From an optimization exercise on the open Yosys and OpenROAD flow, aimed at small area; shortcuts taken in it are not production practice.
At most, simulation tests tie the RTL to the original design; equivalence was not proved.
The series may have gaps, and a smaller design here may also do less where the tests do not look.
Function not checked in run 23: the RTL went through the layout flow alone.
The clock cells of runs 13 to 23 come from the design's own scripts or RTL, not from TritonCTS.
No driver is modelled on the clock port, so clock power and skew are understated where the tree is cut down; a real chip needs a root buffer or a tree.
Power is estimated from default activity; no workload was simulated.

**Run 1: port wiring**

(4 px per µm)
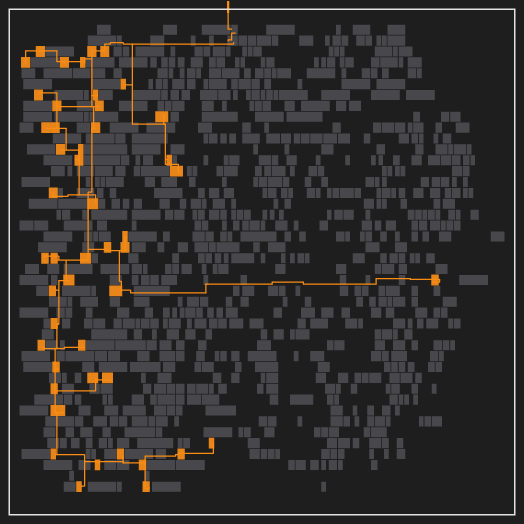
**Run 1: full-chip view from the flow's report step**

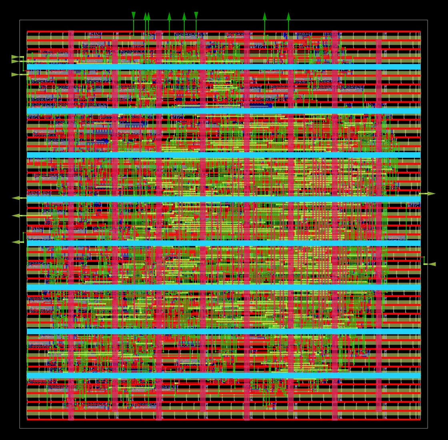
**Run 1: placement by cell class**

(6 px per µm) Fill, decap, tap and diode cells in gray.
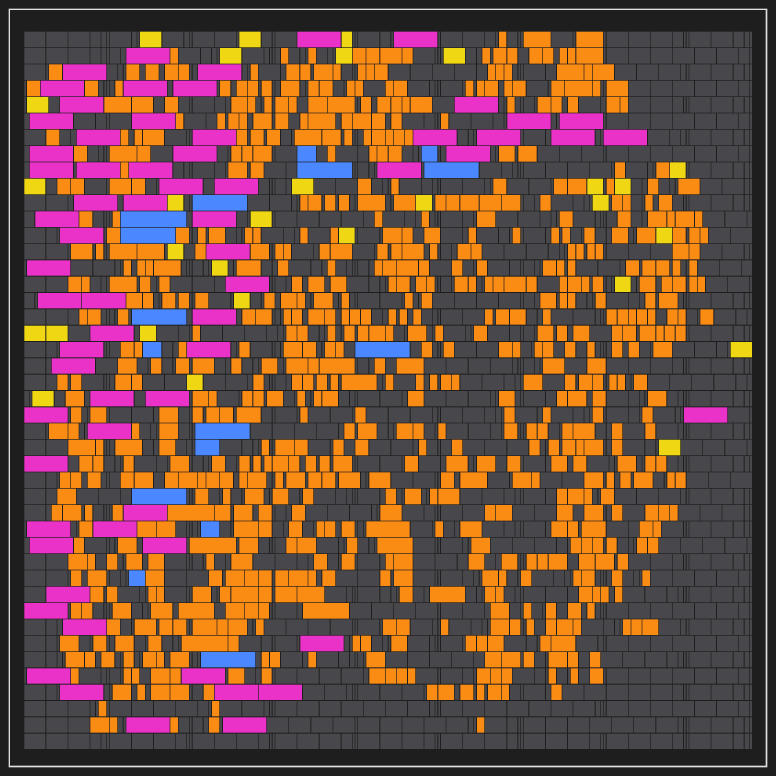
**Run 1: cell density map**

(3 px per µm) The die is cut into 13 by 13 equal tiles; black is low, pale yellow is high, 0 to 100% covered.
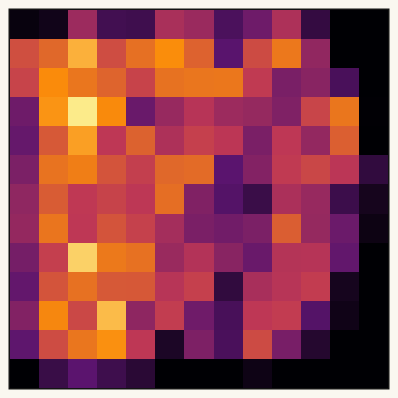
<file path="flow/config.mk">
export PLATFORM = sky130hd
export DESIGN_NAME = rotary_combination_lock
export DESIGN_NICKNAME = rotary_combination_lock
export VERILOG_FILES = /design/flow/design.v
export SDC_FILE = /design/flow/constraint.sdc
export NUM_CORES = 4
export LEC_CHECK = 0
export CAP_MARGIN = 20
export CORE_MARGIN = 2
export CORE_UTILIZATION = 40
export SLEW_MARGIN = 20
</file>
<file path="flow/constraint.sdc">
create_clock -name core_clock -period 10.0 [get_ports {Clk}]
set_input_delay 2.0000 -clock core_clock [delete_from_list [all_inputs] [get_ports {Clk}]]
set_output_delay 2.0000 -clock core_clock [all_outputs]
set_load 0.01 [all_outputs]
</file>
<file path="flow/design.v">
`timescale 1ns / 1ps
module rotary_combination_lock(
    output wire LCD_E, LCD_RW, LCD_RS,
    output wire [3:0] SF_D,
    output wire [2:0] J1,
    input Clk,
    input Rst,
    input Center,
    input South,
    input wire rotA, rotB
);
    wire CenterSync, SouthSync;
    wire Right, Left;
    wire Locked;
    wire [4:0] Count;
    synchronizer syncA(CenterSync, Center, Clk, Rst);
    synchronizer syncB(SouthSync, South, Clk, Rst);
    rotary_encoder_module U0(
         .Left(Left),
         .Right(Right),
         .Clk(Clk),
         .Rst(Rst),
         .rotA(rotA),
         .rotB(rotB)
    );
    combination_lock_fsm U1(
         .Locked(Locked),
         .Right(Right),
         .state(J1),
         .Left(Left),
         .Center(CenterSync),
         .Clk(Clk),
         .South(SouthSync),
         .Count(Count),
         .Rst(Rst)
    );
    up_down_counter U2(
        .Count(Count),
        .Up (Left),
        .Down(Right),
        .Clk(Clk),
        .South(South),
        .Rst(Rst)
    );
    lcd_driver U3(Clk, Rst, South, Count, Locked, SF_D, LCD_E,
        LCD_RS, LCD_RW);
endmodule
`timescale 1ns / 1ps
module synchronizer(
     output wire OutSignal, 
     input wire InSignal, 
     input wire Clk,
     input wire Rst
);
     reg buff0, buff1, buff2;
     always@(posedge Clk)
            if (Rst)
            begin
               buff0 <= 1'b0;
               buff1 <= 1'b0;
               buff2 <= 1'b0;
            end
            else
            begin
               buff0 <= InSignal;
               buff1 <= buff0;
               buff2  <= buff1;
            end
     assign OutSignal = buff2;
endmodule
`timescale 1ns / 1ps
module combination_lock_fsm(output reg [2:0] state,
  output wire Locked,  
  input wire Right, Left,  
  input wire [4:0] Count,  
  input wire Center,  
  input wire Clk, South,  
  input wire Rst
  );
  parameter S0 = 3'b000,
            S1 = 3'b001,
            S2 = 3'b010,
            S3 = 3'b011,
            S4 = 3'b100,
            S5 = 3'b101;
  reg [2:0] nextState;
  always @ ( * ) begin
    case (state)
      S0: begin
        if (Right)
            nextState = S1;
        else
            nextState = S0;
        end
      S1: begin
        if (Left)
            if(Count == 5'b01101)
            	nextState = S2;
            else
            	nextState = S0;
        else
            nextState = S1;
        end
      S2: begin
        if (Right)
            if (Count == 5'b00111)
                nextState = S3;
            else
                nextState = S0;
        else
            nextState = S2;
        end
      S3: begin
        if (Left)
            if (Count == 5'b10001)
                nextState = S4;
            else
                nextState = S0;
        else
            nextState = S3;
        end
      S4: begin
        if (Center)
            if (Count == 5'b10001)
                nextState = S5;
            else
                nextState = S0;
            else if (Right)
                nextState = S0;
        else
            nextState = S4;
        end
      S5: begin
        nextState = S5;
        end
    default: begin
        nextState = S0;
    end
    endcase
  end
    assign Locked = (state == S5) ? 0:1;
    always@ (posedge Clk)
        if (Rst | South)
            state <= S0;
        else
            state <= nextState;
endmodule  
`timescale 1ns / 1ps
module up_down_counter(
  output reg [4:0] Count,
  input wire Up, Down,
  input wire Clk, South,
  input wire Rst
  );
  always @ (posedge Clk) begin
    if (Rst | South)
      Count <= 0;
    else if (Up)
      begin
      if (Count == 19)
        Count <= 0;
      else
        Count <= Count +1;
      end
    else if (Down)
      if (Count == 0)
        Count <= 19;
      else
        Count <= Count - 1;
end
endmodule  
`timescale 1ns / 1ps
module lcd_driver(clk, Rst, reset, Position, Locked, SF_D, LCD_E,
	LCD_RS, LCD_RW);
input [4:0] Position;  
input Locked;  
input clk, Rst, reset;
reg [63:0] status_ascii;  
reg [15:0] count_ascii;  
output [3:0] SF_D;
reg [3:0] SF_D;
output LCD_E, LCD_RS, LCD_RW;
reg LCD_E;
reg LCD_RS;
reg LCD_RW;
reg [20:0] count;
reg [7:0] d;
wire [255:0] display_data;
always @ (posedge clk)
if (Rst)
begin
	count <= 21'd0;
	d <= 8'd0;
	SF_D <= 4'd0;
	LCD_E <= 1'b0;
	LCD_RS <= 1'b0;
	LCD_RW <= 1'b0;
end
else
begin
case (reset)
1'b1:
begin
	count <= count + 21'd1;
	if ((count == 21'd750000) && (d==8'd0))
	begin
		d <= d + 8'd1;
		count <= 21'd0;
		SF_D <= 4'b0011;
		LCD_E <= 1'b1;
	end
	if ((count == 21'd20) && (d==8'd1))
	begin
		d <= d + 8'd1;
		count <= 21'd0;
		SF_D <= 4'b0000;
		LCD_E <= 1'b0;
	end
	if ((count == 21'd205000) && (d==8'd2))
	begin
		d <= d + 8'd1;
		count <= 21'd0;
		SF_D <= 4'b0011;
		LCD_E <= 1'b1;
	end
	if ((count == 21'd20) && (d==8'd3))
	begin
		d <= d + 8'd1;
		count <= 21'd0;
		SF_D <= 4'b0000;
		LCD_E <= 1'b0;
	end
	if ((count == 21'd5000) &&(d==8'd4))
	begin
		d <= d + 8'd1;
		count <= 21'd0;
		SF_D <= 4'b0011;
		LCD_E <= 1'b1;
	end
	if ((count == 21'd20) && (d==8'd5))
	begin
		d <= d + 8'd1;
		count <= 21'd0;
		SF_D <= 4'b0000;
		LCD_E <= 1'b0;
	end
	if ((count == 21'd2200) && (d==8'd6))
	begin
		d <= d + 8'd1;
		count <= 21'd0;
		SF_D <= 4'b0010;
		LCD_E <= 1'b1;
	end
	if ((count == 21'd20) && (d==8'd7))
	begin
		d <= d + 8'd1;
		count <= 21'd0;
		SF_D <= 4'b0000;
		LCD_E <= 1'b0;
	end
	if ((count == 21'd2200) && (d==8'd8))
	begin
		d <= d + 8'd1;
		count <= 21'd0;
		SF_D <= 4'b0010;
		LCD_E <= 1'b1;
	end
	if ((count == 21'd20) && (d==8'd9))
	begin
		d <= d + 8'd1;
		count <= 21'd0;
		SF_D <= 4'b0000;
		LCD_E <= 1'b0;
	end
	if ((count == 21'd60) && (d==8'd10))
	begin
		d <= d + 8'd1;
		count <= 21'd0;
		SF_D <= 4'b1000;
		LCD_E <= 1'b1;
	end
	if ((count == 21'd20) && (d==8'd11))
	begin
		d <= d + 8'd1;
		count <= 21'd0;
		SF_D <= 4'b0000;
		LCD_E <= 1'b0;
	end
	if ((count == 21'd2200) && (d==8'd12))
	begin
		d <= d + 8'd1;
		count <= 21'd0;
		SF_D <= 4'b0000;
		LCD_E <= 1'b1;
	end
	if ((count == 21'd20) && (d==8'd13))
	begin
		d <= d + 8'd1;
		count <= 21'd0;
		SF_D <= 4'b0000;
		LCD_E <= 1'b0;
	end
	if ((count == 21'd60) && (d==8'd14))
	begin
		d <= d + 8'd1;
		count <= 21'd0;
		SF_D <= 4'b0110;
		LCD_E <= 1'b1;
	end
	if ((count == 21'd20) && (d==8'd15))
	begin
		d <= d + 8'd1;
		count <= 21'd0;
		SF_D <= 4'b0000;
		LCD_E <= 1'b0;
	end
	if ((count == 21'd2200) && (d==8'd16))
	begin
		d <= d + 8'd1;
		count <= 21'd0;
		SF_D <= 4'b0000;
		LCD_E <= 1'b1;
	end
	if ((count == 21'd20) && (d==8'd17))
	begin
		d <= d + 8'd1;
		count <= 21'd0;
		SF_D <= 4'b0000;
		LCD_E <= 1'b0;
	end
	if ((count == 21'd60) && (d==8'd18))
	begin
		d <= d + 8'd1;
		count <= 21'd0;
		SF_D <= 4'b1111;
		LCD_E <= 1'b1;
	end
	if ((count == 21'd20) && (d==8'd19))
	begin
		d <= d + 8'd1;
		count <= 21'd0;
		SF_D <= 4'b0000;
		LCD_E <= 1'b0;
	end
	if ((count == 21'd2200) && (d==8'd20))
	begin
		d <= d + 8'd1;
		count <= 21'd0;
		SF_D <= 4'b0000;
		LCD_E <= 1'b1;
	end
	if ((count == 21'd20) && (d==8'd21))
	begin
		d <= d + 8'd1;
		count <= 21'd0;
		SF_D <= 4'b0000;
		LCD_E <= 1'b0;
	end
	if ((count == 21'd60) && (d==8'd22))
	begin
		d <= d + 8'd1;
		count <= 21'd0;
		SF_D <= 4'b0001;
		LCD_E <= 1'b1;
	end
	if ((count == 21'd20) && (d==8'd23))
	begin
		d <= d + 8'd1;
		count <= 21'd0;
		SF_D <= 4'b0000;
		LCD_E <= 1'b0;
	end
	if ((count == 21'd80000) && (d==8'd24))
	begin
		d <= d + 8'd1;
		count <= 21'd0;
		SF_D <= 4'b0000;
		LCD_E <= 1'b0;
	end
end
1'b0:
begin
	count <= count + 21'd1;
	if ((count == 21'd2000) && (d==8'd25))
	begin
		d <= d + 8'd1;
		count <= 21'd0;
		SF_D <= 4'b1000;
		LCD_E <= 1'b1;
		LCD_RS <= 1'b0;
		LCD_RW <=1'b0;
	end
	if ((count == 21'd20) && (d==8'd26))
	begin
		d <= d + 8'd1;
		count <= 21'd0;
		SF_D <= 4'b0000;
		LCD_E <= 1'b0;
		LCD_RS <= 1'b0;
		LCD_RW <=1'b0;
	end
	if ((count == 21'd60) && (d==8'd27))
	begin
		d <= d + 8'd1;
		count <= 21'd0;
		SF_D <= 4'b0000;
		LCD_E <= 1'b1;
		LCD_RS <= 1'b0;
		LCD_RW <=1'b0;
	end
	if ((count == 21'd20) && (d==8'd28))
	begin
		d <= d + 8'd1;
		count <= 21'd0;
		SF_D <= 4'b0000;
		LCD_E <= 1'b0;
	end
	if ((count == 21'd2200) && (d==8'd29))
	begin
		d <= d + 8'd1;
		count <= 21'd0;
		SF_D <= display_data[255:252];
		LCD_E <= 1'b1;
		LCD_RS <= 1'b1;
		LCD_RW <=1'b0;
	end
	if ((count == 21'd20) && (d==8'd30))
	begin
		d <= d + 8'd1;
		count <= 21'd0;
		SF_D <= 4'b0000;
		LCD_E <= 1'b0;
	end
	if ((count == 21'd60) && (d==8'd31))
	begin
		d <= d + 8'd1;
		count <= 21'd0;
		SF_D <= display_data[251:248];
		LCD_E <= 1'b1;
		LCD_RS <= 1'b1;
		LCD_RW <=1'b0;
	end
	if ((count == 21'd20) && (d==8'd32))
	begin
		d <= d + 8'd1;
		count <= 21'd0;
		SF_D <= 4'b0000;
		LCD_E <= 1'b0;
	end
	if ((count == 21'd2200) && (d==8'd33))
	begin
		d <= d + 8'd1;
		count <= 21'd0;
		SF_D <= display_data[247:244];
		LCD_E <= 1'b1;
		LCD_RS <= 1'b1;
		LCD_RW <=1'b0;
	end
	if ((count == 21'd20) && (d==8'd34))
	begin
		d <= d + 8'd1;
		count <= 21'd0;
		SF_D <= 4'b0000;
		LCD_E <= 1'b0;
	end
	if ((count == 21'd60) && (d==8'd35))
	begin
		d <= d + 8'd1;
		count <= 21'd0;
		SF_D <= display_data[243:240];
		LCD_E <= 1'b1;
		LCD_RS <= 1'b1;
		LCD_RW <=1'b0;
	end
	if ((count == 21'd20) && (d==8'd36))
	begin
		d <= d + 8'd1;
		count <= 21'd0;
		SF_D <= 4'b0000;
		LCD_E <= 1'b0;
	end
	if ((count == 21'd2200) && (d==8'd37))
	begin
		d <= d + 8'd1;
		count <= 21'd0;
		SF_D <= display_data[239:236];
		LCD_E <= 1'b1;
		LCD_RS <= 1'b1;
		LCD_RW <=1'b0;
	end
	if ((count == 21'd20) && (d==8'd38))
	begin
		d <= d + 8'd1;
		count <= 21'd0;
		SF_D <= 4'b0000;
		LCD_E <= 1'b0;
	end
	if ((count == 21'd60) && (d==8'd39))
	begin
		d <= d + 8'd1;
		count <= 21'd0;
		SF_D <= display_data[235:232];
		LCD_E <= 1'b1;
		LCD_RS <= 1'b1;
		LCD_RW <=1'b0;
	end
	if ((count == 21'd20) && (d==8'd40))
	begin
		d <= d + 8'd1;
		count <= 21'd0;
		SF_D <= 4'b0000;
		LCD_E <= 1'b0;
	end
	if ((count == 21'd2200) && (d==8'd41))
	begin
		d <= d + 8'd1;
		count <= 21'd0;
		SF_D <= display_data[231:228];
		LCD_E <= 1'b1;
		LCD_RS <= 1'b1;
		LCD_RW <=1'b0;
	end
	if ((count == 21'd20) && (d==8'd42))
	begin
		d <= d + 8'd1;
		count <= 21'd0;
		SF_D <= 4'b0000;
		LCD_E <= 1'b0;
	end
	if ((count == 21'd60) && (d==8'd43))
	begin
		d <= d + 8'd1;
		count <= 21'd0;
		SF_D <= display_data[227:224];
		LCD_E <= 1'b1;
		LCD_RS <= 1'b1;
		LCD_RW <=1'b0;
	end
	if ((count == 21'd20) && (d==8'd44))
	begin
		d <= d + 8'd1;
		count <= 21'd0;
		SF_D <= 4'b0000;
		LCD_E <= 1'b0;
	end
	if ((count == 21'd2200) && (d==8'd45))
	begin
		d <= d + 8'd1;
		count <= 21'd0;
		SF_D <= display_data[223:220];
		LCD_E <= 1'b1;
		LCD_RS <= 1'b1;
		LCD_RW <=1'b0;
	end
	if ((count == 21'd20) && (d==8'd46))
	begin
		d <= d + 8'd1;
		count <= 21'd0;
		SF_D <= 4'b0000;
		LCD_E <= 1'b0;
	end
	if ((count == 21'd60) && (d==8'd47))
	begin
		d <= d + 8'd1;
		count <= 21'd0;
		SF_D <= display_data[219:216];
		LCD_E <= 1'b1;
		LCD_RS <= 1'b1;
		LCD_RW <=1'b0;
	end
	if ((count == 21'd20) && (d==8'd48))
	begin
		d <= d + 8'd1;
		count <= 21'd0;
		SF_D <= 4'b0000;
		LCD_E <= 1'b0;
	end
	if ((count == 21'd2200) && (d==8'd49))
	begin
		d <= d + 8'd1;
		count <= 21'd0;
		SF_D <= display_data[215:212];
		LCD_E <= 1'b1;
		LCD_RS <= 1'b1;
		LCD_RW <=1'b0;
	end
	if ((count == 21'd20) && (d==8'd50))
	begin
		d <= d + 8'd1;
		count <= 21'd0;
		SF_D <= 4'b0000;
		LCD_E <= 1'b0;
	end
	if ((count == 21'd60) && (d==8'd51))
	begin
		d <= d + 8'd1;
		count <= 21'd0;
		SF_D <= display_data[211:208];
		LCD_E <= 1'b1;
		LCD_RS <= 1'b1;
		LCD_RW <=1'b0;
	end
	if ((count == 21'd20) && (d==8'd52))
	begin
		d <= d + 8'd1;
		count <= 21'd0;
		SF_D <= 4'b0000;
		LCD_E <= 1'b0;
	end
	if ((count == 21'd2200) && (d==8'd53))
	begin
		d <= d + 8'd1;
		count <= 21'd0;
		SF_D <= display_data[207:204];
		LCD_E <= 1'b1;
		LCD_RS <= 1'b1;
		LCD_RW <=1'b0;
	end
	if ((count == 21'd20) && (d==8'd54))
	begin
		d <= d + 8'd1;
		count <= 21'd0;
		SF_D <= 4'b0000;
		LCD_E <= 1'b0;
	end
	if ((count == 21'd60) && (d==8'd55))
	begin
		d <= d + 8'd1;
		count <= 21'd0;
		SF_D <= display_data[203:200];
		LCD_E <= 1'b1;
		LCD_RS <= 1'b1;
		LCD_RW <=1'b0;
	end
	if ((count == 21'd20) && (d==8'd56))
	begin
		d <= d + 8'd1;
		count <= 21'd0;
		SF_D <= 4'b0000;
		LCD_E <= 1'b0;
	end
	if ((count == 21'd2200) && (d==8'd57))
	begin
		d <= d + 8'd1;
		count <= 21'd0;
		SF_D <= display_data[199:196];
		LCD_E <= 1'b1;
		LCD_RS <= 1'b1;
		LCD_RW <=1'b0;
	end
	if ((count == 21'd20) && (d==8'd58))
	begin
		d <= d + 8'd1;
		count <= 21'd0;
		SF_D <= 4'b0000;
		LCD_E <= 1'b0;
	end
	if ((count == 21'd60) && (d==8'd59))
	begin
		d <= d + 8'd1;
		count <= 21'd0;
		SF_D <= display_data[195:192];
		LCD_E <= 1'b1;
		LCD_RS <= 1'b1;
		LCD_RW <=1'b0;
	end
	if ((count == 21'd20) && (d==8'd60))
	begin
		d <= d + 8'd1;
		count <= 21'd0;
		SF_D <= 4'b0000;
		LCD_E <= 1'b0;
	end
	if ((count == 21'd2200) && (d==8'd61))
	begin
		d <= d + 8'd1;
		count <= 21'd0;
		SF_D <= display_data[191:188];
		LCD_E <= 1'b1;
		LCD_RS <= 1'b1;
		LCD_RW <=1'b0;
	end
	if ((count == 21'd20) && (d==8'd62))
	begin
		d <= d + 8'd1;
		count <= 21'd0;
		SF_D <= 4'b0000;
		LCD_E <= 1'b0;
	end
	if ((count == 21'd60) && (d==8'd63))
	begin
		d <= d + 8'd1;
		count <= 21'd0;
		SF_D <= display_data[187:184];
		LCD_E <= 1'b1;
		LCD_RS <= 1'b1;
		LCD_RW <=1'b0;
	end
	if ((count == 21'd20) && (d==8'd64))
	begin
		d <= d + 8'd1;
		count <= 21'd0;
		SF_D <= 4'b0000;
		LCD_E <= 1'b0;
	end
	if ((count == 21'd2200) && (d==8'd65))
	begin
		d <= d + 8'd1;
		count <= 21'd0;
		SF_D <= display_data[183:180];
		LCD_E <= 1'b1;
		LCD_RS <= 1'b1;
		LCD_RW <=1'b0;
	end
	if ((count == 21'd20) && (d==8'd66))
	begin
		d <= d + 8'd1;
		count <= 21'd0;
		SF_D <= 4'b0000;
		LCD_E <= 1'b0;
	end
	if ((count == 21'd60) && (d==8'd67))
	begin
		d <= d + 8'd1;
		count <= 21'd0;
		SF_D <= display_data[179:176];
		LCD_E <= 1'b1;
		LCD_RS <= 1'b1;
		LCD_RW <=1'b0;
	end
	if ((count == 21'd20) && (d==8'd68))
	begin
		d <= d + 8'd1;
		count <= 21'd0;
		SF_D <= 4'b0000;
		LCD_E <= 1'b0;
	end
	if ((count == 21'd2200) && (d==8'd69))
	begin
		d <= d + 8'd1;
		count <= 21'd0;
		SF_D <= display_data[175:172];
		LCD_E <= 1'b1;
		LCD_RS <= 1'b1;
		LCD_RW <=1'b0;
	end
	if ((count == 21'd20) && (d==8'd70))
	begin
		d <= d + 8'd1;
		count <= 21'd0;
		SF_D <= 4'b0000;
		LCD_E <= 1'b0;
	end
	if ((count == 21'd60) && (d==8'd71))
	begin
		d <= d + 8'd1;
		count <= 21'd0;
		SF_D <= display_data[171:168];
		LCD_E <= 1'b1;
		LCD_RS <= 1'b1;
		LCD_RW <=1'b0;
	end
	if ((count == 21'd20) && (d==8'd72))
	begin
		d <= d + 8'd1;
		count <= 21'd0;
		SF_D <= 4'b0000;
		LCD_E <= 1'b0;
	end
	if ((count == 21'd2200) && (d==8'd73))
	begin
		d <= d + 8'd1;
		count <= 21'd0;
		SF_D <= display_data[167:164];
		LCD_E <= 1'b1;
		LCD_RS <= 1'b1;
		LCD_RW <=1'b0;
	end
	if ((count == 21'd20) && (d==8'd74))
	begin
		d <= d + 8'd1;
		count <= 21'd0;
		SF_D <= 4'b0000;
		LCD_E <= 1'b0;
	end
	if ((count == 21'd60) && (d==8'd75))
	begin
		d <= d + 8'd1;
		count <= 21'd0;
		SF_D <= display_data[163:160];
		LCD_E <= 1'b1;
		LCD_RS <= 1'b1;
		LCD_RW <=1'b0;
	end
	if ((count == 21'd20) && (d==8'd76))
	begin
		d <= d + 8'd1;
		count <= 21'd0;
		SF_D <= 4'b0000;
		LCD_E <= 1'b0;
	end
	if ((count == 21'd2200) && (d==8'd77))
	begin
		d <= d + 8'd1;
		count <= 21'd0;
		SF_D <= display_data[159:156];
		LCD_E <= 1'b1;
		LCD_RS <= 1'b1;
		LCD_RW <=1'b0;
	end
	if ((count == 21'd20) && (d==8'd78))
	begin
		d <= d + 8'd1;
		count <= 21'd0;
		SF_D <= 4'b0000;
		LCD_E <= 1'b0;
	end
	if ((count == 21'd60) && (d==8'd79))
	begin
		d <= d + 8'd1;
		count <= 21'd0;
		SF_D <= display_data[155:152];
		LCD_E <= 1'b1;
		LCD_RS <= 1'b1;
		LCD_RW <=1'b0;
	end
	if ((count == 21'd20) && (d==8'd80))
	begin
		d <= d + 8'd1;
		count <= 21'd0;
		SF_D <= 4'b0000;
		LCD_E <= 1'b0;
	end
	if ((count == 21'd2200) && (d==8'd81))
	begin
		d <= d + 8'd1;
		count <= 21'd0;
		SF_D <= display_data[151:148];
		LCD_E <= 1'b1;
		LCD_RS <= 1'b1;
		LCD_RW <=1'b0;
	end
	if ((count == 21'd20) && (d==8'd82))
	begin
		d <= d + 8'd1;
		count <= 21'd0;
		SF_D <= 4'b0000;
		LCD_E <= 1'b0;
	end
	if ((count == 21'd60) && (d==8'd83))
	begin
		d <= d + 8'd1;
		count <= 21'd0;
		SF_D <= display_data[147:144];
		LCD_E <= 1'b1;
		LCD_RS <= 1'b1;
		LCD_RW <=1'b0;
	end
	if ((count == 21'd20) && (d==8'd84))
	begin
		d <= d + 8'd1;
		count <= 21'd0;
		SF_D <= 4'b0000;
		LCD_E <= 1'b0;
	end
	if ((count == 21'd2200) && (d==8'd85))
	begin
		d <= d + 8'd1;
		count <= 21'd0;
		SF_D <= display_data[143:140];
		LCD_E <= 1'b1;
		LCD_RS <= 1'b1;
		LCD_RW <=1'b0;
	end
	if ((count == 21'd20) && (d==8'd86))
	begin
		d <= d + 8'd1;
		count <= 21'd0;
		SF_D <= 4'b0000;
		LCD_E <= 1'b0;
	end
	if ((count == 21'd60) && (d==8'd87))
	begin
		d <= d + 8'd1;
		count <= 21'd0;
		SF_D <= display_data[139:136];
		LCD_E <= 1'b1;
		LCD_RS <= 1'b1;
		LCD_RW <=1'b0;
	end
	if ((count == 21'd20) && (d==8'd88))
	begin
		d <= d + 8'd1;
		count <= 21'd0;
		SF_D <= 4'b0000;
		LCD_E <= 1'b0;
	end
	if ((count == 21'd2200) && (d==8'd89))
	begin
		d <= d + 8'd1;
		count <= 21'd0;
		SF_D <= display_data[135:132];
		LCD_E <= 1'b1;
		LCD_RS <= 1'b1;
		LCD_RW <=1'b0;
	end
	if ((count == 21'd20) && (d==8'd90))
	begin
		d <= d + 8'd1;
		count <= 21'd0;
		SF_D <= 4'b0000;
		LCD_E <= 1'b0;
	end
	if ((count == 21'd60) && (d==8'd91))
	begin
		d <= d + 8'd1;
		count <= 21'd0;
		SF_D <= display_data[131:128];
		LCD_E <= 1'b1;
		LCD_RS <= 1'b1;
		LCD_RW <=1'b0;
	end
	if ((count == 21'd20) && (d==8'd92))
	begin
		d <= d + 8'd1;
		count <= 21'd0;
		SF_D <= 4'b0000;
		LCD_E <= 1'b0;
	end
	if ((count == 21'd2000) && (d==8'd93))
	begin
		d <= d + 8'd1;
		count <= 21'd0;
		SF_D <= 4'b1100;
		LCD_E <= 1'b1;
		LCD_RS <= 1'b0;
		LCD_RW <=1'b0;
	end
	if ((count == 21'd20) && (d==8'd94))
	begin
		d <= d + 8'd1;
		count <= 21'd0;
		SF_D <= 4'b0000;
		LCD_E <= 1'b0;
	end
	if ((count == 21'd60) && (d==8'd95))
	begin
		d <= d + 8'd1;
		count <= 21'd0;
		SF_D <= 4'b0000;
		LCD_E <= 1'b1;
		LCD_RS <= 1'b0;
		LCD_RW <=1'b0;
	end
	if ((count == 21'd20) && (d==8'd96))
	begin
		d <= d + 8'd1;
		count <= 21'd0;
		SF_D <= 4'b0000;
		LCD_E <= 1'b0;
	end
	if ((count == 21'd2200) && (d==8'd97))
	begin
		d <= d + 8'd1;
		count <= 21'd0;
		SF_D <= display_data[127:124];
		LCD_E <= 1'b1;
		LCD_RS <= 1'b1;
		LCD_RW <=1'b0;
	end
	if ((count == 21'd20) && (d==8'd98))
	begin
		d <= d + 8'd1;
		count <= 21'd0;
		SF_D <= 4'b0000;
		LCD_E <= 1'b0;
	end
	if ((count == 21'd60) && (d==8'd99))
	begin
		d <= d + 8'd1;
		count <= 21'd0;
		SF_D <= display_data[123:120];
		LCD_E <= 1'b1;
		LCD_RS <= 1'b1;
		LCD_RW <=1'b0;
	end
	if ((count == 21'd20) && (d==8'd100))
	begin
		d <= d + 8'd1;
		count <= 21'd0;
		SF_D <= 4'b0000;
		LCD_E <= 1'b0;
	end
	if ((count == 21'd2200) && (d==8'd101))
	begin
		d <= d + 8'd1;
		count <= 21'd0;
		SF_D <= display_data[119:116];
		LCD_E <= 1'b1;
		LCD_RS <= 1'b1;
		LCD_RW <=1'b0;
	end
	if ((count == 21'd20) && (d==8'd102))
	begin
		d <= d + 8'd1;
		count <= 21'd0;
		SF_D <= 4'b0000;
		LCD_E <= 1'b0;
	end
	if ((count == 21'd60) && (d==8'd103))
	begin
		d <= d + 8'd1;
		count <= 21'd0;
		SF_D <= display_data[115:112];
		LCD_E <= 1'b1;
		LCD_RS <= 1'b1;
		LCD_RW <=1'b0;
	end
	if ((count == 21'd20) && (d==8'd104))
	begin
		d <= d + 8'd1;
		count <= 21'd0;
		SF_D <= 4'b0000;
		LCD_E <= 1'b0;
	end
	if ((count == 21'd2200) && (d==8'd105))
	begin
		d <= d + 8'd1;
		count <= 21'd0;
		SF_D <= display_data[111:108];
		LCD_E <= 1'b1;
		LCD_RS <= 1'b1;
		LCD_RW <=1'b0;
	end
	if ((count == 21'd20) && (d==8'd106))
	begin
		d <= d + 8'd1;
		count <= 21'd0;
		SF_D <= 4'b0000;
		LCD_E <= 1'b0;
	end
	if ((count == 21'd60) && (d==8'd107))
	begin
		d <= d + 8'd1;
		count <= 21'd0;
		SF_D <= display_data[107:104];
		LCD_E <= 1'b1;
		LCD_RS <= 1'b1;
		LCD_RW <=1'b0;
	end
	if ((count == 21'd20) && (d==8'd108))
	begin
		d <= d + 8'd1;
		count <= 21'd0;
		SF_D <= 4'b0000;
		LCD_E <= 1'b0;
	end
	if ((count == 21'd2200) && (d==8'd109))
	begin
		d <= d + 8'd1;
		count <= 21'd0;
		SF_D <= display_data[103:100];
		LCD_E <= 1'b1;
		LCD_RS <= 1'b1;
		LCD_RW <=1'b0;
	end
	if ((count == 21'd20) && (d==8'd110))
	begin
		d <= d + 8'd1;
		count <= 21'd0;
		SF_D <= 4'b0000;
		LCD_E <= 1'b0;
	end
	if ((count == 21'd60) && (d==8'd111))
	begin
		d <= d + 8'd1;
		count <= 21'd0;
		SF_D <= display_data[99:96];
		LCD_E <= 1'b1;
		LCD_RS <= 1'b1;
		LCD_RW <=1'b0;
	end
	if ((count == 21'd20) && (d==8'd112))
	begin
		d <= d + 8'd1;
		count <= 21'd0;
		SF_D <= 4'b0000;
		LCD_E <= 1'b0;
	end
	if ((count == 21'd2200) && (d==8'd113))
	begin
		d <= d + 8'd1;
		count <= 21'd0;
		SF_D <= display_data[95:92];
		LCD_E <= 1'b1;
		LCD_RS <= 1'b1;
		LCD_RW <=1'b0;
	end
	if ((count == 21'd20) && (d==8'd114))
	begin
		d <= d + 8'd1;
		count <= 21'd0;
		SF_D <= 4'b0000;
		LCD_E <= 1'b0;
	end
	if ((count == 21'd60) && (d==8'd115))
	begin
		d <= d + 8'd1;
		count <= 21'd0;
		SF_D <= display_data[91:88];
		LCD_E <= 1'b1;
		LCD_RS <= 1'b1;
		LCD_RW <=1'b0;
	end
	if ((count == 21'd20) && (d==8'd116))
	begin
		d <= d + 8'd1;
		count <= 21'd0;
		SF_D <= 4'b0000;
		LCD_E <= 1'b0;
	end
	if ((count == 21'd2200) && (d==8'd117))
	begin
		d <= d + 8'd1;
		count <= 21'd0;
		SF_D <= display_data[87:84];
		LCD_E <= 1'b1;
		LCD_RS <= 1'b1;
		LCD_RW <=1'b0;
	end
	if ((count == 21'd20) && (d==8'd118))
	begin
		d <= d + 8'd1;
		count <= 21'd0;
		SF_D <= 4'b0000;
		LCD_E <= 1'b0;
	end
	if ((count == 21'd60) && (d==8'd119))
	begin
		d <= d + 8'd1;
		count <= 21'd0;
		SF_D <= display_data[83:80];
		LCD_E <= 1'b1;
		LCD_RS <= 1'b1;
		LCD_RW <=1'b0;
	end
	if ((count == 21'd20) && (d==8'd120))
	begin
		d <= d + 8'd1;
		count <= 21'd0;
		SF_D <= 4'b0000;
		LCD_E <= 1'b0;
	end
	if ((count == 21'd2200) && (d==8'd121))
	begin
		d <= d + 8'd1;
		count <= 21'd0;
		SF_D <= display_data[79:76];
		LCD_E <= 1'b1;
		LCD_RS <= 1'b1;
		LCD_RW <=1'b0;
	end
	if ((count == 21'd20) && (d==8'd122))
	begin
		d <= d + 8'd1;
		count <= 21'd0;
		SF_D <= 4'b0000;
		LCD_E <= 1'b0;
	end
	if ((count == 21'd60) && (d==8'd123))
	begin
		d <= d + 8'd1;
		count <= 21'd0;
		SF_D <= display_data[75:72];
		LCD_E <= 1'b1;
		LCD_RS <= 1'b1;
		LCD_RW <=1'b0;
	end
	if ((count == 21'd20) && (d==8'd124))
	begin
		d <= d + 8'd1;
		count <= 21'd0;
		SF_D <= 4'b0000;
		LCD_E <= 1'b0;
	end
	if ((count == 21'd2200) && (d==8'd125))
	begin
		d <= d + 8'd1;
		count <= 21'd0;
		SF_D <= display_data[71:68];
		LCD_E <= 1'b1;
		LCD_RS <= 1'b1;
		LCD_RW <=1'b0;
	end
	if ((count == 21'd20) && (d==8'd126))
	begin
		d <= d + 8'd1;
		count <= 21'd0;
		SF_D <= 4'b0000;
		LCD_E <= 1'b0;
	end
	if ((count == 21'd60) && (d==8'd127))
	begin
		d <= d + 8'd1;
		count <= 21'd0;
		SF_D <= display_data[67:64];
		LCD_E <= 1'b1;
		LCD_RS <= 1'b1;
		LCD_RW <=1'b0;
	end
	if ((count == 21'd20) && (d==8'd128))
	begin
		d <= d + 8'd1;
		count <= 21'd0;
		SF_D <= 4'b0000;
		LCD_E <= 1'b0;
	end
	if ((count == 21'd2200) && (d==8'd129))
	begin
		d <= d + 8'd1;
		count <= 21'd0;
		SF_D <= display_data[63:60];
		LCD_E <= 1'b1;
		LCD_RS <= 1'b1;
		LCD_RW <=1'b0;
	end
	if ((count == 21'd20) && (d==8'd130))
	begin
		d <= d + 8'd1;
		count <= 21'd0;
		SF_D <= 4'b0000;
		LCD_E <= 1'b0;
	end
	if ((count == 21'd60) && (d==8'd131))
	begin
		d <= d + 8'd1;
		count <= 21'd0;
		SF_D <= display_data[59:56];
		LCD_E <= 1'b1;
		LCD_RS <= 1'b1;
		LCD_RW <=1'b0;
	end
	if ((count == 21'd20) && (d==8'd132))
	begin
		d <= d + 8'd1;
		count <= 21'd0;
		SF_D <= 4'b0000;
		LCD_E <= 1'b0;
	end
	if ((count == 21'd2200) && (d==8'd133))
	begin
		d <= d + 8'd1;
		count <= 21'd0;
		SF_D <= display_data[55:52];
		LCD_E <= 1'b1;
		LCD_RS <= 1'b1;
		LCD_RW <=1'b0;
	end
	if ((count == 21'd20) && (d==8'd134))
	begin
		d <= d + 8'd1;
		count <= 21'd0;
		SF_D <= 4'b0000;
		LCD_E <= 1'b0;
	end
	if ((count == 21'd60) && (d==8'd135))
	begin
		d <= d + 8'd1;
		count <= 21'd0;
		SF_D <= display_data[51:48];
		LCD_E <= 1'b1;
		LCD_RS <= 1'b1;
		LCD_RW <=1'b0;
	end
	if ((count == 21'd20) && (d==8'd136))
	begin
		d <= d + 8'd1;
		count <= 21'd0;
		SF_D <= 4'b0000;
		LCD_E <= 1'b0;
	end
	if ((count == 21'd2200) && (d==8'd137))
	begin
		d <= d + 8'd1;
		count <= 21'd0;
		SF_D <= display_data[47:44];
		LCD_E <= 1'b1;
		LCD_RS <= 1'b1;
		LCD_RW <=1'b0;
	end
	if ((count == 21'd20) && (d==8'd138))
	begin
		d <= d + 8'd1;
		count <= 21'd0;
		SF_D <= 4'b0000;
		LCD_E <= 1'b0;
	end
	if ((count == 21'd60) && (d==8'd139))
	begin
		d <= d + 8'd1;
		count <= 21'd0;
		SF_D <= display_data[43:40];
		LCD_E <= 1'b1;
		LCD_RS <= 1'b1;
		LCD_RW <=1'b0;
	end
	if ((count == 21'd20) && (d==8'd140))
	begin
		d <= d + 8'd1;
		count <= 21'd0;
		SF_D <= 4'b0000;
		LCD_E <= 1'b0;
	end
	if ((count == 21'd2200) && (d==8'd141))
	begin
		d <= d + 8'd1;
		count <= 21'd0;
		SF_D <= display_data[39:36];
		LCD_E <= 1'b1;
		LCD_RS <= 1'b1;
		LCD_RW <=1'b0;
	end
	if ((count == 21'd20) && (d==8'd142))
	begin
		d <= d + 8'd1;
		count <= 21'd0;
		SF_D <= 4'b0000;
		LCD_E <= 1'b0;
	end
	if ((count == 21'd60) && (d==8'd143))
	begin
		d <= d + 8'd1;
		count <= 21'd0;
		SF_D <= display_data[35:32];
		LCD_E <= 1'b1;
		LCD_RS <= 1'b1;
		LCD_RW <=1'b0;
	end
	if ((count == 21'd20) && (d==8'd144))
	begin
		d <= d + 8'd1;
		count <= 21'd0;
		SF_D <= 4'b0000;
		LCD_E <= 1'b0;
	end
	if ((count == 21'd2200) && (d==8'd145))
	begin
		d <= d + 8'd1;
		count <= 21'd0;
		SF_D <= display_data[31:28];
		LCD_E <= 1'b1;
		LCD_RS <= 1'b1;
		LCD_RW <=1'b0;
	end
	if ((count == 21'd20) && (d==8'd146))
	begin
		d <= d + 8'd1;
		count <= 21'd0;
		SF_D <= 4'b0000;
		LCD_E <= 1'b0;
	end
	if ((count == 21'd60) && (d==8'd147))
	begin
		d <= d + 8'd1;
		count <= 21'd0;
		SF_D <= display_data[27:24];
		LCD_E <= 1'b1;
		LCD_RS <= 1'b1;
		LCD_RW <=1'b0;
	end
	if ((count == 21'd20) && (d==8'd148))
	begin
		d <= d + 8'd1;
		count <= 21'd0;
		SF_D <= 4'b0000;
		LCD_E <= 1'b0;
	end
	if ((count == 21'd2200) && (d==8'd149))
	begin
		d <= d + 8'd1;
		count <= 21'd0;
		SF_D <= display_data[23:20];
		LCD_E <= 1'b1;
		LCD_RS <= 1'b1;
		LCD_RW <=1'b0;
	end
	if ((count == 21'd20) && (d==8'd150))
	begin
		d <= d + 8'd1;
		count <= 21'd0;
		SF_D <= 4'b0000;
		LCD_E <= 1'b0;
	end
	if ((count == 21'd60) && (d==8'd151))
	begin
		d <= d + 8'd1;
		count <= 21'd0;
		SF_D <= display_data[19:16];
		LCD_E <= 1'b1;
		LCD_RS <= 1'b1;
		LCD_RW <=1'b0;
	end
	if ((count == 21'd20) && (d==8'd152))
	begin
		d <= d + 8'd1;
		count <= 21'd0;
		SF_D <= 4'b0000;
		LCD_E <= 1'b0;
	end
	if ((count == 21'd2200) && (d==8'd153))
	begin
		d <= d + 8'd1;
		count <= 21'd0;
		SF_D <= display_data[15:12];
		LCD_E <= 1'b1;
		LCD_RS <= 1'b1;
		LCD_RW <=1'b0;
	end
	if ((count == 21'd20) && (d==8'd154))
	begin
		d <= d + 8'd1;
		count <= 21'd0;
		SF_D <= 4'b0000;
		LCD_E <= 1'b0;
	end
	if ((count == 21'd60) && (d==8'd155))
	begin
		d <= d + 8'd1;
		count <= 21'd0;
		SF_D <= display_data[11:8];
		LCD_E <= 1'b1;
		LCD_RS <= 1'b1;
		LCD_RW <=1'b0;
	end
	if ((count == 21'd20) && (d==8'd156))
	begin
		d <= d + 8'd1;
		count <= 21'd0;
		SF_D <= 4'b0000;
		LCD_E <= 1'b0;
	end
	if ((count == 21'd2200) && (d==8'd157))
	begin
		d <= d + 8'd1;
		count <= 21'd0;
		SF_D <= display_data[7:4];
		LCD_E <= 1'b1;
		LCD_RS <= 1'b1;
		LCD_RW <=1'b0;
	end
	if ((count == 21'd20) && (d==8'd158))
	begin
		d <= d + 8'd1;
		count <= 21'd0;
		SF_D <= 4'b0000;
		LCD_E <= 1'b0;
	end
	if ((count == 21'd60) && (d==8'd159))
	begin
		d <= d + 8'd1;
		count <= 21'd0;
		SF_D <= display_data[3:0];
		LCD_E <= 1'b1;
		LCD_RS <= 1'b1;
		LCD_RW <=1'b0;
	end
	if ((count == 21'd20) && (d==8'd160))
	begin
		d <= 8'd25;
		count <= 21'd0;
		SF_D <= 4'b0000;
		LCD_E <= 1'b0;
	end
end
endcase
end
always@(*)
    if(Locked) 
        status_ascii = {8'h20, 8'h20, 8'h4c, 8'h4f, 8'h43,
		 8'h4b, 8'h45, 8'h44};
    else  
        status_ascii = {8'h55, 8'h4e, 8'h4c, 8'h4f, 8'h43,
		8'h4b, 8'h45, 8'h44};
always@(*) 
    case(Position)
        5'd0:  count_ascii = 16'h3030;
        5'd1:  count_ascii = 16'h3031;
        5'd2:  count_ascii = 16'h3032;
        5'd3:  count_ascii = 16'h3033;
        5'd4:  count_ascii = 16'h3034;
        5'd5:  count_ascii = 16'h3035;
        5'd6:  count_ascii = 16'h3036;
        5'd7:  count_ascii = 16'h3037;
        5'd8:  count_ascii = 16'h3038;
        5'd9:  count_ascii = 16'h3039;
        5'd10: count_ascii = 16'h3130;
        5'd11: count_ascii = 16'h3131;
        5'd12: count_ascii = 16'h3132;
        5'd13: count_ascii = 16'h3133;
        5'd14: count_ascii = 16'h3134;
        5'd15: count_ascii = 16'h3135;
        5'd16: count_ascii = 16'h3136;
        5'd17: count_ascii = 16'h3137;
        5'd18: count_ascii = 16'h3138;
        5'd19: count_ascii = 16'h3139;
        5'd20: count_ascii = 16'h3230;
        5'd21: count_ascii = 16'h3231;
        5'd22: count_ascii = 16'h3232;
        5'd23: count_ascii = 16'h3233;
        5'd24: count_ascii = 16'h3234;
        5'd25: count_ascii = 16'h3235;
        5'd26: count_ascii = 16'h3236;
        5'd27: count_ascii = 16'h3237;
        5'd28: count_ascii = 16'h3238;
        5'd29: count_ascii = 16'h3239;
        5'd30: count_ascii = 16'h3330;
        5'd31: count_ascii = 16'h3331;
    endcase
assign display_data = {8'h3e, count_ascii, 8'h20,
 	8'h20, status_ascii, {19{8'h20}}};
endmodule
`timescale 1 ns / 1 ps
`default_nettype none
module rotary_encoder_module(
     output wire Left, Right,
     input Clk, Rst,
     input wire rotA, rotB
);
     wire buffA, buffB;  
     reg rotary_q1, rotary_q2;
     reg rotary_event, rotary_left;
     reg rotary_q1_old;
     synchronizer syncA(buffA, rotA, Clk, Rst);
     synchronizer syncB(buffB, rotB, Clk, Rst);
     always@(posedge Clk)
          if(Rst)
               rotary_q1 <= 1'b0;
          else if(buffA & buffB)
               rotary_q1 <= 1'b1;
          else if(~buffA & ~ buffB)
               rotary_q1 <= 1'b0;
     always@(posedge Clk)
          if(Rst)
               rotary_q2 <= 1'b0;
          else if(~buffA & buffB)
               rotary_q2 <= 1'b1;
          else if(buffA & ~buffB)
               rotary_q2 <= 1'b0;
    always@(posedge Clk)
          if(Rst)
               rotary_q1_old <= 1'b0;
          else
               rotary_q1_old <= rotary_q1;
     always@(posedge Clk)
          if(Rst)
               rotary_event <= 1'b0;
          else
               rotary_event <= ~rotary_q1_old & rotary_q1;
     always@(posedge Clk)
          if(Rst)
               rotary_left <= 1'b0;
          else if(~rotary_q1_old & rotary_q1)
               rotary_left <= rotary_q2;
     assign Left  = rotary_event & rotary_left;
     assign Right = rotary_event & ~rotary_left;
endmodule
</file>
<file path="flow/run.sh">
#!/bin/bash
# synth_recipe.tcl (not shown) runs the flow's synth.tcl, then flattens the netlist and writes it again
# the make line also repeats each setting of config.mk as NAME=value (left out here)
make -C /OpenROAD-flow-scripts/flow DESIGN_CONFIG=/design/flow/config.mk WORK_HOME=/design/flow/orfs CLKGATE_MAP_FILE= SYNTH_SCRIPT=/design/flow/synth_recipe.tcl finish
</file>
==> impl_metrics.ini, run 1 <==
[power]
ir_drop_mv = 0.122
p_per_area_nw_per_um2 = 100
power.leakage_uw = 0.00223

[placed_design]
io_buffers = 14
gp_congestion = 1.04
hpwl_mm = 17.8
dpl_cell_area_um2 = 6180

[cells_and_area]
final_area_um2 = 6500
layout_commonest_cell = nand2_1
final_layout_size_suffix_gt1_share_pct = 8.55
multi_input_area_um2 = 4280
seqCellArea_um2 = 1320
syn_to_final_growth_pct = 9.23
fill_cells = 1558
antennaDiodeCount = 0
fin_nets = 836
mostFrequentLayoutCells = nand2_1, nor2_1, dfxtp_1

[outcome]
status = finished clean

[drt]
via_count = 6870
drc_errors = 0
drt-vias-per-instance = 6.85
postRouteAntennaNets = 0
wl_per_cell_um = 24.8
dr.pass1.iters = 6
first_iter_violations = 1211

[sta]
finalClockSkew_ns = 0.0170
worstMarginPinSlew_ns = 1.02
rsz0062_at_grt = no
fin_tns_setup_ns = 0
whs_ns = 0.433
setup_viol = 0
min_period_ns = 4.57
finalHoldViolations = 0
drv_slew = 0
finalCritPeriodShare_pct = 45.7
fmax_mhz = 219
max_slew_margin_pct = 31.3

[synthesis]
netlist_instances = 829
ys_warn_count = 5
async_flop_share_pct = 0
yosys.cell_types.count = 87
syn_nets = 851
avgSynthCellArea_um2 = 7.18
syn_area_um2 = 5950
synth.ff_latch_count = 66
synth_top_flop_cell = dfxtp_1
yosysSeqAreaShare_pct = 22.2
synth_edf_count = 0

[cts]
cts_tree = done
postCtsHoldBufs = 0
clkTransAtPathRegs_ns = 0.06
cts_setup_buffers = 0
clk_latency_ns = 0.35
cts_htree_levels = 3
ctsLongestPathBuffers = 2
cts_root_buffer = clkbuf_16
clock-sinks = 66
cts_made_buffers = 9
postCtsResizedCells = 0

[critical_path]
cpLargestDelayFamily = simple AND/OR/NAND/NOR gates
crit_arrival_ns = 4.73
crit_fanout = 18
reg2reg_slack_ns = 5.43
path_cells = nor4_4 -> nand4_1 -> nor3_2 -> a221oi_1 -> a31oi_1 -> a21oi_1 -> and4_4 -> nor2_2 -> a311oi_1
critical_path.max_stage_delay_ns = 0.80
cp_num_buf_inv = 0
crit_required_ns = 10.17
crit_slowest_cell = nor3_2
crit_type = flip-flop to flip-flop
start_kind = flip-flop
end_kind = flip-flop

[floorplanning]
start_util_pct = 40.9
core.rowCount = 44
core_area_um2 = 14500
die_h_um = 126
die_x_um = 126

[global_routing]
grt_max_degree = 50
antenna_found_initial = 0
overflow = 0
gr-usage-all-layers_pct = 30.6
grt_pass1_vias = 6254
grt_first_pass_wirelength_mm = 37.8

[hold_path]
worstHoldPathType = flip-flop to flip-flop

[flow_run]
cap_violations = 0
Notes on 'port wiring' above:
[orange] Rst | bits: 1 | direction: input | edge: top | end cells: 49 | buffers: 2 | wire: 517 µm

Notes on 'full-chip view from the flow's report step' above:
WL final: 24.9 mm
# IOs: 16
die area: 15900 µm²

Notes on 'placement by cell class' above:
[yellow] remaining buffers and delay cells | cells: 29
[magenta] registers | cells: 66
[blue] clock drivers and dummy loads | cells: 16
[orange] remaining logic cells | cells: 708

Notes on 'cell density map' above:
fullest tile: 96%
emptiest ninth of the die: bottom right
tiles over 75% full: 4.7%
mean over tiles: 40%

## run 1: stage by stage
stage          utilization, %  power (µW)  setup WS, ns  std cells
3_5_place_dp             42.5         323          5.19        987
5_1_grt                  44.7         673          5.17       1003
2_1_floorplan               -         307          6.45        829
4_1_cts                  44.7         658          5.39       1003
3_3_place_gp             42.5         323          5.26        987
6_report                 44.7         652          5.43       1003
## run 1: cell usage after synthesis (all sizes together) (10+ instances only)
master,instances,area (µm²)
nor2b,24,150
nand2,87,332
nor4,14,121
nand3,34,175
and3,10,62.6
mux2i,11,110
clkbuf,33,124
inv,29,109
o22ai,22,138
a21oi,59,295
o21ai,49,245
xor2,14,123
nor2,75,294
a31oi,14,93.8
nand4,24,186
a211oi,13,97.6
ha,16,200
buf,22,121
nor3,54,324
dfxtp,66,1320
## run 1: sequential cells by signal, indices dropped and copies added, names as in the netlist, 3 cells and up
register        cells
U3.count           21
U3.d                8
U3.count_ascii      6
U2.Count            5
U3.SF_D             4
U1.state            3
## run 1: worst reg2reg max path: cells and delay by family, from the launching register on
| kind | cells | cell delay [ns] |
|---|---|---|
| AOI/OAI and AO/OA | 4 | 1.01 |
| DFF | 1 | 0.40 |
| and+or+nand+nor | 5 | 2.98 |
## run 1: logic make-up after synthesis
group	synth area share, %
xor+xnor	3.09
fa+ha+maj	3.36
mux	1.85
flops	22.2
compound gates	27.2
buf+inv	6.01
simple gates	36.2
other cells	0.0630
## run 1: path summary, 6_finish.rpt
check | start | cells past startpoint | endpoint
setup / recovery | U3.count[9] | 9 | U3.SF_D[1]
hold / removal | U0.syncB.buff1 | 1 | U0.syncB.buff2
setup reg to reg | U3.count[9] | 9 | U3.SF_D[1]
hold reg to reg | U0.syncB.buff1 | 1 | U0.syncB.buff2
## run 1: final cells by class
cell class                      count  area share, %
Multi-Input combinational cell    678           65.9
Sequential cell                    66           20.3
Timing Repair Buffer               29           3.81
Tap cell                          184           3.54
Clock buffer                        9           3.46
Inverter                           30           1.73
Clock inverter                      7           1.27
## run 1: report_power, final
part	switching (µW)	internal, µW	total, µW
sequential	2.73	267	270
combinational	33.0	16.2	49.3
clock	136	197	333
total	171	481	652
## run 1: layer usage
| metal | track usage, % | part of all wire [%] | vias up |
|---|---|---|---|
| li1 | - | - | 3089 |
| met1 | 43.5 | 42 | 3174 |
| met2 | 43.5 | 41 | 494 |
| met3 | 6.71 | 11 | 113 |
| met4 | 15.3 | 6.2 | 0 |
| met5 | 0 | 0 | - |
## Run 2: files that changed since run 1, shown whole
==> flow/design.v <==
`timescale 1ns / 1ps
module rotary_combination_lock(
    output wire LCD_E, LCD_RW, LCD_RS,
    output wire [3:0] SF_D,
    output wire [2:0] J1,
    input Clk,
    input Rst,
    input Center,
    input South,
    input wire rotA, rotB
);
    wire CenterSync, SouthSync;
    wire Right, Left;
    wire Locked;
    wire Tens;
    wire [3:0] Ones;
    synchronizer syncA(CenterSync, Center, Clk, Rst);
    synchronizer syncB(SouthSync, South, Clk, Rst);
    rotary_encoder_module U0(
         .Left(Left), .Right(Right), .Clk(Clk), .Rst(Rst),
         .rotA(rotA), .rotB(rotB));
    combination_lock_fsm U1(
         .state(J1), .Locked(Locked), .Right(Right), .Left(Left),
         .Tens(Tens), .Ones(Ones), .Center(CenterSync), .Clk(Clk),
         .South(SouthSync), .Rst(Rst));
    up_down_counter U2(
        .Tens(Tens), .Ones(Ones), .Up(Left), .Down(Right),
        .Clk(Clk), .South(South), .Rst(Rst));
    lcd_driver U3(Clk, Rst, South, Tens, Ones, Locked, SF_D, LCD_E,
        LCD_RS, LCD_RW);
endmodule
`timescale 1ns / 1ps
module synchronizer(
     output wire OutSignal,
     input wire InSignal,
     input wire Clk,
     input wire Rst
);
     reg buff0, buff1, buff2;
     always @(posedge Clk)
          if (Rst) begin
               buff0 <= 1'b0;
               buff1 <= 1'b0;
               buff2 <= 1'b0;
          end else begin
               buff0 <= InSignal;
               buff1 <= buff0;
               buff2 <= buff1;
          end
     assign OutSignal = buff2;
endmodule
`timescale 1ns / 1ps
module combination_lock_fsm(output reg [2:0] state,
  output wire Locked,
  input wire Right, Left,
  input wire Tens,
  input wire [3:0] Ones,
  input wire Center,
  input wire Clk, South,
  input wire Rst
  );
  wire at13 = Tens & (Ones == 4'd3);
  wire at7  = ~Tens & (Ones == 4'd7);
  wire at17 = Tens & (Ones == 4'd7);
  reg [2:0] nextState;
  always @(*) begin
    nextState = state;
    case (state)
      3'd0: if (Right) nextState = 3'd1;
      3'd1: if (Left) nextState = at13 ? 3'd2 : 3'd0;
      3'd2: if (Right) nextState = at7 ? 3'd3 : 3'd0;
      3'd3: if (Left) nextState = at17 ? 3'd4 : 3'd0;
      3'd4: if (Center) nextState = at17 ? 3'd5 : 3'd0;
            else if (Right) nextState = 3'd0;
      3'd5: nextState = 3'd5;
      default: nextState = 3'd0;
    endcase
  end
  assign Locked = (state != 3'd5);
  always @(posedge Clk)
    if (Rst | South)
      state <= 3'd0;
    else
      state <= nextState;
endmodule
`timescale 1ns / 1ps
module up_down_counter(
  output reg Tens,
  output reg [3:0] Ones,
  input wire Up, Down,
  input wire Clk, South,
  input wire Rst
  );
  always @(posedge Clk)
    if (Rst | South) begin
      Tens <= 1'b0;
      Ones <= 4'd0;
    end else if (Up) begin
      if (Ones == 4'd9) begin
        Ones <= 4'd0;
        Tens <= ~Tens;
      end else
        Ones <= Ones + 4'd1;
    end else if (Down) begin
      if (Ones == 4'd0) begin
        Ones <= 4'd9;
        Tens <= ~Tens;
      end else
        Ones <= Ones - 4'd1;
    end
endmodule
`timescale 1ns / 1ps
module lcd_driver(clk, Rst, reset, Tens, Ones, Locked, SF_D, LCD_E,
	LCD_RS, LCD_RW);
input clk, Rst, reset;
input Tens;
input [3:0] Ones;
input Locked;
output reg [3:0] SF_D;
output LCD_E;
output reg LCD_RS;
output LCD_RW;
localparam [20:0] K20     = 21'h100002;
localparam [20:0] K60     = 21'h140008;
localparam [20:0] K2000   = 21'h04ad05;
localparam [20:0] K2200   = 21'h0f672f;
localparam [20:0] K5000   = 21'h1d4136;
localparam [20:0] K80000  = 21'h145731;
localparam [20:0] K205000 = 21'h0532fd;
localparam [20:0] K750000 = 21'h06848b;
reg [20:0] x;
reg E, s1, A, L;
reg [3:0] c;
assign LCD_E = E;
assign LCD_RW = 1'b0;
wire P = A & c[3];                        
wire k24 = P & (c == 4'd15) & ~s1 & ~E;   
wire low = ~(|x[19:0]);
wire fire = low & ~x[20] & (P ? reset : ~reset);
wire fb = x[20] ^ x[1] ^ low;
reg [20:0] K;
always @(*) begin
	if (~E)
		K = k24 ? K2000 : K20;
	else if (~s1) begin
		if (P & (c == 4'd9)) K = K205000;
		else if (P & (c == 4'd10)) K = K2200;
		else K = K60;
	end else begin
		if (P & (c == 4'd9)) K = K5000;
		else if (P & (c == 4'd14)) K = K80000;
		else if (~A & (c == 4'd15)) K = K2000;
		else K = K2200;
	end
end
reg [3:0] N;
always @(*) begin
	N = 4'h0;
	if (P) begin
		if (~s1)
			case (c)
				4'd9, 4'd10: N = 4'h3;
				4'd11: N = 4'h2;
				default: N = 4'h0;
			endcase
		else
			case (c)
				4'd9: N = 4'h3;
				4'd10: N = 4'h2;
				4'd11: N = 4'h8;
				4'd12: N = 4'h6;
				4'd13: N = 4'hf;
				4'd14: N = 4'h1;
				default: N = 4'h0;
			endcase
	end else if (A) begin
		N = s1 ? 4'h0 : (L ? 4'hc : 4'h8);
	end else if (L) begin
		N = s1 ? 4'h0 : 4'h2;
	end else if (~s1) begin
		case (c)
			4'd0, 4'd1, 4'd2: N = 4'h3;
			4'd5: N = Locked ? 4'h2 : 4'h5;
			4'd6: N = Locked ? 4'h2 : 4'h4;
			4'd7, 4'd8, 4'd9, 4'd10, 4'd11, 4'd12: N = 4'h4;
			default: N = 4'h2;
		endcase
	end else begin
		case (c)
			4'd0: N = 4'he;
			4'd1: N = {3'b000, Tens};
			4'd2: N = Ones;
			4'd5: N = Locked ? 4'h0 : 4'h5;
			4'd6: N = Locked ? 4'h0 : 4'he;
			4'd7: N = 4'hc;
			4'd8: N = 4'hf;
			4'd9: N = 4'h3;
			4'd10: N = 4'hb;
			4'd11: N = 4'h5;
			4'd12: N = 4'h4;
			default: N = 4'h0;
		endcase
	end
end
wire grp = (s1 & E) | k24;
always @(posedge clk)
if (Rst) begin
	x <= K750000;
	E <= 1'b0;
	s1 <= 1'b0;
	c <= 4'd9;
	A <= 1'b1;
	L <= 1'b1;
	SF_D <= 4'd0;
	LCD_RS <= 1'b0;
end else if (fire) begin
	x <= K;
	SF_D <= E ? 4'd0 : N;
	if (~E & ~s1 & ~P)
		LCD_RS <= ~A;
	if (~k24)
		{s1, E} <= {s1, E} + 2'd1;
	if (grp) begin
		c <= (A & (c == 4'd0)) ? 4'd0 : c + 4'd1;
		if (c == 4'd15)
			L <= ~L;
		A <= A ? (c != 4'd0) : (c == 4'd15);
	end
end else begin
	x <= {x[19:0], fb};
end
endmodule
`timescale 1 ns / 1 ps
`default_nettype none
module rotary_encoder_module(
     output wire Left, Right,
     input wire Clk, Rst,
     input wire rotA, rotB
);
     wire buffA, buffB;
     reg rotary_q1, rotary_q2;
     reg [1:0] pulse;  
     synchronizer syncA(buffA, rotA, Clk, Rst);
     synchronizer syncB(buffB, rotB, Clk, Rst);
     wire rise = ~rotary_q1 & buffA & buffB;
     wire pend = pulse[1] & pulse[0];
     always @(posedge Clk)
          if (Rst) begin
               rotary_q1 <= 1'b0;
               rotary_q2 <= 1'b0;
               pulse <= 2'b00;
          end else begin
               if (buffA & buffB)
                    rotary_q1 <= 1'b1;
               else if (~buffA & ~buffB)
                    rotary_q1 <= 1'b0;
               if (~buffA & buffB)
                    rotary_q2 <= 1'b1;
               else if (buffA & ~buffB)
                    rotary_q2 <= 1'b0;
               pulse[1] <= rise | (pend & rotary_q2);
               pulse[0] <= rise | (pend & ~rotary_q2);
          end
     assign Left  = pulse[1] & ~pulse[0];
     assign Right = pulse[0] & ~pulse[1];
endmodule
`default_nettype wire
==> flow/config.mk <==
export PLATFORM = sky130hd
export DESIGN_NAME = rotary_combination_lock
export DESIGN_NICKNAME = rotary_combination_lock
export VERILOG_FILES = /design/flow/design.v
export SDC_FILE = /design/flow/constraint.sdc
export NUM_CORES = 4
export LEC_CHECK = 0
export ABC_AREA = 1
export CAP_MARGIN = 20
export CORE_MARGIN = 2
export CORE_UTILIZATION = 40
export SLEW_MARGIN = 20
**Run 2: placement by cell class**

(8 px per µm) Fill, decap, tap and diode cells in gray.
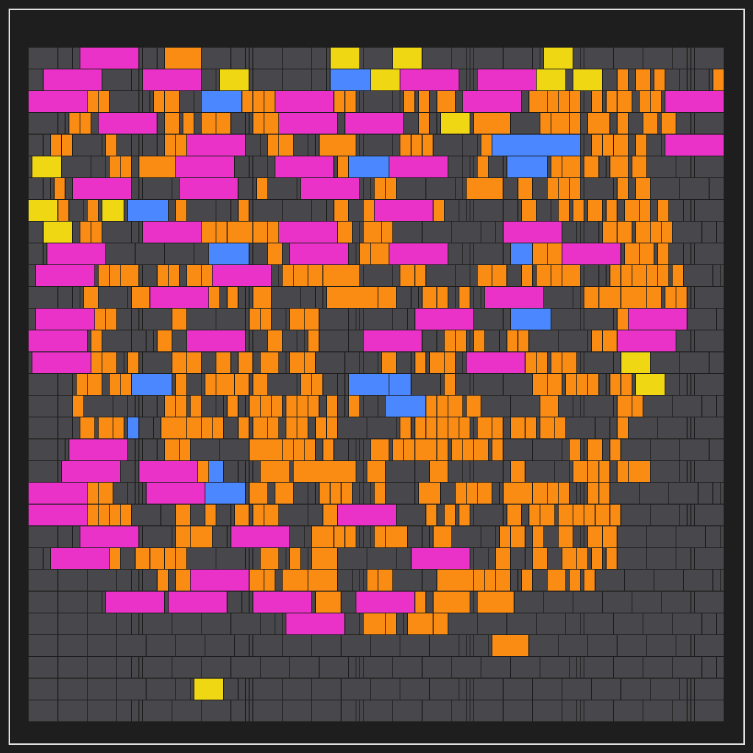
[blue] clock drivers and dummy loads | cells: 16
[yellow] remaining buffers and delay cells | cells: 15
[magenta] registers | cells: 58
[orange] remaining logic cells | cells: 384

**Run 2: port wiring**

(6 px per µm)
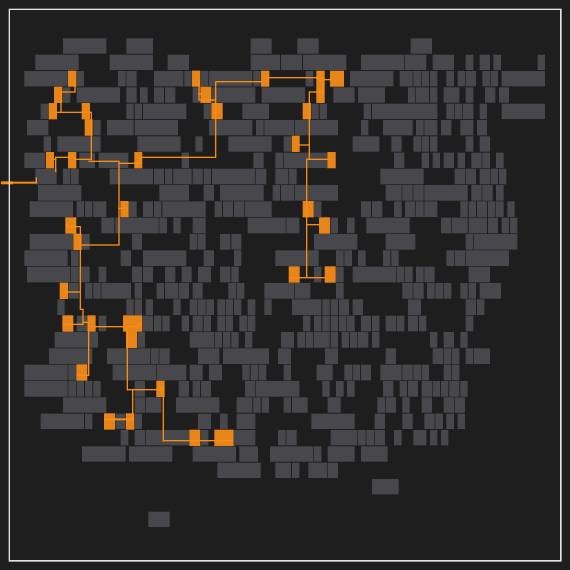
IO Port Bufs: 14

**Run 2: full-chip view from the flow's report step**

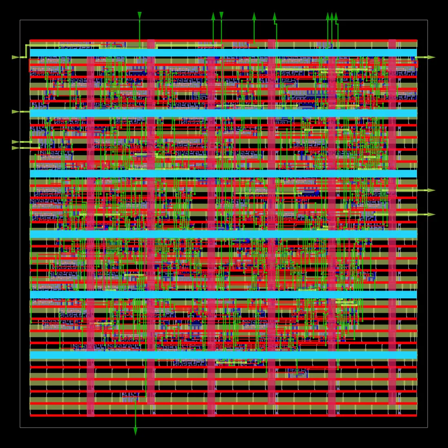
Die Wd: 91.7 µm
Non-Filler Instances: 572
final core occ: 47.5%
Die Y: 91.7 µm

==> run 2 against run 1 <==
Still clean on timing, DRC and antenna. Clock-buffer cell count rose by 3. Clock power fell by 34%. Sequential cell count fell by 8. Area after synthesis fell by 48%. Register-to-register slack improved by 2.6 ns. Combinational power fell by 62%.
==> impl_metrics.ini, run 2 <==
[critical_path]
path_cells = clkdlybuf4s50_1
crit_fanout = 9
crit_slowest_cell = clkdlybuf4s50_1
end_kind = output port
critical_path.max_stage_delay_ns = 0.60
crit_type = flip-flop to output port
crit_arrival_ns = 1.43
cp_num_buf_inv = 1
crit_required_ns = 8.00
cpLargestDelayFamily = buffers and inverters
start_kind = flip-flop

[synthesis]
synth_edf_count = 0
yosysSeqAreaShare_pct = 37.8
yosysMostFrequentCell = nand2_1
netlist_instances = 455
syn_area_um2 = 3080
avgSynthCellArea_um2 = 6.76
syn_nets = 471
yosys.area.top_type = dfxtp_1
async_flop_share_pct = 0
synth_top_area_share_pct = 37.8
yosys.cell_types.count = 37
ys_top_cells_by_area = dfxtp_1, nand2_1, nor2_1
ys_warn_count = 5
synth.ff_latch_count = 58
synth_top_flop_cell = dfxtp_1

[cells_and_area]
mostFrequentLayoutCells = nand2_1, nor2_1, inv_1
syn_to_final_growth_pct = 13.1
antennaDiodeCount = 0
multi_input_area_um2 = 1570
layout_commonest_cell = nand2_1
largest_reg_flops = 21
seqCellArea_um2 = 1160
fill_cells = 748
top_register = U3.x
fin_nets = 484

[power]
netSwitchingFraction_pct = 22.2
seqPwrFrac_pct = 50.2
total_power_uw = 481
ir_drop_mv = 0.0855
p_per_area_nw_per_um2 = 138
pwr-share-clk_pct = 45.9
power.leakage_uw = 0.00153
cell_internal_pwr_uw = 374
power.switching_uw = 107
comb_power_share_pct = 3.9

[sta]
drv_slew = 0
finalClockSkew_ns = 0.00664
finalHoldViolations = 0
min_period_ns = 3.43
max_slew_margin_pct = 63.1
worstMarginPinSlew_ns = 0.553
worst_slack_ns = 6.57
fmax_mhz = 291
fin_tns_setup_ns = 0
setup_viol = 0
finalCritPeriodShare_pct = 34.3
rsz0062_at_grt = no
whs_ns = 0.405

[cts]
cts_htree_levels = 3
clkTransAtPathRegs_ns = 0.07
cts_root_buffer = clkbuf_8
postCtsResizedCells = 0
postCtsHoldBufs = 0
cts_tree = done
clock-sinks = 58
cts_setup_buffers = 0
clk_latency_ns = 0.33
ctsLongestPathBuffers = 2
cts_made_buffers = 9

[drt]
routed_wl_mm = 7.04
drt-vias-per-instance = 4.98
via_count = 2851
wl_per_cell_um = 12.3
dr.pass1.iters = 4
postRouteAntennaNets = 0
drc_errors = 0
first_iter_violations = 159

[global_routing]
overflow = 0
gr-usage-all-layers_pct = 17.7
grt_pass1_vias = 2598
antenna_found_initial = 0
grt_first_pass_wirelength_mm = 12.0
grt_max_degree = 30

[floorplanning]
core_area_um2 = 7330
core.rowCount = 31
die_area_um2 = 8410
ios = 16
start_util_pct = 42.0

[flow_run]
cap_violations = 0

[outcome]
status = finished clean

[hold_path]
worstHoldPathType = flip-flop to flip-flop

[placed_design]
hpwl_mm = 5.31
dpl.cell_count = 556
gp_congestion = 0.909
preCtsSetupSlack_ns = 6.39
==> run 2: logic make-up (layout without fill, tap and decap cells) <==
group,after synthesis,count (layout),share of synthesized area (%)
AOI/OAI and AO/OA,81,81,14.3
buffers and inverters,84,102,11.2
xor gates and xnor gates,3,3,0.855
adders and majority gates,10,10,4.07
DFF,58,58,37.8
and+or+nand+nor,218,218,31.7
other,1,1,0.122
==> run 2: metal layers <==
metal	global-route usage [%]	up-vias	wire [µm]
met1	23.1	1301	3390
met5	0	-	0
met4	6.44	0	121
li1	-	1483	-
met3	4.44	13	248
met2	28.4	54	3280
==> run 2: power groups by stage <==
stage	sequential (µW)	clock [µW]	combinational, µW
finish	241	221	18.7
global route	242	237	21.5
CTS	241	227	18.9
detailed placement	247	0	18.9
global placement	247	0	18.6
floorplan	246	0	13.6
==> run 2: stage by stage <==
stage               area, µm²  util (%)
floorplan                3080         -
global placement         3270      44.7
detailed placement       3270      44.7
CTS                      3480      47.5
global route             3480      47.5
finish                   3480      47.5
==> run 2: area by class of cell <==
type	instances	share of cell area, %
clock buffer	12	4.46
clock inverter	4	1.44
inverter	71	7.80
multi-input combinational	313	45.1
sequential	58	33.4
tap	99	3.56
timing repair buffer	15	4.24
==> run 2: final timing paths <==
check                  from             end  slack (ns)  depth (start not counted)
max reg2reg         U3.c[1]        U3.x[20]        8.06                         11
min reg2reg  U0.syncB.buff1  U0.syncB.buff2        0.40                          2
max                    U3.E           LCD_E        6.57                          1
min          U0.syncB.buff1  U0.syncB.buff2        0.40                          2
==> run 2 -> run 3 <==
==> flow/flow/run.sh (new file) <==
#!/bin/bash
# Own layout flow: the standard ORFS flow with an area-oriented ABC
# mapping script, minimum-size port buffers and a clock tree without dummy
# loads. Each tool's output goes to the logs under orfs/logs and to
# flow_*.log in this folder.
set -euo pipefail
W=$PWD
rm -rf "$W/scripts_mod"
cp -r "$FLOW_HOME/scripts" "$W/scripts_mod"
cp "$W/flow/abc_area.script" "$W/scripts_mod/abc_area.script"
CTS="-sink_clustering_enable -repair_clock_nets -dont_use_dummy_load"
bash standard.sh SCRIPTS_DIR="$W/scripts_mod" \
  "BUFFER_PORTS_ARGS=-buffer_cell sky130_fd_sc_hd__buf_1" \
  "CTS_ARGS=$CTS" finish > "$W/flow_standard.log" 2>&1
==> flow/flow/abc_area.script (new file) <==
strash
&get -n
&deepsyn -T 30
&put
dch -f
amap
==> flow/standard.sh (new file) <==
#!/bin/bash
# synth_recipe.tcl (not shown) runs the flow's synth.tcl, then flattens the netlist and writes it again
# the make line also repeats each setting of config.mk as NAME=value (left out here)
make -C /OpenROAD-flow-scripts/flow DESIGN_CONFIG=/design/flow/config.mk WORK_HOME=/design/flow/orfs CLKGATE_MAP_FILE= SYNTH_SCRIPT=/design/flow/synth_recipe.tcl "${@:-finish}"
removed: flow/run.sh
**Run 3: port wiring**

(6 px per µm)
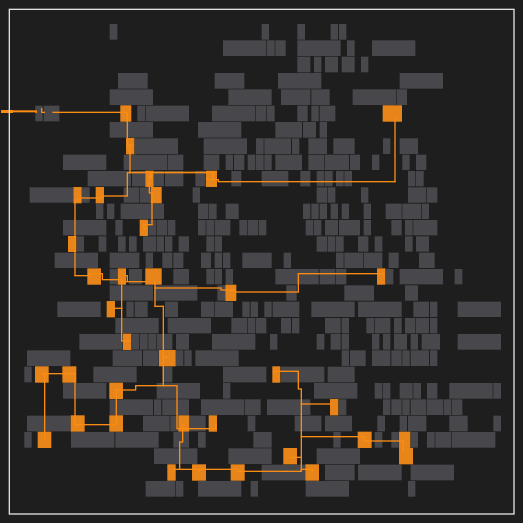
[orange] Rst | bits: 1 | direction: input | edge: left | end cells: 36 | buffers: 2 | wire: 358 µm

**Run 3: placement by cell class**

(10 px per µm) Fill, decap, tap and diode cells in gray.
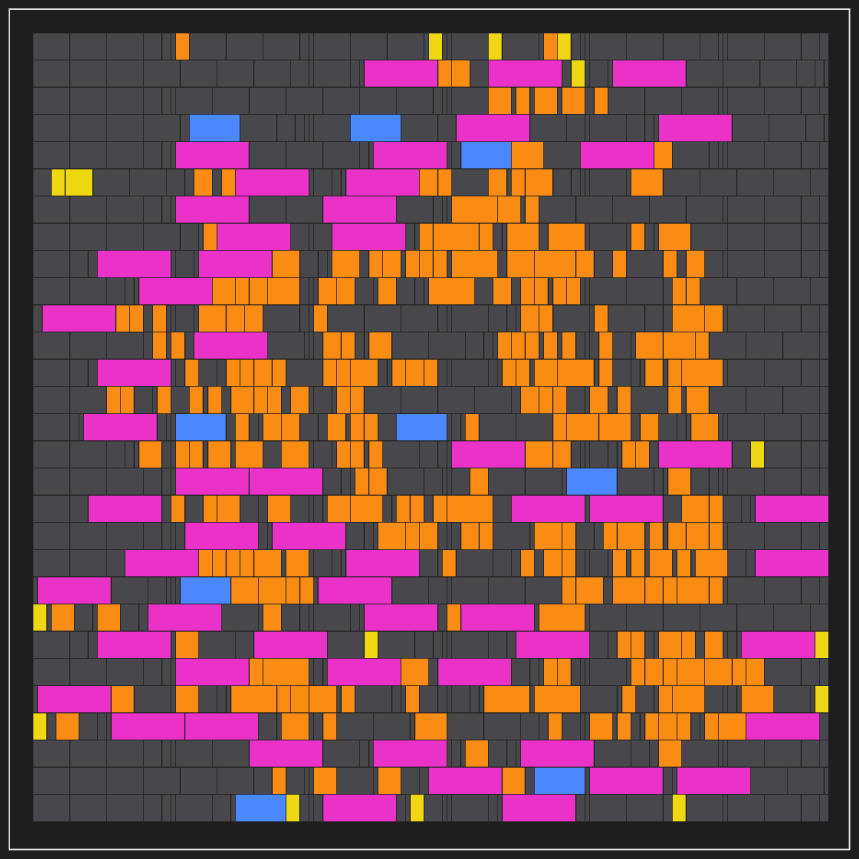
[orange] remaining logic cells | cells: 257
[blue] clock-net drivers | cells: 9
[magenta] registers | cells: 58
[yellow] remaining buffers and delay cells | cells: 15

**Run 3: sequential cells colored by netlist name**

(6 px per µm) Other sequential cells in the stronger gray, the rest of the logic in the fainter gray.
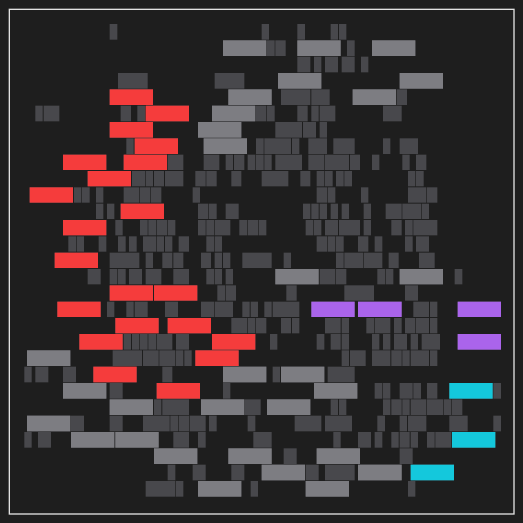
[purple] U2.Ones | placed flops: 4 | where: right middle
[cyan] U1.state | placed flops: 3
[red] U3.x | placed flops: 21 | where: left middle
not colored: 30

==> run 3 against run 2 <==
Still clean on timing, DRC and antenna. Sequential cell count unchanged. Clock-buffer cell count down 3. Via count shrank 22%. Hold slack gained 0.018 ns. Clock power is 29% lower. Critical path type is now input port to flip-flop.
==> impl_metrics.ini, run 3 <==
[critical_path]
start_kind = input port
end_kind = flip-flop
cp_num_buf_inv = 3
reg2regPathDepth = 15
crit_slowest_cell = or4_1
path_cells = buf_1 -> a211oi_1 -> o21ai_0 -> nor2_1 -> clkinv_1 -> nor2_1 -> nor2_1 -> or2_0 -> o21ai_0 -> nor2_1 -> clkinv_1 -> nor2_1 -> or4_1
crit_type = input port to flip-flop

[sta]
worstMarginPinSlew_ns = 0.560
min_period_ns = 4.61
finalHoldViolations = 0
fin_tns_setup_ns = 0
setup_viol = 0
finalClockSkew_ns = 0.0291
finalCritPeriodShare_pct = 46.1
max_slew_margin_pct = 62.4
worst_slack_ns = 5.39

[cts]
clkTransAtPathRegs_ns = 0.05
ctsLongestPathBuffers = 2
cts_setup_buffers = 0
clk_latency_ns = 0.34
postCtsHoldBufs = 0
clock-sinks = 58
cts_made_buffers = 9
cts_root_buffer = clkbuf_8

[global_routing]
grt_first_pass_wirelength_mm = 9.69
grt_max_degree = 37
grt_pass1_vias = 2056
overflow = 0

[power]
cell_internal_pwr_uw = 324
p_per_area_nw_per_um2 = 146
ir_drop_mv = 0.0759
power.leakage_uw = 0.00101
pwr-share-clk_pct = 37.9
total_power_uw = 412

[synthesis]
synth_top_area_share_pct = 45.5
yosysSeqAreaShare_pct = 45.5
netlist_instances = 316
synth_top_flop_cell = dfxtp_1
synth.ff_latch_count = 58
yosysMostFrequentCell = nor2_1
syn_area_um2 = 2550
yosys.cell_types.count = 38
avgSynthCellArea_um2 = 8.08
ys_top_cells_by_area = dfxtp_1, nor2_1, clkinv_1
synth_edf_count = 0
ys_warn_count = 5
syn_nets = 332

[cells_and_area]
mostFrequentLayoutCells = nor2_1, dfxtp_1, clkinv_1
syn_to_final_growth_pct = 10.7
final_area_um2 = 2830
largest_reg_flops = 21
fin_nets = 357
layout_commonest_cell = nor2_1

[drt]
wl_per_cell_um = 13.9
dr.pass1.iters = 5
postRouteAntennaNets = 0
first_iter_violations = 147
drt-vias-per-instance = 5.33
via_count = 2218
routed_wl_mm = 5.79

[placed_design]
dpl_cell_area_um2 = 2700
preCtsSetupSlack_ns = 5.10
gp_congestion = 0.907

[floorplanning]
die_x_um = 83.9
die_h_um = 83.9
core_area_um2 = 6280
start_util_pct = 40.7
die_area_um2 = 7040

[hold_path]
whs_path_depth = 1

[flow_run]
cap_violations = 0

[outcome]
status = finished clean
## run 3: cell count changes in the layout (fill, tap and decap cells not counted), sizes merged, moves of 16 or more
| cell | change |
|---|---|
| clkinv | +44 |
| nor2 | -16 |
| nand2 | -68 |
| a21oi | -29 |
| inv | -70 |
| nand3 | -31 |
## run 3: layout make-up
cell class | instances | area [µm²]
timing repair buffer | 15 | 60.1
fill | 649 | 3450
clock buffer | 9 | 124
inverter | 46 | 173
multi-input combinational | 211 | 1210
tap | 77 | 96.3
sequential | 58 | 1160
## run 3: per-layer routing
metal	up-vias	track usage [%]	routed length, µm
li1	1134	-	-
met1	1015	22.6	2810
met2	60	26.5	2560
met3	9	6.23	318
met4	0	7.77	105
met5	-	0	0
## run 3: logic make-up (layout without fill, tap and decap cells)
kind of cell	count (synthesis)	after routing	share of synthesized area (%)
adders and majority gates	10	10	4.90
DFF	58	58	45.5
AOI/OAI and AO/OA	73	73	19.9
and+or+nand+nor	127	127	22.5
other	1	1	0.147
buffers and inverters	47	70	7.06
## run 3: stage by stage
| step | utilization [%] | hold WS, ns | std cells |
|---|---|---|---|
| 2_1_floorplan | - | 0.400 | 316 |
| 3_3_place_gp | 43.0 | 0.416 | 407 |
| 3_5_place_dp | 43.0 | 0.413 | 407 |
| 4_1_cts | 45.0 | 0.425 | 416 |
| 5_1_grt | 45.0 | 0.449 | 416 |
| 6_report | 45.0 | 0.423 | 416 |
## run 3: power groups by stage
| stage | combinational, µW | clock [µW] | sequential, µW |
|---|---|---|---|
| after floorplan | 9.52 | 0 | 245 |
| after global placement | 14.7 | 0 | 246 |
| after detailed placement | 14.8 | 0 | 246 |
| after CTS | 14.8 | 164 | 241 |
| after global routing | 16.8 | 174 | 242 |
| final | 14.8 | 156 | 241 |
## run 3: final timing paths
kind | start | endpoint
setup / recovery | South | U3.x[1]
hold / removal | U3.x[14] | U3.x[15]
setup reg to reg | U3.c[3] | U3.x[1]
hold reg to reg | U3.x[14] | U3.x[15]
==> run 3 -> run 4 <==
--- a/flow/flow/run.sh
+++ b/flow/flow/run.sh
@@ -8,7 +8,7 @@
 rm -rf "$W/scripts_mod"
 cp -r "$FLOW_HOME/scripts" "$W/scripts_mod"
 cp "$W/flow/abc_area.script" "$W/scripts_mod/abc_area.script"
-CTS="-sink_clustering_enable -repair_clock_nets -dont_use_dummy_load"
+CTS="-sink_clustering_enable -repair_clock_nets -dont_use_dummy_load -buf_list sky130_fd_sc_hd__clkbuf_4 -root_buf sky130_fd_sc_hd__clkbuf_4 -sink_clustering_size 30 -sink_clustering_max_diameter 150"
 bash standard.sh SCRIPTS_DIR="$W/scripts_mod" \
   "BUFFER_PORTS_ARGS=-buffer_cell sky130_fd_sc_hd__buf_1" \
   "CTS_ARGS=$CTS" finish > "$W/flow_standard.log" 2>&1
**Run 4: placement by cell class**

(10 px per µm) Fill, decap, tap and diode cells in gray.
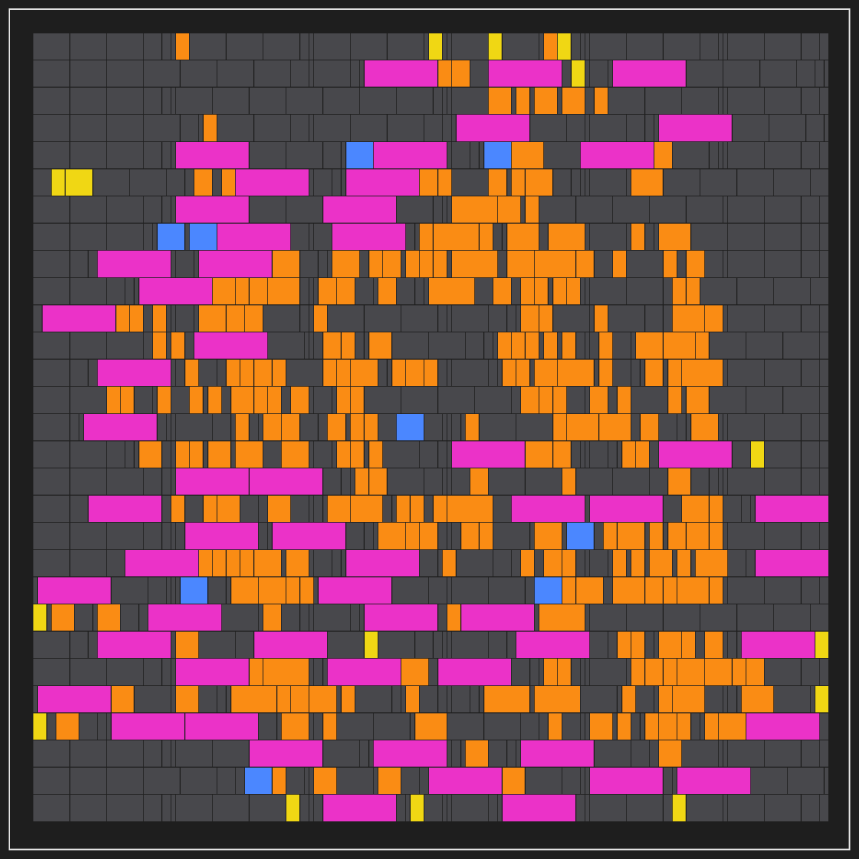
[magenta] registers | cells: 58
[blue] clock-net drivers | cells: 9
[yellow] remaining buffers and delay cells | cells: 15
[orange] remaining logic cells | cells: 257

**Run 4: sequential cells colored by netlist name**

(6 px per µm) Other sequential cells in the stronger gray, the rest of the logic in the fainter gray.
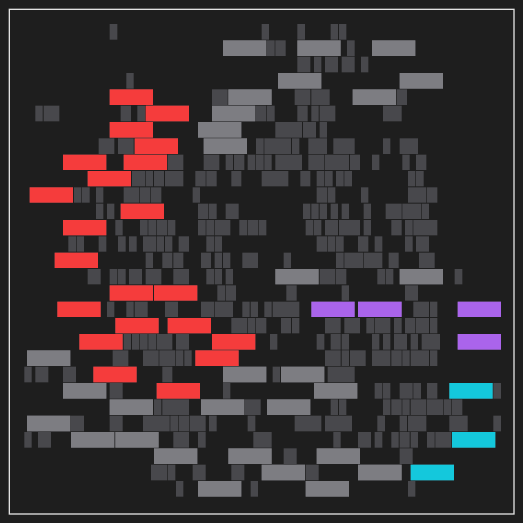
sequential cell area share: 41.9%
Seq group: 241 µW
final core occ: 44.1%
FF/Latch Area: 1160 µm²

**Run 4: full-chip view from the flow's report step**

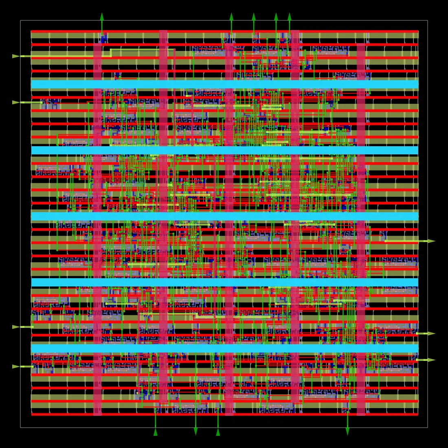
Non-Filler Instances: 416
WL final: 5.78 mm
Layout Cell Area excl Fill: 2770 µm²

==> run 4 against run 3 <==
Still clean on timing, DRC and antenna. Clock power shrank 28%. Fmax grew 1.2%. Synthesized cell count is the same. Critical path type unchanged. Highest routed layer unchanged.
==> impl_metrics.ini, run 4 <==
[synthesis]
ys_warn_count = 5
avgSynthCellArea_um2 = 8.08
yosys.cell_types.count = 38
netlist_instances = 316
synth.ff_latch_count = 58
synth_top_flop_cell = dfxtp_1
syn_area_um2 = 2550
syn_nets = 332
yosysSeqAreaShare_pct = 45.5
synth_edf_count = 0
synth_top_area_share_pct = 45.5
ys_top_cells_by_area = dfxtp_1, nor2_1, clkinv_1
yosysMostFrequentCell = nor2_1

[global_routing]
grt_pass1_vias = 2046
grt_max_degree = 37
overflow = 0
grt_first_pass_wirelength_mm = 9.72

[cells_and_area]
fill_cells = 660
layout_commonest_cell = nor2_1
mostFrequentLayoutCells = nor2_1, dfxtp_1, clkinv_1
syn_to_final_growth_pct = 8.48
fin_nets = 357
largest_reg_flops = 21

[cts]
postCtsHoldBufs = 0
clock-sinks = 58
cts_made_buffers = 9
clk_latency_ns = 0.41
cts_root_buffer = clkbuf_4
ctsLongestPathBuffers = 2

[power]
p_per_area_nw_per_um2 = 133
cell_internal_pwr_uw = 285
power.leakage_uw = 0.000985
ir_drop_mv = 0.0941
pwr-share-clk_pct = 30.6

[critical_path]
end_kind = flip-flop
timing.rr.start = U3.c[3]
worstReg2RegEnd = U3.x[1]
crit_slowest_cell = or4_1
reg2regPathDepth = 15
crit_type = input port to flip-flop
start_kind = input port
path_cells = buf_1 -> a211oi_1 -> o21ai_0 -> nor2_1 -> clkinv_1 -> nor2_1 -> nor2_1 -> or2_0 -> o21ai_0 -> nor2_1 -> clkinv_1 -> nor2_1 -> or4_1

[floorplanning]
die_area_um2 = 7040
die_x_um = 83.9
die_h_um = 83.9
ios = 16

[sta]
fin_tns_setup_ns = 0
finalClockSkew_ns = 0.0512
whs_ns = 0.418
setup_viol = 0
finalCritPeriodShare_pct = 45.6
worstMarginPinSlew_ns = 0.558

[hold_path]
min_from = syncA.buff1
whs_path_depth = 1
hold_path_end = syncA.buff2

[drt]
dr.pass1.iters = 4
first_iter_violations = 166
via_count = 2218
postRouteAntennaNets = 0

[placed_design]
gp_congestion = 0.907

[flow_run]
cap_violations = 0

[outcome]
status = finished clean
run 4: stage by stage:
step | power [µW] | setup slack, ns | utilization (%) | std cells | instance area, µm²
4_1_cts | 375 | 5.50 | 44.1 | 416 | 2770
5_1_grt | 389 | 5.17 | 44.1 | 416 | 2770
6_report | 368 | 5.44 | 44.1 | 416 | 2770
3_3_place_gp | 261 | 5.24 | 43.0 | 407 | 2700
3_5_place_dp | 261 | 5.10 | 43.0 | 407 | 2700
2_1_floorplan | 255 | 5.62 | - | 316 | 2550
run 4: per-layer routing:
metal,up-vias,GRT usage [%],share of wire [%]
met5,-,0,0
met4,0,6.45,2.2
met3,14,5.64,4.9
met2,61,26.5,44
met1,1004,23.0,49
li1,1139,-,-
run 4: critical path: cells and delay by family:
family | cells | cell delay (ns)
and+or+nand+nor | 7 | 1.60
AOI/OAI and AO/OA | 3 | 0.82
buffers and inverters | 3 | 0.37
run 4: power groups by stage:
| stage | Combinational (µW) | Sequential [µW] | Clock, µW |
|---|---|---|---|
| 6_report | 14.8 | 241 | 113 |
| 5_1_grt | 16.8 | 242 | 130 |
| 4_1_cts | 15.0 | 241 | 119 |
| 3_5_place_dp | 14.8 | 246 | 0 |
| 3_3_place_gp | 14.7 | 246 | 0 |
| 2_1_floorplan | 9.52 | 245 | 0 |
run 4: logic make-up (layout without fill, tap and decap cells):
| group | count (synthesis) | in the layout | share of synthesized area [%] |
|---|---|---|---|
| AO/OA/AOI/OAI | 73 | 73 | 19.9 |
| adder cells (fa/ha/maj) | 10 | 10 | 4.90 |
| buffers and inverters | 47 | 70 | 7.06 |
| flip-flops | 58 | 58 | 45.5 |
| other | 1 | 1 | 0.147 |
| AND/OR/NAND/NOR | 127 | 127 | 22.5 |
run 4: how the worst max path moves through the flow:
stage                     startpoint      end  slack [ns]  cells after the start
after floorplan                South  U3.x[1]        5.62                     12
after global placement         South  U3.x[1]        5.24                     13
after detailed placement       South  U3.x[1]        5.10                     13
after CTS                      South  U3.x[1]        5.50                     13
after global routing           South  U3.x[1]        5.17                     13
final                          South  U3.x[1]        5.44                     13
run 4: final cells by class:
cell class / instances / area [µm²] / area share (%)
clock buffer: 9 / 67.6 / 2.44
inverter: 46 / 173 / 6.24
multi-input combinational: 211 / 1210 / 43.7
sequential: 58 / 1160 / 41.9
tap: 77 / 96.3 / 3.48
timing repair buffer: 15 / 60.1 / 2.17
==> run 4 -> run 5 <==
--- a/flow/flow/run.sh
+++ b/flow/flow/run.sh
@@ -9,6 +9,6 @@
 cp -r "$FLOW_HOME/scripts" "$W/scripts_mod"
 cp "$W/flow/abc_area.script" "$W/scripts_mod/abc_area.script"
 CTS="-sink_clustering_enable -repair_clock_nets -dont_use_dummy_load -buf_list sky130_fd_sc_hd__clkbuf_4 -root_buf sky130_fd_sc_hd__clkbuf_4 -sink_clustering_size 30 -sink_clustering_max_diameter 150"
-bash standard.sh SCRIPTS_DIR="$W/scripts_mod" \
+bash standard.sh SCRIPTS_DIR="$W/scripts_mod" ADDER_MAP_FILE= \
   "BUFFER_PORTS_ARGS=-buffer_cell sky130_fd_sc_hd__buf_1" \
   "CTS_ARGS=$CTS" finish > "$W/flow_standard.log" 2>&1
**Run 5: cell density map**

(4 px per µm) The die is cut into 8 by 8 equal tiles; black is low, pale yellow is high, 0 to 100% covered.
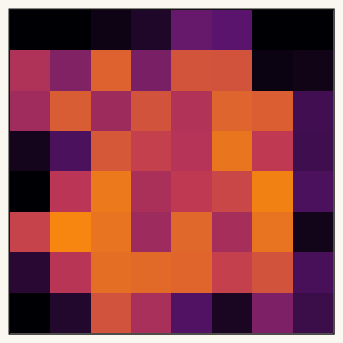
Initial Utilization: 42.1%
placeable core area: 5610 µm²
final core occ: 46.0%

**Run 5: full-chip view from the flow's report step**

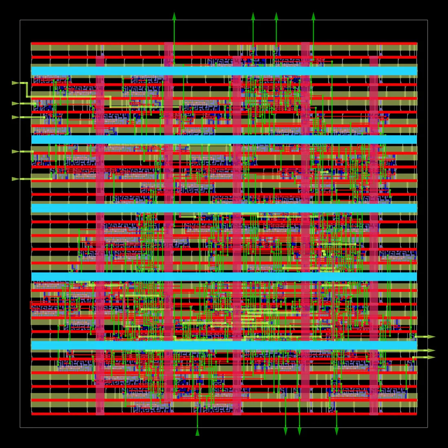
die area: 6530 µm²
Non-Filler Instances: 396
WL final: 5.19 mm
row cnt: 27

**Run 5: sequential cells colored by netlist name**

(6 px per µm) Other sequential cells in the stronger gray, the rest of the logic in the fainter gray.
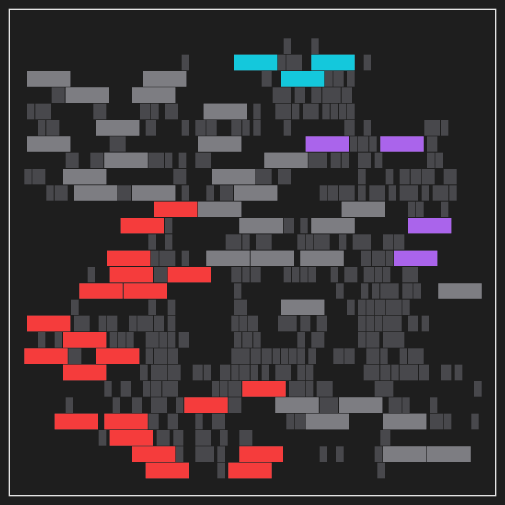
[cyan] U1.state | placed flops: 3
[purple] U2.Ones | placed flops: 4
[red] U3.x | placed flops: 21
not colored: 30

==> run 5 against run 4 <==
Combinational power fell by 12%. Die area fell by 7.2%. Final area fell by 6.9%. Routed wire length fell by 10%. Sequential cell count did not move. Synthesized cell count fell by 5.1%.
==> impl_metrics.ini, run 5 <==
[outcome]
status = finished clean

[synthesis]
ys_top_cells_by_area = dfxtp_1, nor2_1, clkinv_1
synth_top_area_share_pct = 49.2
synth_top_flop_cell = dfxtp_1
yosys.area.top_type = dfxtp_1
syn_area_um2 = 2360
synth.ff_latch_count = 58
yosys.cell_types.count = 36
ys_warn_count = 5
syn_nets = 306
yosysSeqAreaShare_pct = 49.2
synth_edf_count = 0
netlist_instances = 300
avgSynthCellArea_um2 = 7.87
yosysMostFrequentCell = nor2_1

[global_routing]
overflow = 0
met2_usage_pct = 27.5
grt_first_pass_wirelength_mm = 8.87
grt_max_degree = 38
gr-usage-all-layers_pct = 17.8
grtUsageMet1_pct = 23.3
busiest_layer = met2
grt_use_met3_pct = 6.67
grt_pass1_vias = 1930

[cells_and_area]
largest_reg_flops = 21
final_layout_size_suffix_gt1_share_pct = 3.40
antennaDiodeCount = 0
layout_commonest_cell = nor2_1
final_area_um2 = 2580
syn_to_final_growth_pct = 9.22
mostFrequentLayoutCells = nor2_1, dfxtp_1, clkinv_1
fin_nets = 332

[critical_path]
worst-path-stages = 15
path_cells = buf_1 -> nor2_1 -> a2111oi_0 -> buf_4 -> clkinv_1 -> nor2_1 -> clkinv_1 -> nor2_1 -> clkinv_1 -> a21oi_1 -> a311oi_1 -> nor3_1 -> a21o_1 -> nor2_1 -> nor2_1
start_kind = input port
crit_type = input port to flip-flop
reg2regPathDepth = 16
cp_num_buf_inv = 5
crit_slowest_cell = nor3_1
end_kind = flip-flop
cpLargestDelayFamily = compound AO/OA/AOI/OAI gates

[cts]
cts_setup_buffers = 0
cts_htree_levels = 3
cts_made_buffers = 9
postCtsHoldBufs = 0
clock-sinks = 58
cts_root_buffer = clkbuf_4
clk_latency_ns = 0.40
cts_tree = done
clkTransAtPathRegs_ns = 0.10
ctsLongestPathBuffers = 2

[sta]
whs_ns = 0.443
drv_slew = 0
setup_viol = 0
worstMarginPinSlew_ns = 0.623
worst_slack_ns = 5.73
finalCritPeriodShare_pct = 42.7
max_slew_margin_pct = 58.2
finalClockSkew_ns = 0.0221
rsz0062_at_grt = no
fin_tns_setup_ns = 0

[floorplanning]
die_x_um = 80.8
die_h_um = 80.8
ios = 16

[power]
p_per_area_nw_per_um2 = 142
ir_drop_mv = 0.0802
power.leakage_uw = 0.000919

[drt]
via_count = 2089
first_iter_violations = 155
drc_errors = 0
postRouteAntennaNets = 0
dr.pass1.iters = 4

[placed_design]
preCtsSetupSlack_ns = 5.38
dpl_cell_area_um2 = 2510
hpwl_mm = 3.72
gp_congestion = 0.911
io_buffers = 14

[flow_run]
cap_violations = 0

[hold_path]
whs_path_depth = 1
[run 5: cell families after synthesis]
family | count (synthesis) | synth area share [%]
buf+inv | 34 | 5.56
flops | 58 | 49.2
compound gates | 58 | 16.1
other cells | 1 | 0.159
simple gates | 149 | 29.0
[run 5: area by class of cell]
type | count | area, µm²
flip-flops and latches | 58 | 1160
repair buffers | 16 | 67.6
well taps | 72 | 90.1
inverters | 33 | 124
fillers | 588 | 3030
clock buffers | 9 | 67.6
multi-input cells | 208 | 1070
[run 5: metal layers]
metal | vias up | wire (µm)
li1 | 1080 | -
met1 | 944 | 2520
met2 | 56 | 2300
met3 | 9 | 296
met4 | 0 | 76
met5 | - | 0
[run 5: per-stage QoR]
stage / std cells / power (µW)
after CTS: 396 / 373
after detailed placement: 387 / 259
after global routing: 396 / 386
after floorplan: 300 / 254
final: 396 / 367
after global placement: 387 / 259
[run 5: path summary, 6_finish.rpt]
check                           slack (ns)         from           to
worst max register to register        6.33      U3.x[2]     U3.x[20]
worst max-delay path                  5.73        South     U3.x[20]
worst min register to register        0.44  syncA.buff0  syncA.buff1
worst min-delay path                  0.44  syncA.buff0  syncA.buff1
[run 5: power breakdown]
part / switching, µW / internal, µW
sequential: 3.15 / 238
combinational: 7.71 / 5.32
clock: 72.0 / 41.7
total: 82.8 / 285
==> run 5 -> run 6 <==
--- a/flow/flow/run.sh
+++ b/flow/flow/run.sh
@@ -8,7 +8,7 @@
 rm -rf "$W/scripts_mod"
 cp -r "$FLOW_HOME/scripts" "$W/scripts_mod"
 cp "$W/flow/abc_area.script" "$W/scripts_mod/abc_area.script"
-CTS="-sink_clustering_enable -repair_clock_nets -dont_use_dummy_load -buf_list sky130_fd_sc_hd__clkbuf_4 -root_buf sky130_fd_sc_hd__clkbuf_4 -sink_clustering_size 30 -sink_clustering_max_diameter 150"
+CTS="-repair_clock_nets -dont_use_dummy_load -buf_list sky130_fd_sc_hd__clkbuf_2 -root_buf sky130_fd_sc_hd__clkbuf_4"
 bash standard.sh SCRIPTS_DIR="$W/scripts_mod" ADDER_MAP_FILE= \
   "BUFFER_PORTS_ARGS=-buffer_cell sky130_fd_sc_hd__buf_1" \
   "CTS_ARGS=$CTS" finish > "$W/flow_standard.log" 2>&1
**Run 6: port wiring**

(8 px per µm)
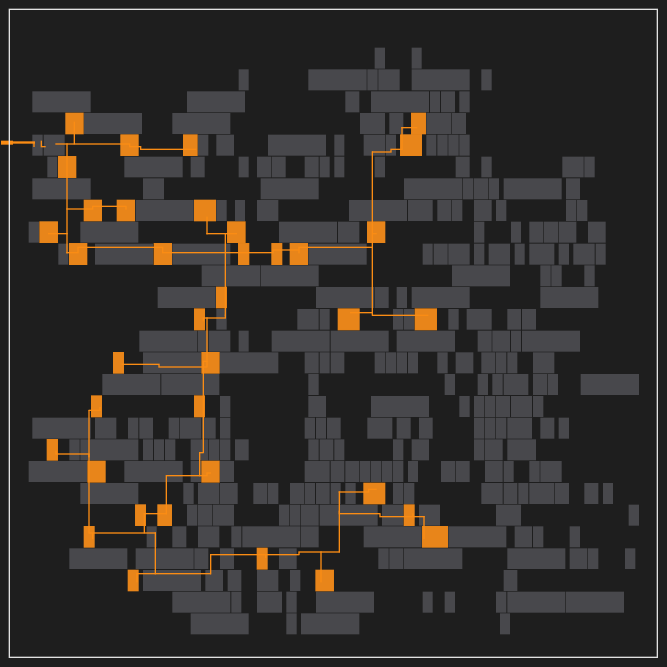
[orange] Rst | bits: 1 | direction: input | edge: left | end cells: 37 | buffers: 2 | wire: 292 µm

**Run 6: placement by cell class**

(10 px per µm) Fill, decap, tap and diode cells in gray.
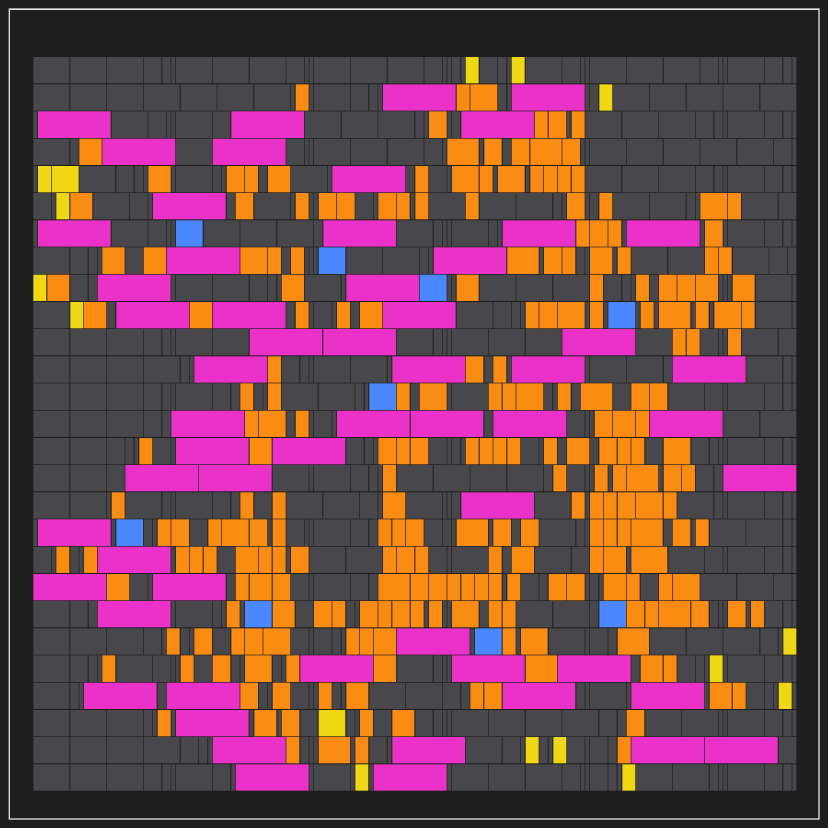
[orange] remaining logic cells | cells: 241
[blue] clock-net drivers | cells: 9
[yellow] remaining buffers and delay cells | cells: 16
[magenta] registers | cells: 58

==> run 6 against run 5 <==
Via count stayed put. Still clean on timing, DRC and antenna. Critical path depth stayed put. Combinational power hardly changed. Area after synthesis stayed put. Register-to-register slack hardly changed.
==> impl_metrics.ini, run 6 <==
[cells_and_area]
syn_to_final_growth_pct = 9.22
mostFrequentLayoutCells = nor2_1, dfxtp_1, clkinv_1
largest_reg_flops = 21
fin_nets = 332
final_layout_size_suffix_gt1_share_pct = 3.40

[drt]
postRouteAntennaNets = 0
dr.pass1.iters = 4
routed_wl_mm = 5.19
via_count = 2089
drc_errors = 0
first_iter_violations = 155

[sta]
drv_slew = 0
setup_viol = 0
fin_tns_setup_ns = 0

[synthesis]
synth_top_area_share_pct = 49.2
avgSynthCellArea_um2 = 7.87
synth_top_flop_cell = dfxtp_1
synth.ff_latch_count = 58
yosys.cell_types.count = 36
synth_edf_count = 0
yosysSeqAreaShare_pct = 49.2
netlist_instances = 300
ys_warn_count = 5

[floorplanning]
die_x_um = 80.8
core.rowCount = 27
start_util_pct = 42.1
core_area_um2 = 5610

[global_routing]
overflow = 0
gr-usage-all-layers_pct = 17.8
grtUsageMet1_pct = 23.3
met2_usage_pct = 27.5
grt_max_degree = 38

[cts]
cts_made_buffers = 9
cts_setup_buffers = 0
cts_root_buffer = clkbuf_4
postCtsHoldBufs = 0
clkTransAtPathRegs_ns = 0.10
cts_tree = done

[power]
ir_drop_mv = 0.0802
p_per_area_nw_per_um2 = 142

[placed_design]
hpwl_mm = 3.72
dpl.cell_count = 387
gp_congestion = 0.911

[critical_path]
end_kind = flip-flop
reg2reg_slack_ns = 6.33
start_kind = input port

[outcome]
status = finished clean
[run 6: final timing paths]
path | startpoint | end | cells after the start
max | South | U3.x[20] | 15
min | syncA.buff0 | syncA.buff1 | 1
min reg2reg | syncA.buff0 | syncA.buff1 | 1
max reg2reg | U3.x[2] | U3.x[20] | 16
[run 6: final cells by class]
class	count	area, µm²	share of cell area (%)
clock buffer	9	67.6	2.62
tap	72	90.1	3.49
multi-input combinational	208	1070	41.4
timing repair buffer	16	67.6	2.62
inverter	33	124	4.80
sequential	58	1160	45.0
[run 6: routing by layer]
metal	wire, µm	part of all wire (%)	up-vias
met5	0	0	-
met3	296	5.7	9
met4	76	1.5	0
met2	2300	44	56
met1	2520	49	944
li1	-	-	1080
[run 6: metrics by stage]
step / utilization (%) / cell area [µm²] / total power, µW / setup slack, ns
3_3_place_gp: 44.8 / 2510 / 259 / 5.50
3_5_place_dp: 44.8 / 2510 / 259 / 5.38
6_report: 46.0 / 2580 / 367 / 5.73
4_1_cts: 46.0 / 2580 / 373 / 5.78
5_1_grt: 46.0 / 2580 / 386 / 5.34
2_1_floorplan: - / 2360 / 254 / 5.27
[run 6: logic make-up (layout without fill, tap and decap cells)]
kind of cell | Yosys count | in the layout | share of synthesized area, %
simple gates | 149 | 149 | 29.0
compound gates | 58 | 58 | 16.1
flops | 58 | 58 | 49.2
buf+inv | 34 | 58 | 5.56
other cells | 1 | 1 | 0.159
[run 6: where the power goes]
group          leakage, µW  total [µW]  internal (µW)  switching (µW)
registers         0.000475         241            238            3.15
clock network    0.0000414         114           41.7            72.0
logic             0.000402        13.0           5.32            7.71
total             0.000919         367            285            82.8
[run 6: critical path, cell delays in order]
cell       delay, ns
buf_1           0.11
nor2_1          0.06
a2111oi_0       0.34
buf_4           0.22
clkinv_1        0.14
nor2_1          0.16
clkinv_1        0.13
nor2_1          0.17
clkinv_1        0.13
a21oi_1         0.28
a311oi_1        0.16
nor3_1          0.36
a21o_1          0.22
nor2_1          0.05
nor2_1          0.07
==> run 6 -> run 7 <==
--- a/flow/flow/run.sh
+++ b/flow/flow/run.sh
@@ -8,7 +8,7 @@
 rm -rf "$W/scripts_mod"
 cp -r "$FLOW_HOME/scripts" "$W/scripts_mod"
 cp "$W/flow/abc_area.script" "$W/scripts_mod/abc_area.script"
-CTS="-repair_clock_nets -dont_use_dummy_load -buf_list sky130_fd_sc_hd__clkbuf_2 -root_buf sky130_fd_sc_hd__clkbuf_4"
+CTS="-sink_clustering_enable -repair_clock_nets -dont_use_dummy_load -buf_list sky130_fd_sc_hd__clkbuf_16 -root_buf sky130_fd_sc_hd__clkbuf_16 -sink_clustering_size 60 -sink_clustering_max_diameter 500 -sink_clustering_levels 1"
 bash standard.sh SCRIPTS_DIR="$W/scripts_mod" ADDER_MAP_FILE= \
   "BUFFER_PORTS_ARGS=-buffer_cell sky130_fd_sc_hd__buf_1" \
   "CTS_ARGS=$CTS" finish > "$W/flow_standard.log" 2>&1
**Run 7: full-chip view from the flow's report step**

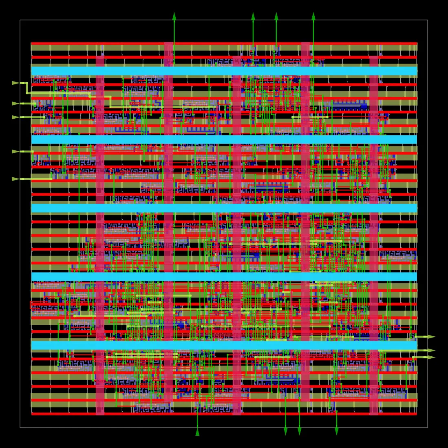
final core occ: 48.8%
Die Wd: 80.8 µm

**Run 7: sequential cells colored by netlist name**

(6 px per µm) Other sequential cells in the stronger gray, the rest of the logic in the fainter gray.
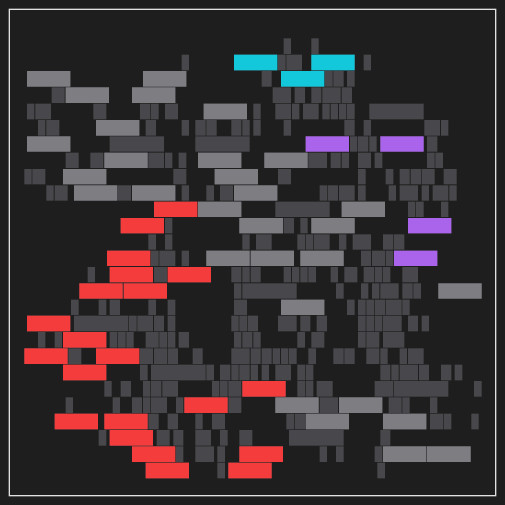
[red] U3.x | placed flops: 21
[purple] U2.Ones | placed flops: 4
[cyan] U1.state | placed flops: 3
not colored: 30

**Run 7: port wiring**

(8 px per µm)
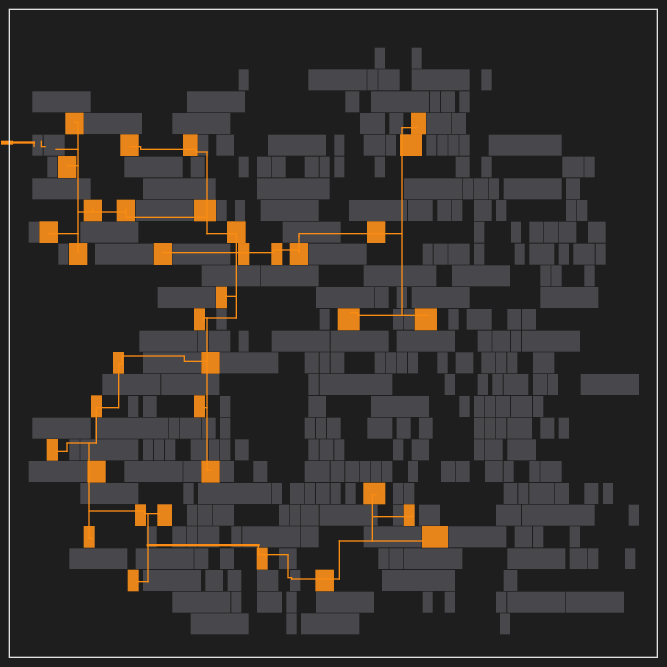

==> run 7 against run 6 <==
Critical path depth down 1. Register-to-register slack got worse by 0.06 ns. Still clean on timing, DRC and antenna. Sequential cell count is the same. First-iteration DRC count decreased by 15%. Area after synthesis did not move. Combinational power about the same.
==> impl_metrics.ini, run 7 <==
[cts]
cts_setup_buffers = 0
cts_made_buffers = 9
clkTransAtPathRegs_ns = 0.05
postCtsResizedCells = 0
clk_latency_ns = 0.32
cts_root_buffer = clkbuf_16
clock-sinks = 58
ctsLongestPathBuffers = 2
cts_tree = done
postCtsHoldBufs = 0
cts_htree_levels = 3

[power]
seqPwrFrac_pct = 48.5
comb_power_share_pct = 2.6
power.switching_uw = 98.6
netSwitchingFraction_pct = 19.8
p_per_area_nw_per_um2 = 182
cell_internal_pwr_uw = 400
power.leakage_uw = 0.000988
pwr-share-clk_pct = 48.9
ir_drop_mv = 0.107

[synthesis]
async_flop_share_pct = 0
synth_top_flop_cell = dfxtp_1
ys_top_cells_by_area = dfxtp_1, nor2_1, clkinv_1
avgSynthCellArea_um2 = 7.87
syn_area_um2 = 2360
ys_warn_count = 5
synth.ff_latch_count = 58
synthTopCellsByCount = nor2_1, dfxtp_1, clkinv_1
yosys.cell_types.count = 36
synth_edf_count = 0
netlist_instances = 300
yosysSeqAreaShare_pct = 49.2
syn_nets = 306
yosys.area.top_type = dfxtp_1
synth_top_area_share_pct = 49.2
yosysMostFrequentCell = nor2_1

[cells_and_area]
fin_nets = 332
largest_reg_flops = 21
antennaDiodeCount = 0
mostFrequentLayoutCells = nor2_1, dfxtp_1, clkinv_1
final_layout_size_suffix_gt1_share_pct = 3.40
final_area_um2 = 2740
layout_commonest_cell = nor2_1
syn_to_final_growth_pct = 15.9
top_register = U3.x

[global_routing]
grt_pass1_vias = 1943
grt_first_pass_wirelength_mm = 8.97
antenna_found_initial = 0
gr-usage-all-layers_pct = 18.4
overflow = 0
grt_max_degree = 38

[hold_path]
whs_path_depth = 1
hold_path_end = syncA.buff1
worstHoldPathType = flip-flop to flip-flop
min_from = syncA.buff0

[critical_path]
end_kind = flip-flop
crit_required_ns = 10.21
crit_type = input port to flip-flop
reg2reg_slack_ns = 6.27
worstReg2RegEnd = U3.x[2]
start_kind = input port
crit_arrival_ns = 4.58
crit_fanout = 6
reg2regPathDepth = 15
timing.rr.start = U3.x[2]

[placed_design]
dpl_cell_area_um2 = 2510
preCtsSetupSlack_ns = 5.38
io_buffers = 14
gp_congestion = 0.911
hpwl_mm = 3.72

[sta]
worstMarginPinSlew_ns = 0.673
min_period_ns = 4.37
fmax_mhz = 229
whs_ns = 0.432
drv_slew = 0
rsz0062_at_grt = no
finalCritPeriodShare_pct = 43.7
finalHoldViolations = 0
setup_viol = 0
max_slew_margin_pct = 54.8
fin_tns_setup_ns = 0
worst_slack_ns = 5.63
finalClockSkew_ns = 0.0159

[drt]
via_count = 2079
dr.pass1.iters = 4
routed_wl_mm = 5.32
first_iter_violations = 131
wl_per_cell_um = 13.4
drc_errors = 0
postRouteAntennaNets = 0
drt-vias-per-instance = 5.25

[outcome]
status = finished clean

[floorplanning]
start_util_pct = 42.1
core_area_um2 = 5610
ios = 16
core.rowCount = 27
die_area_um2 = 6530

[flow_run]
cap_violations = 0
-- run 7: cell types whose count changed in the layout (fill, tap and decap cells not counted) --
| cell | before | now |
|---|---|---|
| clkbuf_16 | 0 | 9 |
| clkbuf_4 | 9 | 0 |
-- run 7: metal layers --
metal	vias up	routed length, µm	track usage, %
li1	1084	-	-
met1	940	2600	23.7
met2	50	2400	27.9
met3	5	272	7.33
met4	0	42	6.95
met5	-	0	0
-- run 7: power by group through the flow --
stage               logic (µW)  clock network [µW]  registers, µW
floorplan                 8.47                   0            245
global placement          13.2                   0            246
detailed placement        13.3                   0            246
CTS                       13.3                 252            242
global route              15.0                 264            242
finish                    13.1                 244            242
-- run 7: worst max-delay path, cell delays in order --
cell and delay [ns]:
buf_1 0.11, nor2_1 0.06, a2111oi_0 0.34, buf_4 0.22, clkinv_1 0.14, nor2_1 0.16
clkinv_1 0.13, nor2_1 0.17, clkinv_1 0.12, a21oi_1 0.27, a311oi_1 0.17, nor3_1 0.38
a21o_1 0.22, a21oi_1 0.07
-- run 7: area by class of cell --
type | count | area, µm²
clock buffers | 9 | 225
fillers | 565 | 2870
inverters | 33 | 124
multi-input cells | 208 | 1070
flip-flops and latches | 58 | 1160
well taps | 72 | 90.1
repair buffers | 16 | 67.6
-- run 7: stage by stage --
step	power, µW	cells
final	499	396
after global routing	521	396
after CTS	507	396
after detailed placement	259	387
after global placement	259	387
after floorplan	254	300
-- run 7: worst max path at each step --
stage / start / endpoint / depth (start not counted)
2_1_floorplan: South / U3.x[2] / 12
5_1_grt: South / U3.x[2] / 14
3_3_place_gp: South / U3.x[13] / 14
4_1_cts: South / U3.x[13] / 14
6_report: South / U3.x[2] / 14
3_5_place_dp: South / U3.x[13] / 14
-- run 7: cells by family (layout without fill, tap and decap cells) --
family,Yosys count,in the layout,synth area share [%]
and+or+nand+nor,149,149,29.0
AOI/OAI and AO/OA,58,58,16.1
buffers and inverters,34,58,5.56
DFF,58,58,49.2
other,1,1,0.159
==> run 7 -> run 8 <==
==> flow/flow/run.sh (replaced) <==
#!/bin/bash
# Own layout flow: the standard ORFS flow with an area-oriented ABC
# mapping script, minimum-size port buffers and a clock tree without dummy
# loads. Each tool's output goes to the logs under orfs/logs and to
# flow_*.log in this folder.
set -euo pipefail
W=$PWD
rm -rf "$W/scripts_mod"
cp -r "$FLOW_HOME/scripts" "$W/scripts_mod"
cp "$W/flow/abc_area.script" "$W/scripts_mod/abc_area.script"
CTS="-sink_clustering_enable -repair_clock_nets -dont_use_dummy_load -buf_list sky130_fd_sc_hd__clkbuf_8 -root_buf sky130_fd_sc_hd__clkbuf_8 -sink_clustering_size 60 -sink_clustering_max_diameter 300"
bash standard.sh SCRIPTS_DIR="$W/scripts_mod" \
  "BUFFER_PORTS_ARGS=-buffer_cell sky130_fd_sc_hd__buf_1" \
  "CTS_ARGS=$CTS" finish > "$W/flow_standard.log" 2>&1
**Run 8: full-chip view from the flow's report step**

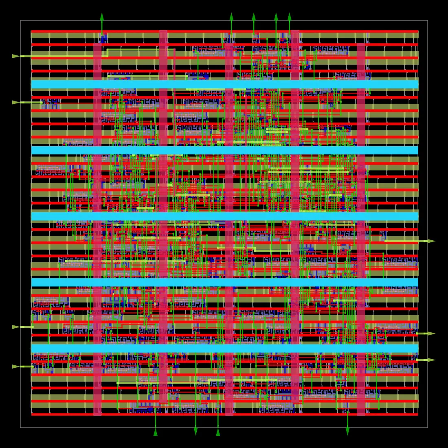
Die Wd: 83.9 µm
Layout Cell Area excl Fill: 2830 µm²
final core occ: 45.0%

**Run 8: cell density map**

(4 px per µm) The die is cut into 8 by 8 equal tiles; black is low, pale yellow is high, 0 to 100% covered.
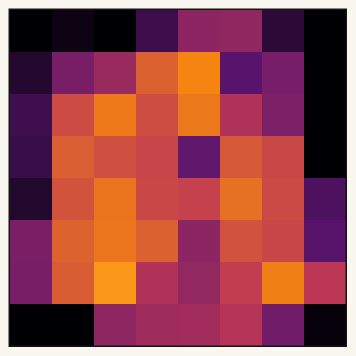
placeable core area: 6280 µm²
Initial Utilization: 40.7%

==> run 8 against run 7 <==
Highest routed layer unchanged. Critical path depth fell by 1. Hold slack got worse by 0.0096 ns. Via count up 6.7%. Non-clock buffer count is 1 lower. Clock skew grew 0.013 ns. Total power down 17%. First-iteration DRC count increased by 12%. Area after synthesis grew 8.1%.
==> impl_metrics.ini, run 8 <==
[synthesis]
ys_top_cells_by_area = dfxtp_1, nor2_1, clkinv_1
synth_edf_count = 0
yosys.cell_types.count = 38
synthTopCellsByCount = nor2_1, dfxtp_1, clkinv_1
yosys.area.top_type = dfxtp_1
syn_nets = 332
yosysSeqAreaShare_pct = 45.5
ys_warn_count = 5
syn_area_um2 = 2550
synth_top_flop_cell = dfxtp_1
netlist_instances = 316
async_flop_share_pct = 0
yosysMostFrequentCell = nor2_1
avgSynthCellArea_um2 = 8.08
synth.ff_latch_count = 58
synth_top_area_share_pct = 45.5

[cts]
ctsLongestPathBuffers = 2
cts_root_buffer = clkbuf_8
cts_htree_levels = 3
clkTransAtPathRegs_ns = 0.05
cts_setup_buffers = 0
cts_made_buffers = 9
clk_latency_ns = 0.34
postCtsHoldBufs = 0
clock-sinks = 58
cts_tree = done
postCtsResizedCells = 0

[critical_path]
reg2reg_slack_ns = 5.86
critical_path.max_stage_delay_ns = 0.41
crit_required_ns = 10.20
end_kind = flip-flop
cpLargestDelayFamily = simple AND/OR/NAND/NOR gates
crit_type = input port to flip-flop
cp_num_buf_inv = 3
cpMostUsedCell = nor2_1
worstReg2RegEnd = U3.x[1]
timing.rr.start = U3.c[3]
crit_fanout = 6
crit_arrival_ns = 4.81
start_kind = input port
reg2regPathDepth = 15
path_cells = buf_1 -> a211oi_1 -> o21ai_0 -> nor2_1 -> clkinv_1 -> nor2_1 -> nor2_1 -> or2_0 -> o21ai_0 -> nor2_1 -> clkinv_1 -> nor2_1 -> or4_1

[global_routing]
antenna_found_initial = 0
grt_max_degree = 37
grt_first_pass_wirelength_mm = 9.69
grt_pass1_vias = 2056
overflow = 0
gr-usage-all-layers_pct = 17.6

[placed_design]
gp_congestion = 0.907
io_buffers = 14
hpwl_mm = 4.21
dpl.cell_count = 407
dpl_cell_area_um2 = 2700

[cells_and_area]
fill_cells = 649
top_register = U3.x
syn_to_final_growth_pct = 10.7
layout_commonest_cell = nor2_1
final_layout_size_suffix_gt1_share_pct = 2.95
antennaDiodeCount = 0
instances_no_fill = 416
mostFrequentLayoutCells = nor2_1, dfxtp_1, clkinv_1
fin_nets = 357
largest_reg_flops = 21

[sta]
finalCritPeriodShare_pct = 46.1
fmax_mhz = 217
rsz0062_at_grt = no
min_period_ns = 4.61
finalHoldViolations = 0
drv_slew = 0
setup_viol = 0
worstMarginPinSlew_ns = 0.560
finalClockSkew_ns = 0.0291
max_slew_margin_pct = 62.4
fin_tns_setup_ns = 0

[floorplanning]
die_area_um2 = 7040
ios = 16
core.rowCount = 29

[power]
power.leakage_uw = 0.00101
p_per_area_nw_per_um2 = 146
ir_drop_mv = 0.0759

[drt]
wl_met1_mm = 2.81
drc_errors = 0
routed_wl_mm = 5.79
drt-vias-per-instance = 5.33
wl_met3_um = 318
first_iter_violations = 147
top_layer = met4
wl_met2_mm = 2.56
wl_per_cell_um = 13.9
postRouteAntennaNets = 0
dr.pass1.iters = 5

[hold_path]
hold_path_end = U3.x[15]
min_from = U3.x[14]
worstHoldPathType = flip-flop to flip-flop
whs_path_depth = 1

[outcome]
status = finished clean

[flow_run]
cap_violations = 0
==> run 8: where the power goes <==
part           switching (µW)  internal [µW]  total [µW]
clock                    76.5           79.5         156
combinational            8.81           5.95        14.8
sequential               3.08            238         241
total                    88.4            324         412
==> run 8: area by class of cell <==
| type | count | area (µm²) | share of cell area (%) |
|---|---|---|---|
| multi-input cells | 211 | 1210 | 42.9 |
| repair buffers | 15 | 60.1 | 2.13 |
| well taps | 77 | 96.3 | 3.41 |
| inverters | 46 | 173 | 6.11 |
| flip-flops and latches | 58 | 1160 | 41.1 |
| clock buffers | 9 | 124 | 4.38 |
==> run 8: layer usage <==
metal	up-vias	GRT usage (%)
met5	-	0
met4	0	7.77
met3	9	6.23
met2	60	26.5
met1	1015	22.6
li1	1134	-
==> run 8: cell families after synthesis <==
family	Yosys count	synth area share [%]
AOI/OAI and AO/OA	73	19.9
adders and majority gates	10	4.90
buffers and inverters	47	7.06
DFF	58	45.5
other	1	0.147
and+or+nand+nor	127	22.5
==> run 8: worst max path at each step <==
| stage | start | endpoint | slack (ns) | cells after the start |
|---|---|---|---|---|
| after floorplan | South | U3.x[1] | 5.62 | 12 |
| after global placement | South | U3.x[1] | 5.24 | 13 |
| after detailed placement | South | U3.x[1] | 5.10 | 13 |
| after CTS | South | U3.x[1] | 5.44 | 13 |
| after global routing | South | U3.x[1] | 5.11 | 13 |
| final | South | U3.x[1] | 5.39 | 13 |
==> run 8: worst reg2reg max path: stages, from the launching register on <==
cell,delay (ns)
dfxtp_1,0.46
clkinv_1,0.30
nor2_1,0.30
clkinv_1,0.19
a211oi_1,0.32
o21ai_0,0.20
nor2_1,0.29
clkinv_1,0.19
nor2_1,0.29
nor2_1,0.16
or2_0,0.30
o21ai_0,0.36
nor2_1,0.11
clkinv_1,0.07
nor2_1,0.05
or4_1,0.41
==> run 8: per-stage QoR <==
stage | worst slack (ns) | hold WS, ns | power [µW]
floorplan | 5.62 | 0.400 | 255
global placement | 5.24 | 0.416 | 261
detailed placement | 5.10 | 0.413 | 261
CTS | 5.44 | 0.425 | 420
global route | 5.11 | 0.449 | 433
finish | 5.39 | 0.423 | 412
==> run 8 -> run 9 <==
==> flow/flow/run.sh (replaced) <==
#!/bin/bash
# Own layout flow: the standard ORFS flow with an area-oriented ABC
# mapping script, minimum-size port buffers and a clock tree without dummy
# loads. Each tool's output goes to the logs under orfs/logs and to
# flow_*.log in this folder.
set -euo pipefail
W=$PWD
rm -rf "$W/scripts_mod"
cp -r "$FLOW_HOME/scripts" "$W/scripts_mod"
cp "$W/flow/abc_area.script" "$W/scripts_mod/abc_area.script"
CTS="-sink_clustering_enable -repair_clock_nets -dont_use_dummy_load -buf_list sky130_fd_sc_hd__clkbuf_8 -root_buf sky130_fd_sc_hd__clkbuf_8 -sink_buffer_max_cap_derate 1.0 -sink_clustering_size 30 -sink_clustering_max_diameter 200"
bash standard.sh SCRIPTS_DIR="$W/scripts_mod" ADDER_MAP_FILE= \
  "BUFFER_PORTS_ARGS=-buffer_cell sky130_fd_sc_hd__buf_1" \
  "CTS_ARGS=$CTS" finish > "$W/flow_standard.log" 2>&1
**Run 9: sequential cells colored by netlist name**

(6 px per µm) Other sequential cells in the stronger gray, the rest of the logic in the fainter gray.
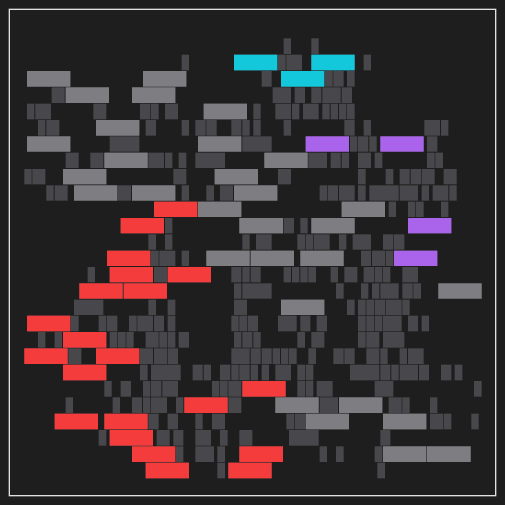
[cyan] U1.state | placed flops: 3
[red] U3.x | placed flops: 21
[purple] U2.Ones | placed flops: 4

**Run 9: port wiring**

(8 px per µm)
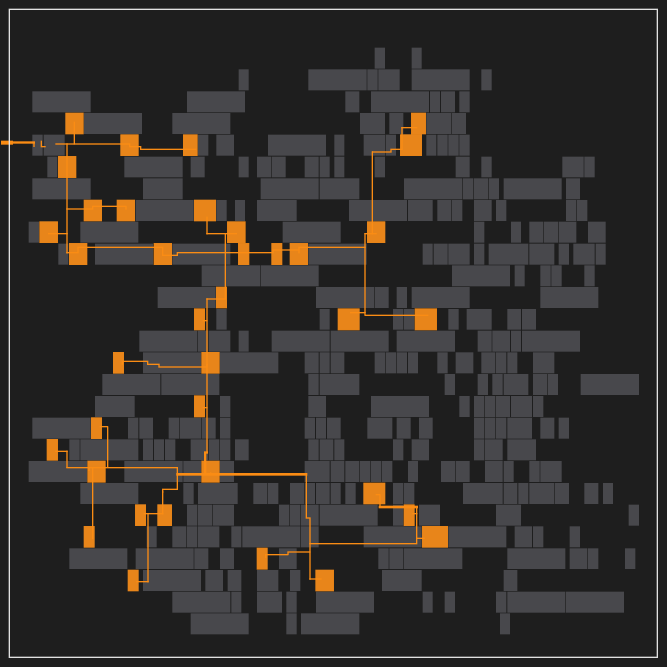

**Run 9: placement by cell class**

(10 px per µm) Fill, decap, tap and diode cells in gray.
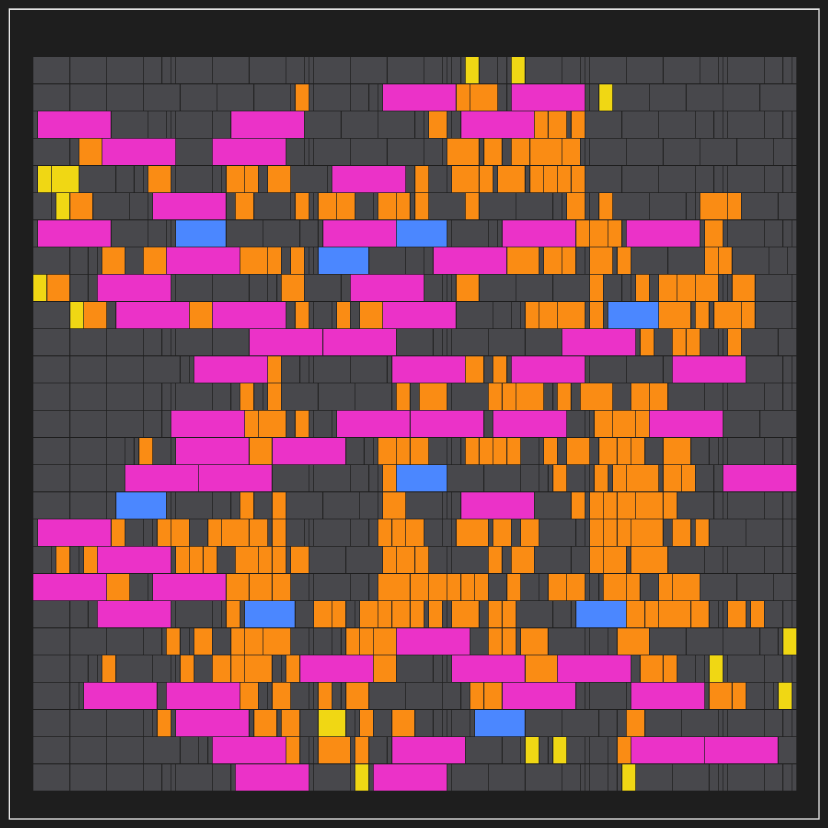
[magenta] registers | cells: 58
[orange] remaining logic cells | cells: 241
[blue] clock-net drivers | cells: 9
[yellow] remaining buffers and delay cells | cells: 16

==> run 9 against run 8 <==
Fmax grew 6.2%. Clock power hardly changed. Critical path depth increased by 1. Routed wire length down 9.2%. Setup slack gained 0.27 ns. Global-route usage increased by 0.63 points. Final area fell by 6.7%. Non-clock buffer count increased by 1. Area after synthesis fell by 7.5%. Sequential power hardly changed. Utilization increased by 2.0 points. Largest power group unchanged.
==> impl_metrics.ini, run 9 <==
[floorplanning]
die_x_um = 80.8

[power]
pwr-share-clk_pct = 38.3
netSwitchingFraction_pct = 21.6
power.leakage_uw = 0.000942
comb_power_share_pct = 3.2
ir_drop_mv = 0.0985
seqPwrFrac_pct = 58.5

[global_routing]
antenna_found_initial = 0
grt_max_degree = 38
gr-usage-all-layers_pct = 18.2

[drt]
wl_per_cell_um = 13.3
first_iter_violations = 173
routed_wl_mm = 5.26

[sta]
min_period_ns = 4.34

[synthesis]
syn_nets = 306
async_flop_share_pct = 0
ys_warn_count = 5
synth.ff_latch_count = 58
synth_top_area_share_pct = 49.2
yosys.cell_types.count = 36

[cts]
cts_root_buffer = clkbuf_8
ctsLongestPathBuffers = 2
cts_tree = done
postCtsResizedCells = 0
postCtsHoldBufs = 0

[cells_and_area]
final_layout_size_suffix_gt1_share_pct = 3.40
mostFrequentLayoutCells = nor2_1, dfxtp_1, clkinv_1
fin_nets = 332

[hold_path]
hold_path_end = syncA.buff1
worstHoldPathType = flip-flop to flip-flop
whs_path_depth = 1

[critical_path]
timing.rr.start = U3.x[2]
reg2regPathDepth = 15
reg2reg_slack_ns = 6.32
critical_path.max_stage_delay_ns = 0.36
cpLargestDelayFamily = compound AO/OA/AOI/OAI gates
crit_required_ns = 10.21

[placed_design]
hpwl_mm = 3.72
gp_congestion = 0.911

[outcome]
status = finished clean

[flow_run]
cap_violations = 0
run 9: cell types whose count changed in the layout (fill, tap and decap cells not counted), moves of 3 or more:
cell / before / now
a22oi_1: 4 / 0
ha_1: 10 / 0
nor3_1: 11 / 16
nor2_1: 61 / 70
nand3_1: 5 / 10
nor2b_1: 11 / 14
o211ai_1: 4 / 1
clkinv_1: 46 / 33
run 9: power groups by stage:
stage	Clock, µW	Sequential [µW]	Combinational, µW
finish	158	241	13.1
global route	175	242	15.0
CTS	163	241	13.3
detailed placement	0	246	13.3
global placement	0	246	13.2
floorplan	0	245	8.47
run 9: metrics by stage:
step	cell area, µm²	total power (µW)	std cells	setup slack (ns)
floorplan	2360	254	300	5.27
global placement	2510	259	387	5.50
detailed placement	2510	259	387	5.38
CTS	2640	418	396	5.71
global route	2640	432	396	5.26
finish	2640	412	396	5.66
run 9: layout make-up:
type                       count  area, µm²  share of cell area, %
timing repair buffer          16       67.6                   2.56
inverter                      33        124                   4.70
sequential                    58       1160                   44.1
clock buffer                   9        124                   4.70
tap                           72       90.1                   3.42
multi-input combinational    208       1070                   40.6
run 9: metal layers:
layer | vias to the layer above | part of all wire (%) | global-route usage (%) | wire length [µm]
met4 | 0 | 1.6 | 6.44 | 85
met5 | - | 0 | 0 | 0
met1 | 935 | 49 | 23.6 | 2580
met3 | 9 | 5.2 | 7.00 | 271
met2 | 53 | 44 | 27.6 | 2330
li1 | 1081 | - | - | -
run 9: how the worst max path moves through the flow:
stage	slack [ns]	cells after the start	end	startpoint
floorplan	5.27	12	U3.x[2]	South
finish	5.66	14	U3.x[13]	South
detailed placement	5.38	14	U3.x[13]	South
global placement	5.50	14	U3.x[13]	South
global route	5.26	14	U3.x[2]	South
CTS	5.71	14	U3.x[13]	South
run 9: cells by family (layout without fill, tap and decap cells):
family | count (synthesis) | in the layout | synth area share (%)
AO/OA/AOI/OAI | 58 | 58 | 16.1
flip-flops | 58 | 58 | 49.2
buffers and inverters | 34 | 58 | 5.56
AND/OR/NAND/NOR | 149 | 149 | 29.0
other | 1 | 1 | 0.159
==> run 9 -> run 10 <==
==> flow/flow/run.sh (replaced) <==
#!/bin/bash
# Own layout flow: the standard ORFS flow with an area-oriented ABC
# mapping script, minimum-size port buffers and a clock tree without dummy
# loads. Each tool's output goes to the logs under orfs/logs and to
# flow_*.log in this folder.
set -euo pipefail
W=$PWD
rm -rf "$W/scripts_mod"
cp -r "$FLOW_HOME/scripts" "$W/scripts_mod"
cp "$W/flow/abc_area.script" "$W/scripts_mod/abc_area.script"
CTS="-sink_clustering_enable -repair_clock_nets -dont_use_dummy_load -buf_list sky130_fd_sc_hd__clkbuf_4 -root_buf sky130_fd_sc_hd__clkbuf_4 -sink_buffer_max_cap_derate 1.0 -sink_clustering_size 20 -sink_clustering_max_diameter 200"
bash standard.sh SCRIPTS_DIR="$W/scripts_mod" ADDER_MAP_FILE= \
  "BUFFER_PORTS_ARGS=-buffer_cell sky130_fd_sc_hd__buf_1" \
  "CTS_ARGS=$CTS" finish > "$W/flow_standard.log" 2>&1
==> run 10 against run 9 <==
Largest cell class unchanged. Highest routed layer unchanged. Critical path type unchanged. Die area did not move. Clock power down 28%. Clock-buffer cell count unchanged. First-iteration DRC count down 10%. Via count grew 0.53%. Critical endpoint is now U3.x[20]. Total power shrank 11%. Cell count did not move. Global-route usage shrank 0.40 points. Largest power group unchanged. Utilization shrank 1.0 points. Sequential share of layout area increased by 0.96 points. Combinational power hardly changed.
==> impl_metrics.ini, run 10 <==
[outcome]
status = finished clean

[synthesis]
yosysSeqAreaShare_pct = 49.2
synthTopCellsByCount = nor2_1, dfxtp_1, clkinv_1
avgSynthCellArea_um2 = 7.87
synth_top_area_share_pct = 49.2
ys_warn_count = 5
synth.ff_latch_count = 58
syn_nets = 306
synth_edf_count = 0
async_flop_share_pct = 0
yosysMostFrequentCell = nor2_1
yosys.cell_types.count = 36
ys_top_cells_by_area = dfxtp_1, nor2_1, clkinv_1

[drt]
postRouteAntennaNets = 0
dr.pass1.iters = 4
drt-vias-per-instance = 5.28
via_count = 2089
first_iter_violations = 155
wl_per_cell_um = 13.1
routed_wl_mm = 5.19
drc_errors = 0

[cells_and_area]
final_area_um2 = 2580
fin_nets = 332
instances_no_fill = 396
syn_to_final_growth_pct = 9.22
multi_input_area_um2 = 1070
antennaDiodeCount = 0
fill_cells = 588
layout_commonest_cell = nor2_1
largest_reg_flops = 21
final_layout_size_suffix_gt1_share_pct = 3.40
seqCellArea_um2 = 1160
mostFrequentLayoutCells = nor2_1, dfxtp_1, clkinv_1

[placed_design]
preCtsSetupSlack_ns = 5.38
hpwl_mm = 3.72
gp_congestion = 0.911
dpl_cell_area_um2 = 2510
io_buffers = 14
dpl.cell_count = 387

[cts]
cts_setup_buffers = 0
ctsLongestPathBuffers = 2
postCtsHoldBufs = 0
cts_htree_levels = 3
clk_latency_ns = 0.40
cts_made_buffers = 9
postCtsResizedCells = 0
clkTransAtPathRegs_ns = 0.10
clock-sinks = 58
cts_root_buffer = clkbuf_4
cts_tree = done

[floorplanning]
die_h_um = 80.8
die_area_um2 = 6530
ios = 16
start_util_pct = 42.1
die_x_um = 80.8

[power]
comb_power_share_pct = 3.5
power.leakage_uw = 0.000919
cell_internal_pwr_uw = 285
pwr-share-clk_pct = 30.9
ir_drop_mv = 0.0802
netSwitchingFraction_pct = 22.5
seqPwrFrac_pct = 65.5
power.switching_uw = 82.8

[sta]
worst_slack_ns = 5.73
finalCritPeriodShare_pct = 42.7
fin_tns_setup_ns = 0
finalHoldViolations = 0
min_period_ns = 4.27
whs_ns = 0.443
rsz0062_at_grt = no
drv_slew = 0
fmax_mhz = 234
setup_viol = 0
max_slew_margin_pct = 58.2

[critical_path]
crit_required_ns = 10.33
crit_arrival_ns = 4.60
crit_fanout = 6
crit_type = input port to flip-flop
start_kind = input port

[hold_path]
worstHoldPathType = flip-flop to flip-flop

[global_routing]
grt_pass1_vias = 1930
antenna_found_initial = 0
grt_max_degree = 38
grt_use_met3_pct = 6.67
met2_usage_pct = 27.5
gr-usage-all-layers_pct = 17.8
busiest_layer = met2
grt_first_pass_wirelength_mm = 8.87
grtUsageMet1_pct = 23.3

[flow_run]
cap_violations = 0
run 10: cell counts after synthesis:
Identical to the previous run, type by type.
run 10: power by group through the flow:
stage	logic, µW	registers, µW	clock network [µW]
floorplan	8.47	245	0
global placement	13.2	246	0
detailed placement	13.3	246	0
CTS	13.3	241	119
global route	15.0	242	130
finish	13.0	241	114
run 10: logic make-up after synthesis:
kind of cell           count (synthesis)  share of synthesized area [%]
AOI/OAI and AO/OA                     58                           16.1
buffers and inverters                 34                           5.56
other                                  1                          0.159
DFF                                   58                           49.2
and+or+nand+nor                      149                           29.0
run 10: worst max-delay path, cell delays in order:
cell and delay [ns]:
buf_1 0.11, nor2_1 0.06, a2111oi_0 0.34, buf_4 0.22, clkinv_1 0.14, nor2_1 0.16, clkinv_1 0.13, nor2_1 0.17
clkinv_1 0.13, a21oi_1 0.28, a311oi_1 0.16, nor3_1 0.36, a21o_1 0.22, nor2_1 0.05, nor2_1 0.07
run 10: area by class of cell:
cell class | count | share of cell area (%)
Inverter | 33 | 4.80
Clock buffer | 9 | 2.62
Timing Repair Buffer | 16 | 2.62
Tap cell | 72 | 3.49
Sequential cell | 58 | 45.0
Multi-Input combinational cell | 208 | 41.4
run 10: worst paths after layout:
check                                  from           to  slack (ns)  depth (start not counted)
worst max-delay path                  South     U3.x[20]        5.73                         15
worst min-delay path            syncA.buff0  syncA.buff1        0.44                          1
worst min register to register  syncA.buff0  syncA.buff1        0.44                          1
worst max register to register      U3.x[2]     U3.x[20]        6.33                         16
run 10: metal layers:
metal	part of all wire, %	routed length [µm]	up-vias
met5	0	0	-
met4	1.5	76	0
met3	5.7	296	9
met2	44	2300	56
met1	49	2520	944
li1	-	-	1080
run 10: per-stage QoR:
stage / total power [µW] / utilization (%)
global route: 386 / 46.0
floorplan: 254 / -
global placement: 259 / 44.8
finish: 367 / 46.0
detailed placement: 259 / 44.8
CTS: 373 / 46.0
==> run 10 -> run 11 <==
--- a/flow/design.v
+++ b/flow/design.v
@@ -14,8 +14,8 @@
     wire Locked;
     wire Tens;
     wire [3:0] Ones;
-    synchronizer syncA(CenterSync, Center, Clk, Rst);
-    synchronizer syncB(SouthSync, South, Clk, Rst);
+    synchronizer_nr syncA(CenterSync, Center, Clk);
+    synchronizer_nr syncB(SouthSync, South, Clk);
     rotary_encoder_module U0(
          .Left(Left), .Right(Right), .Clk(Clk), .Rst(Rst),
          .rotA(rotA), .rotB(rotB));
@@ -47,6 +47,19 @@
                buff1 <= buff0;
                buff2 <= buff1;
           end
+     assign OutSignal = buff2;
+endmodule
+module synchronizer_nr(
+     output wire OutSignal,
+     input wire InSignal,
+     input wire Clk
+);
+     reg buff0, buff1, buff2;
+     always @(posedge Clk) begin
+          buff0 <= InSignal;
+          buff1 <= buff0;
+          buff2 <= buff1;
+     end
      assign OutSignal = buff2;
 endmodule
 `timescale 1ns / 1ps
@@ -91,22 +104,22 @@
   input wire Clk, South,
   input wire Rst
   );
+  wire o0 = Ones[0], o1 = Ones[1], o2 = Ones[2], o3 = Ones[3];
+  wire zero = ~(o3 | o2 | o1 | o0);
+  wire nine = o3 & o0;
+  wire [3:0] t;
+  assign t[0] = Up | Down;
+  assign t[1] = (Up & o0 & ~o3) | (Down & ~o0 & ~zero);
+  assign t[2] = (Up & o1 & o0) | (Down & ~o1 & ~o0 & ~zero);
+  assign t[3] = (Up & ((o2 & o1 & o0) | nine)) | (Down & ((o3 & ~o0) | zero));
+  wire tt = (Up & nine) | (Down & zero);
   always @(posedge Clk)
     if (Rst | South) begin
       Tens <= 1'b0;
       Ones <= 4'd0;
-    end else if (Up) begin
-      if (Ones == 4'd9) begin
-        Ones <= 4'd0;
-        Tens <= ~Tens;
-      end else
-        Ones <= Ones + 4'd1;
-    end else if (Down) begin
-      if (Ones == 4'd0) begin
-        Ones <= 4'd9;
-        Tens <= ~Tens;
-      end else
-        Ones <= Ones - 4'd1;
+    end else begin
+      Tens <= Tens ^ tt;
+      Ones <= Ones ^ t;
     end
 endmodule
 `timescale 1ns / 1ps
@@ -174,8 +187,8 @@
 				default: N = 4'h0;
 			endcase
 	end else if (A) begin
-		N = s1 ? 4'h0 : (L ? 4'hc : 4'h8);
-	end else if (L) begin
+		N = s1 ? 4'h0 : (L ? 4'h8 : 4'hc);
+	end else if (~L) begin
 		N = s1 ? 4'h0 : 4'h2;
 	end else if (~s1) begin
 		case (c)
@@ -210,7 +223,7 @@
 	s1 <= 1'b0;
 	c <= 4'd9;
 	A <= 1'b1;
-	L <= 1'b1;
+	L <= 1'b0;
 	SF_D <= 4'd0;
 	LCD_RS <= 1'b0;
 end else if (fire) begin
==> flow/flow/run.sh (replaced) <==
#!/bin/bash
# Own layout flow: the standard ORFS flow with
#  - an area-oriented ABC mapping script (flow/abc_area.script),
#  - minimum-size port buffers,
#  - a small hand-built clock buffer stage in place of TritonCTS
#    (flow/manual_cts.tcl).
# Tool output goes to flow_standard.log here and to the ORFS logs.
set -euo pipefail
W=$PWD
rm -rf "$W/scripts_mod"
cp -r "$FLOW_HOME/scripts" "$W/scripts_mod"
cp "$W/flow/abc_area.script" "$W/scripts_mod/abc_area.script"
cp "$W/flow/manual_cts.tcl" "$W/scripts_mod/manual_cts.tcl"
sed -i 's|^log_cmd clock_tree_synthesis {\*}\$cts_args|source $::env(SCRIPTS_DIR)/manual_cts.tcl|' "$W/scripts_mod/cts.tcl"
grep -q manual_cts.tcl "$W/scripts_mod/cts.tcl"
export MCTS_N=${MCTS_N:-2}
export MCTS_CELL=${MCTS_CELL:-sky130_fd_sc_hd__clkbuf_4}
bash standard.sh SCRIPTS_DIR="$W/scripts_mod" ADDER_MAP_FILE= \
  "BUFFER_PORTS_ARGS=-buffer_cell sky130_fd_sc_hd__buf_1" \
  finish > "$W/flow_standard.log" 2>&1
==> flow/flow/abc_area.script (replaced) <==
strash
&get -n
&deepsyn -J 100
&put
dch -f
amap
==> flow/flow/manual_cts.tcl (new file) <==
# Clock buffering in place of TritonCTS: the flip-flop clock pins are split
# into MCTS_N groups of nearby sinks (by x, then y), and each group is driven
# by one MCTS_CELL buffer placed at its centroid and fed from the clock port.
set mcts_n $::env(MCTS_N)
set mcts_cell $::env(MCTS_CELL)
set db [ord::get_db]
set block [ord::get_db_block]
set master [$db findMaster $mcts_cell]
foreach clk_port [get_ports [get_property [all_clocks] sources]] {
  set clk_net [$block findNet [get_full_name $clk_port]]
  set sinks {}
  foreach it [$clk_net getITerms] {
    set inst [$it getInst]
    set bb [$inst getBBox]
    lappend sinks [list [expr {([$bb xMin] + [$bb xMax]) / 2}] [expr {([$bb yMin] + [$bb yMax]) / 2}] $it]
  }
  set sinks [lsort -integer -index 0 $sinks]
  set n [llength $sinks]
  set per [expr {int(ceil(double($n) / $mcts_n))}]
  for {set g 0} {$g < $mcts_n} {incr g} {
    set grp [lrange $sinks [expr {$g * $per}] [expr {($g + 1) * $per - 1}]]
    if {[llength $grp] == 0} { continue }
    set sx 0; set sy 0
    foreach s $grp { incr sx [lindex $s 0]; incr sy [lindex $s 1] }
    set cx [expr {$sx / [llength $grp]}]
    set cy [expr {$sy / [llength $grp]}]
    set buf [odb::dbInst_create $block $master "mcts_buf_$g"]
    set net [odb::dbNet_create $block "mcts_net_$g"]
    $net setSigType CLOCK
    foreach s $grp {
      set it [lindex $s 2]
      $it disconnect
      $it connect $net
    }
    [$buf findITerm A] connect $clk_net
    [$buf findITerm X] connect $net
    $buf setLocation $cx $cy
    $buf setPlacementStatus PLACED
    puts "mcts: buffer mcts_buf_$g ($mcts_cell) drives [llength $grp] sinks at ($cx, $cy)"
  }
}
set_propagated_clock [all_clocks]
==> run 11 against run 10 <==
The run now fails in clock tree synthesis (4_1_cts). Area after synthesis decreased by 0.37%. Synthesized cell count is 3.0% higher.
==> impl_metrics.ini, run 11 <==
[synthesis]
yosys.cell_types.count = 34
syn_nets = 315
syn_area_um2 = 2350
ys_top_cells_by_area = dfxtp_1, nor2_1, clkinv_1
ys_warn_count = 6
synthTopCellsByCount = nor2_1, dfxtp_1, clkinv_1
synth_top_area_share_pct = 49.4
yosysSeqAreaShare_pct = 49.4
netlist_instances = 309
synth.ff_latch_count = 58
async_flop_share_pct = 0
avgSynthCellArea_um2 = 7.61
synth_edf_count = 0
synth_top_flop_cell = dfxtp_1
yosysMostFrequentCell = nor2_1
yosys.area.top_type = dfxtp_1

[outcome]
error = [ERROR STA-0333] object '_f2771120c87f0000_p_Pin' is not a port.
lastStage = clock tree synthesis (4_1_cts)
status = did not finish

[floorplanning]
ios = 16
start_util_pct = 41.9
die_h_um = 80.7
die_x_um = 80.7
core.rowCount = 27

[placed_design]
preCtsSetupSlack_ns = 4.55
gp_congestion = 0.922
io_buffers = 14
dpl.cell_count = 396
hpwl_mm = 3.88
dpl_cell_area_um2 = 2500
==> run 11: power groups by stage <==
stage / Combinational [µW] / Sequential (µW) / Clock (µW)
global placement: 12.4 / 247 / 0
detailed placement: 12.6 / 247 / 0
floorplan: 7.96 / 246 / 0
==> run 11: cells by family after synthesis <==
group	after synthesis	share of synthesized area, %
flops	58	49.4
other cells	1	0.159
simple gates	151	27.9
buf+inv	37	6.06
compound gates	62	16.5
==> run 11: worst max-delay path by stage <==
| stage | end | startpoint | slack, ns |
|---|---|---|---|
| after detailed placement | U3.x[9] | South | 4.55 |
| after global placement | U3.x[9] | South | 4.76 |
| after floorplan | U3.x[1] | South | 4.93 |
==> run 11: metrics by stage <==
step	power [µW]	hold slack, ns
2_1_floorplan	254	0.310
3_3_place_gp	259	0.311
3_5_place_dp	259	0.315
==> run 11 -> run 12 <==
--- a/flow/flow/run.sh
+++ b/flow/flow/run.sh
@@ -13,8 +13,8 @@
 cp "$W/flow/manual_cts.tcl" "$W/scripts_mod/manual_cts.tcl"
 sed -i 's|^log_cmd clock_tree_synthesis {\*}\$cts_args|source $::env(SCRIPTS_DIR)/manual_cts.tcl|' "$W/scripts_mod/cts.tcl"
 grep -q manual_cts.tcl "$W/scripts_mod/cts.tcl"
-export MCTS_N=${MCTS_N:-2}
-export MCTS_CELL=${MCTS_CELL:-sky130_fd_sc_hd__clkbuf_4}
+export MCTS_N=${MCTS_N:-1}
+export MCTS_CELL=${MCTS_CELL:-sky130_fd_sc_hd__clkbuf_8}
 bash standard.sh SCRIPTS_DIR="$W/scripts_mod" ADDER_MAP_FILE= \
   "BUFFER_PORTS_ARGS=-buffer_cell sky130_fd_sc_hd__buf_1" \
   finish > "$W/flow_standard.log" 2>&1
==> run 12 against run 11 <==
The flow again stops in clock tree synthesis (4_1_cts). Area after synthesis is the same. Synthesized cell count unchanged.
==> impl_metrics.ini, run 12 <==
[synthesis]
synth_top_area_share_pct = 49.4
ys_warn_count = 6
synth_edf_count = 0
synth.ff_latch_count = 58
yosysSeqAreaShare_pct = 49.4
syn_nets = 315
yosysMostFrequentCell = nor2_1
ys_top_cells_by_area = dfxtp_1, nor2_1, clkinv_1
async_flop_share_pct = 0
netlist_instances = 309
synthTopCellsByCount = nor2_1, dfxtp_1, clkinv_1
avgSynthCellArea_um2 = 7.61
yosys.cell_types.count = 34
synth_top_flop_cell = dfxtp_1
yosys.area.top_type = dfxtp_1
syn_area_um2 = 2350

[placed_design]
hpwl_mm = 3.88
dpl_cell_area_um2 = 2500
gp_congestion = 0.922
io_buffers = 14

[floorplanning]
ios = 16
die_x_um = 80.7
core.rowCount = 27
die_h_um = 80.7
start_util_pct = 41.9

[outcome]
lastStage = clock tree synthesis (4_1_cts)
status = did not finish
error = [ERROR STA-0333] object '_32713145847f0000_p_Pin' is not a port.
[run 12: cell counts after synthesis]
Identical to the previous run, type by type.
[run 12: cell families after synthesis]
family,synth area share [%]
DFF,49.4
other,0.159
and+or+nand+nor,27.9
AOI/OAI and AO/OA,16.5
buffers and inverters,6.06
[run 12: power groups by stage]
stage	combinational, µW	clock (µW)	sequential (µW)
after floorplan	7.96	0	246
after global placement	12.4	0	247
after detailed placement	12.6	0	247
[run 12: how the worst min path moves through the flow]
| stage | cells after the start | start | to | slack (ns) |
|---|---|---|---|---|
| 2_1_floorplan | 0 | syncA.buff0 | syncA.buff1 | 0.31 |
| 3_3_place_gp | 0 | syncA.buff1 | syncA.buff2 | 0.31 |
| 3_5_place_dp | 0 | syncB.buff1 | syncB.buff2 | 0.32 |
[run 12: through the flow]
step / total power [µW] / setup slack, ns / cells
after detailed placement: 259 / 4.55 / 396
after floorplan: 254 / 4.93 / 309
after global placement: 259 / 4.76 / 396
==> run 12 -> run 13 <==
--- a/flow/flow/run.sh
+++ b/flow/flow/run.sh
@@ -13,7 +13,7 @@
 cp "$W/flow/manual_cts.tcl" "$W/scripts_mod/manual_cts.tcl"
 sed -i 's|^log_cmd clock_tree_synthesis {\*}\$cts_args|source $::env(SCRIPTS_DIR)/manual_cts.tcl|' "$W/scripts_mod/cts.tcl"
 grep -q manual_cts.tcl "$W/scripts_mod/cts.tcl"
-export MCTS_N=${MCTS_N:-1}
+export MCTS_N=${MCTS_N:-3}
 export MCTS_CELL=${MCTS_CELL:-sky130_fd_sc_hd__clkbuf_8}
 bash standard.sh SCRIPTS_DIR="$W/scripts_mod" ADDER_MAP_FILE= \
   "BUFFER_PORTS_ARGS=-buffer_cell sky130_fd_sc_hd__buf_1" \
--- a/flow/flow/manual_cts.tcl
+++ b/flow/flow/manual_cts.tcl
@@ -6,20 +6,38 @@
 set db [ord::get_db]
 set block [ord::get_db_block]
 set master [$db findMaster $mcts_cell]
-foreach clk_port [get_ports [get_property [all_clocks] sources]] {
-  set clk_net [$block findNet [get_full_name $clk_port]]
+foreach clk_src [get_property [all_clocks] sources] {
+  set clk_net [$block findNet [get_full_name $clk_src]]
   set sinks {}
   foreach it [$clk_net getITerms] {
     set inst [$it getInst]
     set bb [$inst getBBox]
     lappend sinks [list [expr {([$bb xMin] + [$bb xMax]) / 2}] [expr {([$bb yMin] + [$bb yMax]) / 2}] $it]
   }
+  # grid partition: cols columns by x, then each column split by y
+  set cols [expr {int(ceil(sqrt($mcts_n)))}]
   set sinks [lsort -integer -index 0 $sinks]
   set n [llength $sinks]
-  set per [expr {int(ceil(double($n) / $mcts_n))}]
-  for {set g 0} {$g < $mcts_n} {incr g} {
-    set grp [lrange $sinks [expr {$g * $per}] [expr {($g + 1) * $per - 1}]]
-    if {[llength $grp] == 0} { continue }
+  set groups {}
+  set left $mcts_n
+  set start 0
+  for {set c 0} {$c < $cols} {incr c} {
+    set ng [expr {int(ceil(double($left) / ($cols - $c)))}]
+    set cnt [expr {int(round(double($n - $start) * $ng / $left))}]
+    set colsinks [lsort -integer -index 1 [lrange $sinks $start [expr {$start + $cnt - 1}]]]
+    set start [expr {$start + $cnt}]
+    set left [expr {$left - $ng}]
+    set m [llength $colsinks]
+    set s0 0
+    for {set r 0} {$r < $ng} {incr r} {
+      set k [expr {int(round(double($m - $s0) / ($ng - $r)))}]
+      lappend groups [lrange $colsinks $s0 [expr {$s0 + $k - 1}]]
+      set s0 [expr {$s0 + $k}]
+    }
+  }
+  set g -1
+  foreach grp $groups {
+    incr g
     set sx 0; set sy 0
     foreach s $grp { incr sx [lindex $s 0]; incr sy [lindex $s 1] }
     set cx [expr {$sx / [llength $grp]}]
**Run 13: full-chip view from the flow's report step**

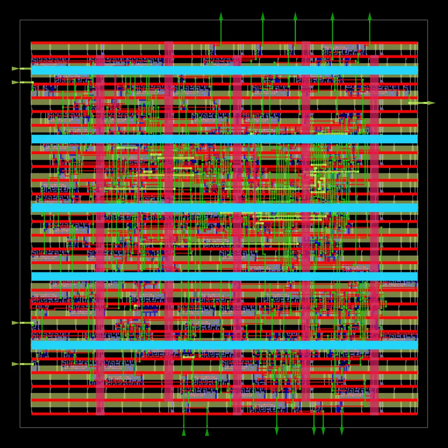
Die Wd: 80.7 µm
Non-Filler Instances: 399

**Run 13: sequential cells colored by netlist name**

(6 px per µm) Other sequential cells in the stronger gray, the rest of the logic in the fainter gray.
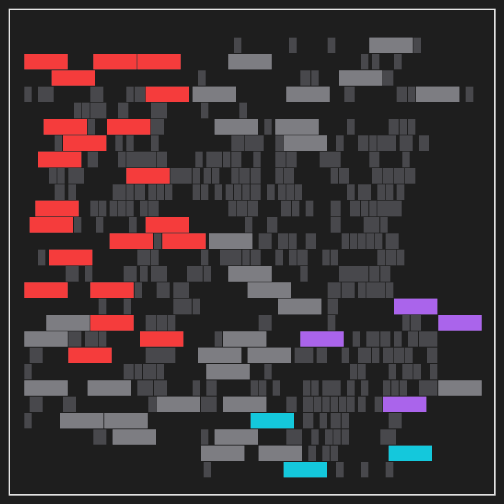
[purple] U2.Ones | placed flops: 4
[red] U3.x | placed flops: 21
[cyan] U1.state | placed flops: 3
not colored: 30

**Run 13: port wiring**

(8 px per µm)
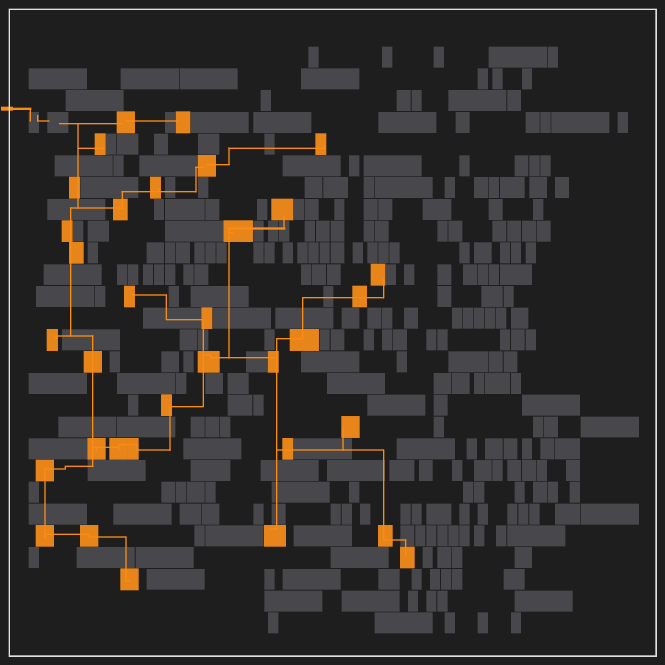
[orange] Rst | bits: 1 | direction: input | edge: left | end cells: 34 | buffers: 2 | wire: 298 µm

==> run 13 against run 12 <==
The run now finishes clean. Synthesized cell count is the same. Area after synthesis is the same.
==> impl_metrics.ini, run 13 <==
[synthesis]
synth.ff_latch_count = 58
synth_top_area_share_pct = 49.4
avgSynthCellArea_um2 = 7.61
synth_edf_count = 0
synth_top_flop_cell = dfxtp_1
ys_warn_count = 6
yosys.area.top_type = dfxtp_1
yosysSeqAreaShare_pct = 49.4
netlist_instances = 309
ys_top_cells_by_area = dfxtp_1, nor2_1, clkinv_1
syn_area_um2 = 2350
syn_nets = 315
yosysMostFrequentCell = nor2_1
async_flop_share_pct = 0
synthTopCellsByCount = nor2_1, dfxtp_1, clkinv_1
yosys.cell_types.count = 34

[placed_design]
io_buffers = 14
gp_congestion = 0.922
dpl_cell_area_um2 = 2500
preCtsSetupSlack_ns = 4.55
hpwl_mm = 3.88

[power]
ir_drop_mv = 0.0763
comb_power_share_pct = 3.6
p_per_area_nw_per_um2 = 134
seqPwrFrac_pct = 70.9
power.switching_uw = 68.8
pwr-share-clk_pct = 25.4

[critical_path]
end_kind = flip-flop
crit_type = input port to flip-flop
reg2regPathDepth = 20
crit_fanout = 5
crit_arrival_ns = 5.36
worstReg2RegEnd = U3.x[16]
timing.rr.start = U3.c[3]
reg2reg_slack_ns = 5.47

[hold_path]
whs_path_depth = 0
hold_path_end = syncB.buff2
worstHoldPathType = flip-flop to flip-flop
min_from = syncB.buff1

[drt]
drc_errors = 0
postRouteAntennaNets = 0
first_iter_violations = 105
drt-vias-per-instance = 5.16
wl_per_cell_um = 12.9

[floorplanning]
ios = 16
die_area_um2 = 6510
core.rowCount = 27
core_area_um2 = 5610
start_util_pct = 41.9

[sta]
worst_slack_ns = 4.70
fmax_mhz = 189
min_period_ns = 5.30
finalClockSkew_ns = 0.0100
fin_tns_setup_ns = 0

[cts]
clkTransAtPathRegs_ns = 0.12
postCtsHoldBufs = 0
postCtsResizedCells = 0

[cells_and_area]
antennaDiodeCount = 0
syn_to_final_growth_pct = 8.14
final_layout_size_suffix_gt1_share_pct = 1.53
layout_commonest_cell = nor2_1
final_area_um2 = 2540

[global_routing]
grt_first_pass_wirelength_mm = 8.81
gr-usage-all-layers_pct = 16.6
grt_max_degree = 35

[flow_run]
cap_violations = 0

[outcome]
status = finished clean
## run 13: kinds of logic after synthesis
logic type             count (synthesis)  synth area share [%]
and+or+nand+nor                      151                  27.9
AOI/OAI and AO/OA                     62                  16.5
buffers and inverters                 37                  6.06
DFF                                   58                  49.4
other                                  1                 0.159
## run 13: worst max path at each step
| stage | from | end | slack, ns | cells after the start |
|---|---|---|---|---|
| after CTS | South | U3.x[9] | 4.71 | 19 |
| after global routing | South | U3.x[16] | 4.22 | 19 |
| after detailed placement | South | U3.x[9] | 4.55 | 19 |
| after global placement | South | U3.x[9] | 4.76 | 19 |
| final | South | U3.x[16] | 4.70 | 19 |
| after floorplan | South | U3.x[1] | 4.93 | 14 |
## run 13: cell type report
| class | count | area [µm²] |
|---|---|---|
| fillers | 595 | 3060 |
| flip-flops and latches | 58 | 1160 |
| multi-input cells | 214 | 1050 |
| inverters | 36 | 135 |
| well taps | 72 | 90.1 |
| repair buffers | 16 | 67.6 |
| plain buffers | 3 | 41.3 |
## run 13: routing by layer
layer / vias to the layer above / track usage, % / routed length (µm)
met5: - / 0 / 0
met4: 0 / 2.71 / 64
met3: 7 / 1.35 / 194
met2: 46 / 28.7 / 2410
met1: 925 / 23.0 / 2470
li1: 1080 / - / -
## run 13: per-stage QoR
stage,hold WS (ns),instances,util [%],total power [µW]
after CTS,0.330,399,45.4,344
after global routing,0.342,399,45.4,355
after global placement,0.311,396,44.6,259
after floorplan,0.310,309,-,254
after detailed placement,0.315,396,44.6,259
final,0.330,399,45.4,340
## run 13: worst max-delay path: stages
cell and delay (ns):
buf_1 0.14, nor2_1 0.06, a2111oi_0 0.34, buf_4 0.21
clkinv_1 0.09, nor2_1 0.21, clkinv_1 0.12, o21ai_0 0.46
clkinv_1 0.23, nor2_1 0.22, nand2_1 0.10, nor2_1 0.20
a21oi_1 0.12, nor2_1 0.28, clkinv_1 0.15, nor2_1 0.21
nor2_1 0.06, nor2_1 0.10, nor2_1 0.05
## run 13: power by group through the flow
stage	registers, µW	clock network [µW]	logic (µW)
6_report	241	86.5	12.3
5_1_grt	243	98.2	14.2
4_1_cts	242	90.1	12.7
3_5_place_dp	247	0	12.6
3_3_place_gp	247	0	12.4
2_1_floorplan	246	0	7.96
==> run 13 -> run 14 <==
--- a/flow/design.v
+++ b/flow/design.v
@@ -133,21 +133,21 @@
 output LCD_E;
 output reg LCD_RS;
 output LCD_RW;
-localparam [20:0] K20     = 21'h100002;
-localparam [20:0] K60     = 21'h140008;
-localparam [20:0] K2000   = 21'h04ad05;
-localparam [20:0] K2200   = 21'h0f672f;
-localparam [20:0] K5000   = 21'h1d4136;
-localparam [20:0] K80000  = 21'h145731;
-localparam [20:0] K205000 = 21'h0532fd;
-localparam [20:0] K750000 = 21'h06848b;
+localparam [20:0] K20      = 21'h100002;
+localparam [20:0] K60      = 21'h140008;
+localparam [20:0] K2000    = 21'h04ad05;
+localparam [20:0] K2200    = 21'h0f672f;
+localparam [20:0] K5000    = 21'h1d4136;
+localparam [20:0] K80000   = 21'h145731;
+localparam [20:0] K205000  = 21'h0532fd;
+localparam [20:0] K750000  = 21'h06848b;
 reg [20:0] x;
 reg E, s1, A, L;
 reg [3:0] c;
 assign LCD_E = E;
 assign LCD_RW = 1'b0;
-wire P = A & c[3];                        
-wire k24 = P & (c == 4'd15) & ~s1 & ~E;   
+wire P = A & (~c[0] | c[3]);   
+wire k24 = P & (c == 4'd0) & ~s1 & ~E;   
 wire low = ~(|x[19:0]);
 wire fire = low & ~x[20] & (P ? reset : ~reset);
 wire fb = x[20] ^ x[1] ^ low;
@@ -156,13 +156,13 @@
 	if (~E)
 		K = k24 ? K2000 : K20;
 	else if (~s1) begin
-		if (P & (c == 4'd9)) K = K205000;
-		else if (P & (c == 4'd10)) K = K2200;
+		if (P & (c == 4'd10)) K = K205000;
+		else if (P & (c == 4'd11)) K = K2200;
 		else K = K60;
 	end else begin
-		if (P & (c == 4'd9)) K = K5000;
-		else if (P & (c == 4'd14)) K = K80000;
-		else if (~A & (c == 4'd15)) K = K2000;
+		if (P & (c == 4'd10)) K = K5000;
+		else if (P & (c == 4'd15)) K = K80000;
+		else if (~A & (c == 4'd0)) K = K2000;
 		else K = K2200;
 	end
 end
@@ -172,18 +172,19 @@
 	if (P) begin
 		if (~s1)
 			case (c)
-				4'd9, 4'd10: N = 4'h3;
-				4'd11: N = 4'h2;
+				4'd10: N = 4'h3;
+				4'd11: N = 4'h3;
+				4'd12: N = 4'h2;
 				default: N = 4'h0;
 			endcase
 		else
 			case (c)
-				4'd9: N = 4'h3;
-				4'd10: N = 4'h2;
-				4'd11: N = 4'h8;
-				4'd12: N = 4'h6;
-				4'd13: N = 4'hf;
-				4'd14: N = 4'h1;
+				4'd10: N = 4'h3;
+				4'd11: N = 4'h2;
+				4'd12: N = 4'h8;
+				4'd13: N = 4'h6;
+				4'd14: N = 4'hf;
+				4'd15: N = 4'h1;
 				default: N = 4'h0;
 			endcase
 	end else if (A) begin
@@ -192,25 +193,32 @@
 		N = s1 ? 4'h0 : 4'h2;
 	end else if (~s1) begin
 		case (c)
-			4'd0, 4'd1, 4'd2: N = 4'h3;
-			4'd5: N = Locked ? 4'h2 : 4'h5;
-			4'd6: N = Locked ? 4'h2 : 4'h4;
-			4'd7, 4'd8, 4'd9, 4'd10, 4'd11, 4'd12: N = 4'h4;
+			4'd1: N = 4'h3;
+			4'd2: N = 4'h3;
+			4'd3: N = 4'h3;
+			4'd6: N = Locked ? 4'h2 : 4'h5;
+			4'd7: N = Locked ? 4'h2 : 4'h4;
+			4'd8: N = 4'h4;
+			4'd9: N = 4'h4;
+			4'd10: N = 4'h4;
+			4'd11: N = 4'h4;
+			4'd12: N = 4'h4;
+			4'd13: N = 4'h4;
 			default: N = 4'h2;
 		endcase
 	end else begin
 		case (c)
-			4'd0: N = 4'he;
-			4'd1: N = {3'b000, Tens};
-			4'd2: N = Ones;
-			4'd5: N = Locked ? 4'h0 : 4'h5;
-			4'd6: N = Locked ? 4'h0 : 4'he;
-			4'd7: N = 4'hc;
-			4'd8: N = 4'hf;
-			4'd9: N = 4'h3;
-			4'd10: N = 4'hb;
-			4'd11: N = 4'h5;
-			4'd12: N = 4'h4;
+			4'd1: N = 4'he;
+			4'd2: N = {3'b000, Tens};
+			4'd3: N = Ones;
+			4'd6: N = Locked ? 4'h0 : 4'h5;
+			4'd7: N = Locked ? 4'h0 : 4'he;
+			4'd8: N = 4'hc;
+			4'd9: N = 4'hf;
+			4'd10: N = 4'h3;
+			4'd11: N = 4'hb;
+			4'd12: N = 4'h5;
+			4'd13: N = 4'h4;
 			default: N = 4'h0;
 		endcase
 	end
@@ -221,7 +229,7 @@
 	x <= K750000;
 	E <= 1'b0;
 	s1 <= 1'b0;
-	c <= 4'd9;
+	c <= 4'd10;
 	A <= 1'b1;
 	L <= 1'b0;
 	SF_D <= 4'd0;
@@ -234,10 +242,10 @@
 	if (~k24)
 		{s1, E} <= {s1, E} + 2'd1;
 	if (grp) begin
-		c <= (A & (c == 4'd0)) ? 4'd0 : c + 4'd1;
-		if (c == 4'd15)
+		c <= (A & (c == 4'd1)) ? 4'd1 : c + 4'd1;
+		if (c == 4'd0)
 			L <= ~L;
-		A <= A ? (c != 4'd0) : (c == 4'd15);
+		A <= A ? (c != 4'd1) : (c == 4'd0);
 	end
 end else begin
 	x <= {x[19:0], fb};
**Run 14: sequential cells colored by netlist name**

(6 px per µm) Other sequential cells in the stronger gray, the rest of the logic in the fainter gray.
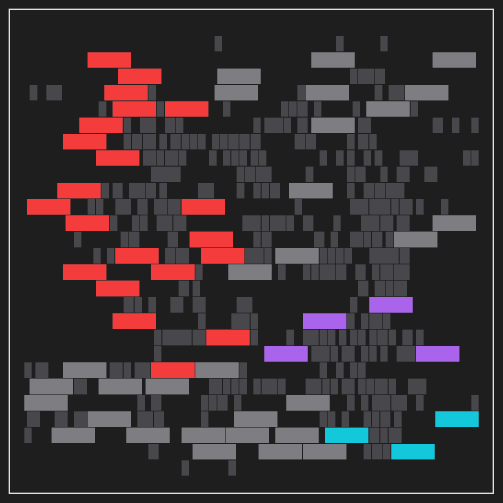
[red] U3.x | placed flops: 21
[purple] U2.Ones | placed flops: 4
[cyan] U1.state | placed flops: 3
not colored: 30

**Run 14: full-chip view from the flow's report step**

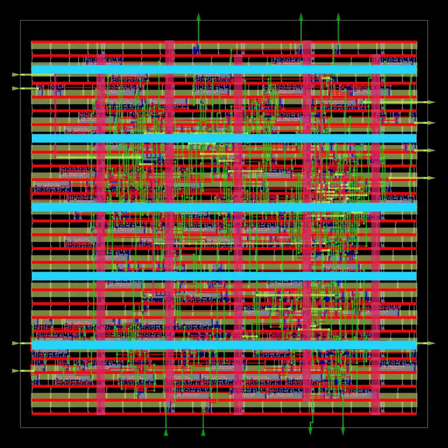
Die Wd: 80.4 µm
final core occ: 45.3%
Layout Cell Area excl Fill: 2530 µm²
Die Y: 80.4 µm
die area: 6470 µm²

**Run 14: port wiring**

(8 px per µm)
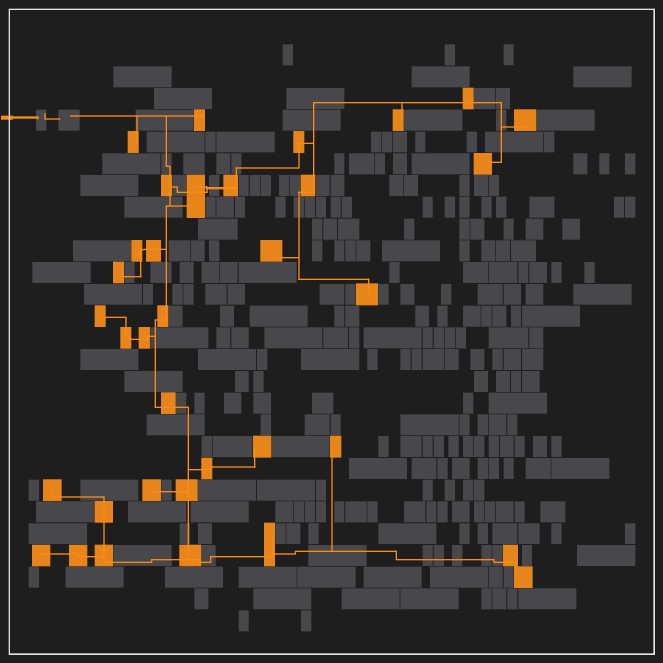

==> run 14 against run 13 <==
Still clean. Global-route usage decreased by 0.67 points. Fmax increased by 20%. Clock skew decreased by 0.0032 ns. Final area decreased by 0.64%. Cell count decreased by 2.3%. Hold slack improved by 0.0017 ns. Setup slack improved by 0.88 ns. Utilization about the same. Synthesized cell count decreased by 2.9%. Critical endpoint is now U3.x[3]. Largest power group unchanged.
==> impl_metrics.ini, run 14 <==
[critical_path]
crit_fanout = 5
end_kind = flip-flop
start_kind = input port
reg2reg_slack_ns = 6.45
crit_required_ns = 10.06
crit_type = input port to flip-flop
crit_arrival_ns = 4.48

[cts]
cts_setup_buffers = 0
clkTransAtPathRegs_ns = 0.11
postCtsResizedCells = 0
postCtsHoldBufs = 0
clk_latency_ns = 0.17

[synthesis]
async_flop_share_pct = 0
ys_warn_count = 6
yosys.cell_types.count = 31
syn_area_um2 = 2340
synth.ff_latch_count = 58
synth_top_flop_cell = dfxtp_1
synthTopCellsByCount = nor2_1, dfxtp_1, clkinv_1
synth-xor-area-share_pct = 0
avgSynthCellArea_um2 = 7.79
synth_top_family_by_area = simple AND/OR/NAND/NOR gates
synth_mux_area_share_pct = 0
synth_simple_gate_area_share_pct = 25.8
synth_top_area_share_pct = 49.7
yosys.area.top_type = dfxtp_1
yosysSeqAreaShare_pct = 49.7
syn_nets = 306
yosysMostFrequentCell = nor2_1
synth_edf_count = 0
ys_top_cells_by_area = dfxtp_1, nor2_1, clkinv_1
netlist_instances = 300
synth_adder_area_share_pct = 0
synth_compound_area_share_pct = 17.2

[drt]
wl_per_cell_um = 13.0
dr.pass1.iters = 6
postRouteAntennaNets = 0
drc_errors = 0
via_count = 2077
first_iter_violations = 152
routed_wl_mm = 5.06
drt-vias-per-instance = 5.33

[cells_and_area]
mostFrequentLayoutCells = nor2_1, dfxtp_1, clkinv_1
largest_reg_flops = 21
antennaDiodeCount = 0
instances_no_fill = 390
fill_cells = 577
final_layout_size_suffix_gt1_share_pct = 1.57
layout_commonest_cell = nor2_1
top_register = U3.x
syn_to_final_growth_pct = 8.19
fin_nets = 326

[power]
p_per_area_nw_per_um2 = 134
ir_drop_mv = 0.0680
power.leakage_uw = 0.000849

[placed_design]
dpl.cell_count = 387
io_buffers = 14
gp_congestion = 0.909
hpwl_mm = 3.77

[floorplanning]
ios = 16
start_util_pct = 41.9
core_area_um2 = 5570
core.rowCount = 27

[hold_path]
worstHoldPathType = flip-flop to flip-flop

[global_routing]
grt_max_degree = 38
gr-usage-all-layers_pct = 15.9
antenna_found_initial = 0
overflow = 0
grt_first_pass_wirelength_mm = 8.57
grt_pass1_vias = 1867

[outcome]
status = finished clean

[sta]
fin_tns_setup_ns = 0
fmax_mhz = 226
setup_viol = 0
min_period_ns = 4.43
worstMarginPinSlew_ns = 0.542
finalHoldViolations = 0
finalCritPeriodShare_pct = 44.3
max_slew_margin_pct = 63.4
drv_slew = 0
rsz0062_at_grt = no
finalClockSkew_ns = 0.00676

[flow_run]
cap_violations = 0
-- run 14: path summary, 6_finish.rpt --
check / startpoint / to / cells after the start
min reg2reg: syncB.buff1 / syncB.buff2 / 0
max: South / U3.x[3] / 12
min: syncB.buff1 / syncB.buff2 / 0
max reg2reg: U3.x[8] / U3.x[3] / 13
-- run 14: per-stage QoR --
stage	utilization, %	power (µW)	area [µm²]	setup slack (ns)	hold slack, ns
finish	45.3	338	2530	5.57	0.332
global route	45.3	354	2530	5.30	0.338
CTS	45.3	343	2530	5.62	0.332
detailed placement	44.6	259	2490	5.44	0.312
global placement	44.6	259	2490	5.55	0.310
floorplan	-	253	2340	5.43	0.310
-- run 14: report_power, final --
| part | total [µW] | switching [µW] | internal, µW |
|---|---|---|---|
| registers | 241 | 3.20 | 238 |
| logic | 12.1 | 7.28 | 4.79 |
| clock network | 84.7 | 56.6 | 28.1 |
| total | 338 | 67.1 | 271 |
-- run 14: cell type report --
cell class / count / area, µm² / area share, %
inverter: 42 / 158 / 6.24
sequential: 58 / 1160 / 45.9
tap: 72 / 90.1 / 3.56
timing repair buffer: 16 / 67.6 / 2.67
multi-input combinational: 199 / 1010 / 40.0
buffer: 3 / 41.3 / 1.63
-- run 14: cell families after synthesis --
kind of cell	Yosys count
flops	58
simple gates	136
other cells	1
compound gates	62
buf+inv	43
-- run 14: worst max-delay path, stage by stage --
cell and delay [ns]:
buf_1 0.10, clkinv_1 0.12, a2111oi_0 0.37, buf_4 0.21, nand2_1 0.12, nor2_1 0.18
clkinv_1 0.10, nor2_1 0.22, clkinv_1 0.12, nor3_1 0.44, o31ai_1 0.16, or3_1 0.33
-- run 14: routing by layer --
metal / track usage, % / share of wire, % / vias to the layer above
met5: 0 / 0 / -
met4: 2.71 / 2.0 / 0
met3: 1.24 / 4.5 / 16
met2: 26.7 / 44 / 68
met1: 22.8 / 49 / 916
li1: - / - / 1077
==> run 14 -> run 15 <==
==> flow/flow/run.sh (replaced) <==
#!/bin/bash
# Own layout flow: the standard ORFS flow (standard.sh) with
#  - synthesis run once per area-oriented ABC script in flow/abc_*.script
#    (in parallel, each in its own ORFS work folder syn_N/), keeping the
#    smallest netlist; only the combinational mapping differs between them,
#  - minimum-size port buffers,
#  - a small hand-built clock buffer stage in place of TritonCTS
#    (flow/manual_cts.tcl).
# Each run's output goes to syn_N/synth.log and flow_standard.log here, and
# to the ORFS logs under syn_N/orfs/logs and orfs/logs.
set -euo pipefail
W=$PWD
R=results/sky130hd/rotary_combination_lock/base
mkscripts() {
  rm -rf "$1"
  cp -r "$FLOW_HOME/scripts" "$1"
  cp "$W/flow/manual_cts.tcl" "$1/manual_cts.tcl"
  sed -i 's|^log_cmd clock_tree_synthesis {\*}\$cts_args|source $::env(SCRIPTS_DIR)/manual_cts.tcl|' "$1/cts.tcl"
  grep -q manual_cts.tcl "$1/cts.tcl"
}
i=0
for s in "$W"/flow/abc_*.script; do
  i=$((i + 1))
  d="$W/syn_$i"
  rm -rf "$d"; mkdir -p "$d"
  mkscripts "$d/scripts"
  cp "$s" "$d/scripts/abc_area.script"
  sed "s|WORK_HOME=[^ ]*|WORK_HOME=$d/orfs|" standard.sh > "$d/std.sh"
  ( bash "$d/std.sh" SCRIPTS_DIR="$d/scripts" ADDER_MAP_FILE= synth > "$d/synth.log" 2>&1 || true ) &
done
wait
best=""; besta=""
for d in "$W"/syn_*; do
  f="$d/orfs/reports/sky130hd/rotary_combination_lock/base/synth_stat.txt"
  [ -f "$d/orfs/$R/1_synth.odb" ] && [ -f "$f" ] || continue
  a=$(grep -i "chip area for module" "$f" | awk '{print $NF}')
  echo "$d $a" >> "$W/flow_synth_choice.log"
  if [ -z "$best" ] || awk "BEGIN{exit !($a < $besta)}"; then best=$d; besta=$a; fi
done
[ -n "$best" ]
echo "chosen: $best $besta" >> "$W/flow_synth_choice.log"
rm -rf "$W/orfs"
cp -a "$best/orfs" "$W/orfs"
mkscripts "$W/scripts_mod"
cp "$best/scripts/abc_area.script" "$W/scripts_mod/abc_area.script"
export MCTS_N=${MCTS_N:-3}
export MCTS_CELL=${MCTS_CELL:-sky130_fd_sc_hd__clkbuf_8}
bash standard.sh SCRIPTS_DIR="$W/scripts_mod" ADDER_MAP_FILE= \
  "BUFFER_PORTS_ARGS=-buffer_cell sky130_fd_sc_hd__buf_1" \
  finish > "$W/flow_standard.log" 2>&1
==> flow/flow/abc_1.script (new file) <==
strash
&get -n
&deepsyn -J 100
&put
dch -f
amap
==> flow/flow/abc_2.script (new file) <==
strash
&get -n
&deepsyn -J 100
&put
dc2
dch -f
amap
==> flow/flow/abc_3.script (new file) <==
strash
&get -n
&deepsyn -J 100 -S 7
&put
dch -f
amap
==> flow/flow/abc_4.script (new file) <==
strash
&get -n
&deepsyn -J 500
&put
dch -f
amap
--- a/flow/config.mk
+++ b/flow/config.mk
@@ -6,7 +6,8 @@
 export NUM_CORES = 4
 export LEC_CHECK = 0
 export ABC_AREA = 1
-export CAP_MARGIN = 20
+export CAP_MARGIN = 0
 export CORE_MARGIN = 2
 export CORE_UTILIZATION = 40
-export SLEW_MARGIN = 20
+export GPL_TIMING_DRIVEN = 0
+export SLEW_MARGIN = 0
removed: flow/flow/abc_area.script
**Run 15: full-chip view from the flow's report step**

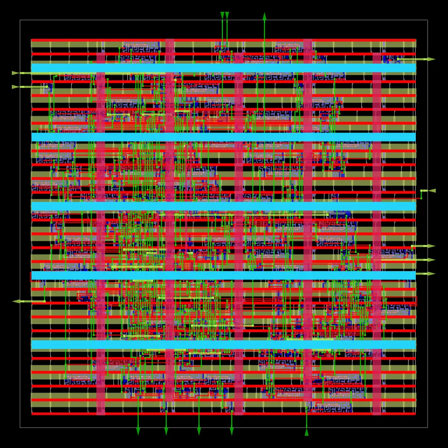
die area: 6420 µm²
final core occ: 45.3%
Die Wd: 80.1 µm
Layout Cell Area excl Fill: 2510 µm²
WL final: 4.91 mm

**Run 15: placement by cell class**

(10 px per µm) Fill, decap, tap and diode cells in gray.
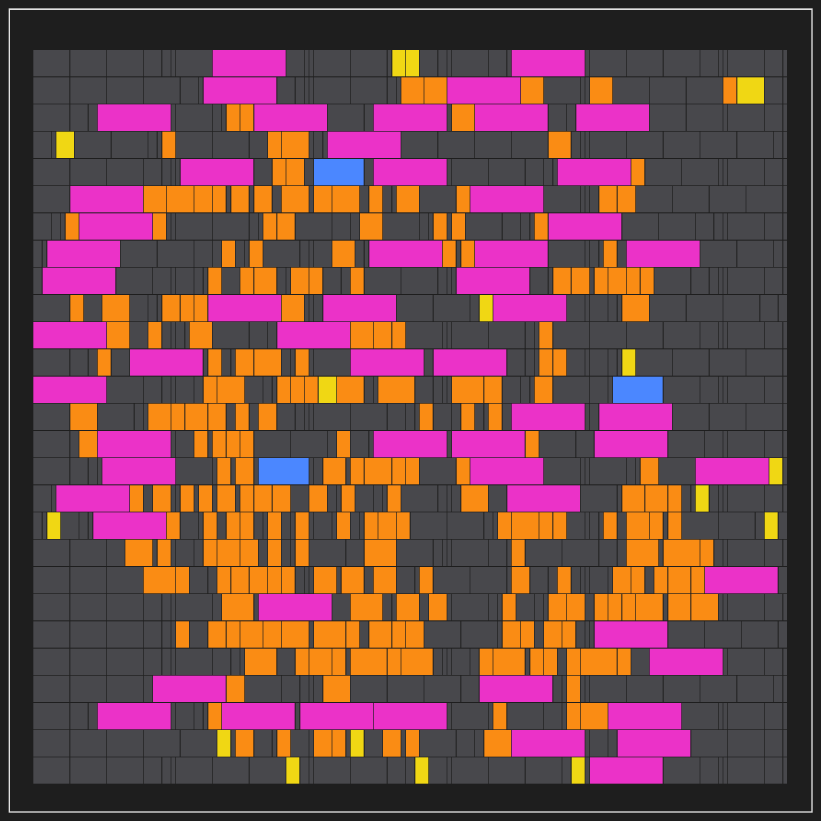
[magenta] registers | cells: 58
[blue] clock-net drivers | cells: 3
[yellow] remaining buffers and delay cells | cells: 16
[orange] remaining logic cells | cells: 231

**Run 15: port wiring**

(8 px per µm)
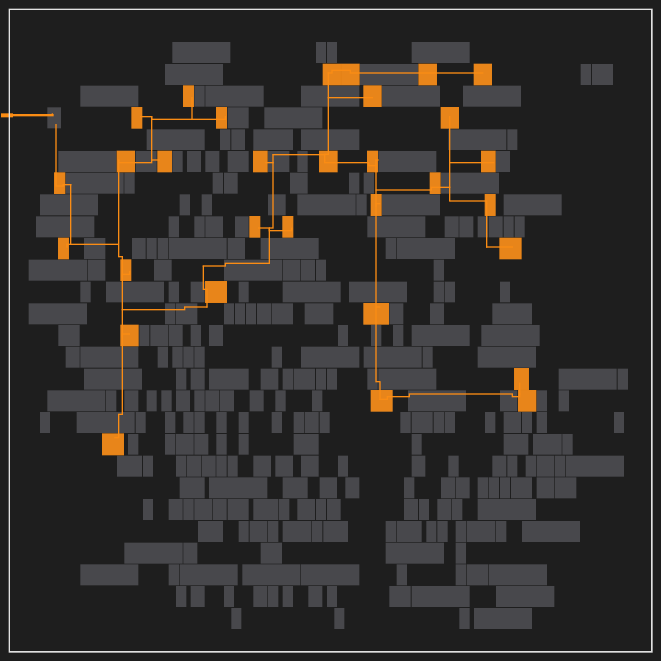

==> run 15 against run 14 <==
Still clean on timing, DRC and antenna. Cell count is 2.6% lower. Global-route usage is 0.22 points lower. Sequential share of layout area is 0.32 points higher. Final area is 0.69% lower. Combinational power hardly changed. Register-to-register slack worse by 0.39 ns. Critical path depth is 3 higher. Clock skew is 0.0080 ns higher. Setup slack worse by 0.47 ns. Critical path type unchanged. Critical endpoint unchanged.
==> impl_metrics.ini, run 15 <==
[critical_path]
crit_arrival_ns = 4.97
crit_fanout = 5
start_kind = input port

[sta]
setup_viol = 0
finalCritPeriodShare_pct = 49.0
min_period_ns = 4.90
rsz0062_at_grt = no
fmax_mhz = 204
worstMarginPinSlew_ns = 0.802
max_slew_margin_pct = 46.4

[power]
power.leakage_uw = 0.000860

[global_routing]
antenna_found_initial = 0
gr-usage-all-layers_pct = 15.7
grt_pass1_vias = 1780
overflow = 0
grt_first_pass_wirelength_mm = 8.36

[synthesis]
synth_top_flop_cell = dfxtp_1
async_flop_share_pct = 0
syn_nets = 296
synthTopCellsByCount = nor2_1, dfxtp_1, clkinv_1
yosysSeqAreaShare_pct = 50.1
synth_top_area_share_pct = 50.1
ys_warn_count = 6
yosys.area.top_type = dfxtp_1
yosys.cell_types.count = 32

[drt]
first_iter_violations = 88
via_count = 1994
postRouteAntennaNets = 0
dr.pass1.iters = 4
drc_errors = 0
wl_per_cell_um = 12.9

[floorplanning]
ios = 16
core_area_um2 = 5540
core.rowCount = 27

[cells_and_area]
largest_reg_flops = 21
mostFrequentLayoutCells = nor2_1, dfxtp_1, clkinv_1
syn_to_final_growth_pct = 8.26
fill_cells = 588
top_register = U3.x
fin_nets = 316

[hold_path]
worstHoldPathType = flip-flop to flip-flop
whs_path_depth = 0

[cts]
cts_setup_buffers = 0
clkTransAtPathRegs_ns = 0.12
postCtsHoldBufs = 0

[placed_design]
io_buffers = 14
dpl_cell_area_um2 = 2470
hpwl_mm = 3.68

[outcome]
status = finished clean
-- run 15: cell count changes after synthesis, moves of 4 or more --
cell,before,now
a31oi_1,3,7
clkinv_1,42,36
o22ai_1,7,0
nor2_1,75,67
a21oi_1,13,8
-- run 15: path summary, 6_finish.rpt --
path | from | slack [ns] | endpoint
setup reg to reg | U3.x[12] | 6.06 | U3.x[3]
hold reg to reg | syncA.buff0 | 0.34 | syncA.buff1
setup / recovery | South | 5.10 | U3.x[3]
hold / removal | syncA.buff0 | 0.34 | syncA.buff1
-- run 15: stage by stage --
step | cells | hold slack, ns | setup slack [ns]
2_1_floorplan | 290 | 0.310 | 5.21
3_3_place_gp | 376 | 0.310 | 4.06
3_5_place_dp | 377 | 0.314 | 4.99
4_1_cts | 380 | 0.343 | 5.17
5_1_grt | 380 | 0.347 | 4.62
6_report | 380 | 0.341 | 5.10
-- run 15: cell families (layout without fill, tap and decap cells) --
kind of cell	after synthesis	count (layout)	share of synthesized area, %
AND/OR/NAND/NOR	133	133	25.9
AO/OA/AOI/OAI	61	61	17.7
flip-flops	58	58	50.1
buffers and inverters	37	55	6.15
other	1	1	0.162
-- run 15: area by class of cell --
class                           count  area (µm²)  share of cell area, %
Sequential cell                    58        1160                   46.3
Timing Repair Buffer               15        58.8                   2.34
Buffer                              4        48.8                   1.94
Inverter                           36         135                   5.38
Multi-Input combinational cell    195        1020                   40.5
Tap cell                           72        90.1                   3.59
-- run 15: worst max-delay path, stage by stage --
cell and delay [ns]:
buf_1 0.13, clkinv_1 0.13, a2111oi_1 0.73, clkinv_1 0.23
nor2_1 0.22, clkinv_1 0.16, nor2_1 0.15, clkinv_1 0.09
o21bai_1 0.35, nor2b_1 0.15, clkinv_1 0.10, nor2_1 0.07
nand2_1 0.08, nand2_1 0.06, or3_1 0.31
-- run 15: routing by layer --
layer / global-route usage, % / up-vias / wire (µm)
met5: 0 / - / 0
met4: 1.86 / 0 / 48
met3: 1.01 / 6 / 193
met2: 25.6 / 41 / 2160
met1: 23.6 / 909 / 2510
li1: - / 1038 / -
-- run 15: report_power, final --
part           switching (µW)  internal [µW]  leakage [µW]
sequential               3.09            238      0.000476
combinational            7.23           5.06      0.000362
clock                    57.4           28.1     0.0000216
total                    67.7            271      0.000860
==> run 15 -> run 16 <==
--- a/flow/config.mk
+++ b/flow/config.mk
@@ -6,8 +6,7 @@
 export NUM_CORES = 4
 export LEC_CHECK = 0
 export ABC_AREA = 1
-export CAP_MARGIN = 0
+export CAP_MARGIN = 20
 export CORE_MARGIN = 2
 export CORE_UTILIZATION = 40
-export GPL_TIMING_DRIVEN = 0
-export SLEW_MARGIN = 0
+export SLEW_MARGIN = 20
**Run 16: port wiring**

(8 px per µm)
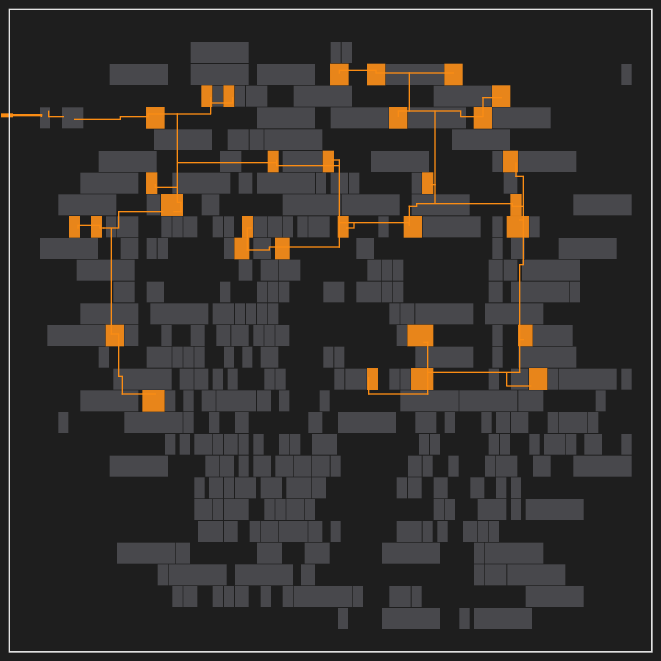

**Run 16: cell density map**

(4 px per µm) The die is cut into 8 by 8 equal tiles; black is low, pale yellow is high, 0 to 100% covered.
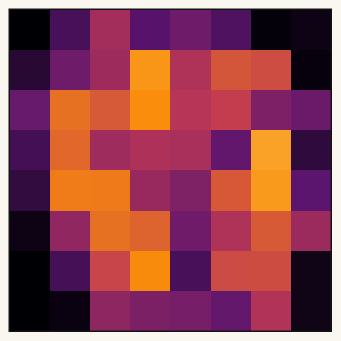
nearly empty tiles: 7.8%
fullest tile: 80%
tiles over 75% full: 6.2%

**Run 16: placement by cell class**

(10 px per µm) Fill, decap, tap and diode cells in gray.
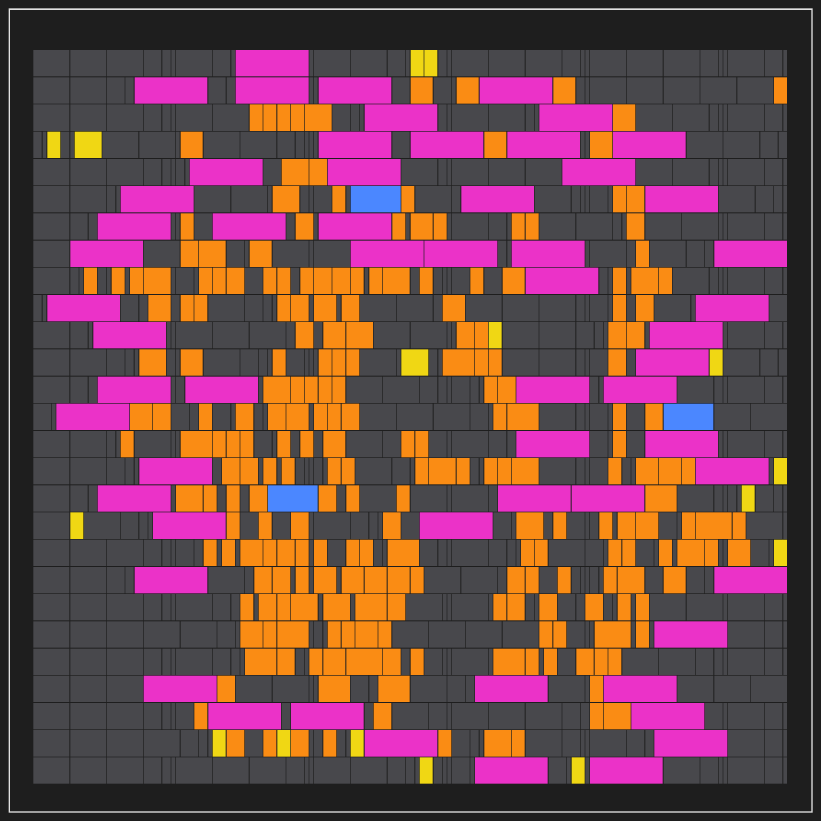
sequential cell area share: 46.3%
placeable core area: 5540 µm²

==> run 16 against run 15 <==
Hold slack gained 0.0014 ns. Highest routed layer unchanged. Sequential cell count is the same. Total power is essentially flat. Final area is the same. Critical path type unchanged. Global-route usage grew 0.53 points. Cell count is the same. Sequential power is essentially flat. Clock power is essentially flat. Critical path depth grew 1. Still clean on timing, DRC and antenna. Area after synthesis is the same. Largest cell class unchanged. Register-to-register slack gained 0.35 ns. Routed wire length grew 2.0%.
==> impl_metrics.ini, run 16 <==
[global_routing]
grt_pass1_vias = 1827
overflow = 0
met2_usage_pct = 26.0
busiest_layer = met2
grt_use_met3_pct = 1.24
gr-usage-all-layers_pct = 16.3
grtUsageMet1_pct = 24.1
grt_first_pass_wirelength_mm = 8.63
antenna_found_initial = 0

[cts]
postCtsHoldBufs = 0
clk_latency_ns = 0.17
postCtsResizedCells = 0
clkTransAtPathRegs_ns = 0.12
cts_setup_buffers = 0

[synthesis]
syn_area_um2 = 2320
async_flop_share_pct = 0
syn_nets = 296
synth.ff_latch_count = 58
yosysMostFrequentCell = nor2_1
synthTopCellsByCount = nor2_1, dfxtp_1, clkinv_1
ys_top_cells_by_area = dfxtp_1, nor2_1, clkinv_1
ys_warn_count = 6
synth_top_flop_cell = dfxtp_1
yosys.area.top_type = dfxtp_1
yosys.cell_types.count = 32
synth_top_area_share_pct = 50.1
netlist_instances = 290
yosysSeqAreaShare_pct = 50.1

[drt]
postRouteAntennaNets = 0
routed_wl_mm = 5.01
via_count = 1993
drc_errors = 0
first_iter_violations = 109
dr.pass1.iters = 4
wl_per_cell_um = 13.2

[critical_path]
cp_num_buf_inv = 6
timing.rr.start = U3.x[12]
worst-path-stages = 16
critical_path.max_stage_delay_ns = 0.38
critPathLaunch = South
crit_end = U3.x[3]
start_kind = input port
crit_fanout = 6
worstReg2RegEnd = U3.x[3]
reg2reg_slack_ns = 6.41
cpMostUsedCell = nor2_1
crit_slowest_cell = a2111oi_0
end_kind = flip-flop
cpLargestDelayFamily = simple AND/OR/NAND/NOR gates
path_cells = buf_1 -> clkinv_1 -> a2111oi_0 -> buf_4 -> clkinv_1 -> nor2_1 -> nand2_1 -> nor2_1 -> clkinv_1 -> nor2_1 -> clkinv_1 -> nor2_1 -> nor2_1 -> nand2_1 -> nand2_1 -> or3_1
crit_arrival_ns = 4.57

[cells_and_area]
final_area_um2 = 2510
mostFrequentLayoutCells = nor2_1, dfxtp_1, clkinv_1
syn_to_final_growth_pct = 8.26
fin_nets = 316
fill_cells = 580
antennaDiodeCount = 0
largest_reg_flops = 21
final_layout_size_suffix_gt1_share_pct = 1.62
top_register = U3.x

[floorplanning]
die_x_um = 80.1
die_area_um2 = 6420
ios = 16
core.rowCount = 27

[placed_design]
hpwl_mm = 3.77
dpl_cell_area_um2 = 2470
io_buffers = 14

[sta]
finalCritPeriodShare_pct = 45.0
rsz0062_at_grt = no
finalClockSkew_ns = 0.00893
finalHoldViolations = 0
setup_viol = 0
fmax_mhz = 222
drv_slew = 0
min_period_ns = 4.50
fin_tns_setup_ns = 0

[hold_path]
worstHoldPathType = flip-flop to flip-flop

[power]
p_per_area_nw_per_um2 = 135
power.leakage_uw = 0.000856

[outcome]
status = finished clean
run 16: final cells by class:
class | instances | area (µm²) | area share (%)
sequential | 58 | 1160 | 46.3
multi-input combinational | 195 | 1010 | 40.4
inverter | 36 | 135 | 5.38
tap | 72 | 90.1 | 3.59
timing repair buffer | 16 | 67.6 | 2.69
buffer | 3 | 41.3 | 1.65
run 16: cell families (layout without fill, tap and decap cells):
| family | after synthesis | after routing | share of synthesized area (%) |
|---|---|---|---|
| and+or+nand+nor | 133 | 133 | 25.9 |
| AOI/OAI and AO/OA | 61 | 61 | 17.7 |
| DFF | 58 | 58 | 50.1 |
| buffers and inverters | 37 | 55 | 6.15 |
| other | 1 | 1 | 0.162 |
run 16: through the flow:
step | setup slack, ns | total power, µW | utilization, % | hold slack [ns] | std cells
after global routing | 5.15 | 355 | 45.3 | 0.352 | 380
after floorplan | 5.21 | 254 | - | 0.310 | 290
final | 5.50 | 339 | 45.3 | 0.342 | 380
after detailed placement | 5.33 | 259 | 44.6 | 0.315 | 377
after CTS | 5.51 | 343 | 45.3 | 0.346 | 380
after global placement | 5.40 | 259 | 44.6 | 0.310 | 377
run 16: layer usage:
| metal | up-vias | wire length, µm |
|---|---|---|
| li1 | 1038 | - |
| met1 | 890 | 2470 |
| met2 | 55 | 2250 |
| met3 | 10 | 211 |
| met4 | 0 | 82 |
| met5 | - | 0 |
run 16: worst min-delay path by stage:
stage	startpoint	end	slack, ns	cells past startpoint
final	syncA.buff1	syncA.buff2	0.34	0
after global routing	syncA.buff0	syncA.buff1	0.35	0
after CTS	syncA.buff1	syncA.buff2	0.35	0
after detailed placement	syncA.buff1	syncA.buff2	0.31	0
after global placement	syncA.buff1	syncA.buff2	0.31	0
after floorplan	syncA.buff0	syncA.buff1	0.31	0
run 16: power by group:
| part | leakage, µW | internal, µW | switching (µW) |
|---|---|---|---|
| logic | 0.000359 | 5.00 | 7.23 |
| registers | 0.000476 | 238 | 3.53 |
| clock network | 0.0000216 | 28.1 | 57.1 |
==> run 16 -> run 17 <==
--- a/flow/flow/run.sh
+++ b/flow/flow/run.sh
@@ -3,7 +3,8 @@
 #  - synthesis run once per area-oriented ABC script in flow/abc_*.script
 #    (in parallel, each in its own ORFS work folder syn_N/), keeping the
 #    smallest netlist; only the combinational mapping differs between them,
-#  - minimum-size port buffers,
+#  - no extra synthesis buffer on the constant output, minimum-size port
+#    buffers,
 #  - a small hand-built clock buffer stage in place of TritonCTS
 #    (flow/manual_cts.tcl).
 # Each run's output goes to syn_N/synth.log and flow_standard.log here, and
@@ -26,7 +27,7 @@
   mkscripts "$d/scripts"
   cp "$s" "$d/scripts/abc_area.script"
   sed "s|WORK_HOME=[^ ]*|WORK_HOME=$d/orfs|" standard.sh > "$d/std.sh"
-  ( bash "$d/std.sh" SCRIPTS_DIR="$d/scripts" ADDER_MAP_FILE= synth > "$d/synth.log" 2>&1 || true ) &
+  ( bash "$d/std.sh" SCRIPTS_DIR="$d/scripts" ADDER_MAP_FILE= SYNTH_INSBUF=0 synth > "$d/synth.log" 2>&1 || true ) &
 done
 wait
 best=""; besta=""
@@ -45,6 +46,6 @@
 cp "$best/scripts/abc_area.script" "$W/scripts_mod/abc_area.script"
 export MCTS_N=${MCTS_N:-3}
 export MCTS_CELL=${MCTS_CELL:-sky130_fd_sc_hd__clkbuf_8}
-bash standard.sh SCRIPTS_DIR="$W/scripts_mod" ADDER_MAP_FILE= \
+bash standard.sh SCRIPTS_DIR="$W/scripts_mod" ADDER_MAP_FILE= SYNTH_INSBUF=0 \
   "BUFFER_PORTS_ARGS=-buffer_cell sky130_fd_sc_hd__buf_1" \
   finish > "$W/flow_standard.log" 2>&1
**Run 17: full-chip view from the flow's report step**

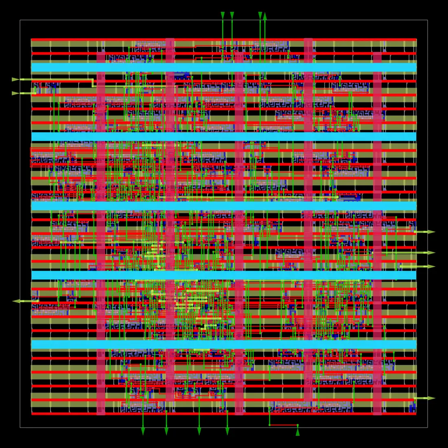
Die Y: 80.0 µm
die area: 6400 µm²

**Run 17: placement by cell class**

(10 px per µm) Fill, decap, tap and diode cells in gray.
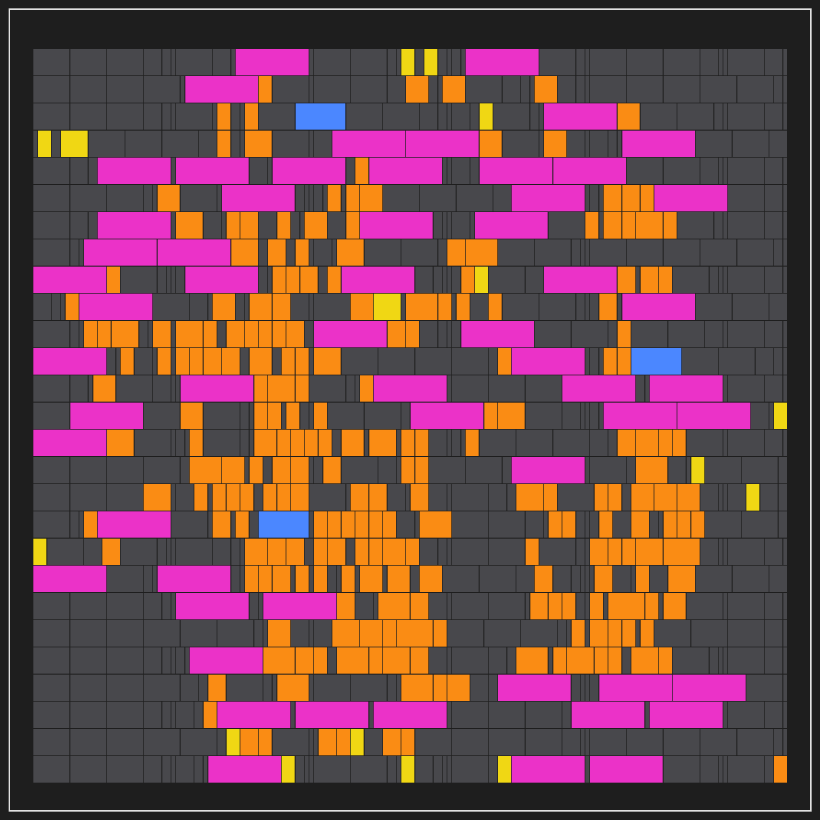
[blue] clock-net drivers | cells: 3
[magenta] registers | cells: 58
[orange] remaining logic cells | cells: 231
[yellow] remaining buffers and delay cells | cells: 16

**Run 17: cell density map**

(4 px per µm) The die is cut into 8 by 8 equal tiles; black is low, pale yellow is high, 0 to 100% covered.
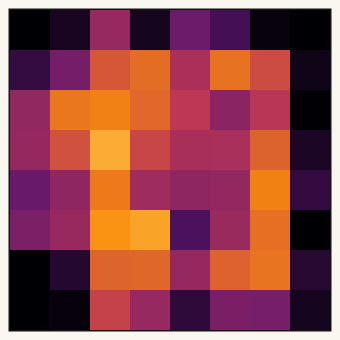
fullest tile: 82%
mean over tiles: 38%
nearly empty tiles: 11%
tiles over 75% full: 4.7%

==> run 17 against run 16 <==
Still clean. Sequential cell count stayed put. Die area is 0.30% lower. Via count stayed put. Sequential share of layout area stayed put. Final area stayed put. Cell count stayed put. Largest cell class unchanged.
==> impl_metrics.ini, run 17 <==
[sta]
setup_viol = 0
min_period_ns = 4.43
fin_tns_setup_ns = 0
worst_slack_ns = 5.57
rsz0062_at_grt = no
drv_slew = 0
finalClockSkew_ns = 0.0123
finalCritPeriodShare_pct = 44.3
finalHoldViolations = 0
fmax_mhz = 226
whs_ns = 0.339

[hold_path]
whs_path_depth = 0
worstHoldPathType = flip-flop to flip-flop

[synthesis]
yosys.area.top_type = dfxtp_1
yosys.cell_types.count = 31
synth.ff_latch_count = 58
async_flop_share_pct = 0
yosysSeqAreaShare_pct = 50.2
syn_area_um2 = 2310
ys_top_cells_by_area = dfxtp_1, nor2_1, clkinv_1
ys_warn_count = 6
synthTopCellsByCount = nor2_1, dfxtp_1, clkinv_1
yosysMostFrequentCell = nor2_1
synth_top_area_share_pct = 50.2
syn_nets = 295
synth_top_flop_cell = dfxtp_1

[cells_and_area]
largest_reg_flops = 21
top_register = U3.x
syn_to_final_growth_pct = 8.61
seqCellArea_um2 = 1160
final_layout_size_suffix_gt1_share_pct = 1.62
antennaDiodeCount = 0
fin_nets = 316
multi_input_area_um2 = 1010
mostFrequentLayoutCells = nor2_1, dfxtp_1, clkinv_1

[floorplanning]
ios = 16
start_util_pct = 41.7
core.rowCount = 27
core_area_um2 = 5540
die_x_um = 80.0

[placed_design]
io_buffers = 14
preCtsSetupSlack_ns = 5.43
hpwl_mm = 3.66

[cts]
clkTransAtPathRegs_ns = 0.12
postCtsHoldBufs = 0
clk_latency_ns = 0.17
postCtsResizedCells = 0
cts_setup_buffers = 0

[global_routing]
gr-usage-all-layers_pct = 15.7
grt_first_pass_wirelength_mm = 8.32
antenna_found_initial = 0
overflow = 0
grt_pass1_vias = 1793

[critical_path]
critPathLaunch = South
crit_fanout = 6
start_kind = input port
worstReg2RegEnd = U3.x[3]
timing.rr.start = U3.x[12]
crit_type = input port to flip-flop
crit_end = U3.x[3]
crit_arrival_ns = 4.50
crit_required_ns = 10.08
end_kind = flip-flop
reg2reg_slack_ns = 6.50

[drt]
first_iter_violations = 111
postRouteAntennaNets = 0
wl_per_cell_um = 12.8
dr.pass1.iters = 4
drc_errors = 0
via_count = 1993
routed_wl_mm = 4.86

[power]
p_per_area_nw_per_um2 = 135
power.leakage_uw = 0.000856

[outcome]
status = finished clean
==> run 17: report_power, final <==
part | switching (µW) | internal, µW | total, µW
logic | 7.03 | 5.00 | 12.0
registers | 3.29 | 238 | 241
clock network | 58.2 | 28.1 | 86.3
==> run 17: through the flow <==
stage	util, %	area [µm²]	std cells	power, µW
global placement	44.6	2470	377	259
detailed placement	44.6	2470	377	259
finish	45.3	2510	380	340
global route	45.3	2510	380	356
CTS	45.3	2510	380	343
floorplan	-	2310	289	253
==> run 17: cells by family (layout without fill, tap and decap cells) <==
logic type | count (synthesis) | count (layout) | synth area share (%)
simple gates | 133 | 133 | 26.0
compound gates | 61 | 61 | 17.8
flops | 58 | 58 | 50.2
buf+inv | 36 | 55 | 5.85
other cells | 1 | 1 | 0.162
==> run 17: cell type report <==
class | instances | area share [%]
sequential | 58 | 46.3
multi-input combinational | 195 | 40.4
inverter | 36 | 5.38
tap | 72 | 3.59
timing repair buffer | 16 | 2.69
buffer | 3 | 1.65
==> run 17: worst min-delay path by stage <==
stage | slack, ns | from | end
after detailed placement | 0.31 | syncA.buff0 | syncA.buff1
after global placement | 0.31 | syncA.buff0 | syncA.buff1
final | 0.34 | syncA.buff0 | syncA.buff1
after floorplan | 0.31 | syncA.buff0 | syncA.buff1
after CTS | 0.34 | syncA.buff0 | syncA.buff1
after global routing | 0.34 | syncA.buff0 | syncA.buff1
==> run 17: worst max-delay path: stages <==
cell and delay, ns:
buf_1 0.11, clkinv_1 0.10, a2111oi_0 0.38, buf_4 0.22, clkinv_1 0.09, nor2_1 0.17, nand2_1 0.09, nor2_1 0.14
clkinv_1 0.10, nor2_1 0.18, clkinv_1 0.11, nor2_1 0.25, nor2_1 0.12, nand2_1 0.07, nand2_1 0.06, or3_1 0.30
==> run 17: layer usage <==
metal	vias up	wire length [µm]	global-route usage, %	part of all wire, %
li1	1040	-	-	-
met1	891	2360	22.5	49
met2	52	2210	26.3	45
met3	10	234	1.13	4.8
met4	0	57	2.37	1.2
met5	-	0	0	0
==> run 17 -> run 18 <==
--- a/flow/config.mk
+++ b/flow/config.mk
@@ -6,7 +6,8 @@
 export NUM_CORES = 4
 export LEC_CHECK = 0
 export ABC_AREA = 1
-export CAP_MARGIN = 20
+export CAP_MARGIN = 0
 export CORE_MARGIN = 2
 export CORE_UTILIZATION = 40
-export SLEW_MARGIN = 20
+export GPL_TIMING_DRIVEN = 0
+export SLEW_MARGIN = 0
**Run 18: port wiring**

(8 px per µm)
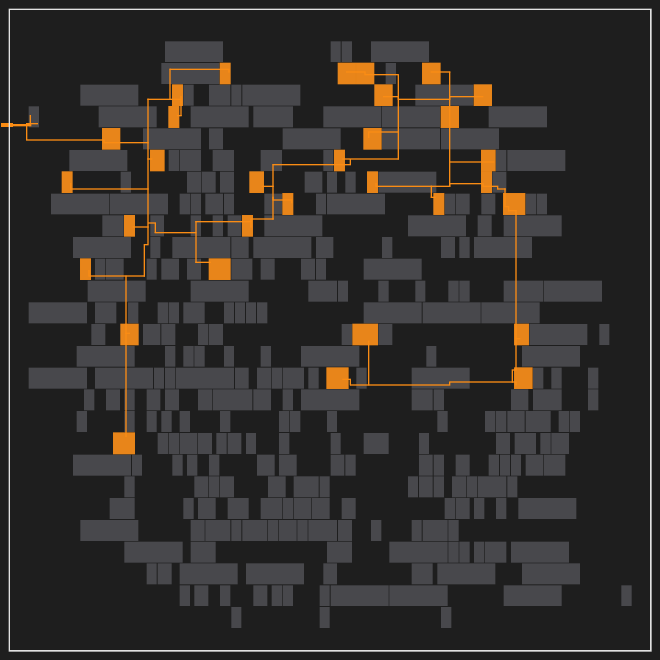
[orange] Rst | bits: 1 | direction: input | edge: left | end cells: 31 | buffers: 1 | wire: 288 µm

**Run 18: placement by cell class**

(10 px per µm) Fill, decap, tap and diode cells in gray.
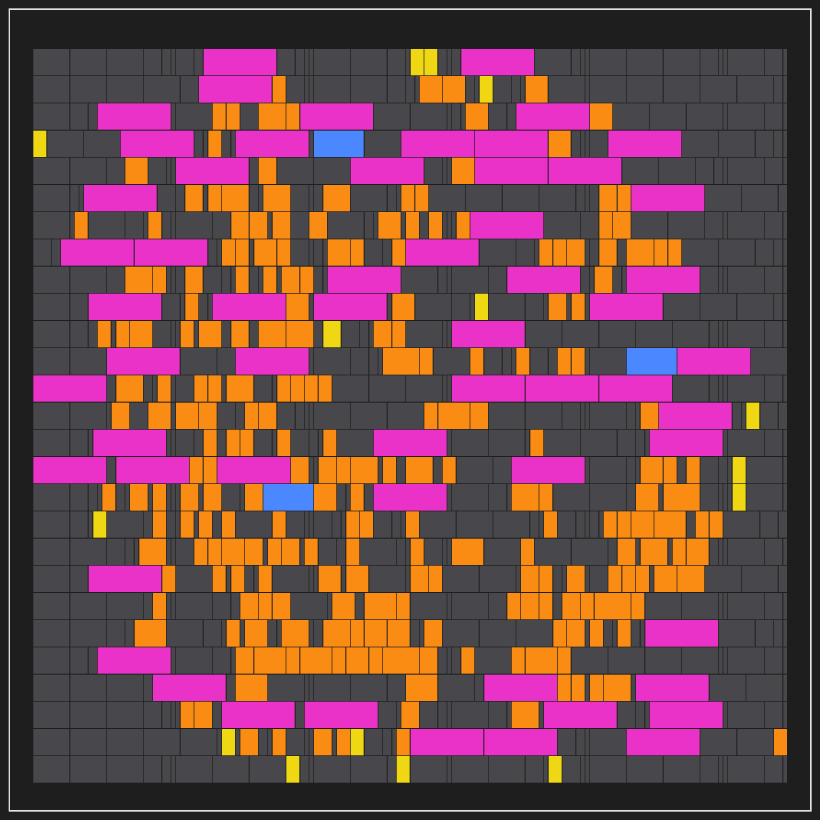
[blue] clock-net drivers | cells: 3
[yellow] remaining buffers and delay cells | cells: 15
[magenta] registers | cells: 58
[orange] remaining logic cells | cells: 231

**Run 18: sequential cells colored by netlist name**

(6 px per µm) Other sequential cells in the stronger gray, the rest of the logic in the fainter gray.
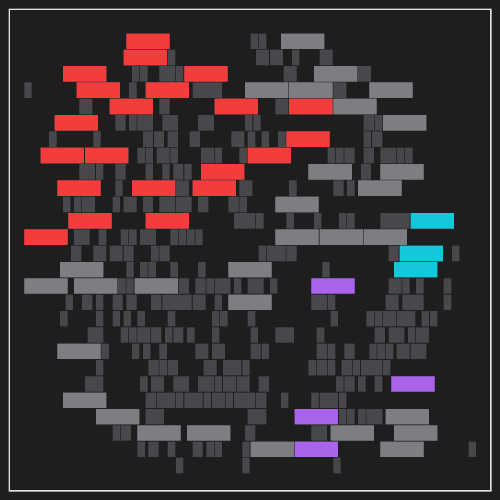
sequential cell area share: 46.4%
final core occ: 45.1%

==> run 18 against run 17 <==
Still clean. Fmax shrank 8.5%. Cell count shrank 0.26%. Hold slack lost 0.0015 ns. Die area did not move. Critical path type unchanged.
==> impl_metrics.ini, run 18 <==
[outcome]
status = finished clean

[cts]
clkTransAtPathRegs_ns = 0.11
postCtsHoldBufs = 0
cts_setup_buffers = 0

[placed_design]
io_buffers = 14
preCtsSetupSlack_ns = 4.98
dpl_cell_area_um2 = 2460
dpl.cell_count = 376

[sta]
fin_tns_setup_ns = 0
finalCritPeriodShare_pct = 48.4
setup_viol = 0
drv_slew = 0
finalClockSkew_ns = 0.0106

[drt]
routed_wl_mm = 4.85
wl_per_cell_um = 12.8
postRouteAntennaNets = 0

[power]
p_per_area_nw_per_um2 = 134
comb_power_share_pct = 3.5
pwr-share-clk_pct = 24.8

[synthesis]
yosys.cell_types.count = 31
ys_warn_count = 6
syn_area_um2 = 2310
yosysSeqAreaShare_pct = 50.2
synth_top_flop_cell = dfxtp_1
synth.ff_latch_count = 58
synthTopCellsByCount = nor2_1, dfxtp_1, clkinv_1

[cells_and_area]
instances_no_fill = 379
mostFrequentLayoutCells = nor2_1, dfxtp_1, clkinv_1
fin_nets = 315
top_register = U3.x

[critical_path]
start_kind = input port
end_kind = flip-flop
cp_num_buf_inv = 5
crit_fanout = 5
timing.rr.start = U3.x[8]
reg2reg_slack_ns = 6.07

[floorplanning]
die_h_um = 80.0
core.rowCount = 27
start_util_pct = 41.7

[global_routing]
gr-usage-all-layers_pct = 15.9
overflow = 0
grt_pass1_vias = 1800

[hold_path]
worstHoldPathType = flip-flop to flip-flop
run 18: worst max-delay path by stage:
| stage | cells past startpoint | endpoint | startpoint |
|---|---|---|---|
| 6_report | 15 | U3.x[3] | South |
| 5_1_grt | 15 | U3.x[3] | South |
| 4_1_cts | 15 | U3.x[3] | South |
| 3_5_place_dp | 15 | U3.x[3] | South |
| 3_3_place_gp | 15 | U3.x[3] | South |
| 2_1_floorplan | 15 | U3.x[3] | South |
run 18: logic make-up after synthesis:
family          share of synthesized area (%)
compound gates                           17.8
buf+inv                                  5.85
flops                                    50.2
other cells                             0.162
simple gates                             26.0
run 18: power by group through the flow:
stage	registers, µW	clock network (µW)	logic [µW]
final	241	83.3	11.9
after global routing	242	97.3	13.8
after CTS	241	88.8	12.0
after detailed placement	247	0	12.0
after global placement	246	0	11.9
after floorplan	246	0	7.75
run 18: layer usage:
layer	routed length [µm]	vias up	track usage, %
li1	-	1036	-
met1	2420	917	23.1
met2	2210	32	26.8
met3	170	5	1.13
met4	53	0	1.53
met5	0	-	0
run 18: area by class of cell:
type	count	area [µm²]	share of cell area, %
inverters	36	135	5.40
plain buffers	3	41.3	1.65
multi-input cells	195	1020	40.6
well taps	72	90.1	3.60
flip-flops and latches	58	1160	46.4
repair buffers	15	57.6	2.30
run 18: through the flow:
| step | hold WS (ns) | util (%) |
|---|---|---|
| 4_1_cts | 0.339 | 45.1 |
| 2_1_floorplan | 0.310 | - |
| 6_report | 0.338 | 45.1 |
| 3_5_place_dp | 0.312 | 44.4 |
| 5_1_grt | 0.357 | 45.1 |
| 3_3_place_gp | 0.310 | 44.3 |
==> run 18 -> run 19 <==
--- a/flow/config.mk
+++ b/flow/config.mk
@@ -6,8 +6,8 @@
 export NUM_CORES = 4
 export LEC_CHECK = 0
 export ABC_AREA = 1
-export CAP_MARGIN = 0
+export CAP_MARGIN = 10
 export CORE_MARGIN = 2
 export CORE_UTILIZATION = 40
 export GPL_TIMING_DRIVEN = 0
-export SLEW_MARGIN = 0
+export SLEW_MARGIN = 10
**Run 19: port wiring**

(8 px per µm)
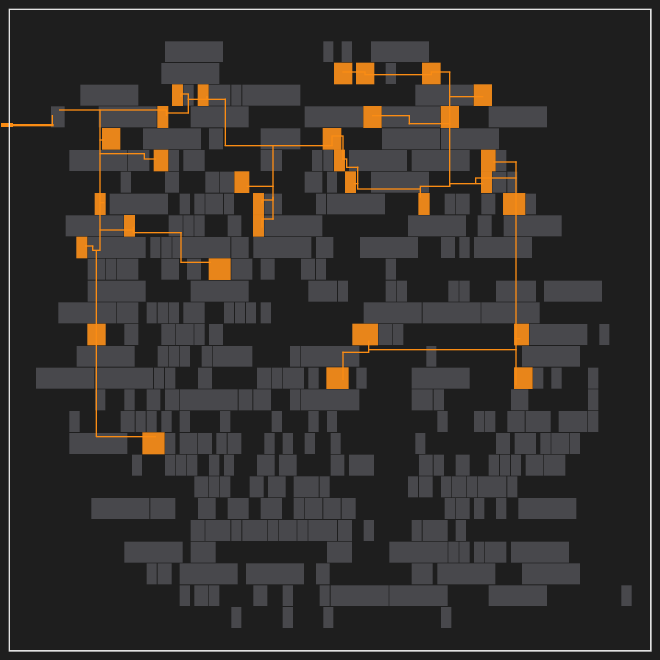
[orange] Rst | bits: 1 | direction: input | edge: left | end cells: 31 | buffers: 1 | wire: 280 µm

**Run 19: sequential cells colored by netlist name**

(6 px per µm) Other sequential cells in the stronger gray, the rest of the logic in the fainter gray.
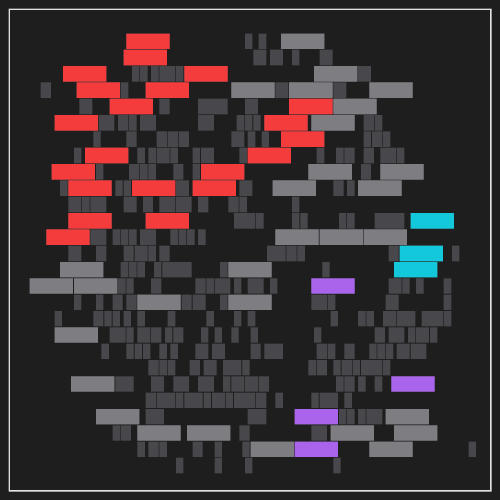
[red] U3.x | placed flops: 21
[cyan] U1.state | placed flops: 3
[purple] U2.Ones | placed flops: 4

**Run 19: cell density map**

(4 px per µm) The die is cut into 8 by 8 equal tiles; black is low, pale yellow is high, 0 to 100% covered.
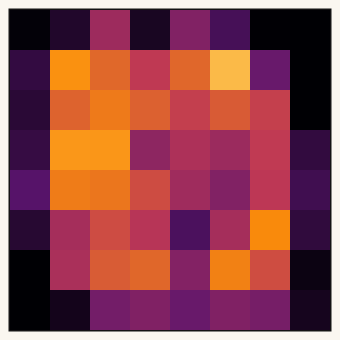
nearly empty tiles: 11%
fullest tile: 85%
tiles over 75% full: 6.2%

==> run 19 against run 18 <==
Clock power rose by 3.2%. Critical path type unchanged. Fmax rose by 0.88%. Hold slack improved by 0.00071 ns. Largest cell class unchanged. Final area barely moved.
==> impl_metrics.ini, run 19 <==
[synthesis]
syn_area_um2 = 2310
synthTopCellsByCount = nor2_1, dfxtp_1, clkinv_1
synth_top_flop_cell = dfxtp_1
ys_warn_count = 6
yosysSeqAreaShare_pct = 50.2
yosys.cell_types.count = 31
synth.ff_latch_count = 58

[global_routing]
grt_pass1_vias = 1770
gr-usage-all-layers_pct = 15.8
overflow = 0

[sta]
fin_tns_setup_ns = 0
whs_ns = 0.339
setup_viol = 0
finalHoldViolations = 0
worstMarginPinSlew_ns = 0.808
drv_slew = 0
finalClockSkew_ns = 0.0147
finalCritPeriodShare_pct = 48.0
max_slew_margin_pct = 46.0

[placed_design]
io_buffers = 14

[critical_path]
cp_num_buf_inv = 5
end_kind = flip-flop
path_cells = buf_1 -> clkinv_1 -> a2111oi_1 -> clkinv_1 -> nor2_1 -> nand2_1 -> nor2_1 -> clkinv_1 -> nor2_1 -> clkinv_1 -> nor2_1 -> nor2_1 -> nand2_1 -> nand2_1 -> or3_1
cpMostUsedCell = nor2_1
crit_fanout = 5
start_kind = input port
crit_type = input port to flip-flop
cpLargestDelayFamily = simple AND/OR/NAND/NOR gates

[cts]
clkTransAtPathRegs_ns = 0.12
postCtsHoldBufs = 0
cts_setup_buffers = 0

[floorplanning]
start_util_pct = 41.7
die_h_um = 80.0
core.rowCount = 27

[power]
p_per_area_nw_per_um2 = 136

[hold_path]
worstHoldPathType = flip-flop to flip-flop

[drt]
first_iter_violations = 90
wl_per_cell_um = 12.8
drt-vias-per-instance = 5.24
routed_wl_mm = 4.85
drc_errors = 0
postRouteAntennaNets = 0

[cells_and_area]
mostFrequentLayoutCells = nor2_1, dfxtp_1, clkinv_1
top_register = U3.x
fin_nets = 315

[outcome]
status = finished clean
==> run 19: cell counts after synthesis <==
No cell type changed its count.
==> run 19: layout make-up <==
class / count / area [µm²]
buffer: 3 / 41.3
fill: 578 / 3040
inverter: 36 / 135
multi-input combinational: 195 / 1020
sequential: 58 / 1160
tap: 72 / 90.1
timing repair buffer: 15 / 58.8
==> run 19: kinds of logic (layout without fill, tap and decap cells) <==
logic type             count (synthesis)  in the layout  share of synthesized area [%]
AO/OA/AOI/OAI                         61             61                           17.8
other                                  1              1                          0.162
flip-flops                            58             58                           50.2
AND/OR/NAND/NOR                      133            133                           26.0
buffers and inverters                 36             54                           5.85
==> run 19: final timing paths <==
| path | start | to | slack, ns | depth (start not counted) |
|---|---|---|---|---|
| setup / recovery | South | U3.x[3] | 5.20 | 15 |
| hold / removal | syncB.buff1 | syncB.buff2 | 0.34 | 0 |
| setup reg to reg | U3.x[8] | U3.x[3] | 6.09 | 16 |
| hold reg to reg | syncB.buff1 | syncB.buff2 | 0.34 | 0 |
==> run 19: where the power goes <==
part           switching [µW]  internal, µW  leakage [µW]  total [µW]
sequential               3.13           238      0.000476         241
clock                    57.9          28.1     0.0000216        86.0
combinational            7.13          4.81      0.000357        11.9
total                    68.1           271      0.000854         339
==> run 19: layer usage <==
layer	GRT usage (%)	vias to the layer above	share of wire [%]
li1	-	1039	-
met1	23.1	908	51
met2	26.5	33	44
met3	1.13	5	3.4
met4	1.36	0	0.95
met5	0	-	0
==> run 19: stage by stage <==
step	util, %	worst slack, ns	instance area, µm²	cells	total power (µW)
3_5_place_dp	44.4	5.01	2460	376	258
5_1_grt	45.2	4.68	2500	379	353
4_1_cts	45.2	5.20	2500	379	343
3_3_place_gp	44.3	4.08	2450	375	258
2_1_floorplan	-	5.21	2310	289	253
6_report	45.2	5.20	2500	379	339
==> run 19 -> run 20 <==
--- a/flow/config.mk
+++ b/flow/config.mk
@@ -8,6 +8,6 @@
 export ABC_AREA = 1
 export CAP_MARGIN = 10
 export CORE_MARGIN = 2
-export CORE_UTILIZATION = 40
+export CORE_UTILIZATION = 60
 export GPL_TIMING_DRIVEN = 0
 export SLEW_MARGIN = 10
**Run 20: port wiring**

(8 px per µm)
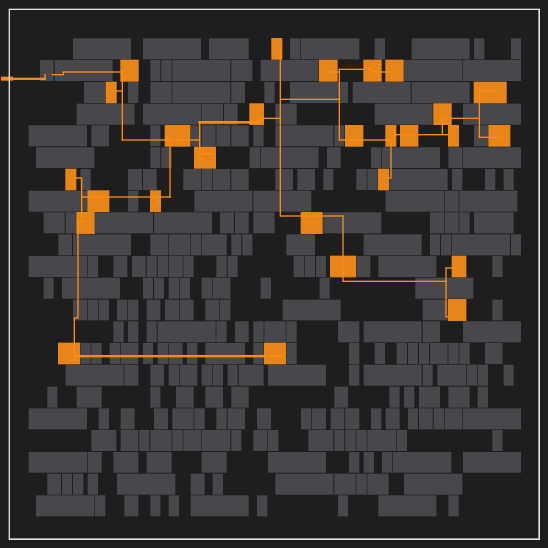

**Run 20: sequential cells colored by netlist name**

(8 px per µm) Other sequential cells in the stronger gray, the rest of the logic in the fainter gray.
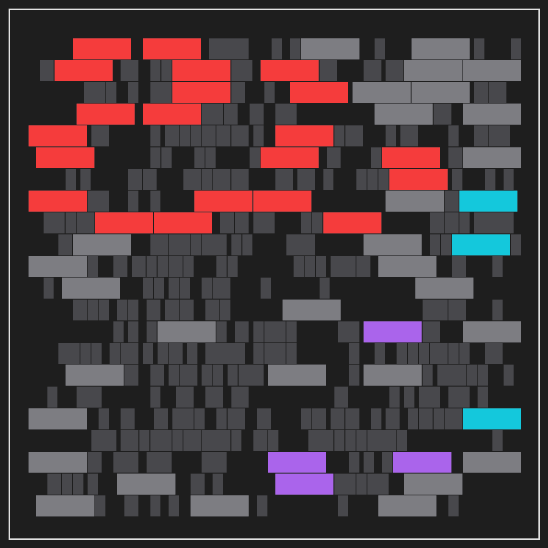
[cyan] U1.state | placed flops: 3
[red] U3.x | placed flops: 21
[purple] U2.Ones | placed flops: 4
not colored: 30

**Run 20: placement by cell class**

(12 px per µm) Fill, decap, tap and diode cells in gray.
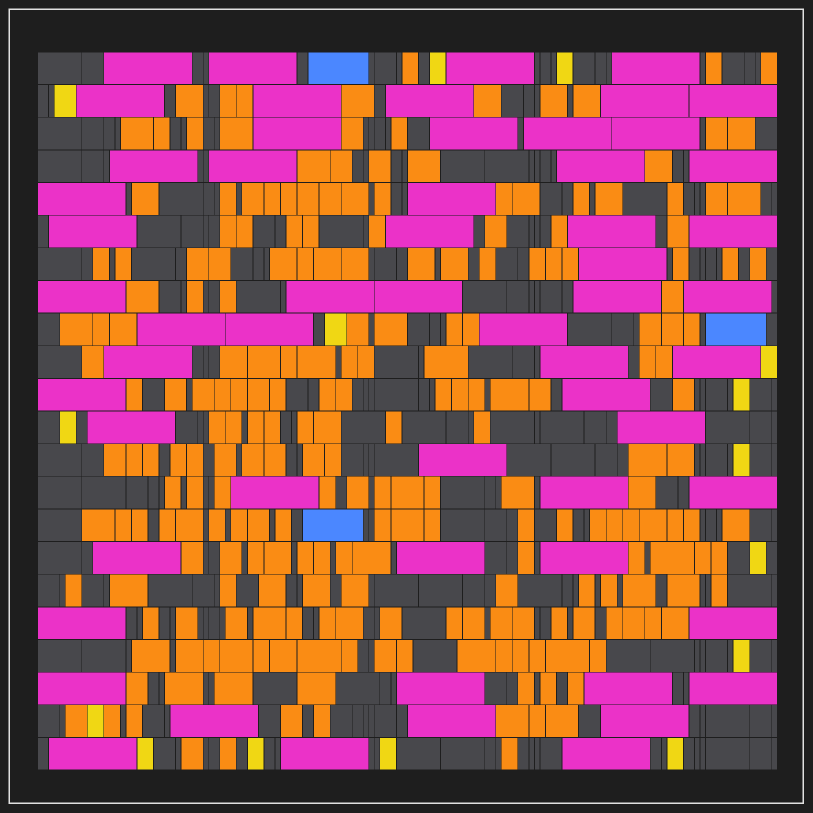
[orange] remaining logic cells | cells: 231
[blue] clock-net drivers | cells: 3
[yellow] remaining buffers and delay cells | cells: 15
[magenta] registers | cells: 58

==> run 20 against run 19 <==
Still clean. Hold slack better by 0.0017 ns. Sequential share of layout area up 0.56 points. Synthesized cell count stayed put. Critical path type unchanged. Largest power group unchanged.
==> impl_metrics.ini, run 20 <==
[drt]
drt-vias-per-instance = 5.68
first_iter_violations = 97
postRouteAntennaNets = 0
via_count = 2015
wl_per_cell_um = 13.7
routed_wl_mm = 4.86
dr.pass1.iters = 4
drc_errors = 0

[synthesis]
synth_top_flop_cell = dfxtp_1
yosysSeqAreaShare_pct = 50.2
synth.ff_latch_count = 58
ys_warn_count = 6
synth_edf_count = 0
synthTopCellsByCount = nor2_1, dfxtp_1, clkinv_1
yosysMostFrequentCell = nor2_1
ys_top_cells_by_area = dfxtp_1, nor2_1, clkinv_1
async_flop_share_pct = 0
avgSynthCellArea_um2 = 8.00
syn_area_um2 = 2310
netlist_instances = 289
yosys.area.top_type = dfxtp_1
yosys.cell_types.count = 31
synth_top_area_share_pct = 50.2

[sta]
worst_slack_ns = 5.04
finalCritPeriodShare_pct = 49.6
finalClockSkew_ns = 0.0164
setup_viol = 0
fmax_mhz = 202
drv_slew = 0
rsz0062_at_grt = no
fin_tns_setup_ns = 0
whs_ns = 0.340
worstMarginPinSlew_ns = 0.856
finalHoldViolations = 0
max_slew_margin_pct = 42.8

[cells_and_area]
seqCellArea_um2 = 1160
layout_commonest_cell = nor2_1
fin_nets = 315
fill_cells = 331
syn_to_final_growth_pct = 6.98
top_register = U3.x
multi_input_area_um2 = 1020
final_layout_size_suffix_gt1_share_pct = 1.63
final_area_um2 = 2470
antennaDiodeCount = 0
mostFrequentLayoutCells = nor2_1, dfxtp_1, clkinv_1

[critical_path]
crit_type = input port to flip-flop
end_kind = flip-flop
crit_arrival_ns = 5.02
timing.rr.start = U3.x[12]
crit_fanout = 5
start_kind = input port
critPathLaunch = South

[floorplanning]
die_area_um2 = 4360
ios = 16
die_x_um = 66.1
start_util_pct = 62.7
core_area_um2 = 3690
die_h_um = 66.1
core.rowCount = 22

[power]
total_power_uw = 339
netSwitchingFraction_pct = 20.1
p_per_area_nw_per_um2 = 137
pwr-share-clk_pct = 25.3
comb_power_share_pct = 3.6
seqPwrFrac_pct = 71.2
power.switching_uw = 68.2
power.leakage_uw = 0.000855
cell_internal_pwr_uw = 271

[placed_design]
io_buffers = 14
preCtsSetupSlack_ns = 4.88
dpl_cell_area_um2 = 2430

[global_routing]
gr-usage-all-layers_pct = 23.3
grt_pass1_vias = 1803
antenna_found_initial = 0
overflow = 0
grt_max_degree = 32
grt_first_pass_wirelength_mm = 8.20

[cts]
clk_latency_ns = 0.18
postCtsHoldBufs = 0
postCtsResizedCells = 0
cts_setup_buffers = 0
clkTransAtPathRegs_ns = 0.11

[flow_run]
cap_violations = 0

[outcome]
status = finished clean

[hold_path]
worstHoldPathType = flip-flop to flip-flop
min_from = syncB.buff1
run 20: cell counts after synthesis:
No cell type changed its count.
run 20: power groups by stage:
| stage | Clock, µW | Combinational [µW] | Sequential [µW] |
|---|---|---|---|
| floorplan | 0 | 7.75 | 246 |
| global placement | 0 | 11.7 | 246 |
| detailed placement | 0 | 12.1 | 247 |
| CTS | 86.0 | 12.2 | 242 |
| global route | 94.1 | 13.8 | 242 |
| finish | 85.7 | 12.1 | 241 |
run 20: path summary, 6_finish.rpt:
kind	end	slack, ns	cells past startpoint
worst max register to register	U3.x[3]	5.99	16
worst max-delay path	U3.x[3]	5.04	15
worst min register to register	syncB.buff2	0.34	0
worst min-delay path	syncB.buff2	0.34	0
run 20: worst max-delay path: stages:
cell       delay [ns]
buf_1            0.15
clkinv_1         0.12
a2111oi_1        0.77
clkinv_1         0.24
nor2_1           0.23
nand2_1          0.09
nor2_1           0.14
clkinv_1         0.10
nor2_1           0.18
clkinv_1         0.12
nor2_1           0.31
nor2_1           0.13
nand2_1          0.08
nand2_1          0.07
or3_1            0.31
run 20: layout make-up:
type / instances / area share, %
Sequential cell: 58 / 47.0
Buffer: 3 / 1.67
Timing Repair Buffer: 15 / 2.38
Tap cell: 48 / 2.43
Multi-Input combinational cell: 195 / 41.1
Inverter: 36 / 5.47
run 20: logic make-up after synthesis:
group / Yosys count / synth area share, %
buffers and inverters: 36 / 5.85
AND/OR/NAND/NOR: 133 / 26.0
flip-flops: 58 / 50.2
other: 1 / 0.162
AO/OA/AOI/OAI: 61 / 17.8
run 20: through the flow:
step	instances	utilization [%]
after floorplan	289	-
after global placement	351	65.7
after detailed placement	352	65.9
after CTS	355	67.0
after global routing	355	67.0
final	355	67.0
run 20: layer usage:
layer | track usage, % | up-vias | part of all wire [%]
li1 | - | 1031 | -
met3 | 1.70 | 9 | 6.0
met5 | 0 | - | 0
met4 | 2.55 | 0 | 1.5
met1 | 32.9 | 921 | 48
met2 | 40.4 | 54 | 45
==> run 20 -> run 21 <==
--- a/flow/config.mk
+++ b/flow/config.mk
@@ -8,6 +8,6 @@
 export ABC_AREA = 1
 export CAP_MARGIN = 10
 export CORE_MARGIN = 2
-export CORE_UTILIZATION = 60
+export CORE_UTILIZATION = 70
 export GPL_TIMING_DRIVEN = 0
 export SLEW_MARGIN = 10
**Run 21: placement by cell class**

(12 px per µm) Fill, decap, tap and diode cells in gray.
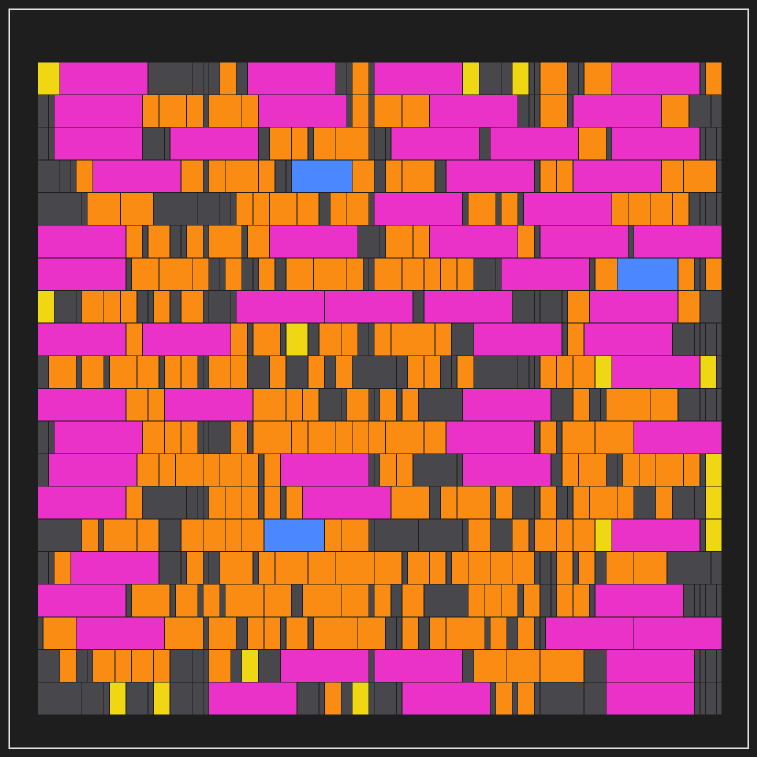
[blue] clock-net drivers | cells: 3
[yellow] remaining buffers and delay cells | cells: 15
[magenta] registers | cells: 58
[orange] remaining logic cells | cells: 231

**Run 21: cell density map**

(6 px per µm) The die is cut into 6 by 6 equal tiles; black is low, pale yellow is high, 0 to 100% covered.
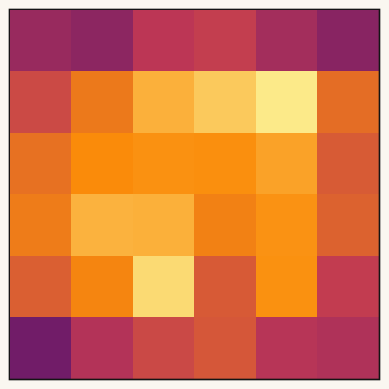
fullest tile: 96%
mean over tiles: 64%
tiles over 75% full: 31%

**Run 21: full-chip view from the flow's report step**

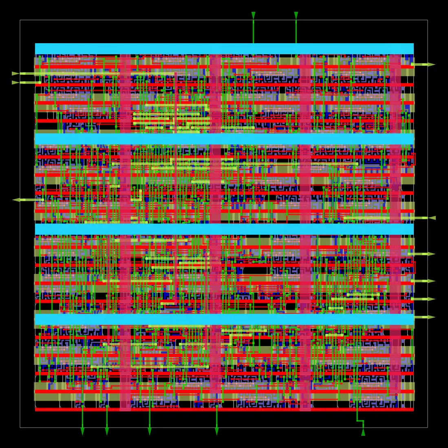
final core occ: 79.5%
Die Y: 61.5 µm
WL final: 4.83 mm
Non-Filler Instances: 351

==> run 21 against run 20 <==
Total power is 1.0% lower. Die area is 13% lower. Hold slack better by 0.0020 ns. Routed wire length is 0.66% lower. Final area is 0.20% lower. Fmax hardly changed. Combinational power hardly changed. Clock skew is 0.0068 ns lower. Sequential share of layout area is 0.095 points higher. Sequential power hardly changed. Sequential cell count stayed put. Largest power group unchanged.
==> impl_metrics.ini, run 21 <==
[outcome]
status = finished clean

[cts]
postCtsResizedCells = 0
cts_setup_buffers = 0

[synthesis]
avgSynthCellArea_um2 = 8.00
synth_top_flop_cell = dfxtp_1
synthTopCellsByCount = nor2_1, dfxtp_1, clkinv_1
yosys.cell_types.count = 31
netlist_instances = 289
async_flop_share_pct = 0
synth.ff_latch_count = 58
yosys.area.top_type = dfxtp_1
yosysSeqAreaShare_pct = 50.2

[cells_and_area]
final_layout_size_suffix_gt1_share_pct = 1.63
seqCellArea_um2 = 1160
mostFrequentLayoutCells = nor2_1, dfxtp_1, clkinv_1
fin_nets = 315
multi_input_area_um2 = 1020

[power]
power.switching_uw = 65.0
cell_internal_pwr_uw = 271
total_power_uw = 336
pwr-share-clk_pct = 24.5
comb_power_share_pct = 3.6
seqPwrFrac_pct = 71.9

[hold_path]
hold_path_end = syncA.buff2
whs_path_depth = 0
worstHoldPathType = flip-flop to flip-flop

[drt]
top_layer = met4
wl_met1_mm = 2.20
postRouteAntennaNets = 0
wl_met2_mm = 2.24
wl_per_cell_um = 13.8

[critical_path]
critPathLaunch = South
timing.rr.start = U3.x[12]
critical_path.max_stage_delay_ns = 0.73
reg2reg_slack_ns = 5.93
path_cells = buf_1 -> clkinv_1 -> a2111oi_1 -> clkinv_1 -> nor2_1 -> nand2_1 -> nor2_1 -> clkinv_1 -> nor2_1 -> clkinv_1 -> nor2_1 -> nor2_1 -> nand2_1 -> nand2_1 -> or3_1

[sta]
finalClockSkew_ns = 0.00963
drv_slew = 0
finalCritPeriodShare_pct = 49.7

[floorplanning]
core_area_um2 = 3100
start_util_pct = 74.5

[placed_design]
dpl.cell_count = 348

[global_routing]
grt_first_pass_wirelength_mm = 7.76
overflow = 0
gr-usage-all-layers_pct = 26.3
grt_max_degree = 32
-- run 21: cell counts after synthesis --
Identical to the previous run, type by type.
-- run 21: critical path, delay by kind of cell --
kind                   cells  cell delay [ns]
AND/OR/NAND/NOR            9             1.57
AO/OA/AOI/OAI              1             0.73
buffers and inverters      5             0.70
-- run 21: through the flow --
stage	setup WS [ns]	utilization [%]
after floorplan	5.21	-
after global placement	4.19	77.9
after detailed placement	4.97	78.1
after CTS	5.13	79.5
after global routing	4.68	79.5
final	5.03	79.5
-- run 21: worst max-delay path by stage --
stage	endpoint	cells after the start
after detailed placement	U3.x[3]	15
after floorplan	U3.x[3]	15
after global placement	U3.x[3]	15
final	U3.x[3]	15
after CTS	U3.x[3]	15
after global routing	U3.x[3]	15
-- run 21: power by group through the flow --
stage | clock [µW] | combinational [µW] | sequential [µW]
2_1_floorplan | 0 | 7.75 | 246
3_3_place_gp | 0 | 11.6 | 246
3_5_place_dp | 0 | 12.2 | 247
4_1_cts | 82.7 | 12.2 | 241
5_1_grt | 90.3 | 13.9 | 242
6_report | 82.2 | 12.2 | 241
-- run 21: logic make-up (layout without fill, tap and decap cells) --
logic type             after synthesis  after routing  synth area share, %
AO/OA/AOI/OAI                       61             61                 17.8
buffers and inverters               36             54                 5.85
flip-flops                          58             58                 50.2
other                                1              1                0.162
AND/OR/NAND/NOR                    133            133                 26.0
-- run 21: metal layers --
metal,GRT usage (%),vias up
met4,5.78,0
met1,36.5,957
li1,-,1034
met5,0,-
met2,44.8,77
met3,2.73,10
-- run 21: final cells by class --
| cell class | count | area share, % |
|---|---|---|
| Timing Repair Buffer | 15 | 2.38 |
| Buffer | 3 | 1.67 |
| Tap cell | 44 | 2.23 |
| Sequential cell | 58 | 47.1 |
| Inverter | 36 | 5.48 |
| Multi-Input combinational cell | 195 | 41.2 |
==> run 21 -> run 22 <==
--- a/flow/design.v
+++ b/flow/design.v
@@ -142,8 +142,12 @@
 localparam [20:0] K205000  = 21'h0532fd;
 localparam [20:0] K750000  = 21'h06848b;
 reg [20:0] x;
-reg E, s1, A, L;
-reg [3:0] c;
+reg E, L;
+reg [3:0] c_q;
+reg A_q, s1_q;
+wire [3:0] c = c_q ^ 4'd0;
+wire A = A_q ^ 1'b0;
+wire s1 = s1_q ^ 1'b1;
 assign LCD_E = E;
 assign LCD_RW = 1'b0;
 wire P = A & (~c[0] | c[3]);   
@@ -228,9 +232,9 @@
 if (Rst) begin
 	x <= K750000;
 	E <= 1'b0;
-	s1 <= 1'b0;
-	c <= 4'd10;
-	A <= 1'b1;
+	s1_q <= 1'b1;
+	c_q <= 4'd10;
+	A_q <= 1'b1;
 	L <= 1'b0;
 	SF_D <= 4'd0;
 	LCD_RS <= 1'b0;
@@ -240,12 +244,12 @@
 	if (~E & ~s1 & ~P)
 		LCD_RS <= ~A;
 	if (~k24)
-		{s1, E} <= {s1, E} + 2'd1;
+		{s1_q, E} <= ({s1, E} + 2'd1) ^ {1'b1, 1'b0};
 	if (grp) begin
-		c <= (A & (c == 4'd1)) ? 4'd1 : c + 4'd1;
+		c_q <= ((A & (c == 4'd1)) ? 4'd1 : c + 4'd1) ^ 4'd0;
 		if (c == 4'd0)
 			L <= ~L;
-		A <= A ? (c != 4'd1) : (c == 4'd0);
+		A_q <= (A ? (c != 4'd1) : (c == 4'd0)) ^ 1'b0;
 	end
 end else begin
 	x <= {x[19:0], fb};
**Run 22: cell density map**

(6 px per µm) The die is cut into 6 by 6 equal tiles; black is low, pale yellow is high, 0 to 100% covered.
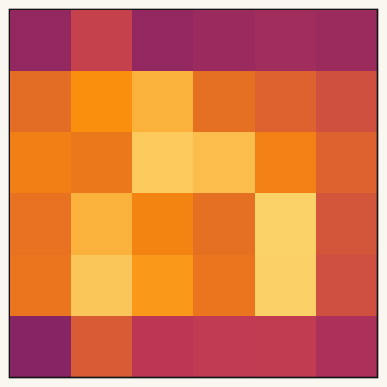
tiles over 75% full: 25%
fullest tile: 90%
mean over tiles: 64%

**Run 22: full-chip view from the flow's report step**

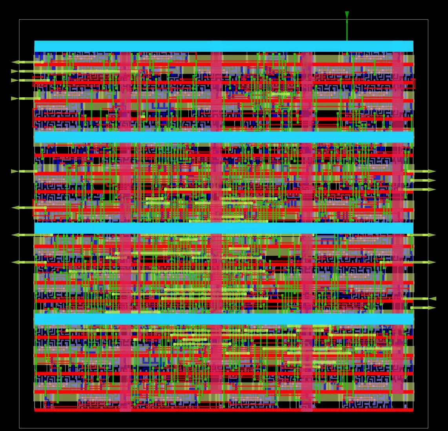
WL final: 4.89 mm
final core occ: 79.3%
Die Y: 61.1 µm

**Run 22: port wiring**

(10 px per µm)
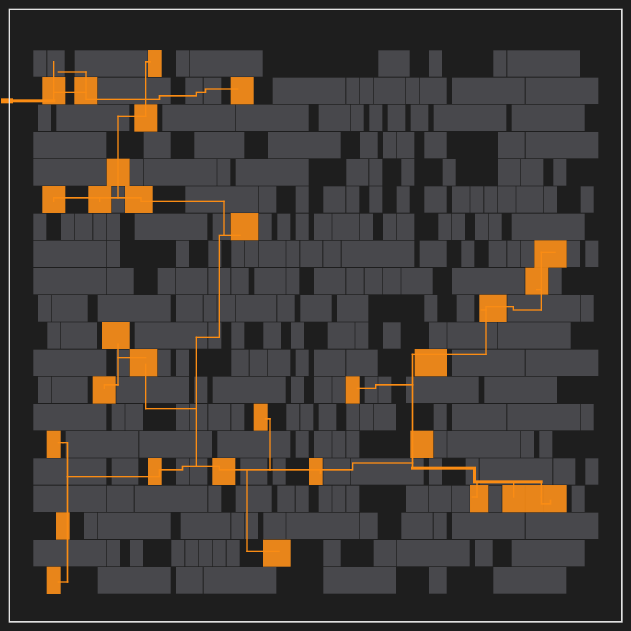

==> run 22 against run 21 <==
Global-route usage up 0.97 points. Utilization down 0.25 points. Critical endpoint is now U3.x[0]. Hold slack worse by 0.0057 ns. Sequential power about the same. Sequential cell count unchanged. Critical path depth up 3.
==> impl_metrics.ini, run 22 <==
[cells_and_area]
seqCellArea_um2 = 1160
top_register = U3.x
mostFrequentLayoutCells = dfxtp_1, nor2_1, clkinv_1
instances_no_fill = 335
fin_nets = 299
multi_input_area_um2 = 1020
fill_cells = 221
antennaDiodeCount = 0
syn_to_final_growth_pct = 6.85
final_layout_size_suffix_gt1_share_pct = 1.72

[synthesis]
syn_nets = 280
ys_top_cells_by_area = dfxtp_1, nor2_1, clkinv_1
netlist_instances = 274
yosys.cell_types.count = 34
yosysSeqAreaShare_pct = 50.8
synth_top_flop_cell = dfxtp_1
synthTopCellsByCount = dfxtp_1, nor2_1, clkinv_1
yosys.area.top_type = dfxtp_1
avgSynthCellArea_um2 = 8.33
yosysMostFrequentCell = dfxtp_1
synth_top_area_share_pct = 50.8
async_flop_share_pct = 0
synth.ff_latch_count = 58
syn_area_um2 = 2280

[hold_path]
worstHoldPathType = flip-flop to flip-flop

[critical_path]
start_kind = input port
cpLargestDelayFamily = simple AND/OR/NAND/NOR gates
cp_num_buf_inv = 3
cpMostUsedCell = nor2_1
path_cells = buf_1 -> nor2_1 -> a2111oi_2 -> clkinv_1 -> or2_0 -> a31oi_1 -> nor2_1 -> clkinv_1 -> nor2_1 -> nand2_1 -> a21oi_1 -> nor3_1 -> o21ai_0 -> nor2_1 -> nor2b_1 -> nor2_1 -> nor2_1 -> o21ai_0
critical_path.max_stage_delay_ns = 0.78
crit_fanout = 7
crit_type = input port to flip-flop

[cts]
clk_latency_ns = 0.17
cts_setup_buffers = 0
postCtsResizedCells = 0
postCtsHoldBufs = 0

[sta]
worstMarginPinSlew_ns = 0.899
fin_tns_setup_ns = 0
rsz0062_at_grt = no
finalClockSkew_ns = 0.0133
finalCritPeriodShare_pct = 64.8
drv_slew = 0

[drt]
first_iter_violations = 211
wl_per_cell_um = 14.6
drt-vias-per-instance = 6.19
drc_errors = 0
postRouteAntennaNets = 0

[global_routing]
grt_first_pass_wirelength_mm = 7.94
grt_max_degree = 32
overflow = 0
gr-usage-all-layers_pct = 27.3
antenna_found_initial = 0

[placed_design]
io_buffers = 14
dpl.cell_count = 332

[floorplanning]
die_x_um = 61.1
core.rowCount = 20
ios = 16
start_util_pct = 74.2
core_area_um2 = 3080

[outcome]
status = finished clean
[run 22: changes by cell type after synthesis, moves of 2 or more]
| cell | previous run | this run |
|---|---|---|
| a2111oi_0 | 2 | 4 |
| a211oi_1 | 7 | 5 |
| a22o_1 | 0 | 2 |
| a31o_1 | 4 | 0 |
| a31oi_1 | 7 | 5 |
| a32o_1 | 0 | 3 |
| clkinv_1 | 36 | 29 |
| nand2_1 | 17 | 20 |
| nor2_1 | 67 | 54 |
| nor3_1 | 14 | 11 |
| o311ai_0 | 0 | 2 |
| o31ai_1 | 1 | 3 |
| o32ai_1 | 0 | 3 |
[run 22: kinds of logic (layout without fill, tap and decap cells)]
kind of cell	count (synthesis)	in the layout	share of synthesized area, %
simple gates	120	120	24.0
buf+inv	29	46	4.77
compound gates	66	66	20.2
other cells	1	1	0.164
flops	58	58	50.8
[run 22: area by class of cell]
cell class                 instances  area share, %
tap                               44           2.26
sequential                        58           47.6
buffer                             3           1.69
multi-input combinational        187           41.8
inverter                          29           4.46
timing repair buffer              14           2.21
[run 22: path summary, 6_finish.rpt]
kind                               endpoint  slack, ns  depth (start not counted)   startpoint
worst max-delay path                U3.x[0]       3.52                         18        South
worst min-delay path            syncB.buff1       0.34                          0  syncB.buff0
worst max register to register      U3.x[0]       4.34                         19    U3.c_q[0]
worst min register to register  syncB.buff1       0.34                          0  syncB.buff0
[run 22: through the flow]
| stage | instance area [µm²] | utilization [%] | setup slack (ns) | hold WS, ns | power [µW] |
|---|---|---|---|---|---|
| 2_1_floorplan | 2280 | - | 4.49 | 0.310 | 255 |
| 3_3_place_gp | 2390 | 77.7 | 2.63 | 0.313 | 260 |
| 3_5_place_dp | 2400 | 77.9 | 3.59 | 0.315 | 261 |
| 4_1_cts | 2440 | 79.2 | 3.76 | 0.340 | 340 |
| 5_1_grt | 2440 | 79.3 | 3.24 | 0.345 | 351 |
| 6_report | 2440 | 79.3 | 3.52 | 0.336 | 339 |
[run 22: layer usage]
| layer | global-route usage [%] | up-vias | part of all wire (%) |
|---|---|---|---|
| li1 | - | 1013 | - |
| met1 | 40.6 | 965 | 45 |
| met2 | 45.7 | 91 | 46 |
| met3 | 1.26 | 4 | 8.1 |
| met4 | 3.11 | 0 | 0.82 |
| met5 | 0 | - | 0 |
[run 22: power breakdown]
part / switching (µW) / internal, µW
logic: 8.60 / 5.36
registers: 3.68 / 239
clock network: 54.7 / 28.0
total: 67.0 / 272
==> run 22 -> run 23 <==
--- a/flow/design.v
+++ b/flow/design.v
@@ -142,16 +142,12 @@
 localparam [20:0] K205000  = 21'h0532fd;
 localparam [20:0] K750000  = 21'h06848b;
 reg [20:0] x;
-reg E, L;
-reg [3:0] c_q;
-reg A_q, s1_q;
-wire [3:0] c = c_q ^ 4'd0;
-wire A = A_q ^ 1'b0;
-wire s1 = s1_q ^ 1'b1;
+reg E, s1, A, L;
+reg [3:0] c;
 assign LCD_E = E;
 assign LCD_RW = 1'b0;
-wire P = A & (~c[0] | c[3]);   
-wire k24 = P & (c == 4'd0) & ~s1 & ~E;   
+wire P = A & (c[0] | ~c[3]);   
+wire k24 = P & (c == 4'd15) & ~s1 & ~E;   
 wire low = ~(|x[19:0]);
 wire fire = low & ~x[20] & (P ? reset : ~reset);
 wire fb = x[20] ^ x[1] ^ low;
@@ -160,13 +156,13 @@
 	if (~E)
 		K = k24 ? K2000 : K20;
 	else if (~s1) begin
-		if (P & (c == 4'd10)) K = K205000;
-		else if (P & (c == 4'd11)) K = K2200;
+		if (P & (c == 4'd5)) K = K205000;
+		else if (P & (c == 4'd4)) K = K2200;
 		else K = K60;
 	end else begin
-		if (P & (c == 4'd10)) K = K5000;
-		else if (P & (c == 4'd15)) K = K80000;
-		else if (~A & (c == 4'd0)) K = K2000;
+		if (P & (c == 4'd5)) K = K5000;
+		else if (P & (c == 4'd0)) K = K80000;
+		else if (~A & (c == 4'd15)) K = K2000;
 		else K = K2200;
 	end
 end
@@ -176,19 +172,19 @@
 	if (P) begin
 		if (~s1)
 			case (c)
-				4'd10: N = 4'h3;
-				4'd11: N = 4'h3;
-				4'd12: N = 4'h2;
+				4'd5: N = 4'h3;
+				4'd4: N = 4'h3;
+				4'd3: N = 4'h2;
 				default: N = 4'h0;
 			endcase
 		else
 			case (c)
-				4'd10: N = 4'h3;
-				4'd11: N = 4'h2;
-				4'd12: N = 4'h8;
-				4'd13: N = 4'h6;
-				4'd14: N = 4'hf;
-				4'd15: N = 4'h1;
+				4'd5: N = 4'h3;
+				4'd4: N = 4'h2;
+				4'd3: N = 4'h8;
+				4'd2: N = 4'h6;
+				4'd1: N = 4'hf;
+				4'd0: N = 4'h1;
 				default: N = 4'h0;
 			endcase
 	end else if (A) begin
@@ -197,32 +193,32 @@
 		N = s1 ? 4'h0 : 4'h2;
 	end else if (~s1) begin
 		case (c)
-			4'd1: N = 4'h3;
-			4'd2: N = 4'h3;
-			4'd3: N = 4'h3;
-			4'd6: N = Locked ? 4'h2 : 4'h5;
-			4'd7: N = Locked ? 4'h2 : 4'h4;
-			4'd8: N = 4'h4;
-			4'd9: N = 4'h4;
-			4'd10: N = 4'h4;
-			4'd11: N = 4'h4;
-			4'd12: N = 4'h4;
-			4'd13: N = 4'h4;
+			4'd14: N = 4'h3;
+			4'd13: N = 4'h3;
+			4'd12: N = 4'h3;
+			4'd9: N = Locked ? 4'h2 : 4'h5;
+			4'd8: N = Locked ? 4'h2 : 4'h4;
+			4'd7: N = 4'h4;
+			4'd6: N = 4'h4;
+			4'd5: N = 4'h4;
+			4'd4: N = 4'h4;
+			4'd3: N = 4'h4;
+			4'd2: N = 4'h4;
 			default: N = 4'h2;
 		endcase
 	end else begin
 		case (c)
-			4'd1: N = 4'he;
-			4'd2: N = {3'b000, Tens};
-			4'd3: N = Ones;
-			4'd6: N = Locked ? 4'h0 : 4'h5;
-			4'd7: N = Locked ? 4'h0 : 4'he;
-			4'd8: N = 4'hc;
-			4'd9: N = 4'hf;
-			4'd10: N = 4'h3;
-			4'd11: N = 4'hb;
-			4'd12: N = 4'h5;
-			4'd13: N = 4'h4;
+			4'd14: N = 4'he;
+			4'd13: N = {3'b000, Tens};
+			4'd12: N = Ones;
+			4'd9: N = Locked ? 4'h0 : 4'h5;
+			4'd8: N = Locked ? 4'h0 : 4'he;
+			4'd7: N = 4'hc;
+			4'd6: N = 4'hf;
+			4'd5: N = 4'h3;
+			4'd4: N = 4'hb;
+			4'd3: N = 4'h5;
+			4'd2: N = 4'h4;
 			default: N = 4'h0;
 		endcase
 	end
@@ -232,9 +228,9 @@
 if (Rst) begin
 	x <= K750000;
 	E <= 1'b0;
-	s1_q <= 1'b1;
-	c_q <= 4'd10;
-	A_q <= 1'b1;
+	s1 <= 1'b0;
+	c <= 4'd5;
+	A <= 1'b1;
 	L <= 1'b0;
 	SF_D <= 4'd0;
 	LCD_RS <= 1'b0;
@@ -244,12 +240,12 @@
 	if (~E & ~s1 & ~P)
 		LCD_RS <= ~A;
 	if (~k24)
-		{s1_q, E} <= ({s1, E} + 2'd1) ^ {1'b1, 1'b0};
+		{s1, E} <= {s1, E} + 2'd1;
 	if (grp) begin
-		c_q <= ((A & (c == 4'd1)) ? 4'd1 : c + 4'd1) ^ 4'd0;
-		if (c == 4'd0)
+		c <= (A & (c == 4'd14)) ? 4'd14 : c - 4'd1;
+		if (c == 4'd15)
 			L <= ~L;
-		A_q <= (A ? (c != 4'd1) : (c == 4'd0)) ^ 1'b0;
+		A <= A ? (c != 4'd14) : (c == 4'd15);
 	end
 end else begin
 	x <= {x[19:0], fb};
**Run 23: placement by cell class**

(12 px per µm) Fill, decap, tap and diode cells in gray.
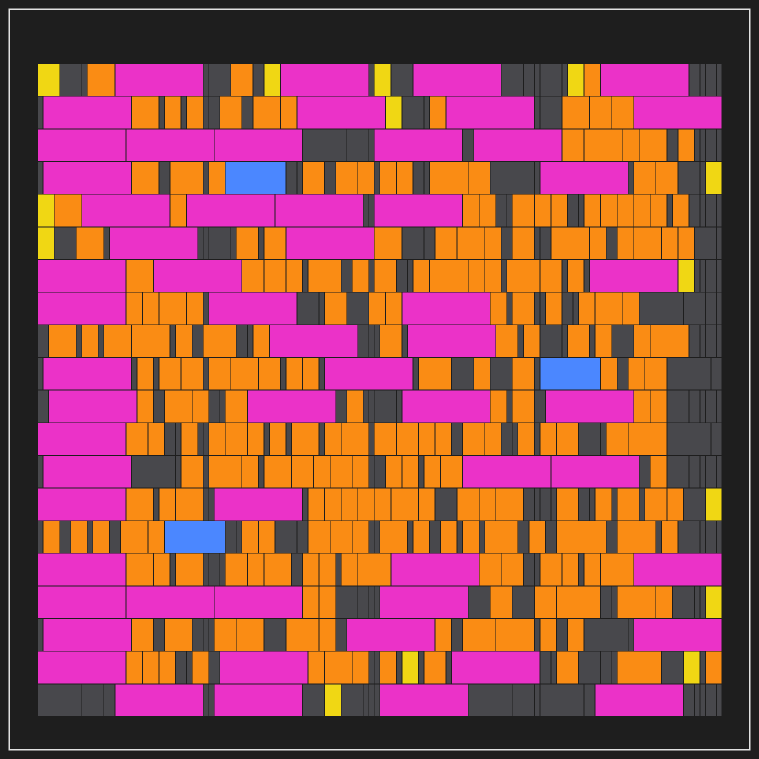
[orange] remaining logic cells | cells: 238
[blue] clock-net drivers | cells: 3
[yellow] remaining buffers and delay cells | cells: 14
[magenta] registers | cells: 58

**Run 23: sequential cells colored by netlist name**

(8 px per µm) Other sequential cells in the stronger gray, the rest of the logic in the fainter gray.
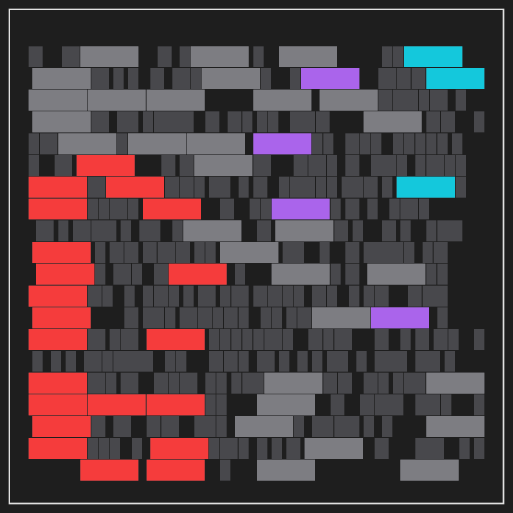
final core occ: 79.7%
sequential cell area share: 47.0%

**Run 23: port wiring**

(10 px per µm)
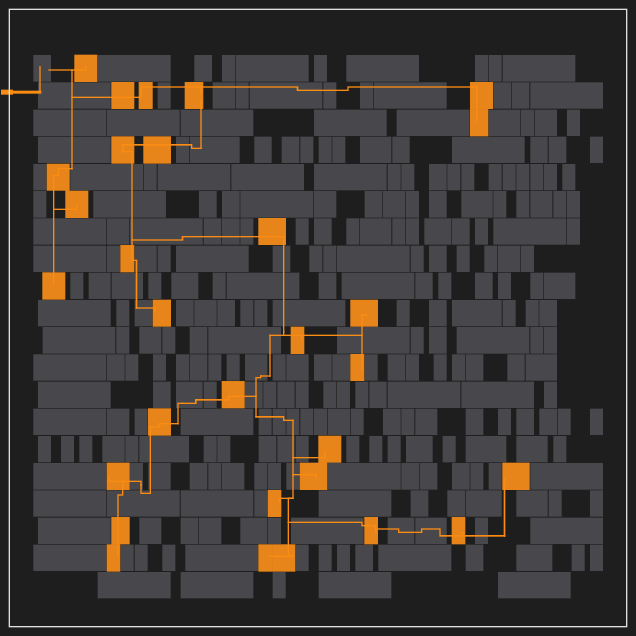
[orange] Rst | bits: 1 | direction: input | edge: left | end cells: 30 | buffers: 1 | wire: 257 µm

==> run 23 against run 22 <==
Via count up 4.4%. First-iteration DRC count down 23%. Combinational power down 9%. Register-to-register slack better by 0.97 ns. Synthesized cell count up 8.0%. Critical path type unchanged.
==> impl_metrics.ini, run 23 <==
[outcome]
status = finished clean

[cts]
postCtsHoldBufs = 0
cts_setup_buffers = 0
postCtsResizedCells = 0
clk_latency_ns = 0.17

[global_routing]
overflow = 0
antenna_found_initial = 0
grt_first_pass_wirelength_mm = 8.34
gr-usage-all-layers_pct = 28.5

[sta]
finalClockSkew_ns = 0.0123
worst_slack_ns = 4.28
finalCritPeriodShare_pct = 57.2
fin_tns_setup_ns = 0
whs_ns = 0.328

[synthesis]
syn_nets = 302
syn_area_um2 = 2320
synth_top_flop_cell = dfxtp_1
netlist_instances = 296
yosys.area.top_type = dfxtp_1
async_flop_share_pct = 0
yosysSeqAreaShare_pct = 50.0
yosys.cell_types.count = 36
avgSynthCellArea_um2 = 7.85
synthTopCellsByCount = nor2_1, dfxtp_1, clkinv_1

[drt]
drt-vias-per-instance = 6.06
wl_met1_mm = 2.21
drc_errors = 0
first_iter_violations = 162
routed_wl_mm = 5.08
postRouteAntennaNets = 0

[cells_and_area]
antennaDiodeCount = 0
multi_input_area_um2 = 1010
fill_cells = 238
instances_no_fill = 357
top_register = U3.x
final_area_um2 = 2470
seqCellArea_um2 = 1160

[floorplanning]
core.rowCount = 20
start_util_pct = 74.8
core_area_um2 = 3100

[critical_path]
cpLargestDelayFamily = simple AND/OR/NAND/NOR gates
cp_num_buf_inv = 4
crit_type = input port to flip-flop
crit_fanout = 6
path_cells = buf_1 -> clkinv_1 -> a21oi_1 -> nor4_1 -> nand2_1 -> nor2_1 -> clkinv_1 -> o21ai_0 -> or2_0 -> nor2_1 -> o21ai_0 -> clkinv_1 -> o21ai_0 -> o21ai_0 -> or4_1
cpMostUsedCell = o21ai_0

[placed_design]
preCtsSetupSlack_ns = 4.28
dpl.cell_count = 354

[hold_path]
worstHoldPathType = flip-flop to flip-flop
## run 23: worst register-to-register path, stage by stage (launching register included)
cell	delay, ns
dfxtp_1	0.50
clkinv_1	0.18
nor2_1	0.29
nor3_1	0.11
nor4_1	0.73
nand2_1	0.30
nor2_1	0.23
clkinv_1	0.11
o21ai_0	0.34
or2_0	0.28
nor2_1	0.06
o21ai_0	0.19
clkinv_1	0.25
o21ai_0	0.20
o21ai_0	0.33
or4_1	0.46
## run 23: cell families (layout without fill, tap and decap cells)
logic type | count (synthesis) | count (layout) | share of synthesized area, %
and+or+nand+nor | 125 | 125 | 24.3
DFF | 58 | 58 | 50.0
AOI/OAI and AO/OA | 72 | 72 | 19.1
other | 1 | 1 | 0.161
buffers and inverters | 40 | 57 | 6.47
## run 23: worst paths after layout
path              slack (ns)     endpoint        start  cells past startpoint
setup / recovery        4.28      U3.x[1]        South                     15
hold / removal          0.33  syncB.buff1  syncB.buff0                      0
setup reg to reg        5.31      U3.x[1]      U3.c[3]                     15
hold reg to reg         0.33  syncB.buff1  syncB.buff0                      0
## run 23: cell type report
cell class                 count  area share (%)
buffer                         3            1.67
inverter                      40            6.07
multi-input combinational    198            40.9
sequential                    58            47.0
tap                           44            2.23
timing repair buffer          14            2.18
## run 23: through the flow
| step | utilization [%] | total power, µW |
|---|---|---|
| after floorplan | - | 254 |
| after global placement | 78.3 | 259 |
| after detailed placement | 78.3 | 259 |
| after CTS | 79.6 | 338 |
| after global routing | 79.7 | 348 |
| final | 79.7 | 338 |
## run 23: power breakdown
group | internal, µW | switching (µW) | leakage [µW]
sequential | 238 | 3.24 | 0.000476
clock | 28.1 | 56.1 | 0.0000216
combinational | 4.58 | 8.20 | 0.000342
total | 271 | 67.5 | 0.000840
## run 23: metal layers
metal,vias up,track usage [%]
met1,982,38.0
met2,111,49.6
li1,1057,-
met5,-,0
met4,0,6.38
met3,14,3.36

[static timing again, ports no longer ideal]
No port has a modelled driver above. Below, the same layouts with a new extraction and two added sets of constraints. Step 1 assumes that a clkbuf_16 drives the clock port and a buf_2 every other input. Step 2 times the ports against the registers' clock, not the clock port: input delays grow and output delays shrink by t, the midpoint of the rising clock arrivals with the driver on. Slacks: no drivers / after step 1 / after step 2; pairs: no drivers / after step 1.
run	t, ns	setup slack, ns	worst setup path after step 2	clock arrival spread, ns	slew at the worst register clock pin (ns)
run 1	0.382	5.434 / 5.434 / 5.091	input to register	0.017 / 0.017	0.07 / 0.07
run 2	0.361	6.568 / 6.536 / 6.373	input to register	0.007 / 0.007	0.07 / 0.07
run 3	0.357	5.385 / 5.395 / 5.038	input to register	0.029 / 0.029	0.07 / 0.07
run 4	0.407	5.440 / 5.448 / 5.041	input to register	0.051 / 0.052	0.12 / 0.12
run 5	0.411	5.733 / 5.737 / 5.326	input to register	0.022 / 0.022	0.10 / 0.10
run 6	0.411	5.733 / 5.737 / 5.326	input to register	0.022 / 0.022	0.10 / 0.10
run 7	0.348	5.629 / 5.641 / 5.293	input to register	0.016 / 0.016	0.05 / 0.05
run 8	0.357	5.385 / 5.395 / 5.038	input to register	0.029 / 0.029	0.07 / 0.07
run 9	0.357	5.656 / 5.662 / 5.305	input to register	0.015 / 0.014	0.06 / 0.06
run 10	0.411	5.733 / 5.737 / 5.326	input to register	0.022 / 0.022	0.10 / 0.10
run 13	0.213	4.697 / 4.719 / 4.506	input to register	0.010 / 0.010	0.12 / 0.12
run 14	0.210	5.575 / 5.599 / 5.388	input to register	0.007 / 0.007	0.11 / 0.11
run 15	0.213	5.105 / 5.122 / 4.908	input to register	0.015 / 0.015	0.12 / 0.12
run 16	0.214	5.501 / 5.523 / 5.308	input to register	0.009 / 0.009	0.12 / 0.12
run 17	0.217	5.571 / 5.585 / 5.368	input to register	0.012 / 0.012	0.12 / 0.12
run 18	0.214	5.158 / 5.166 / 4.952	input to register	0.011 / 0.010	0.11 / 0.11
run 19	0.215	5.200 / 5.209 / 4.993	input to register	0.015 / 0.015	0.12 / 0.12
run 20	0.214	5.038 / 5.061 / 4.847	input to register	0.017 / 0.017	0.12 / 0.12
run 21	0.209	5.034 / 5.050 / 4.841	input to register	0.010 / 0.010	0.11 / 0.11
run 22	0.208	3.517 / 3.542 / 3.334	input to register	0.013 / 0.013	0.11 / 0.11
run 23	0.209	4.281 / 4.307 / 4.098	input to register	0.013 / 0.012	0.12 / 0.12
After both steps setup and hold are still met in every run listed.
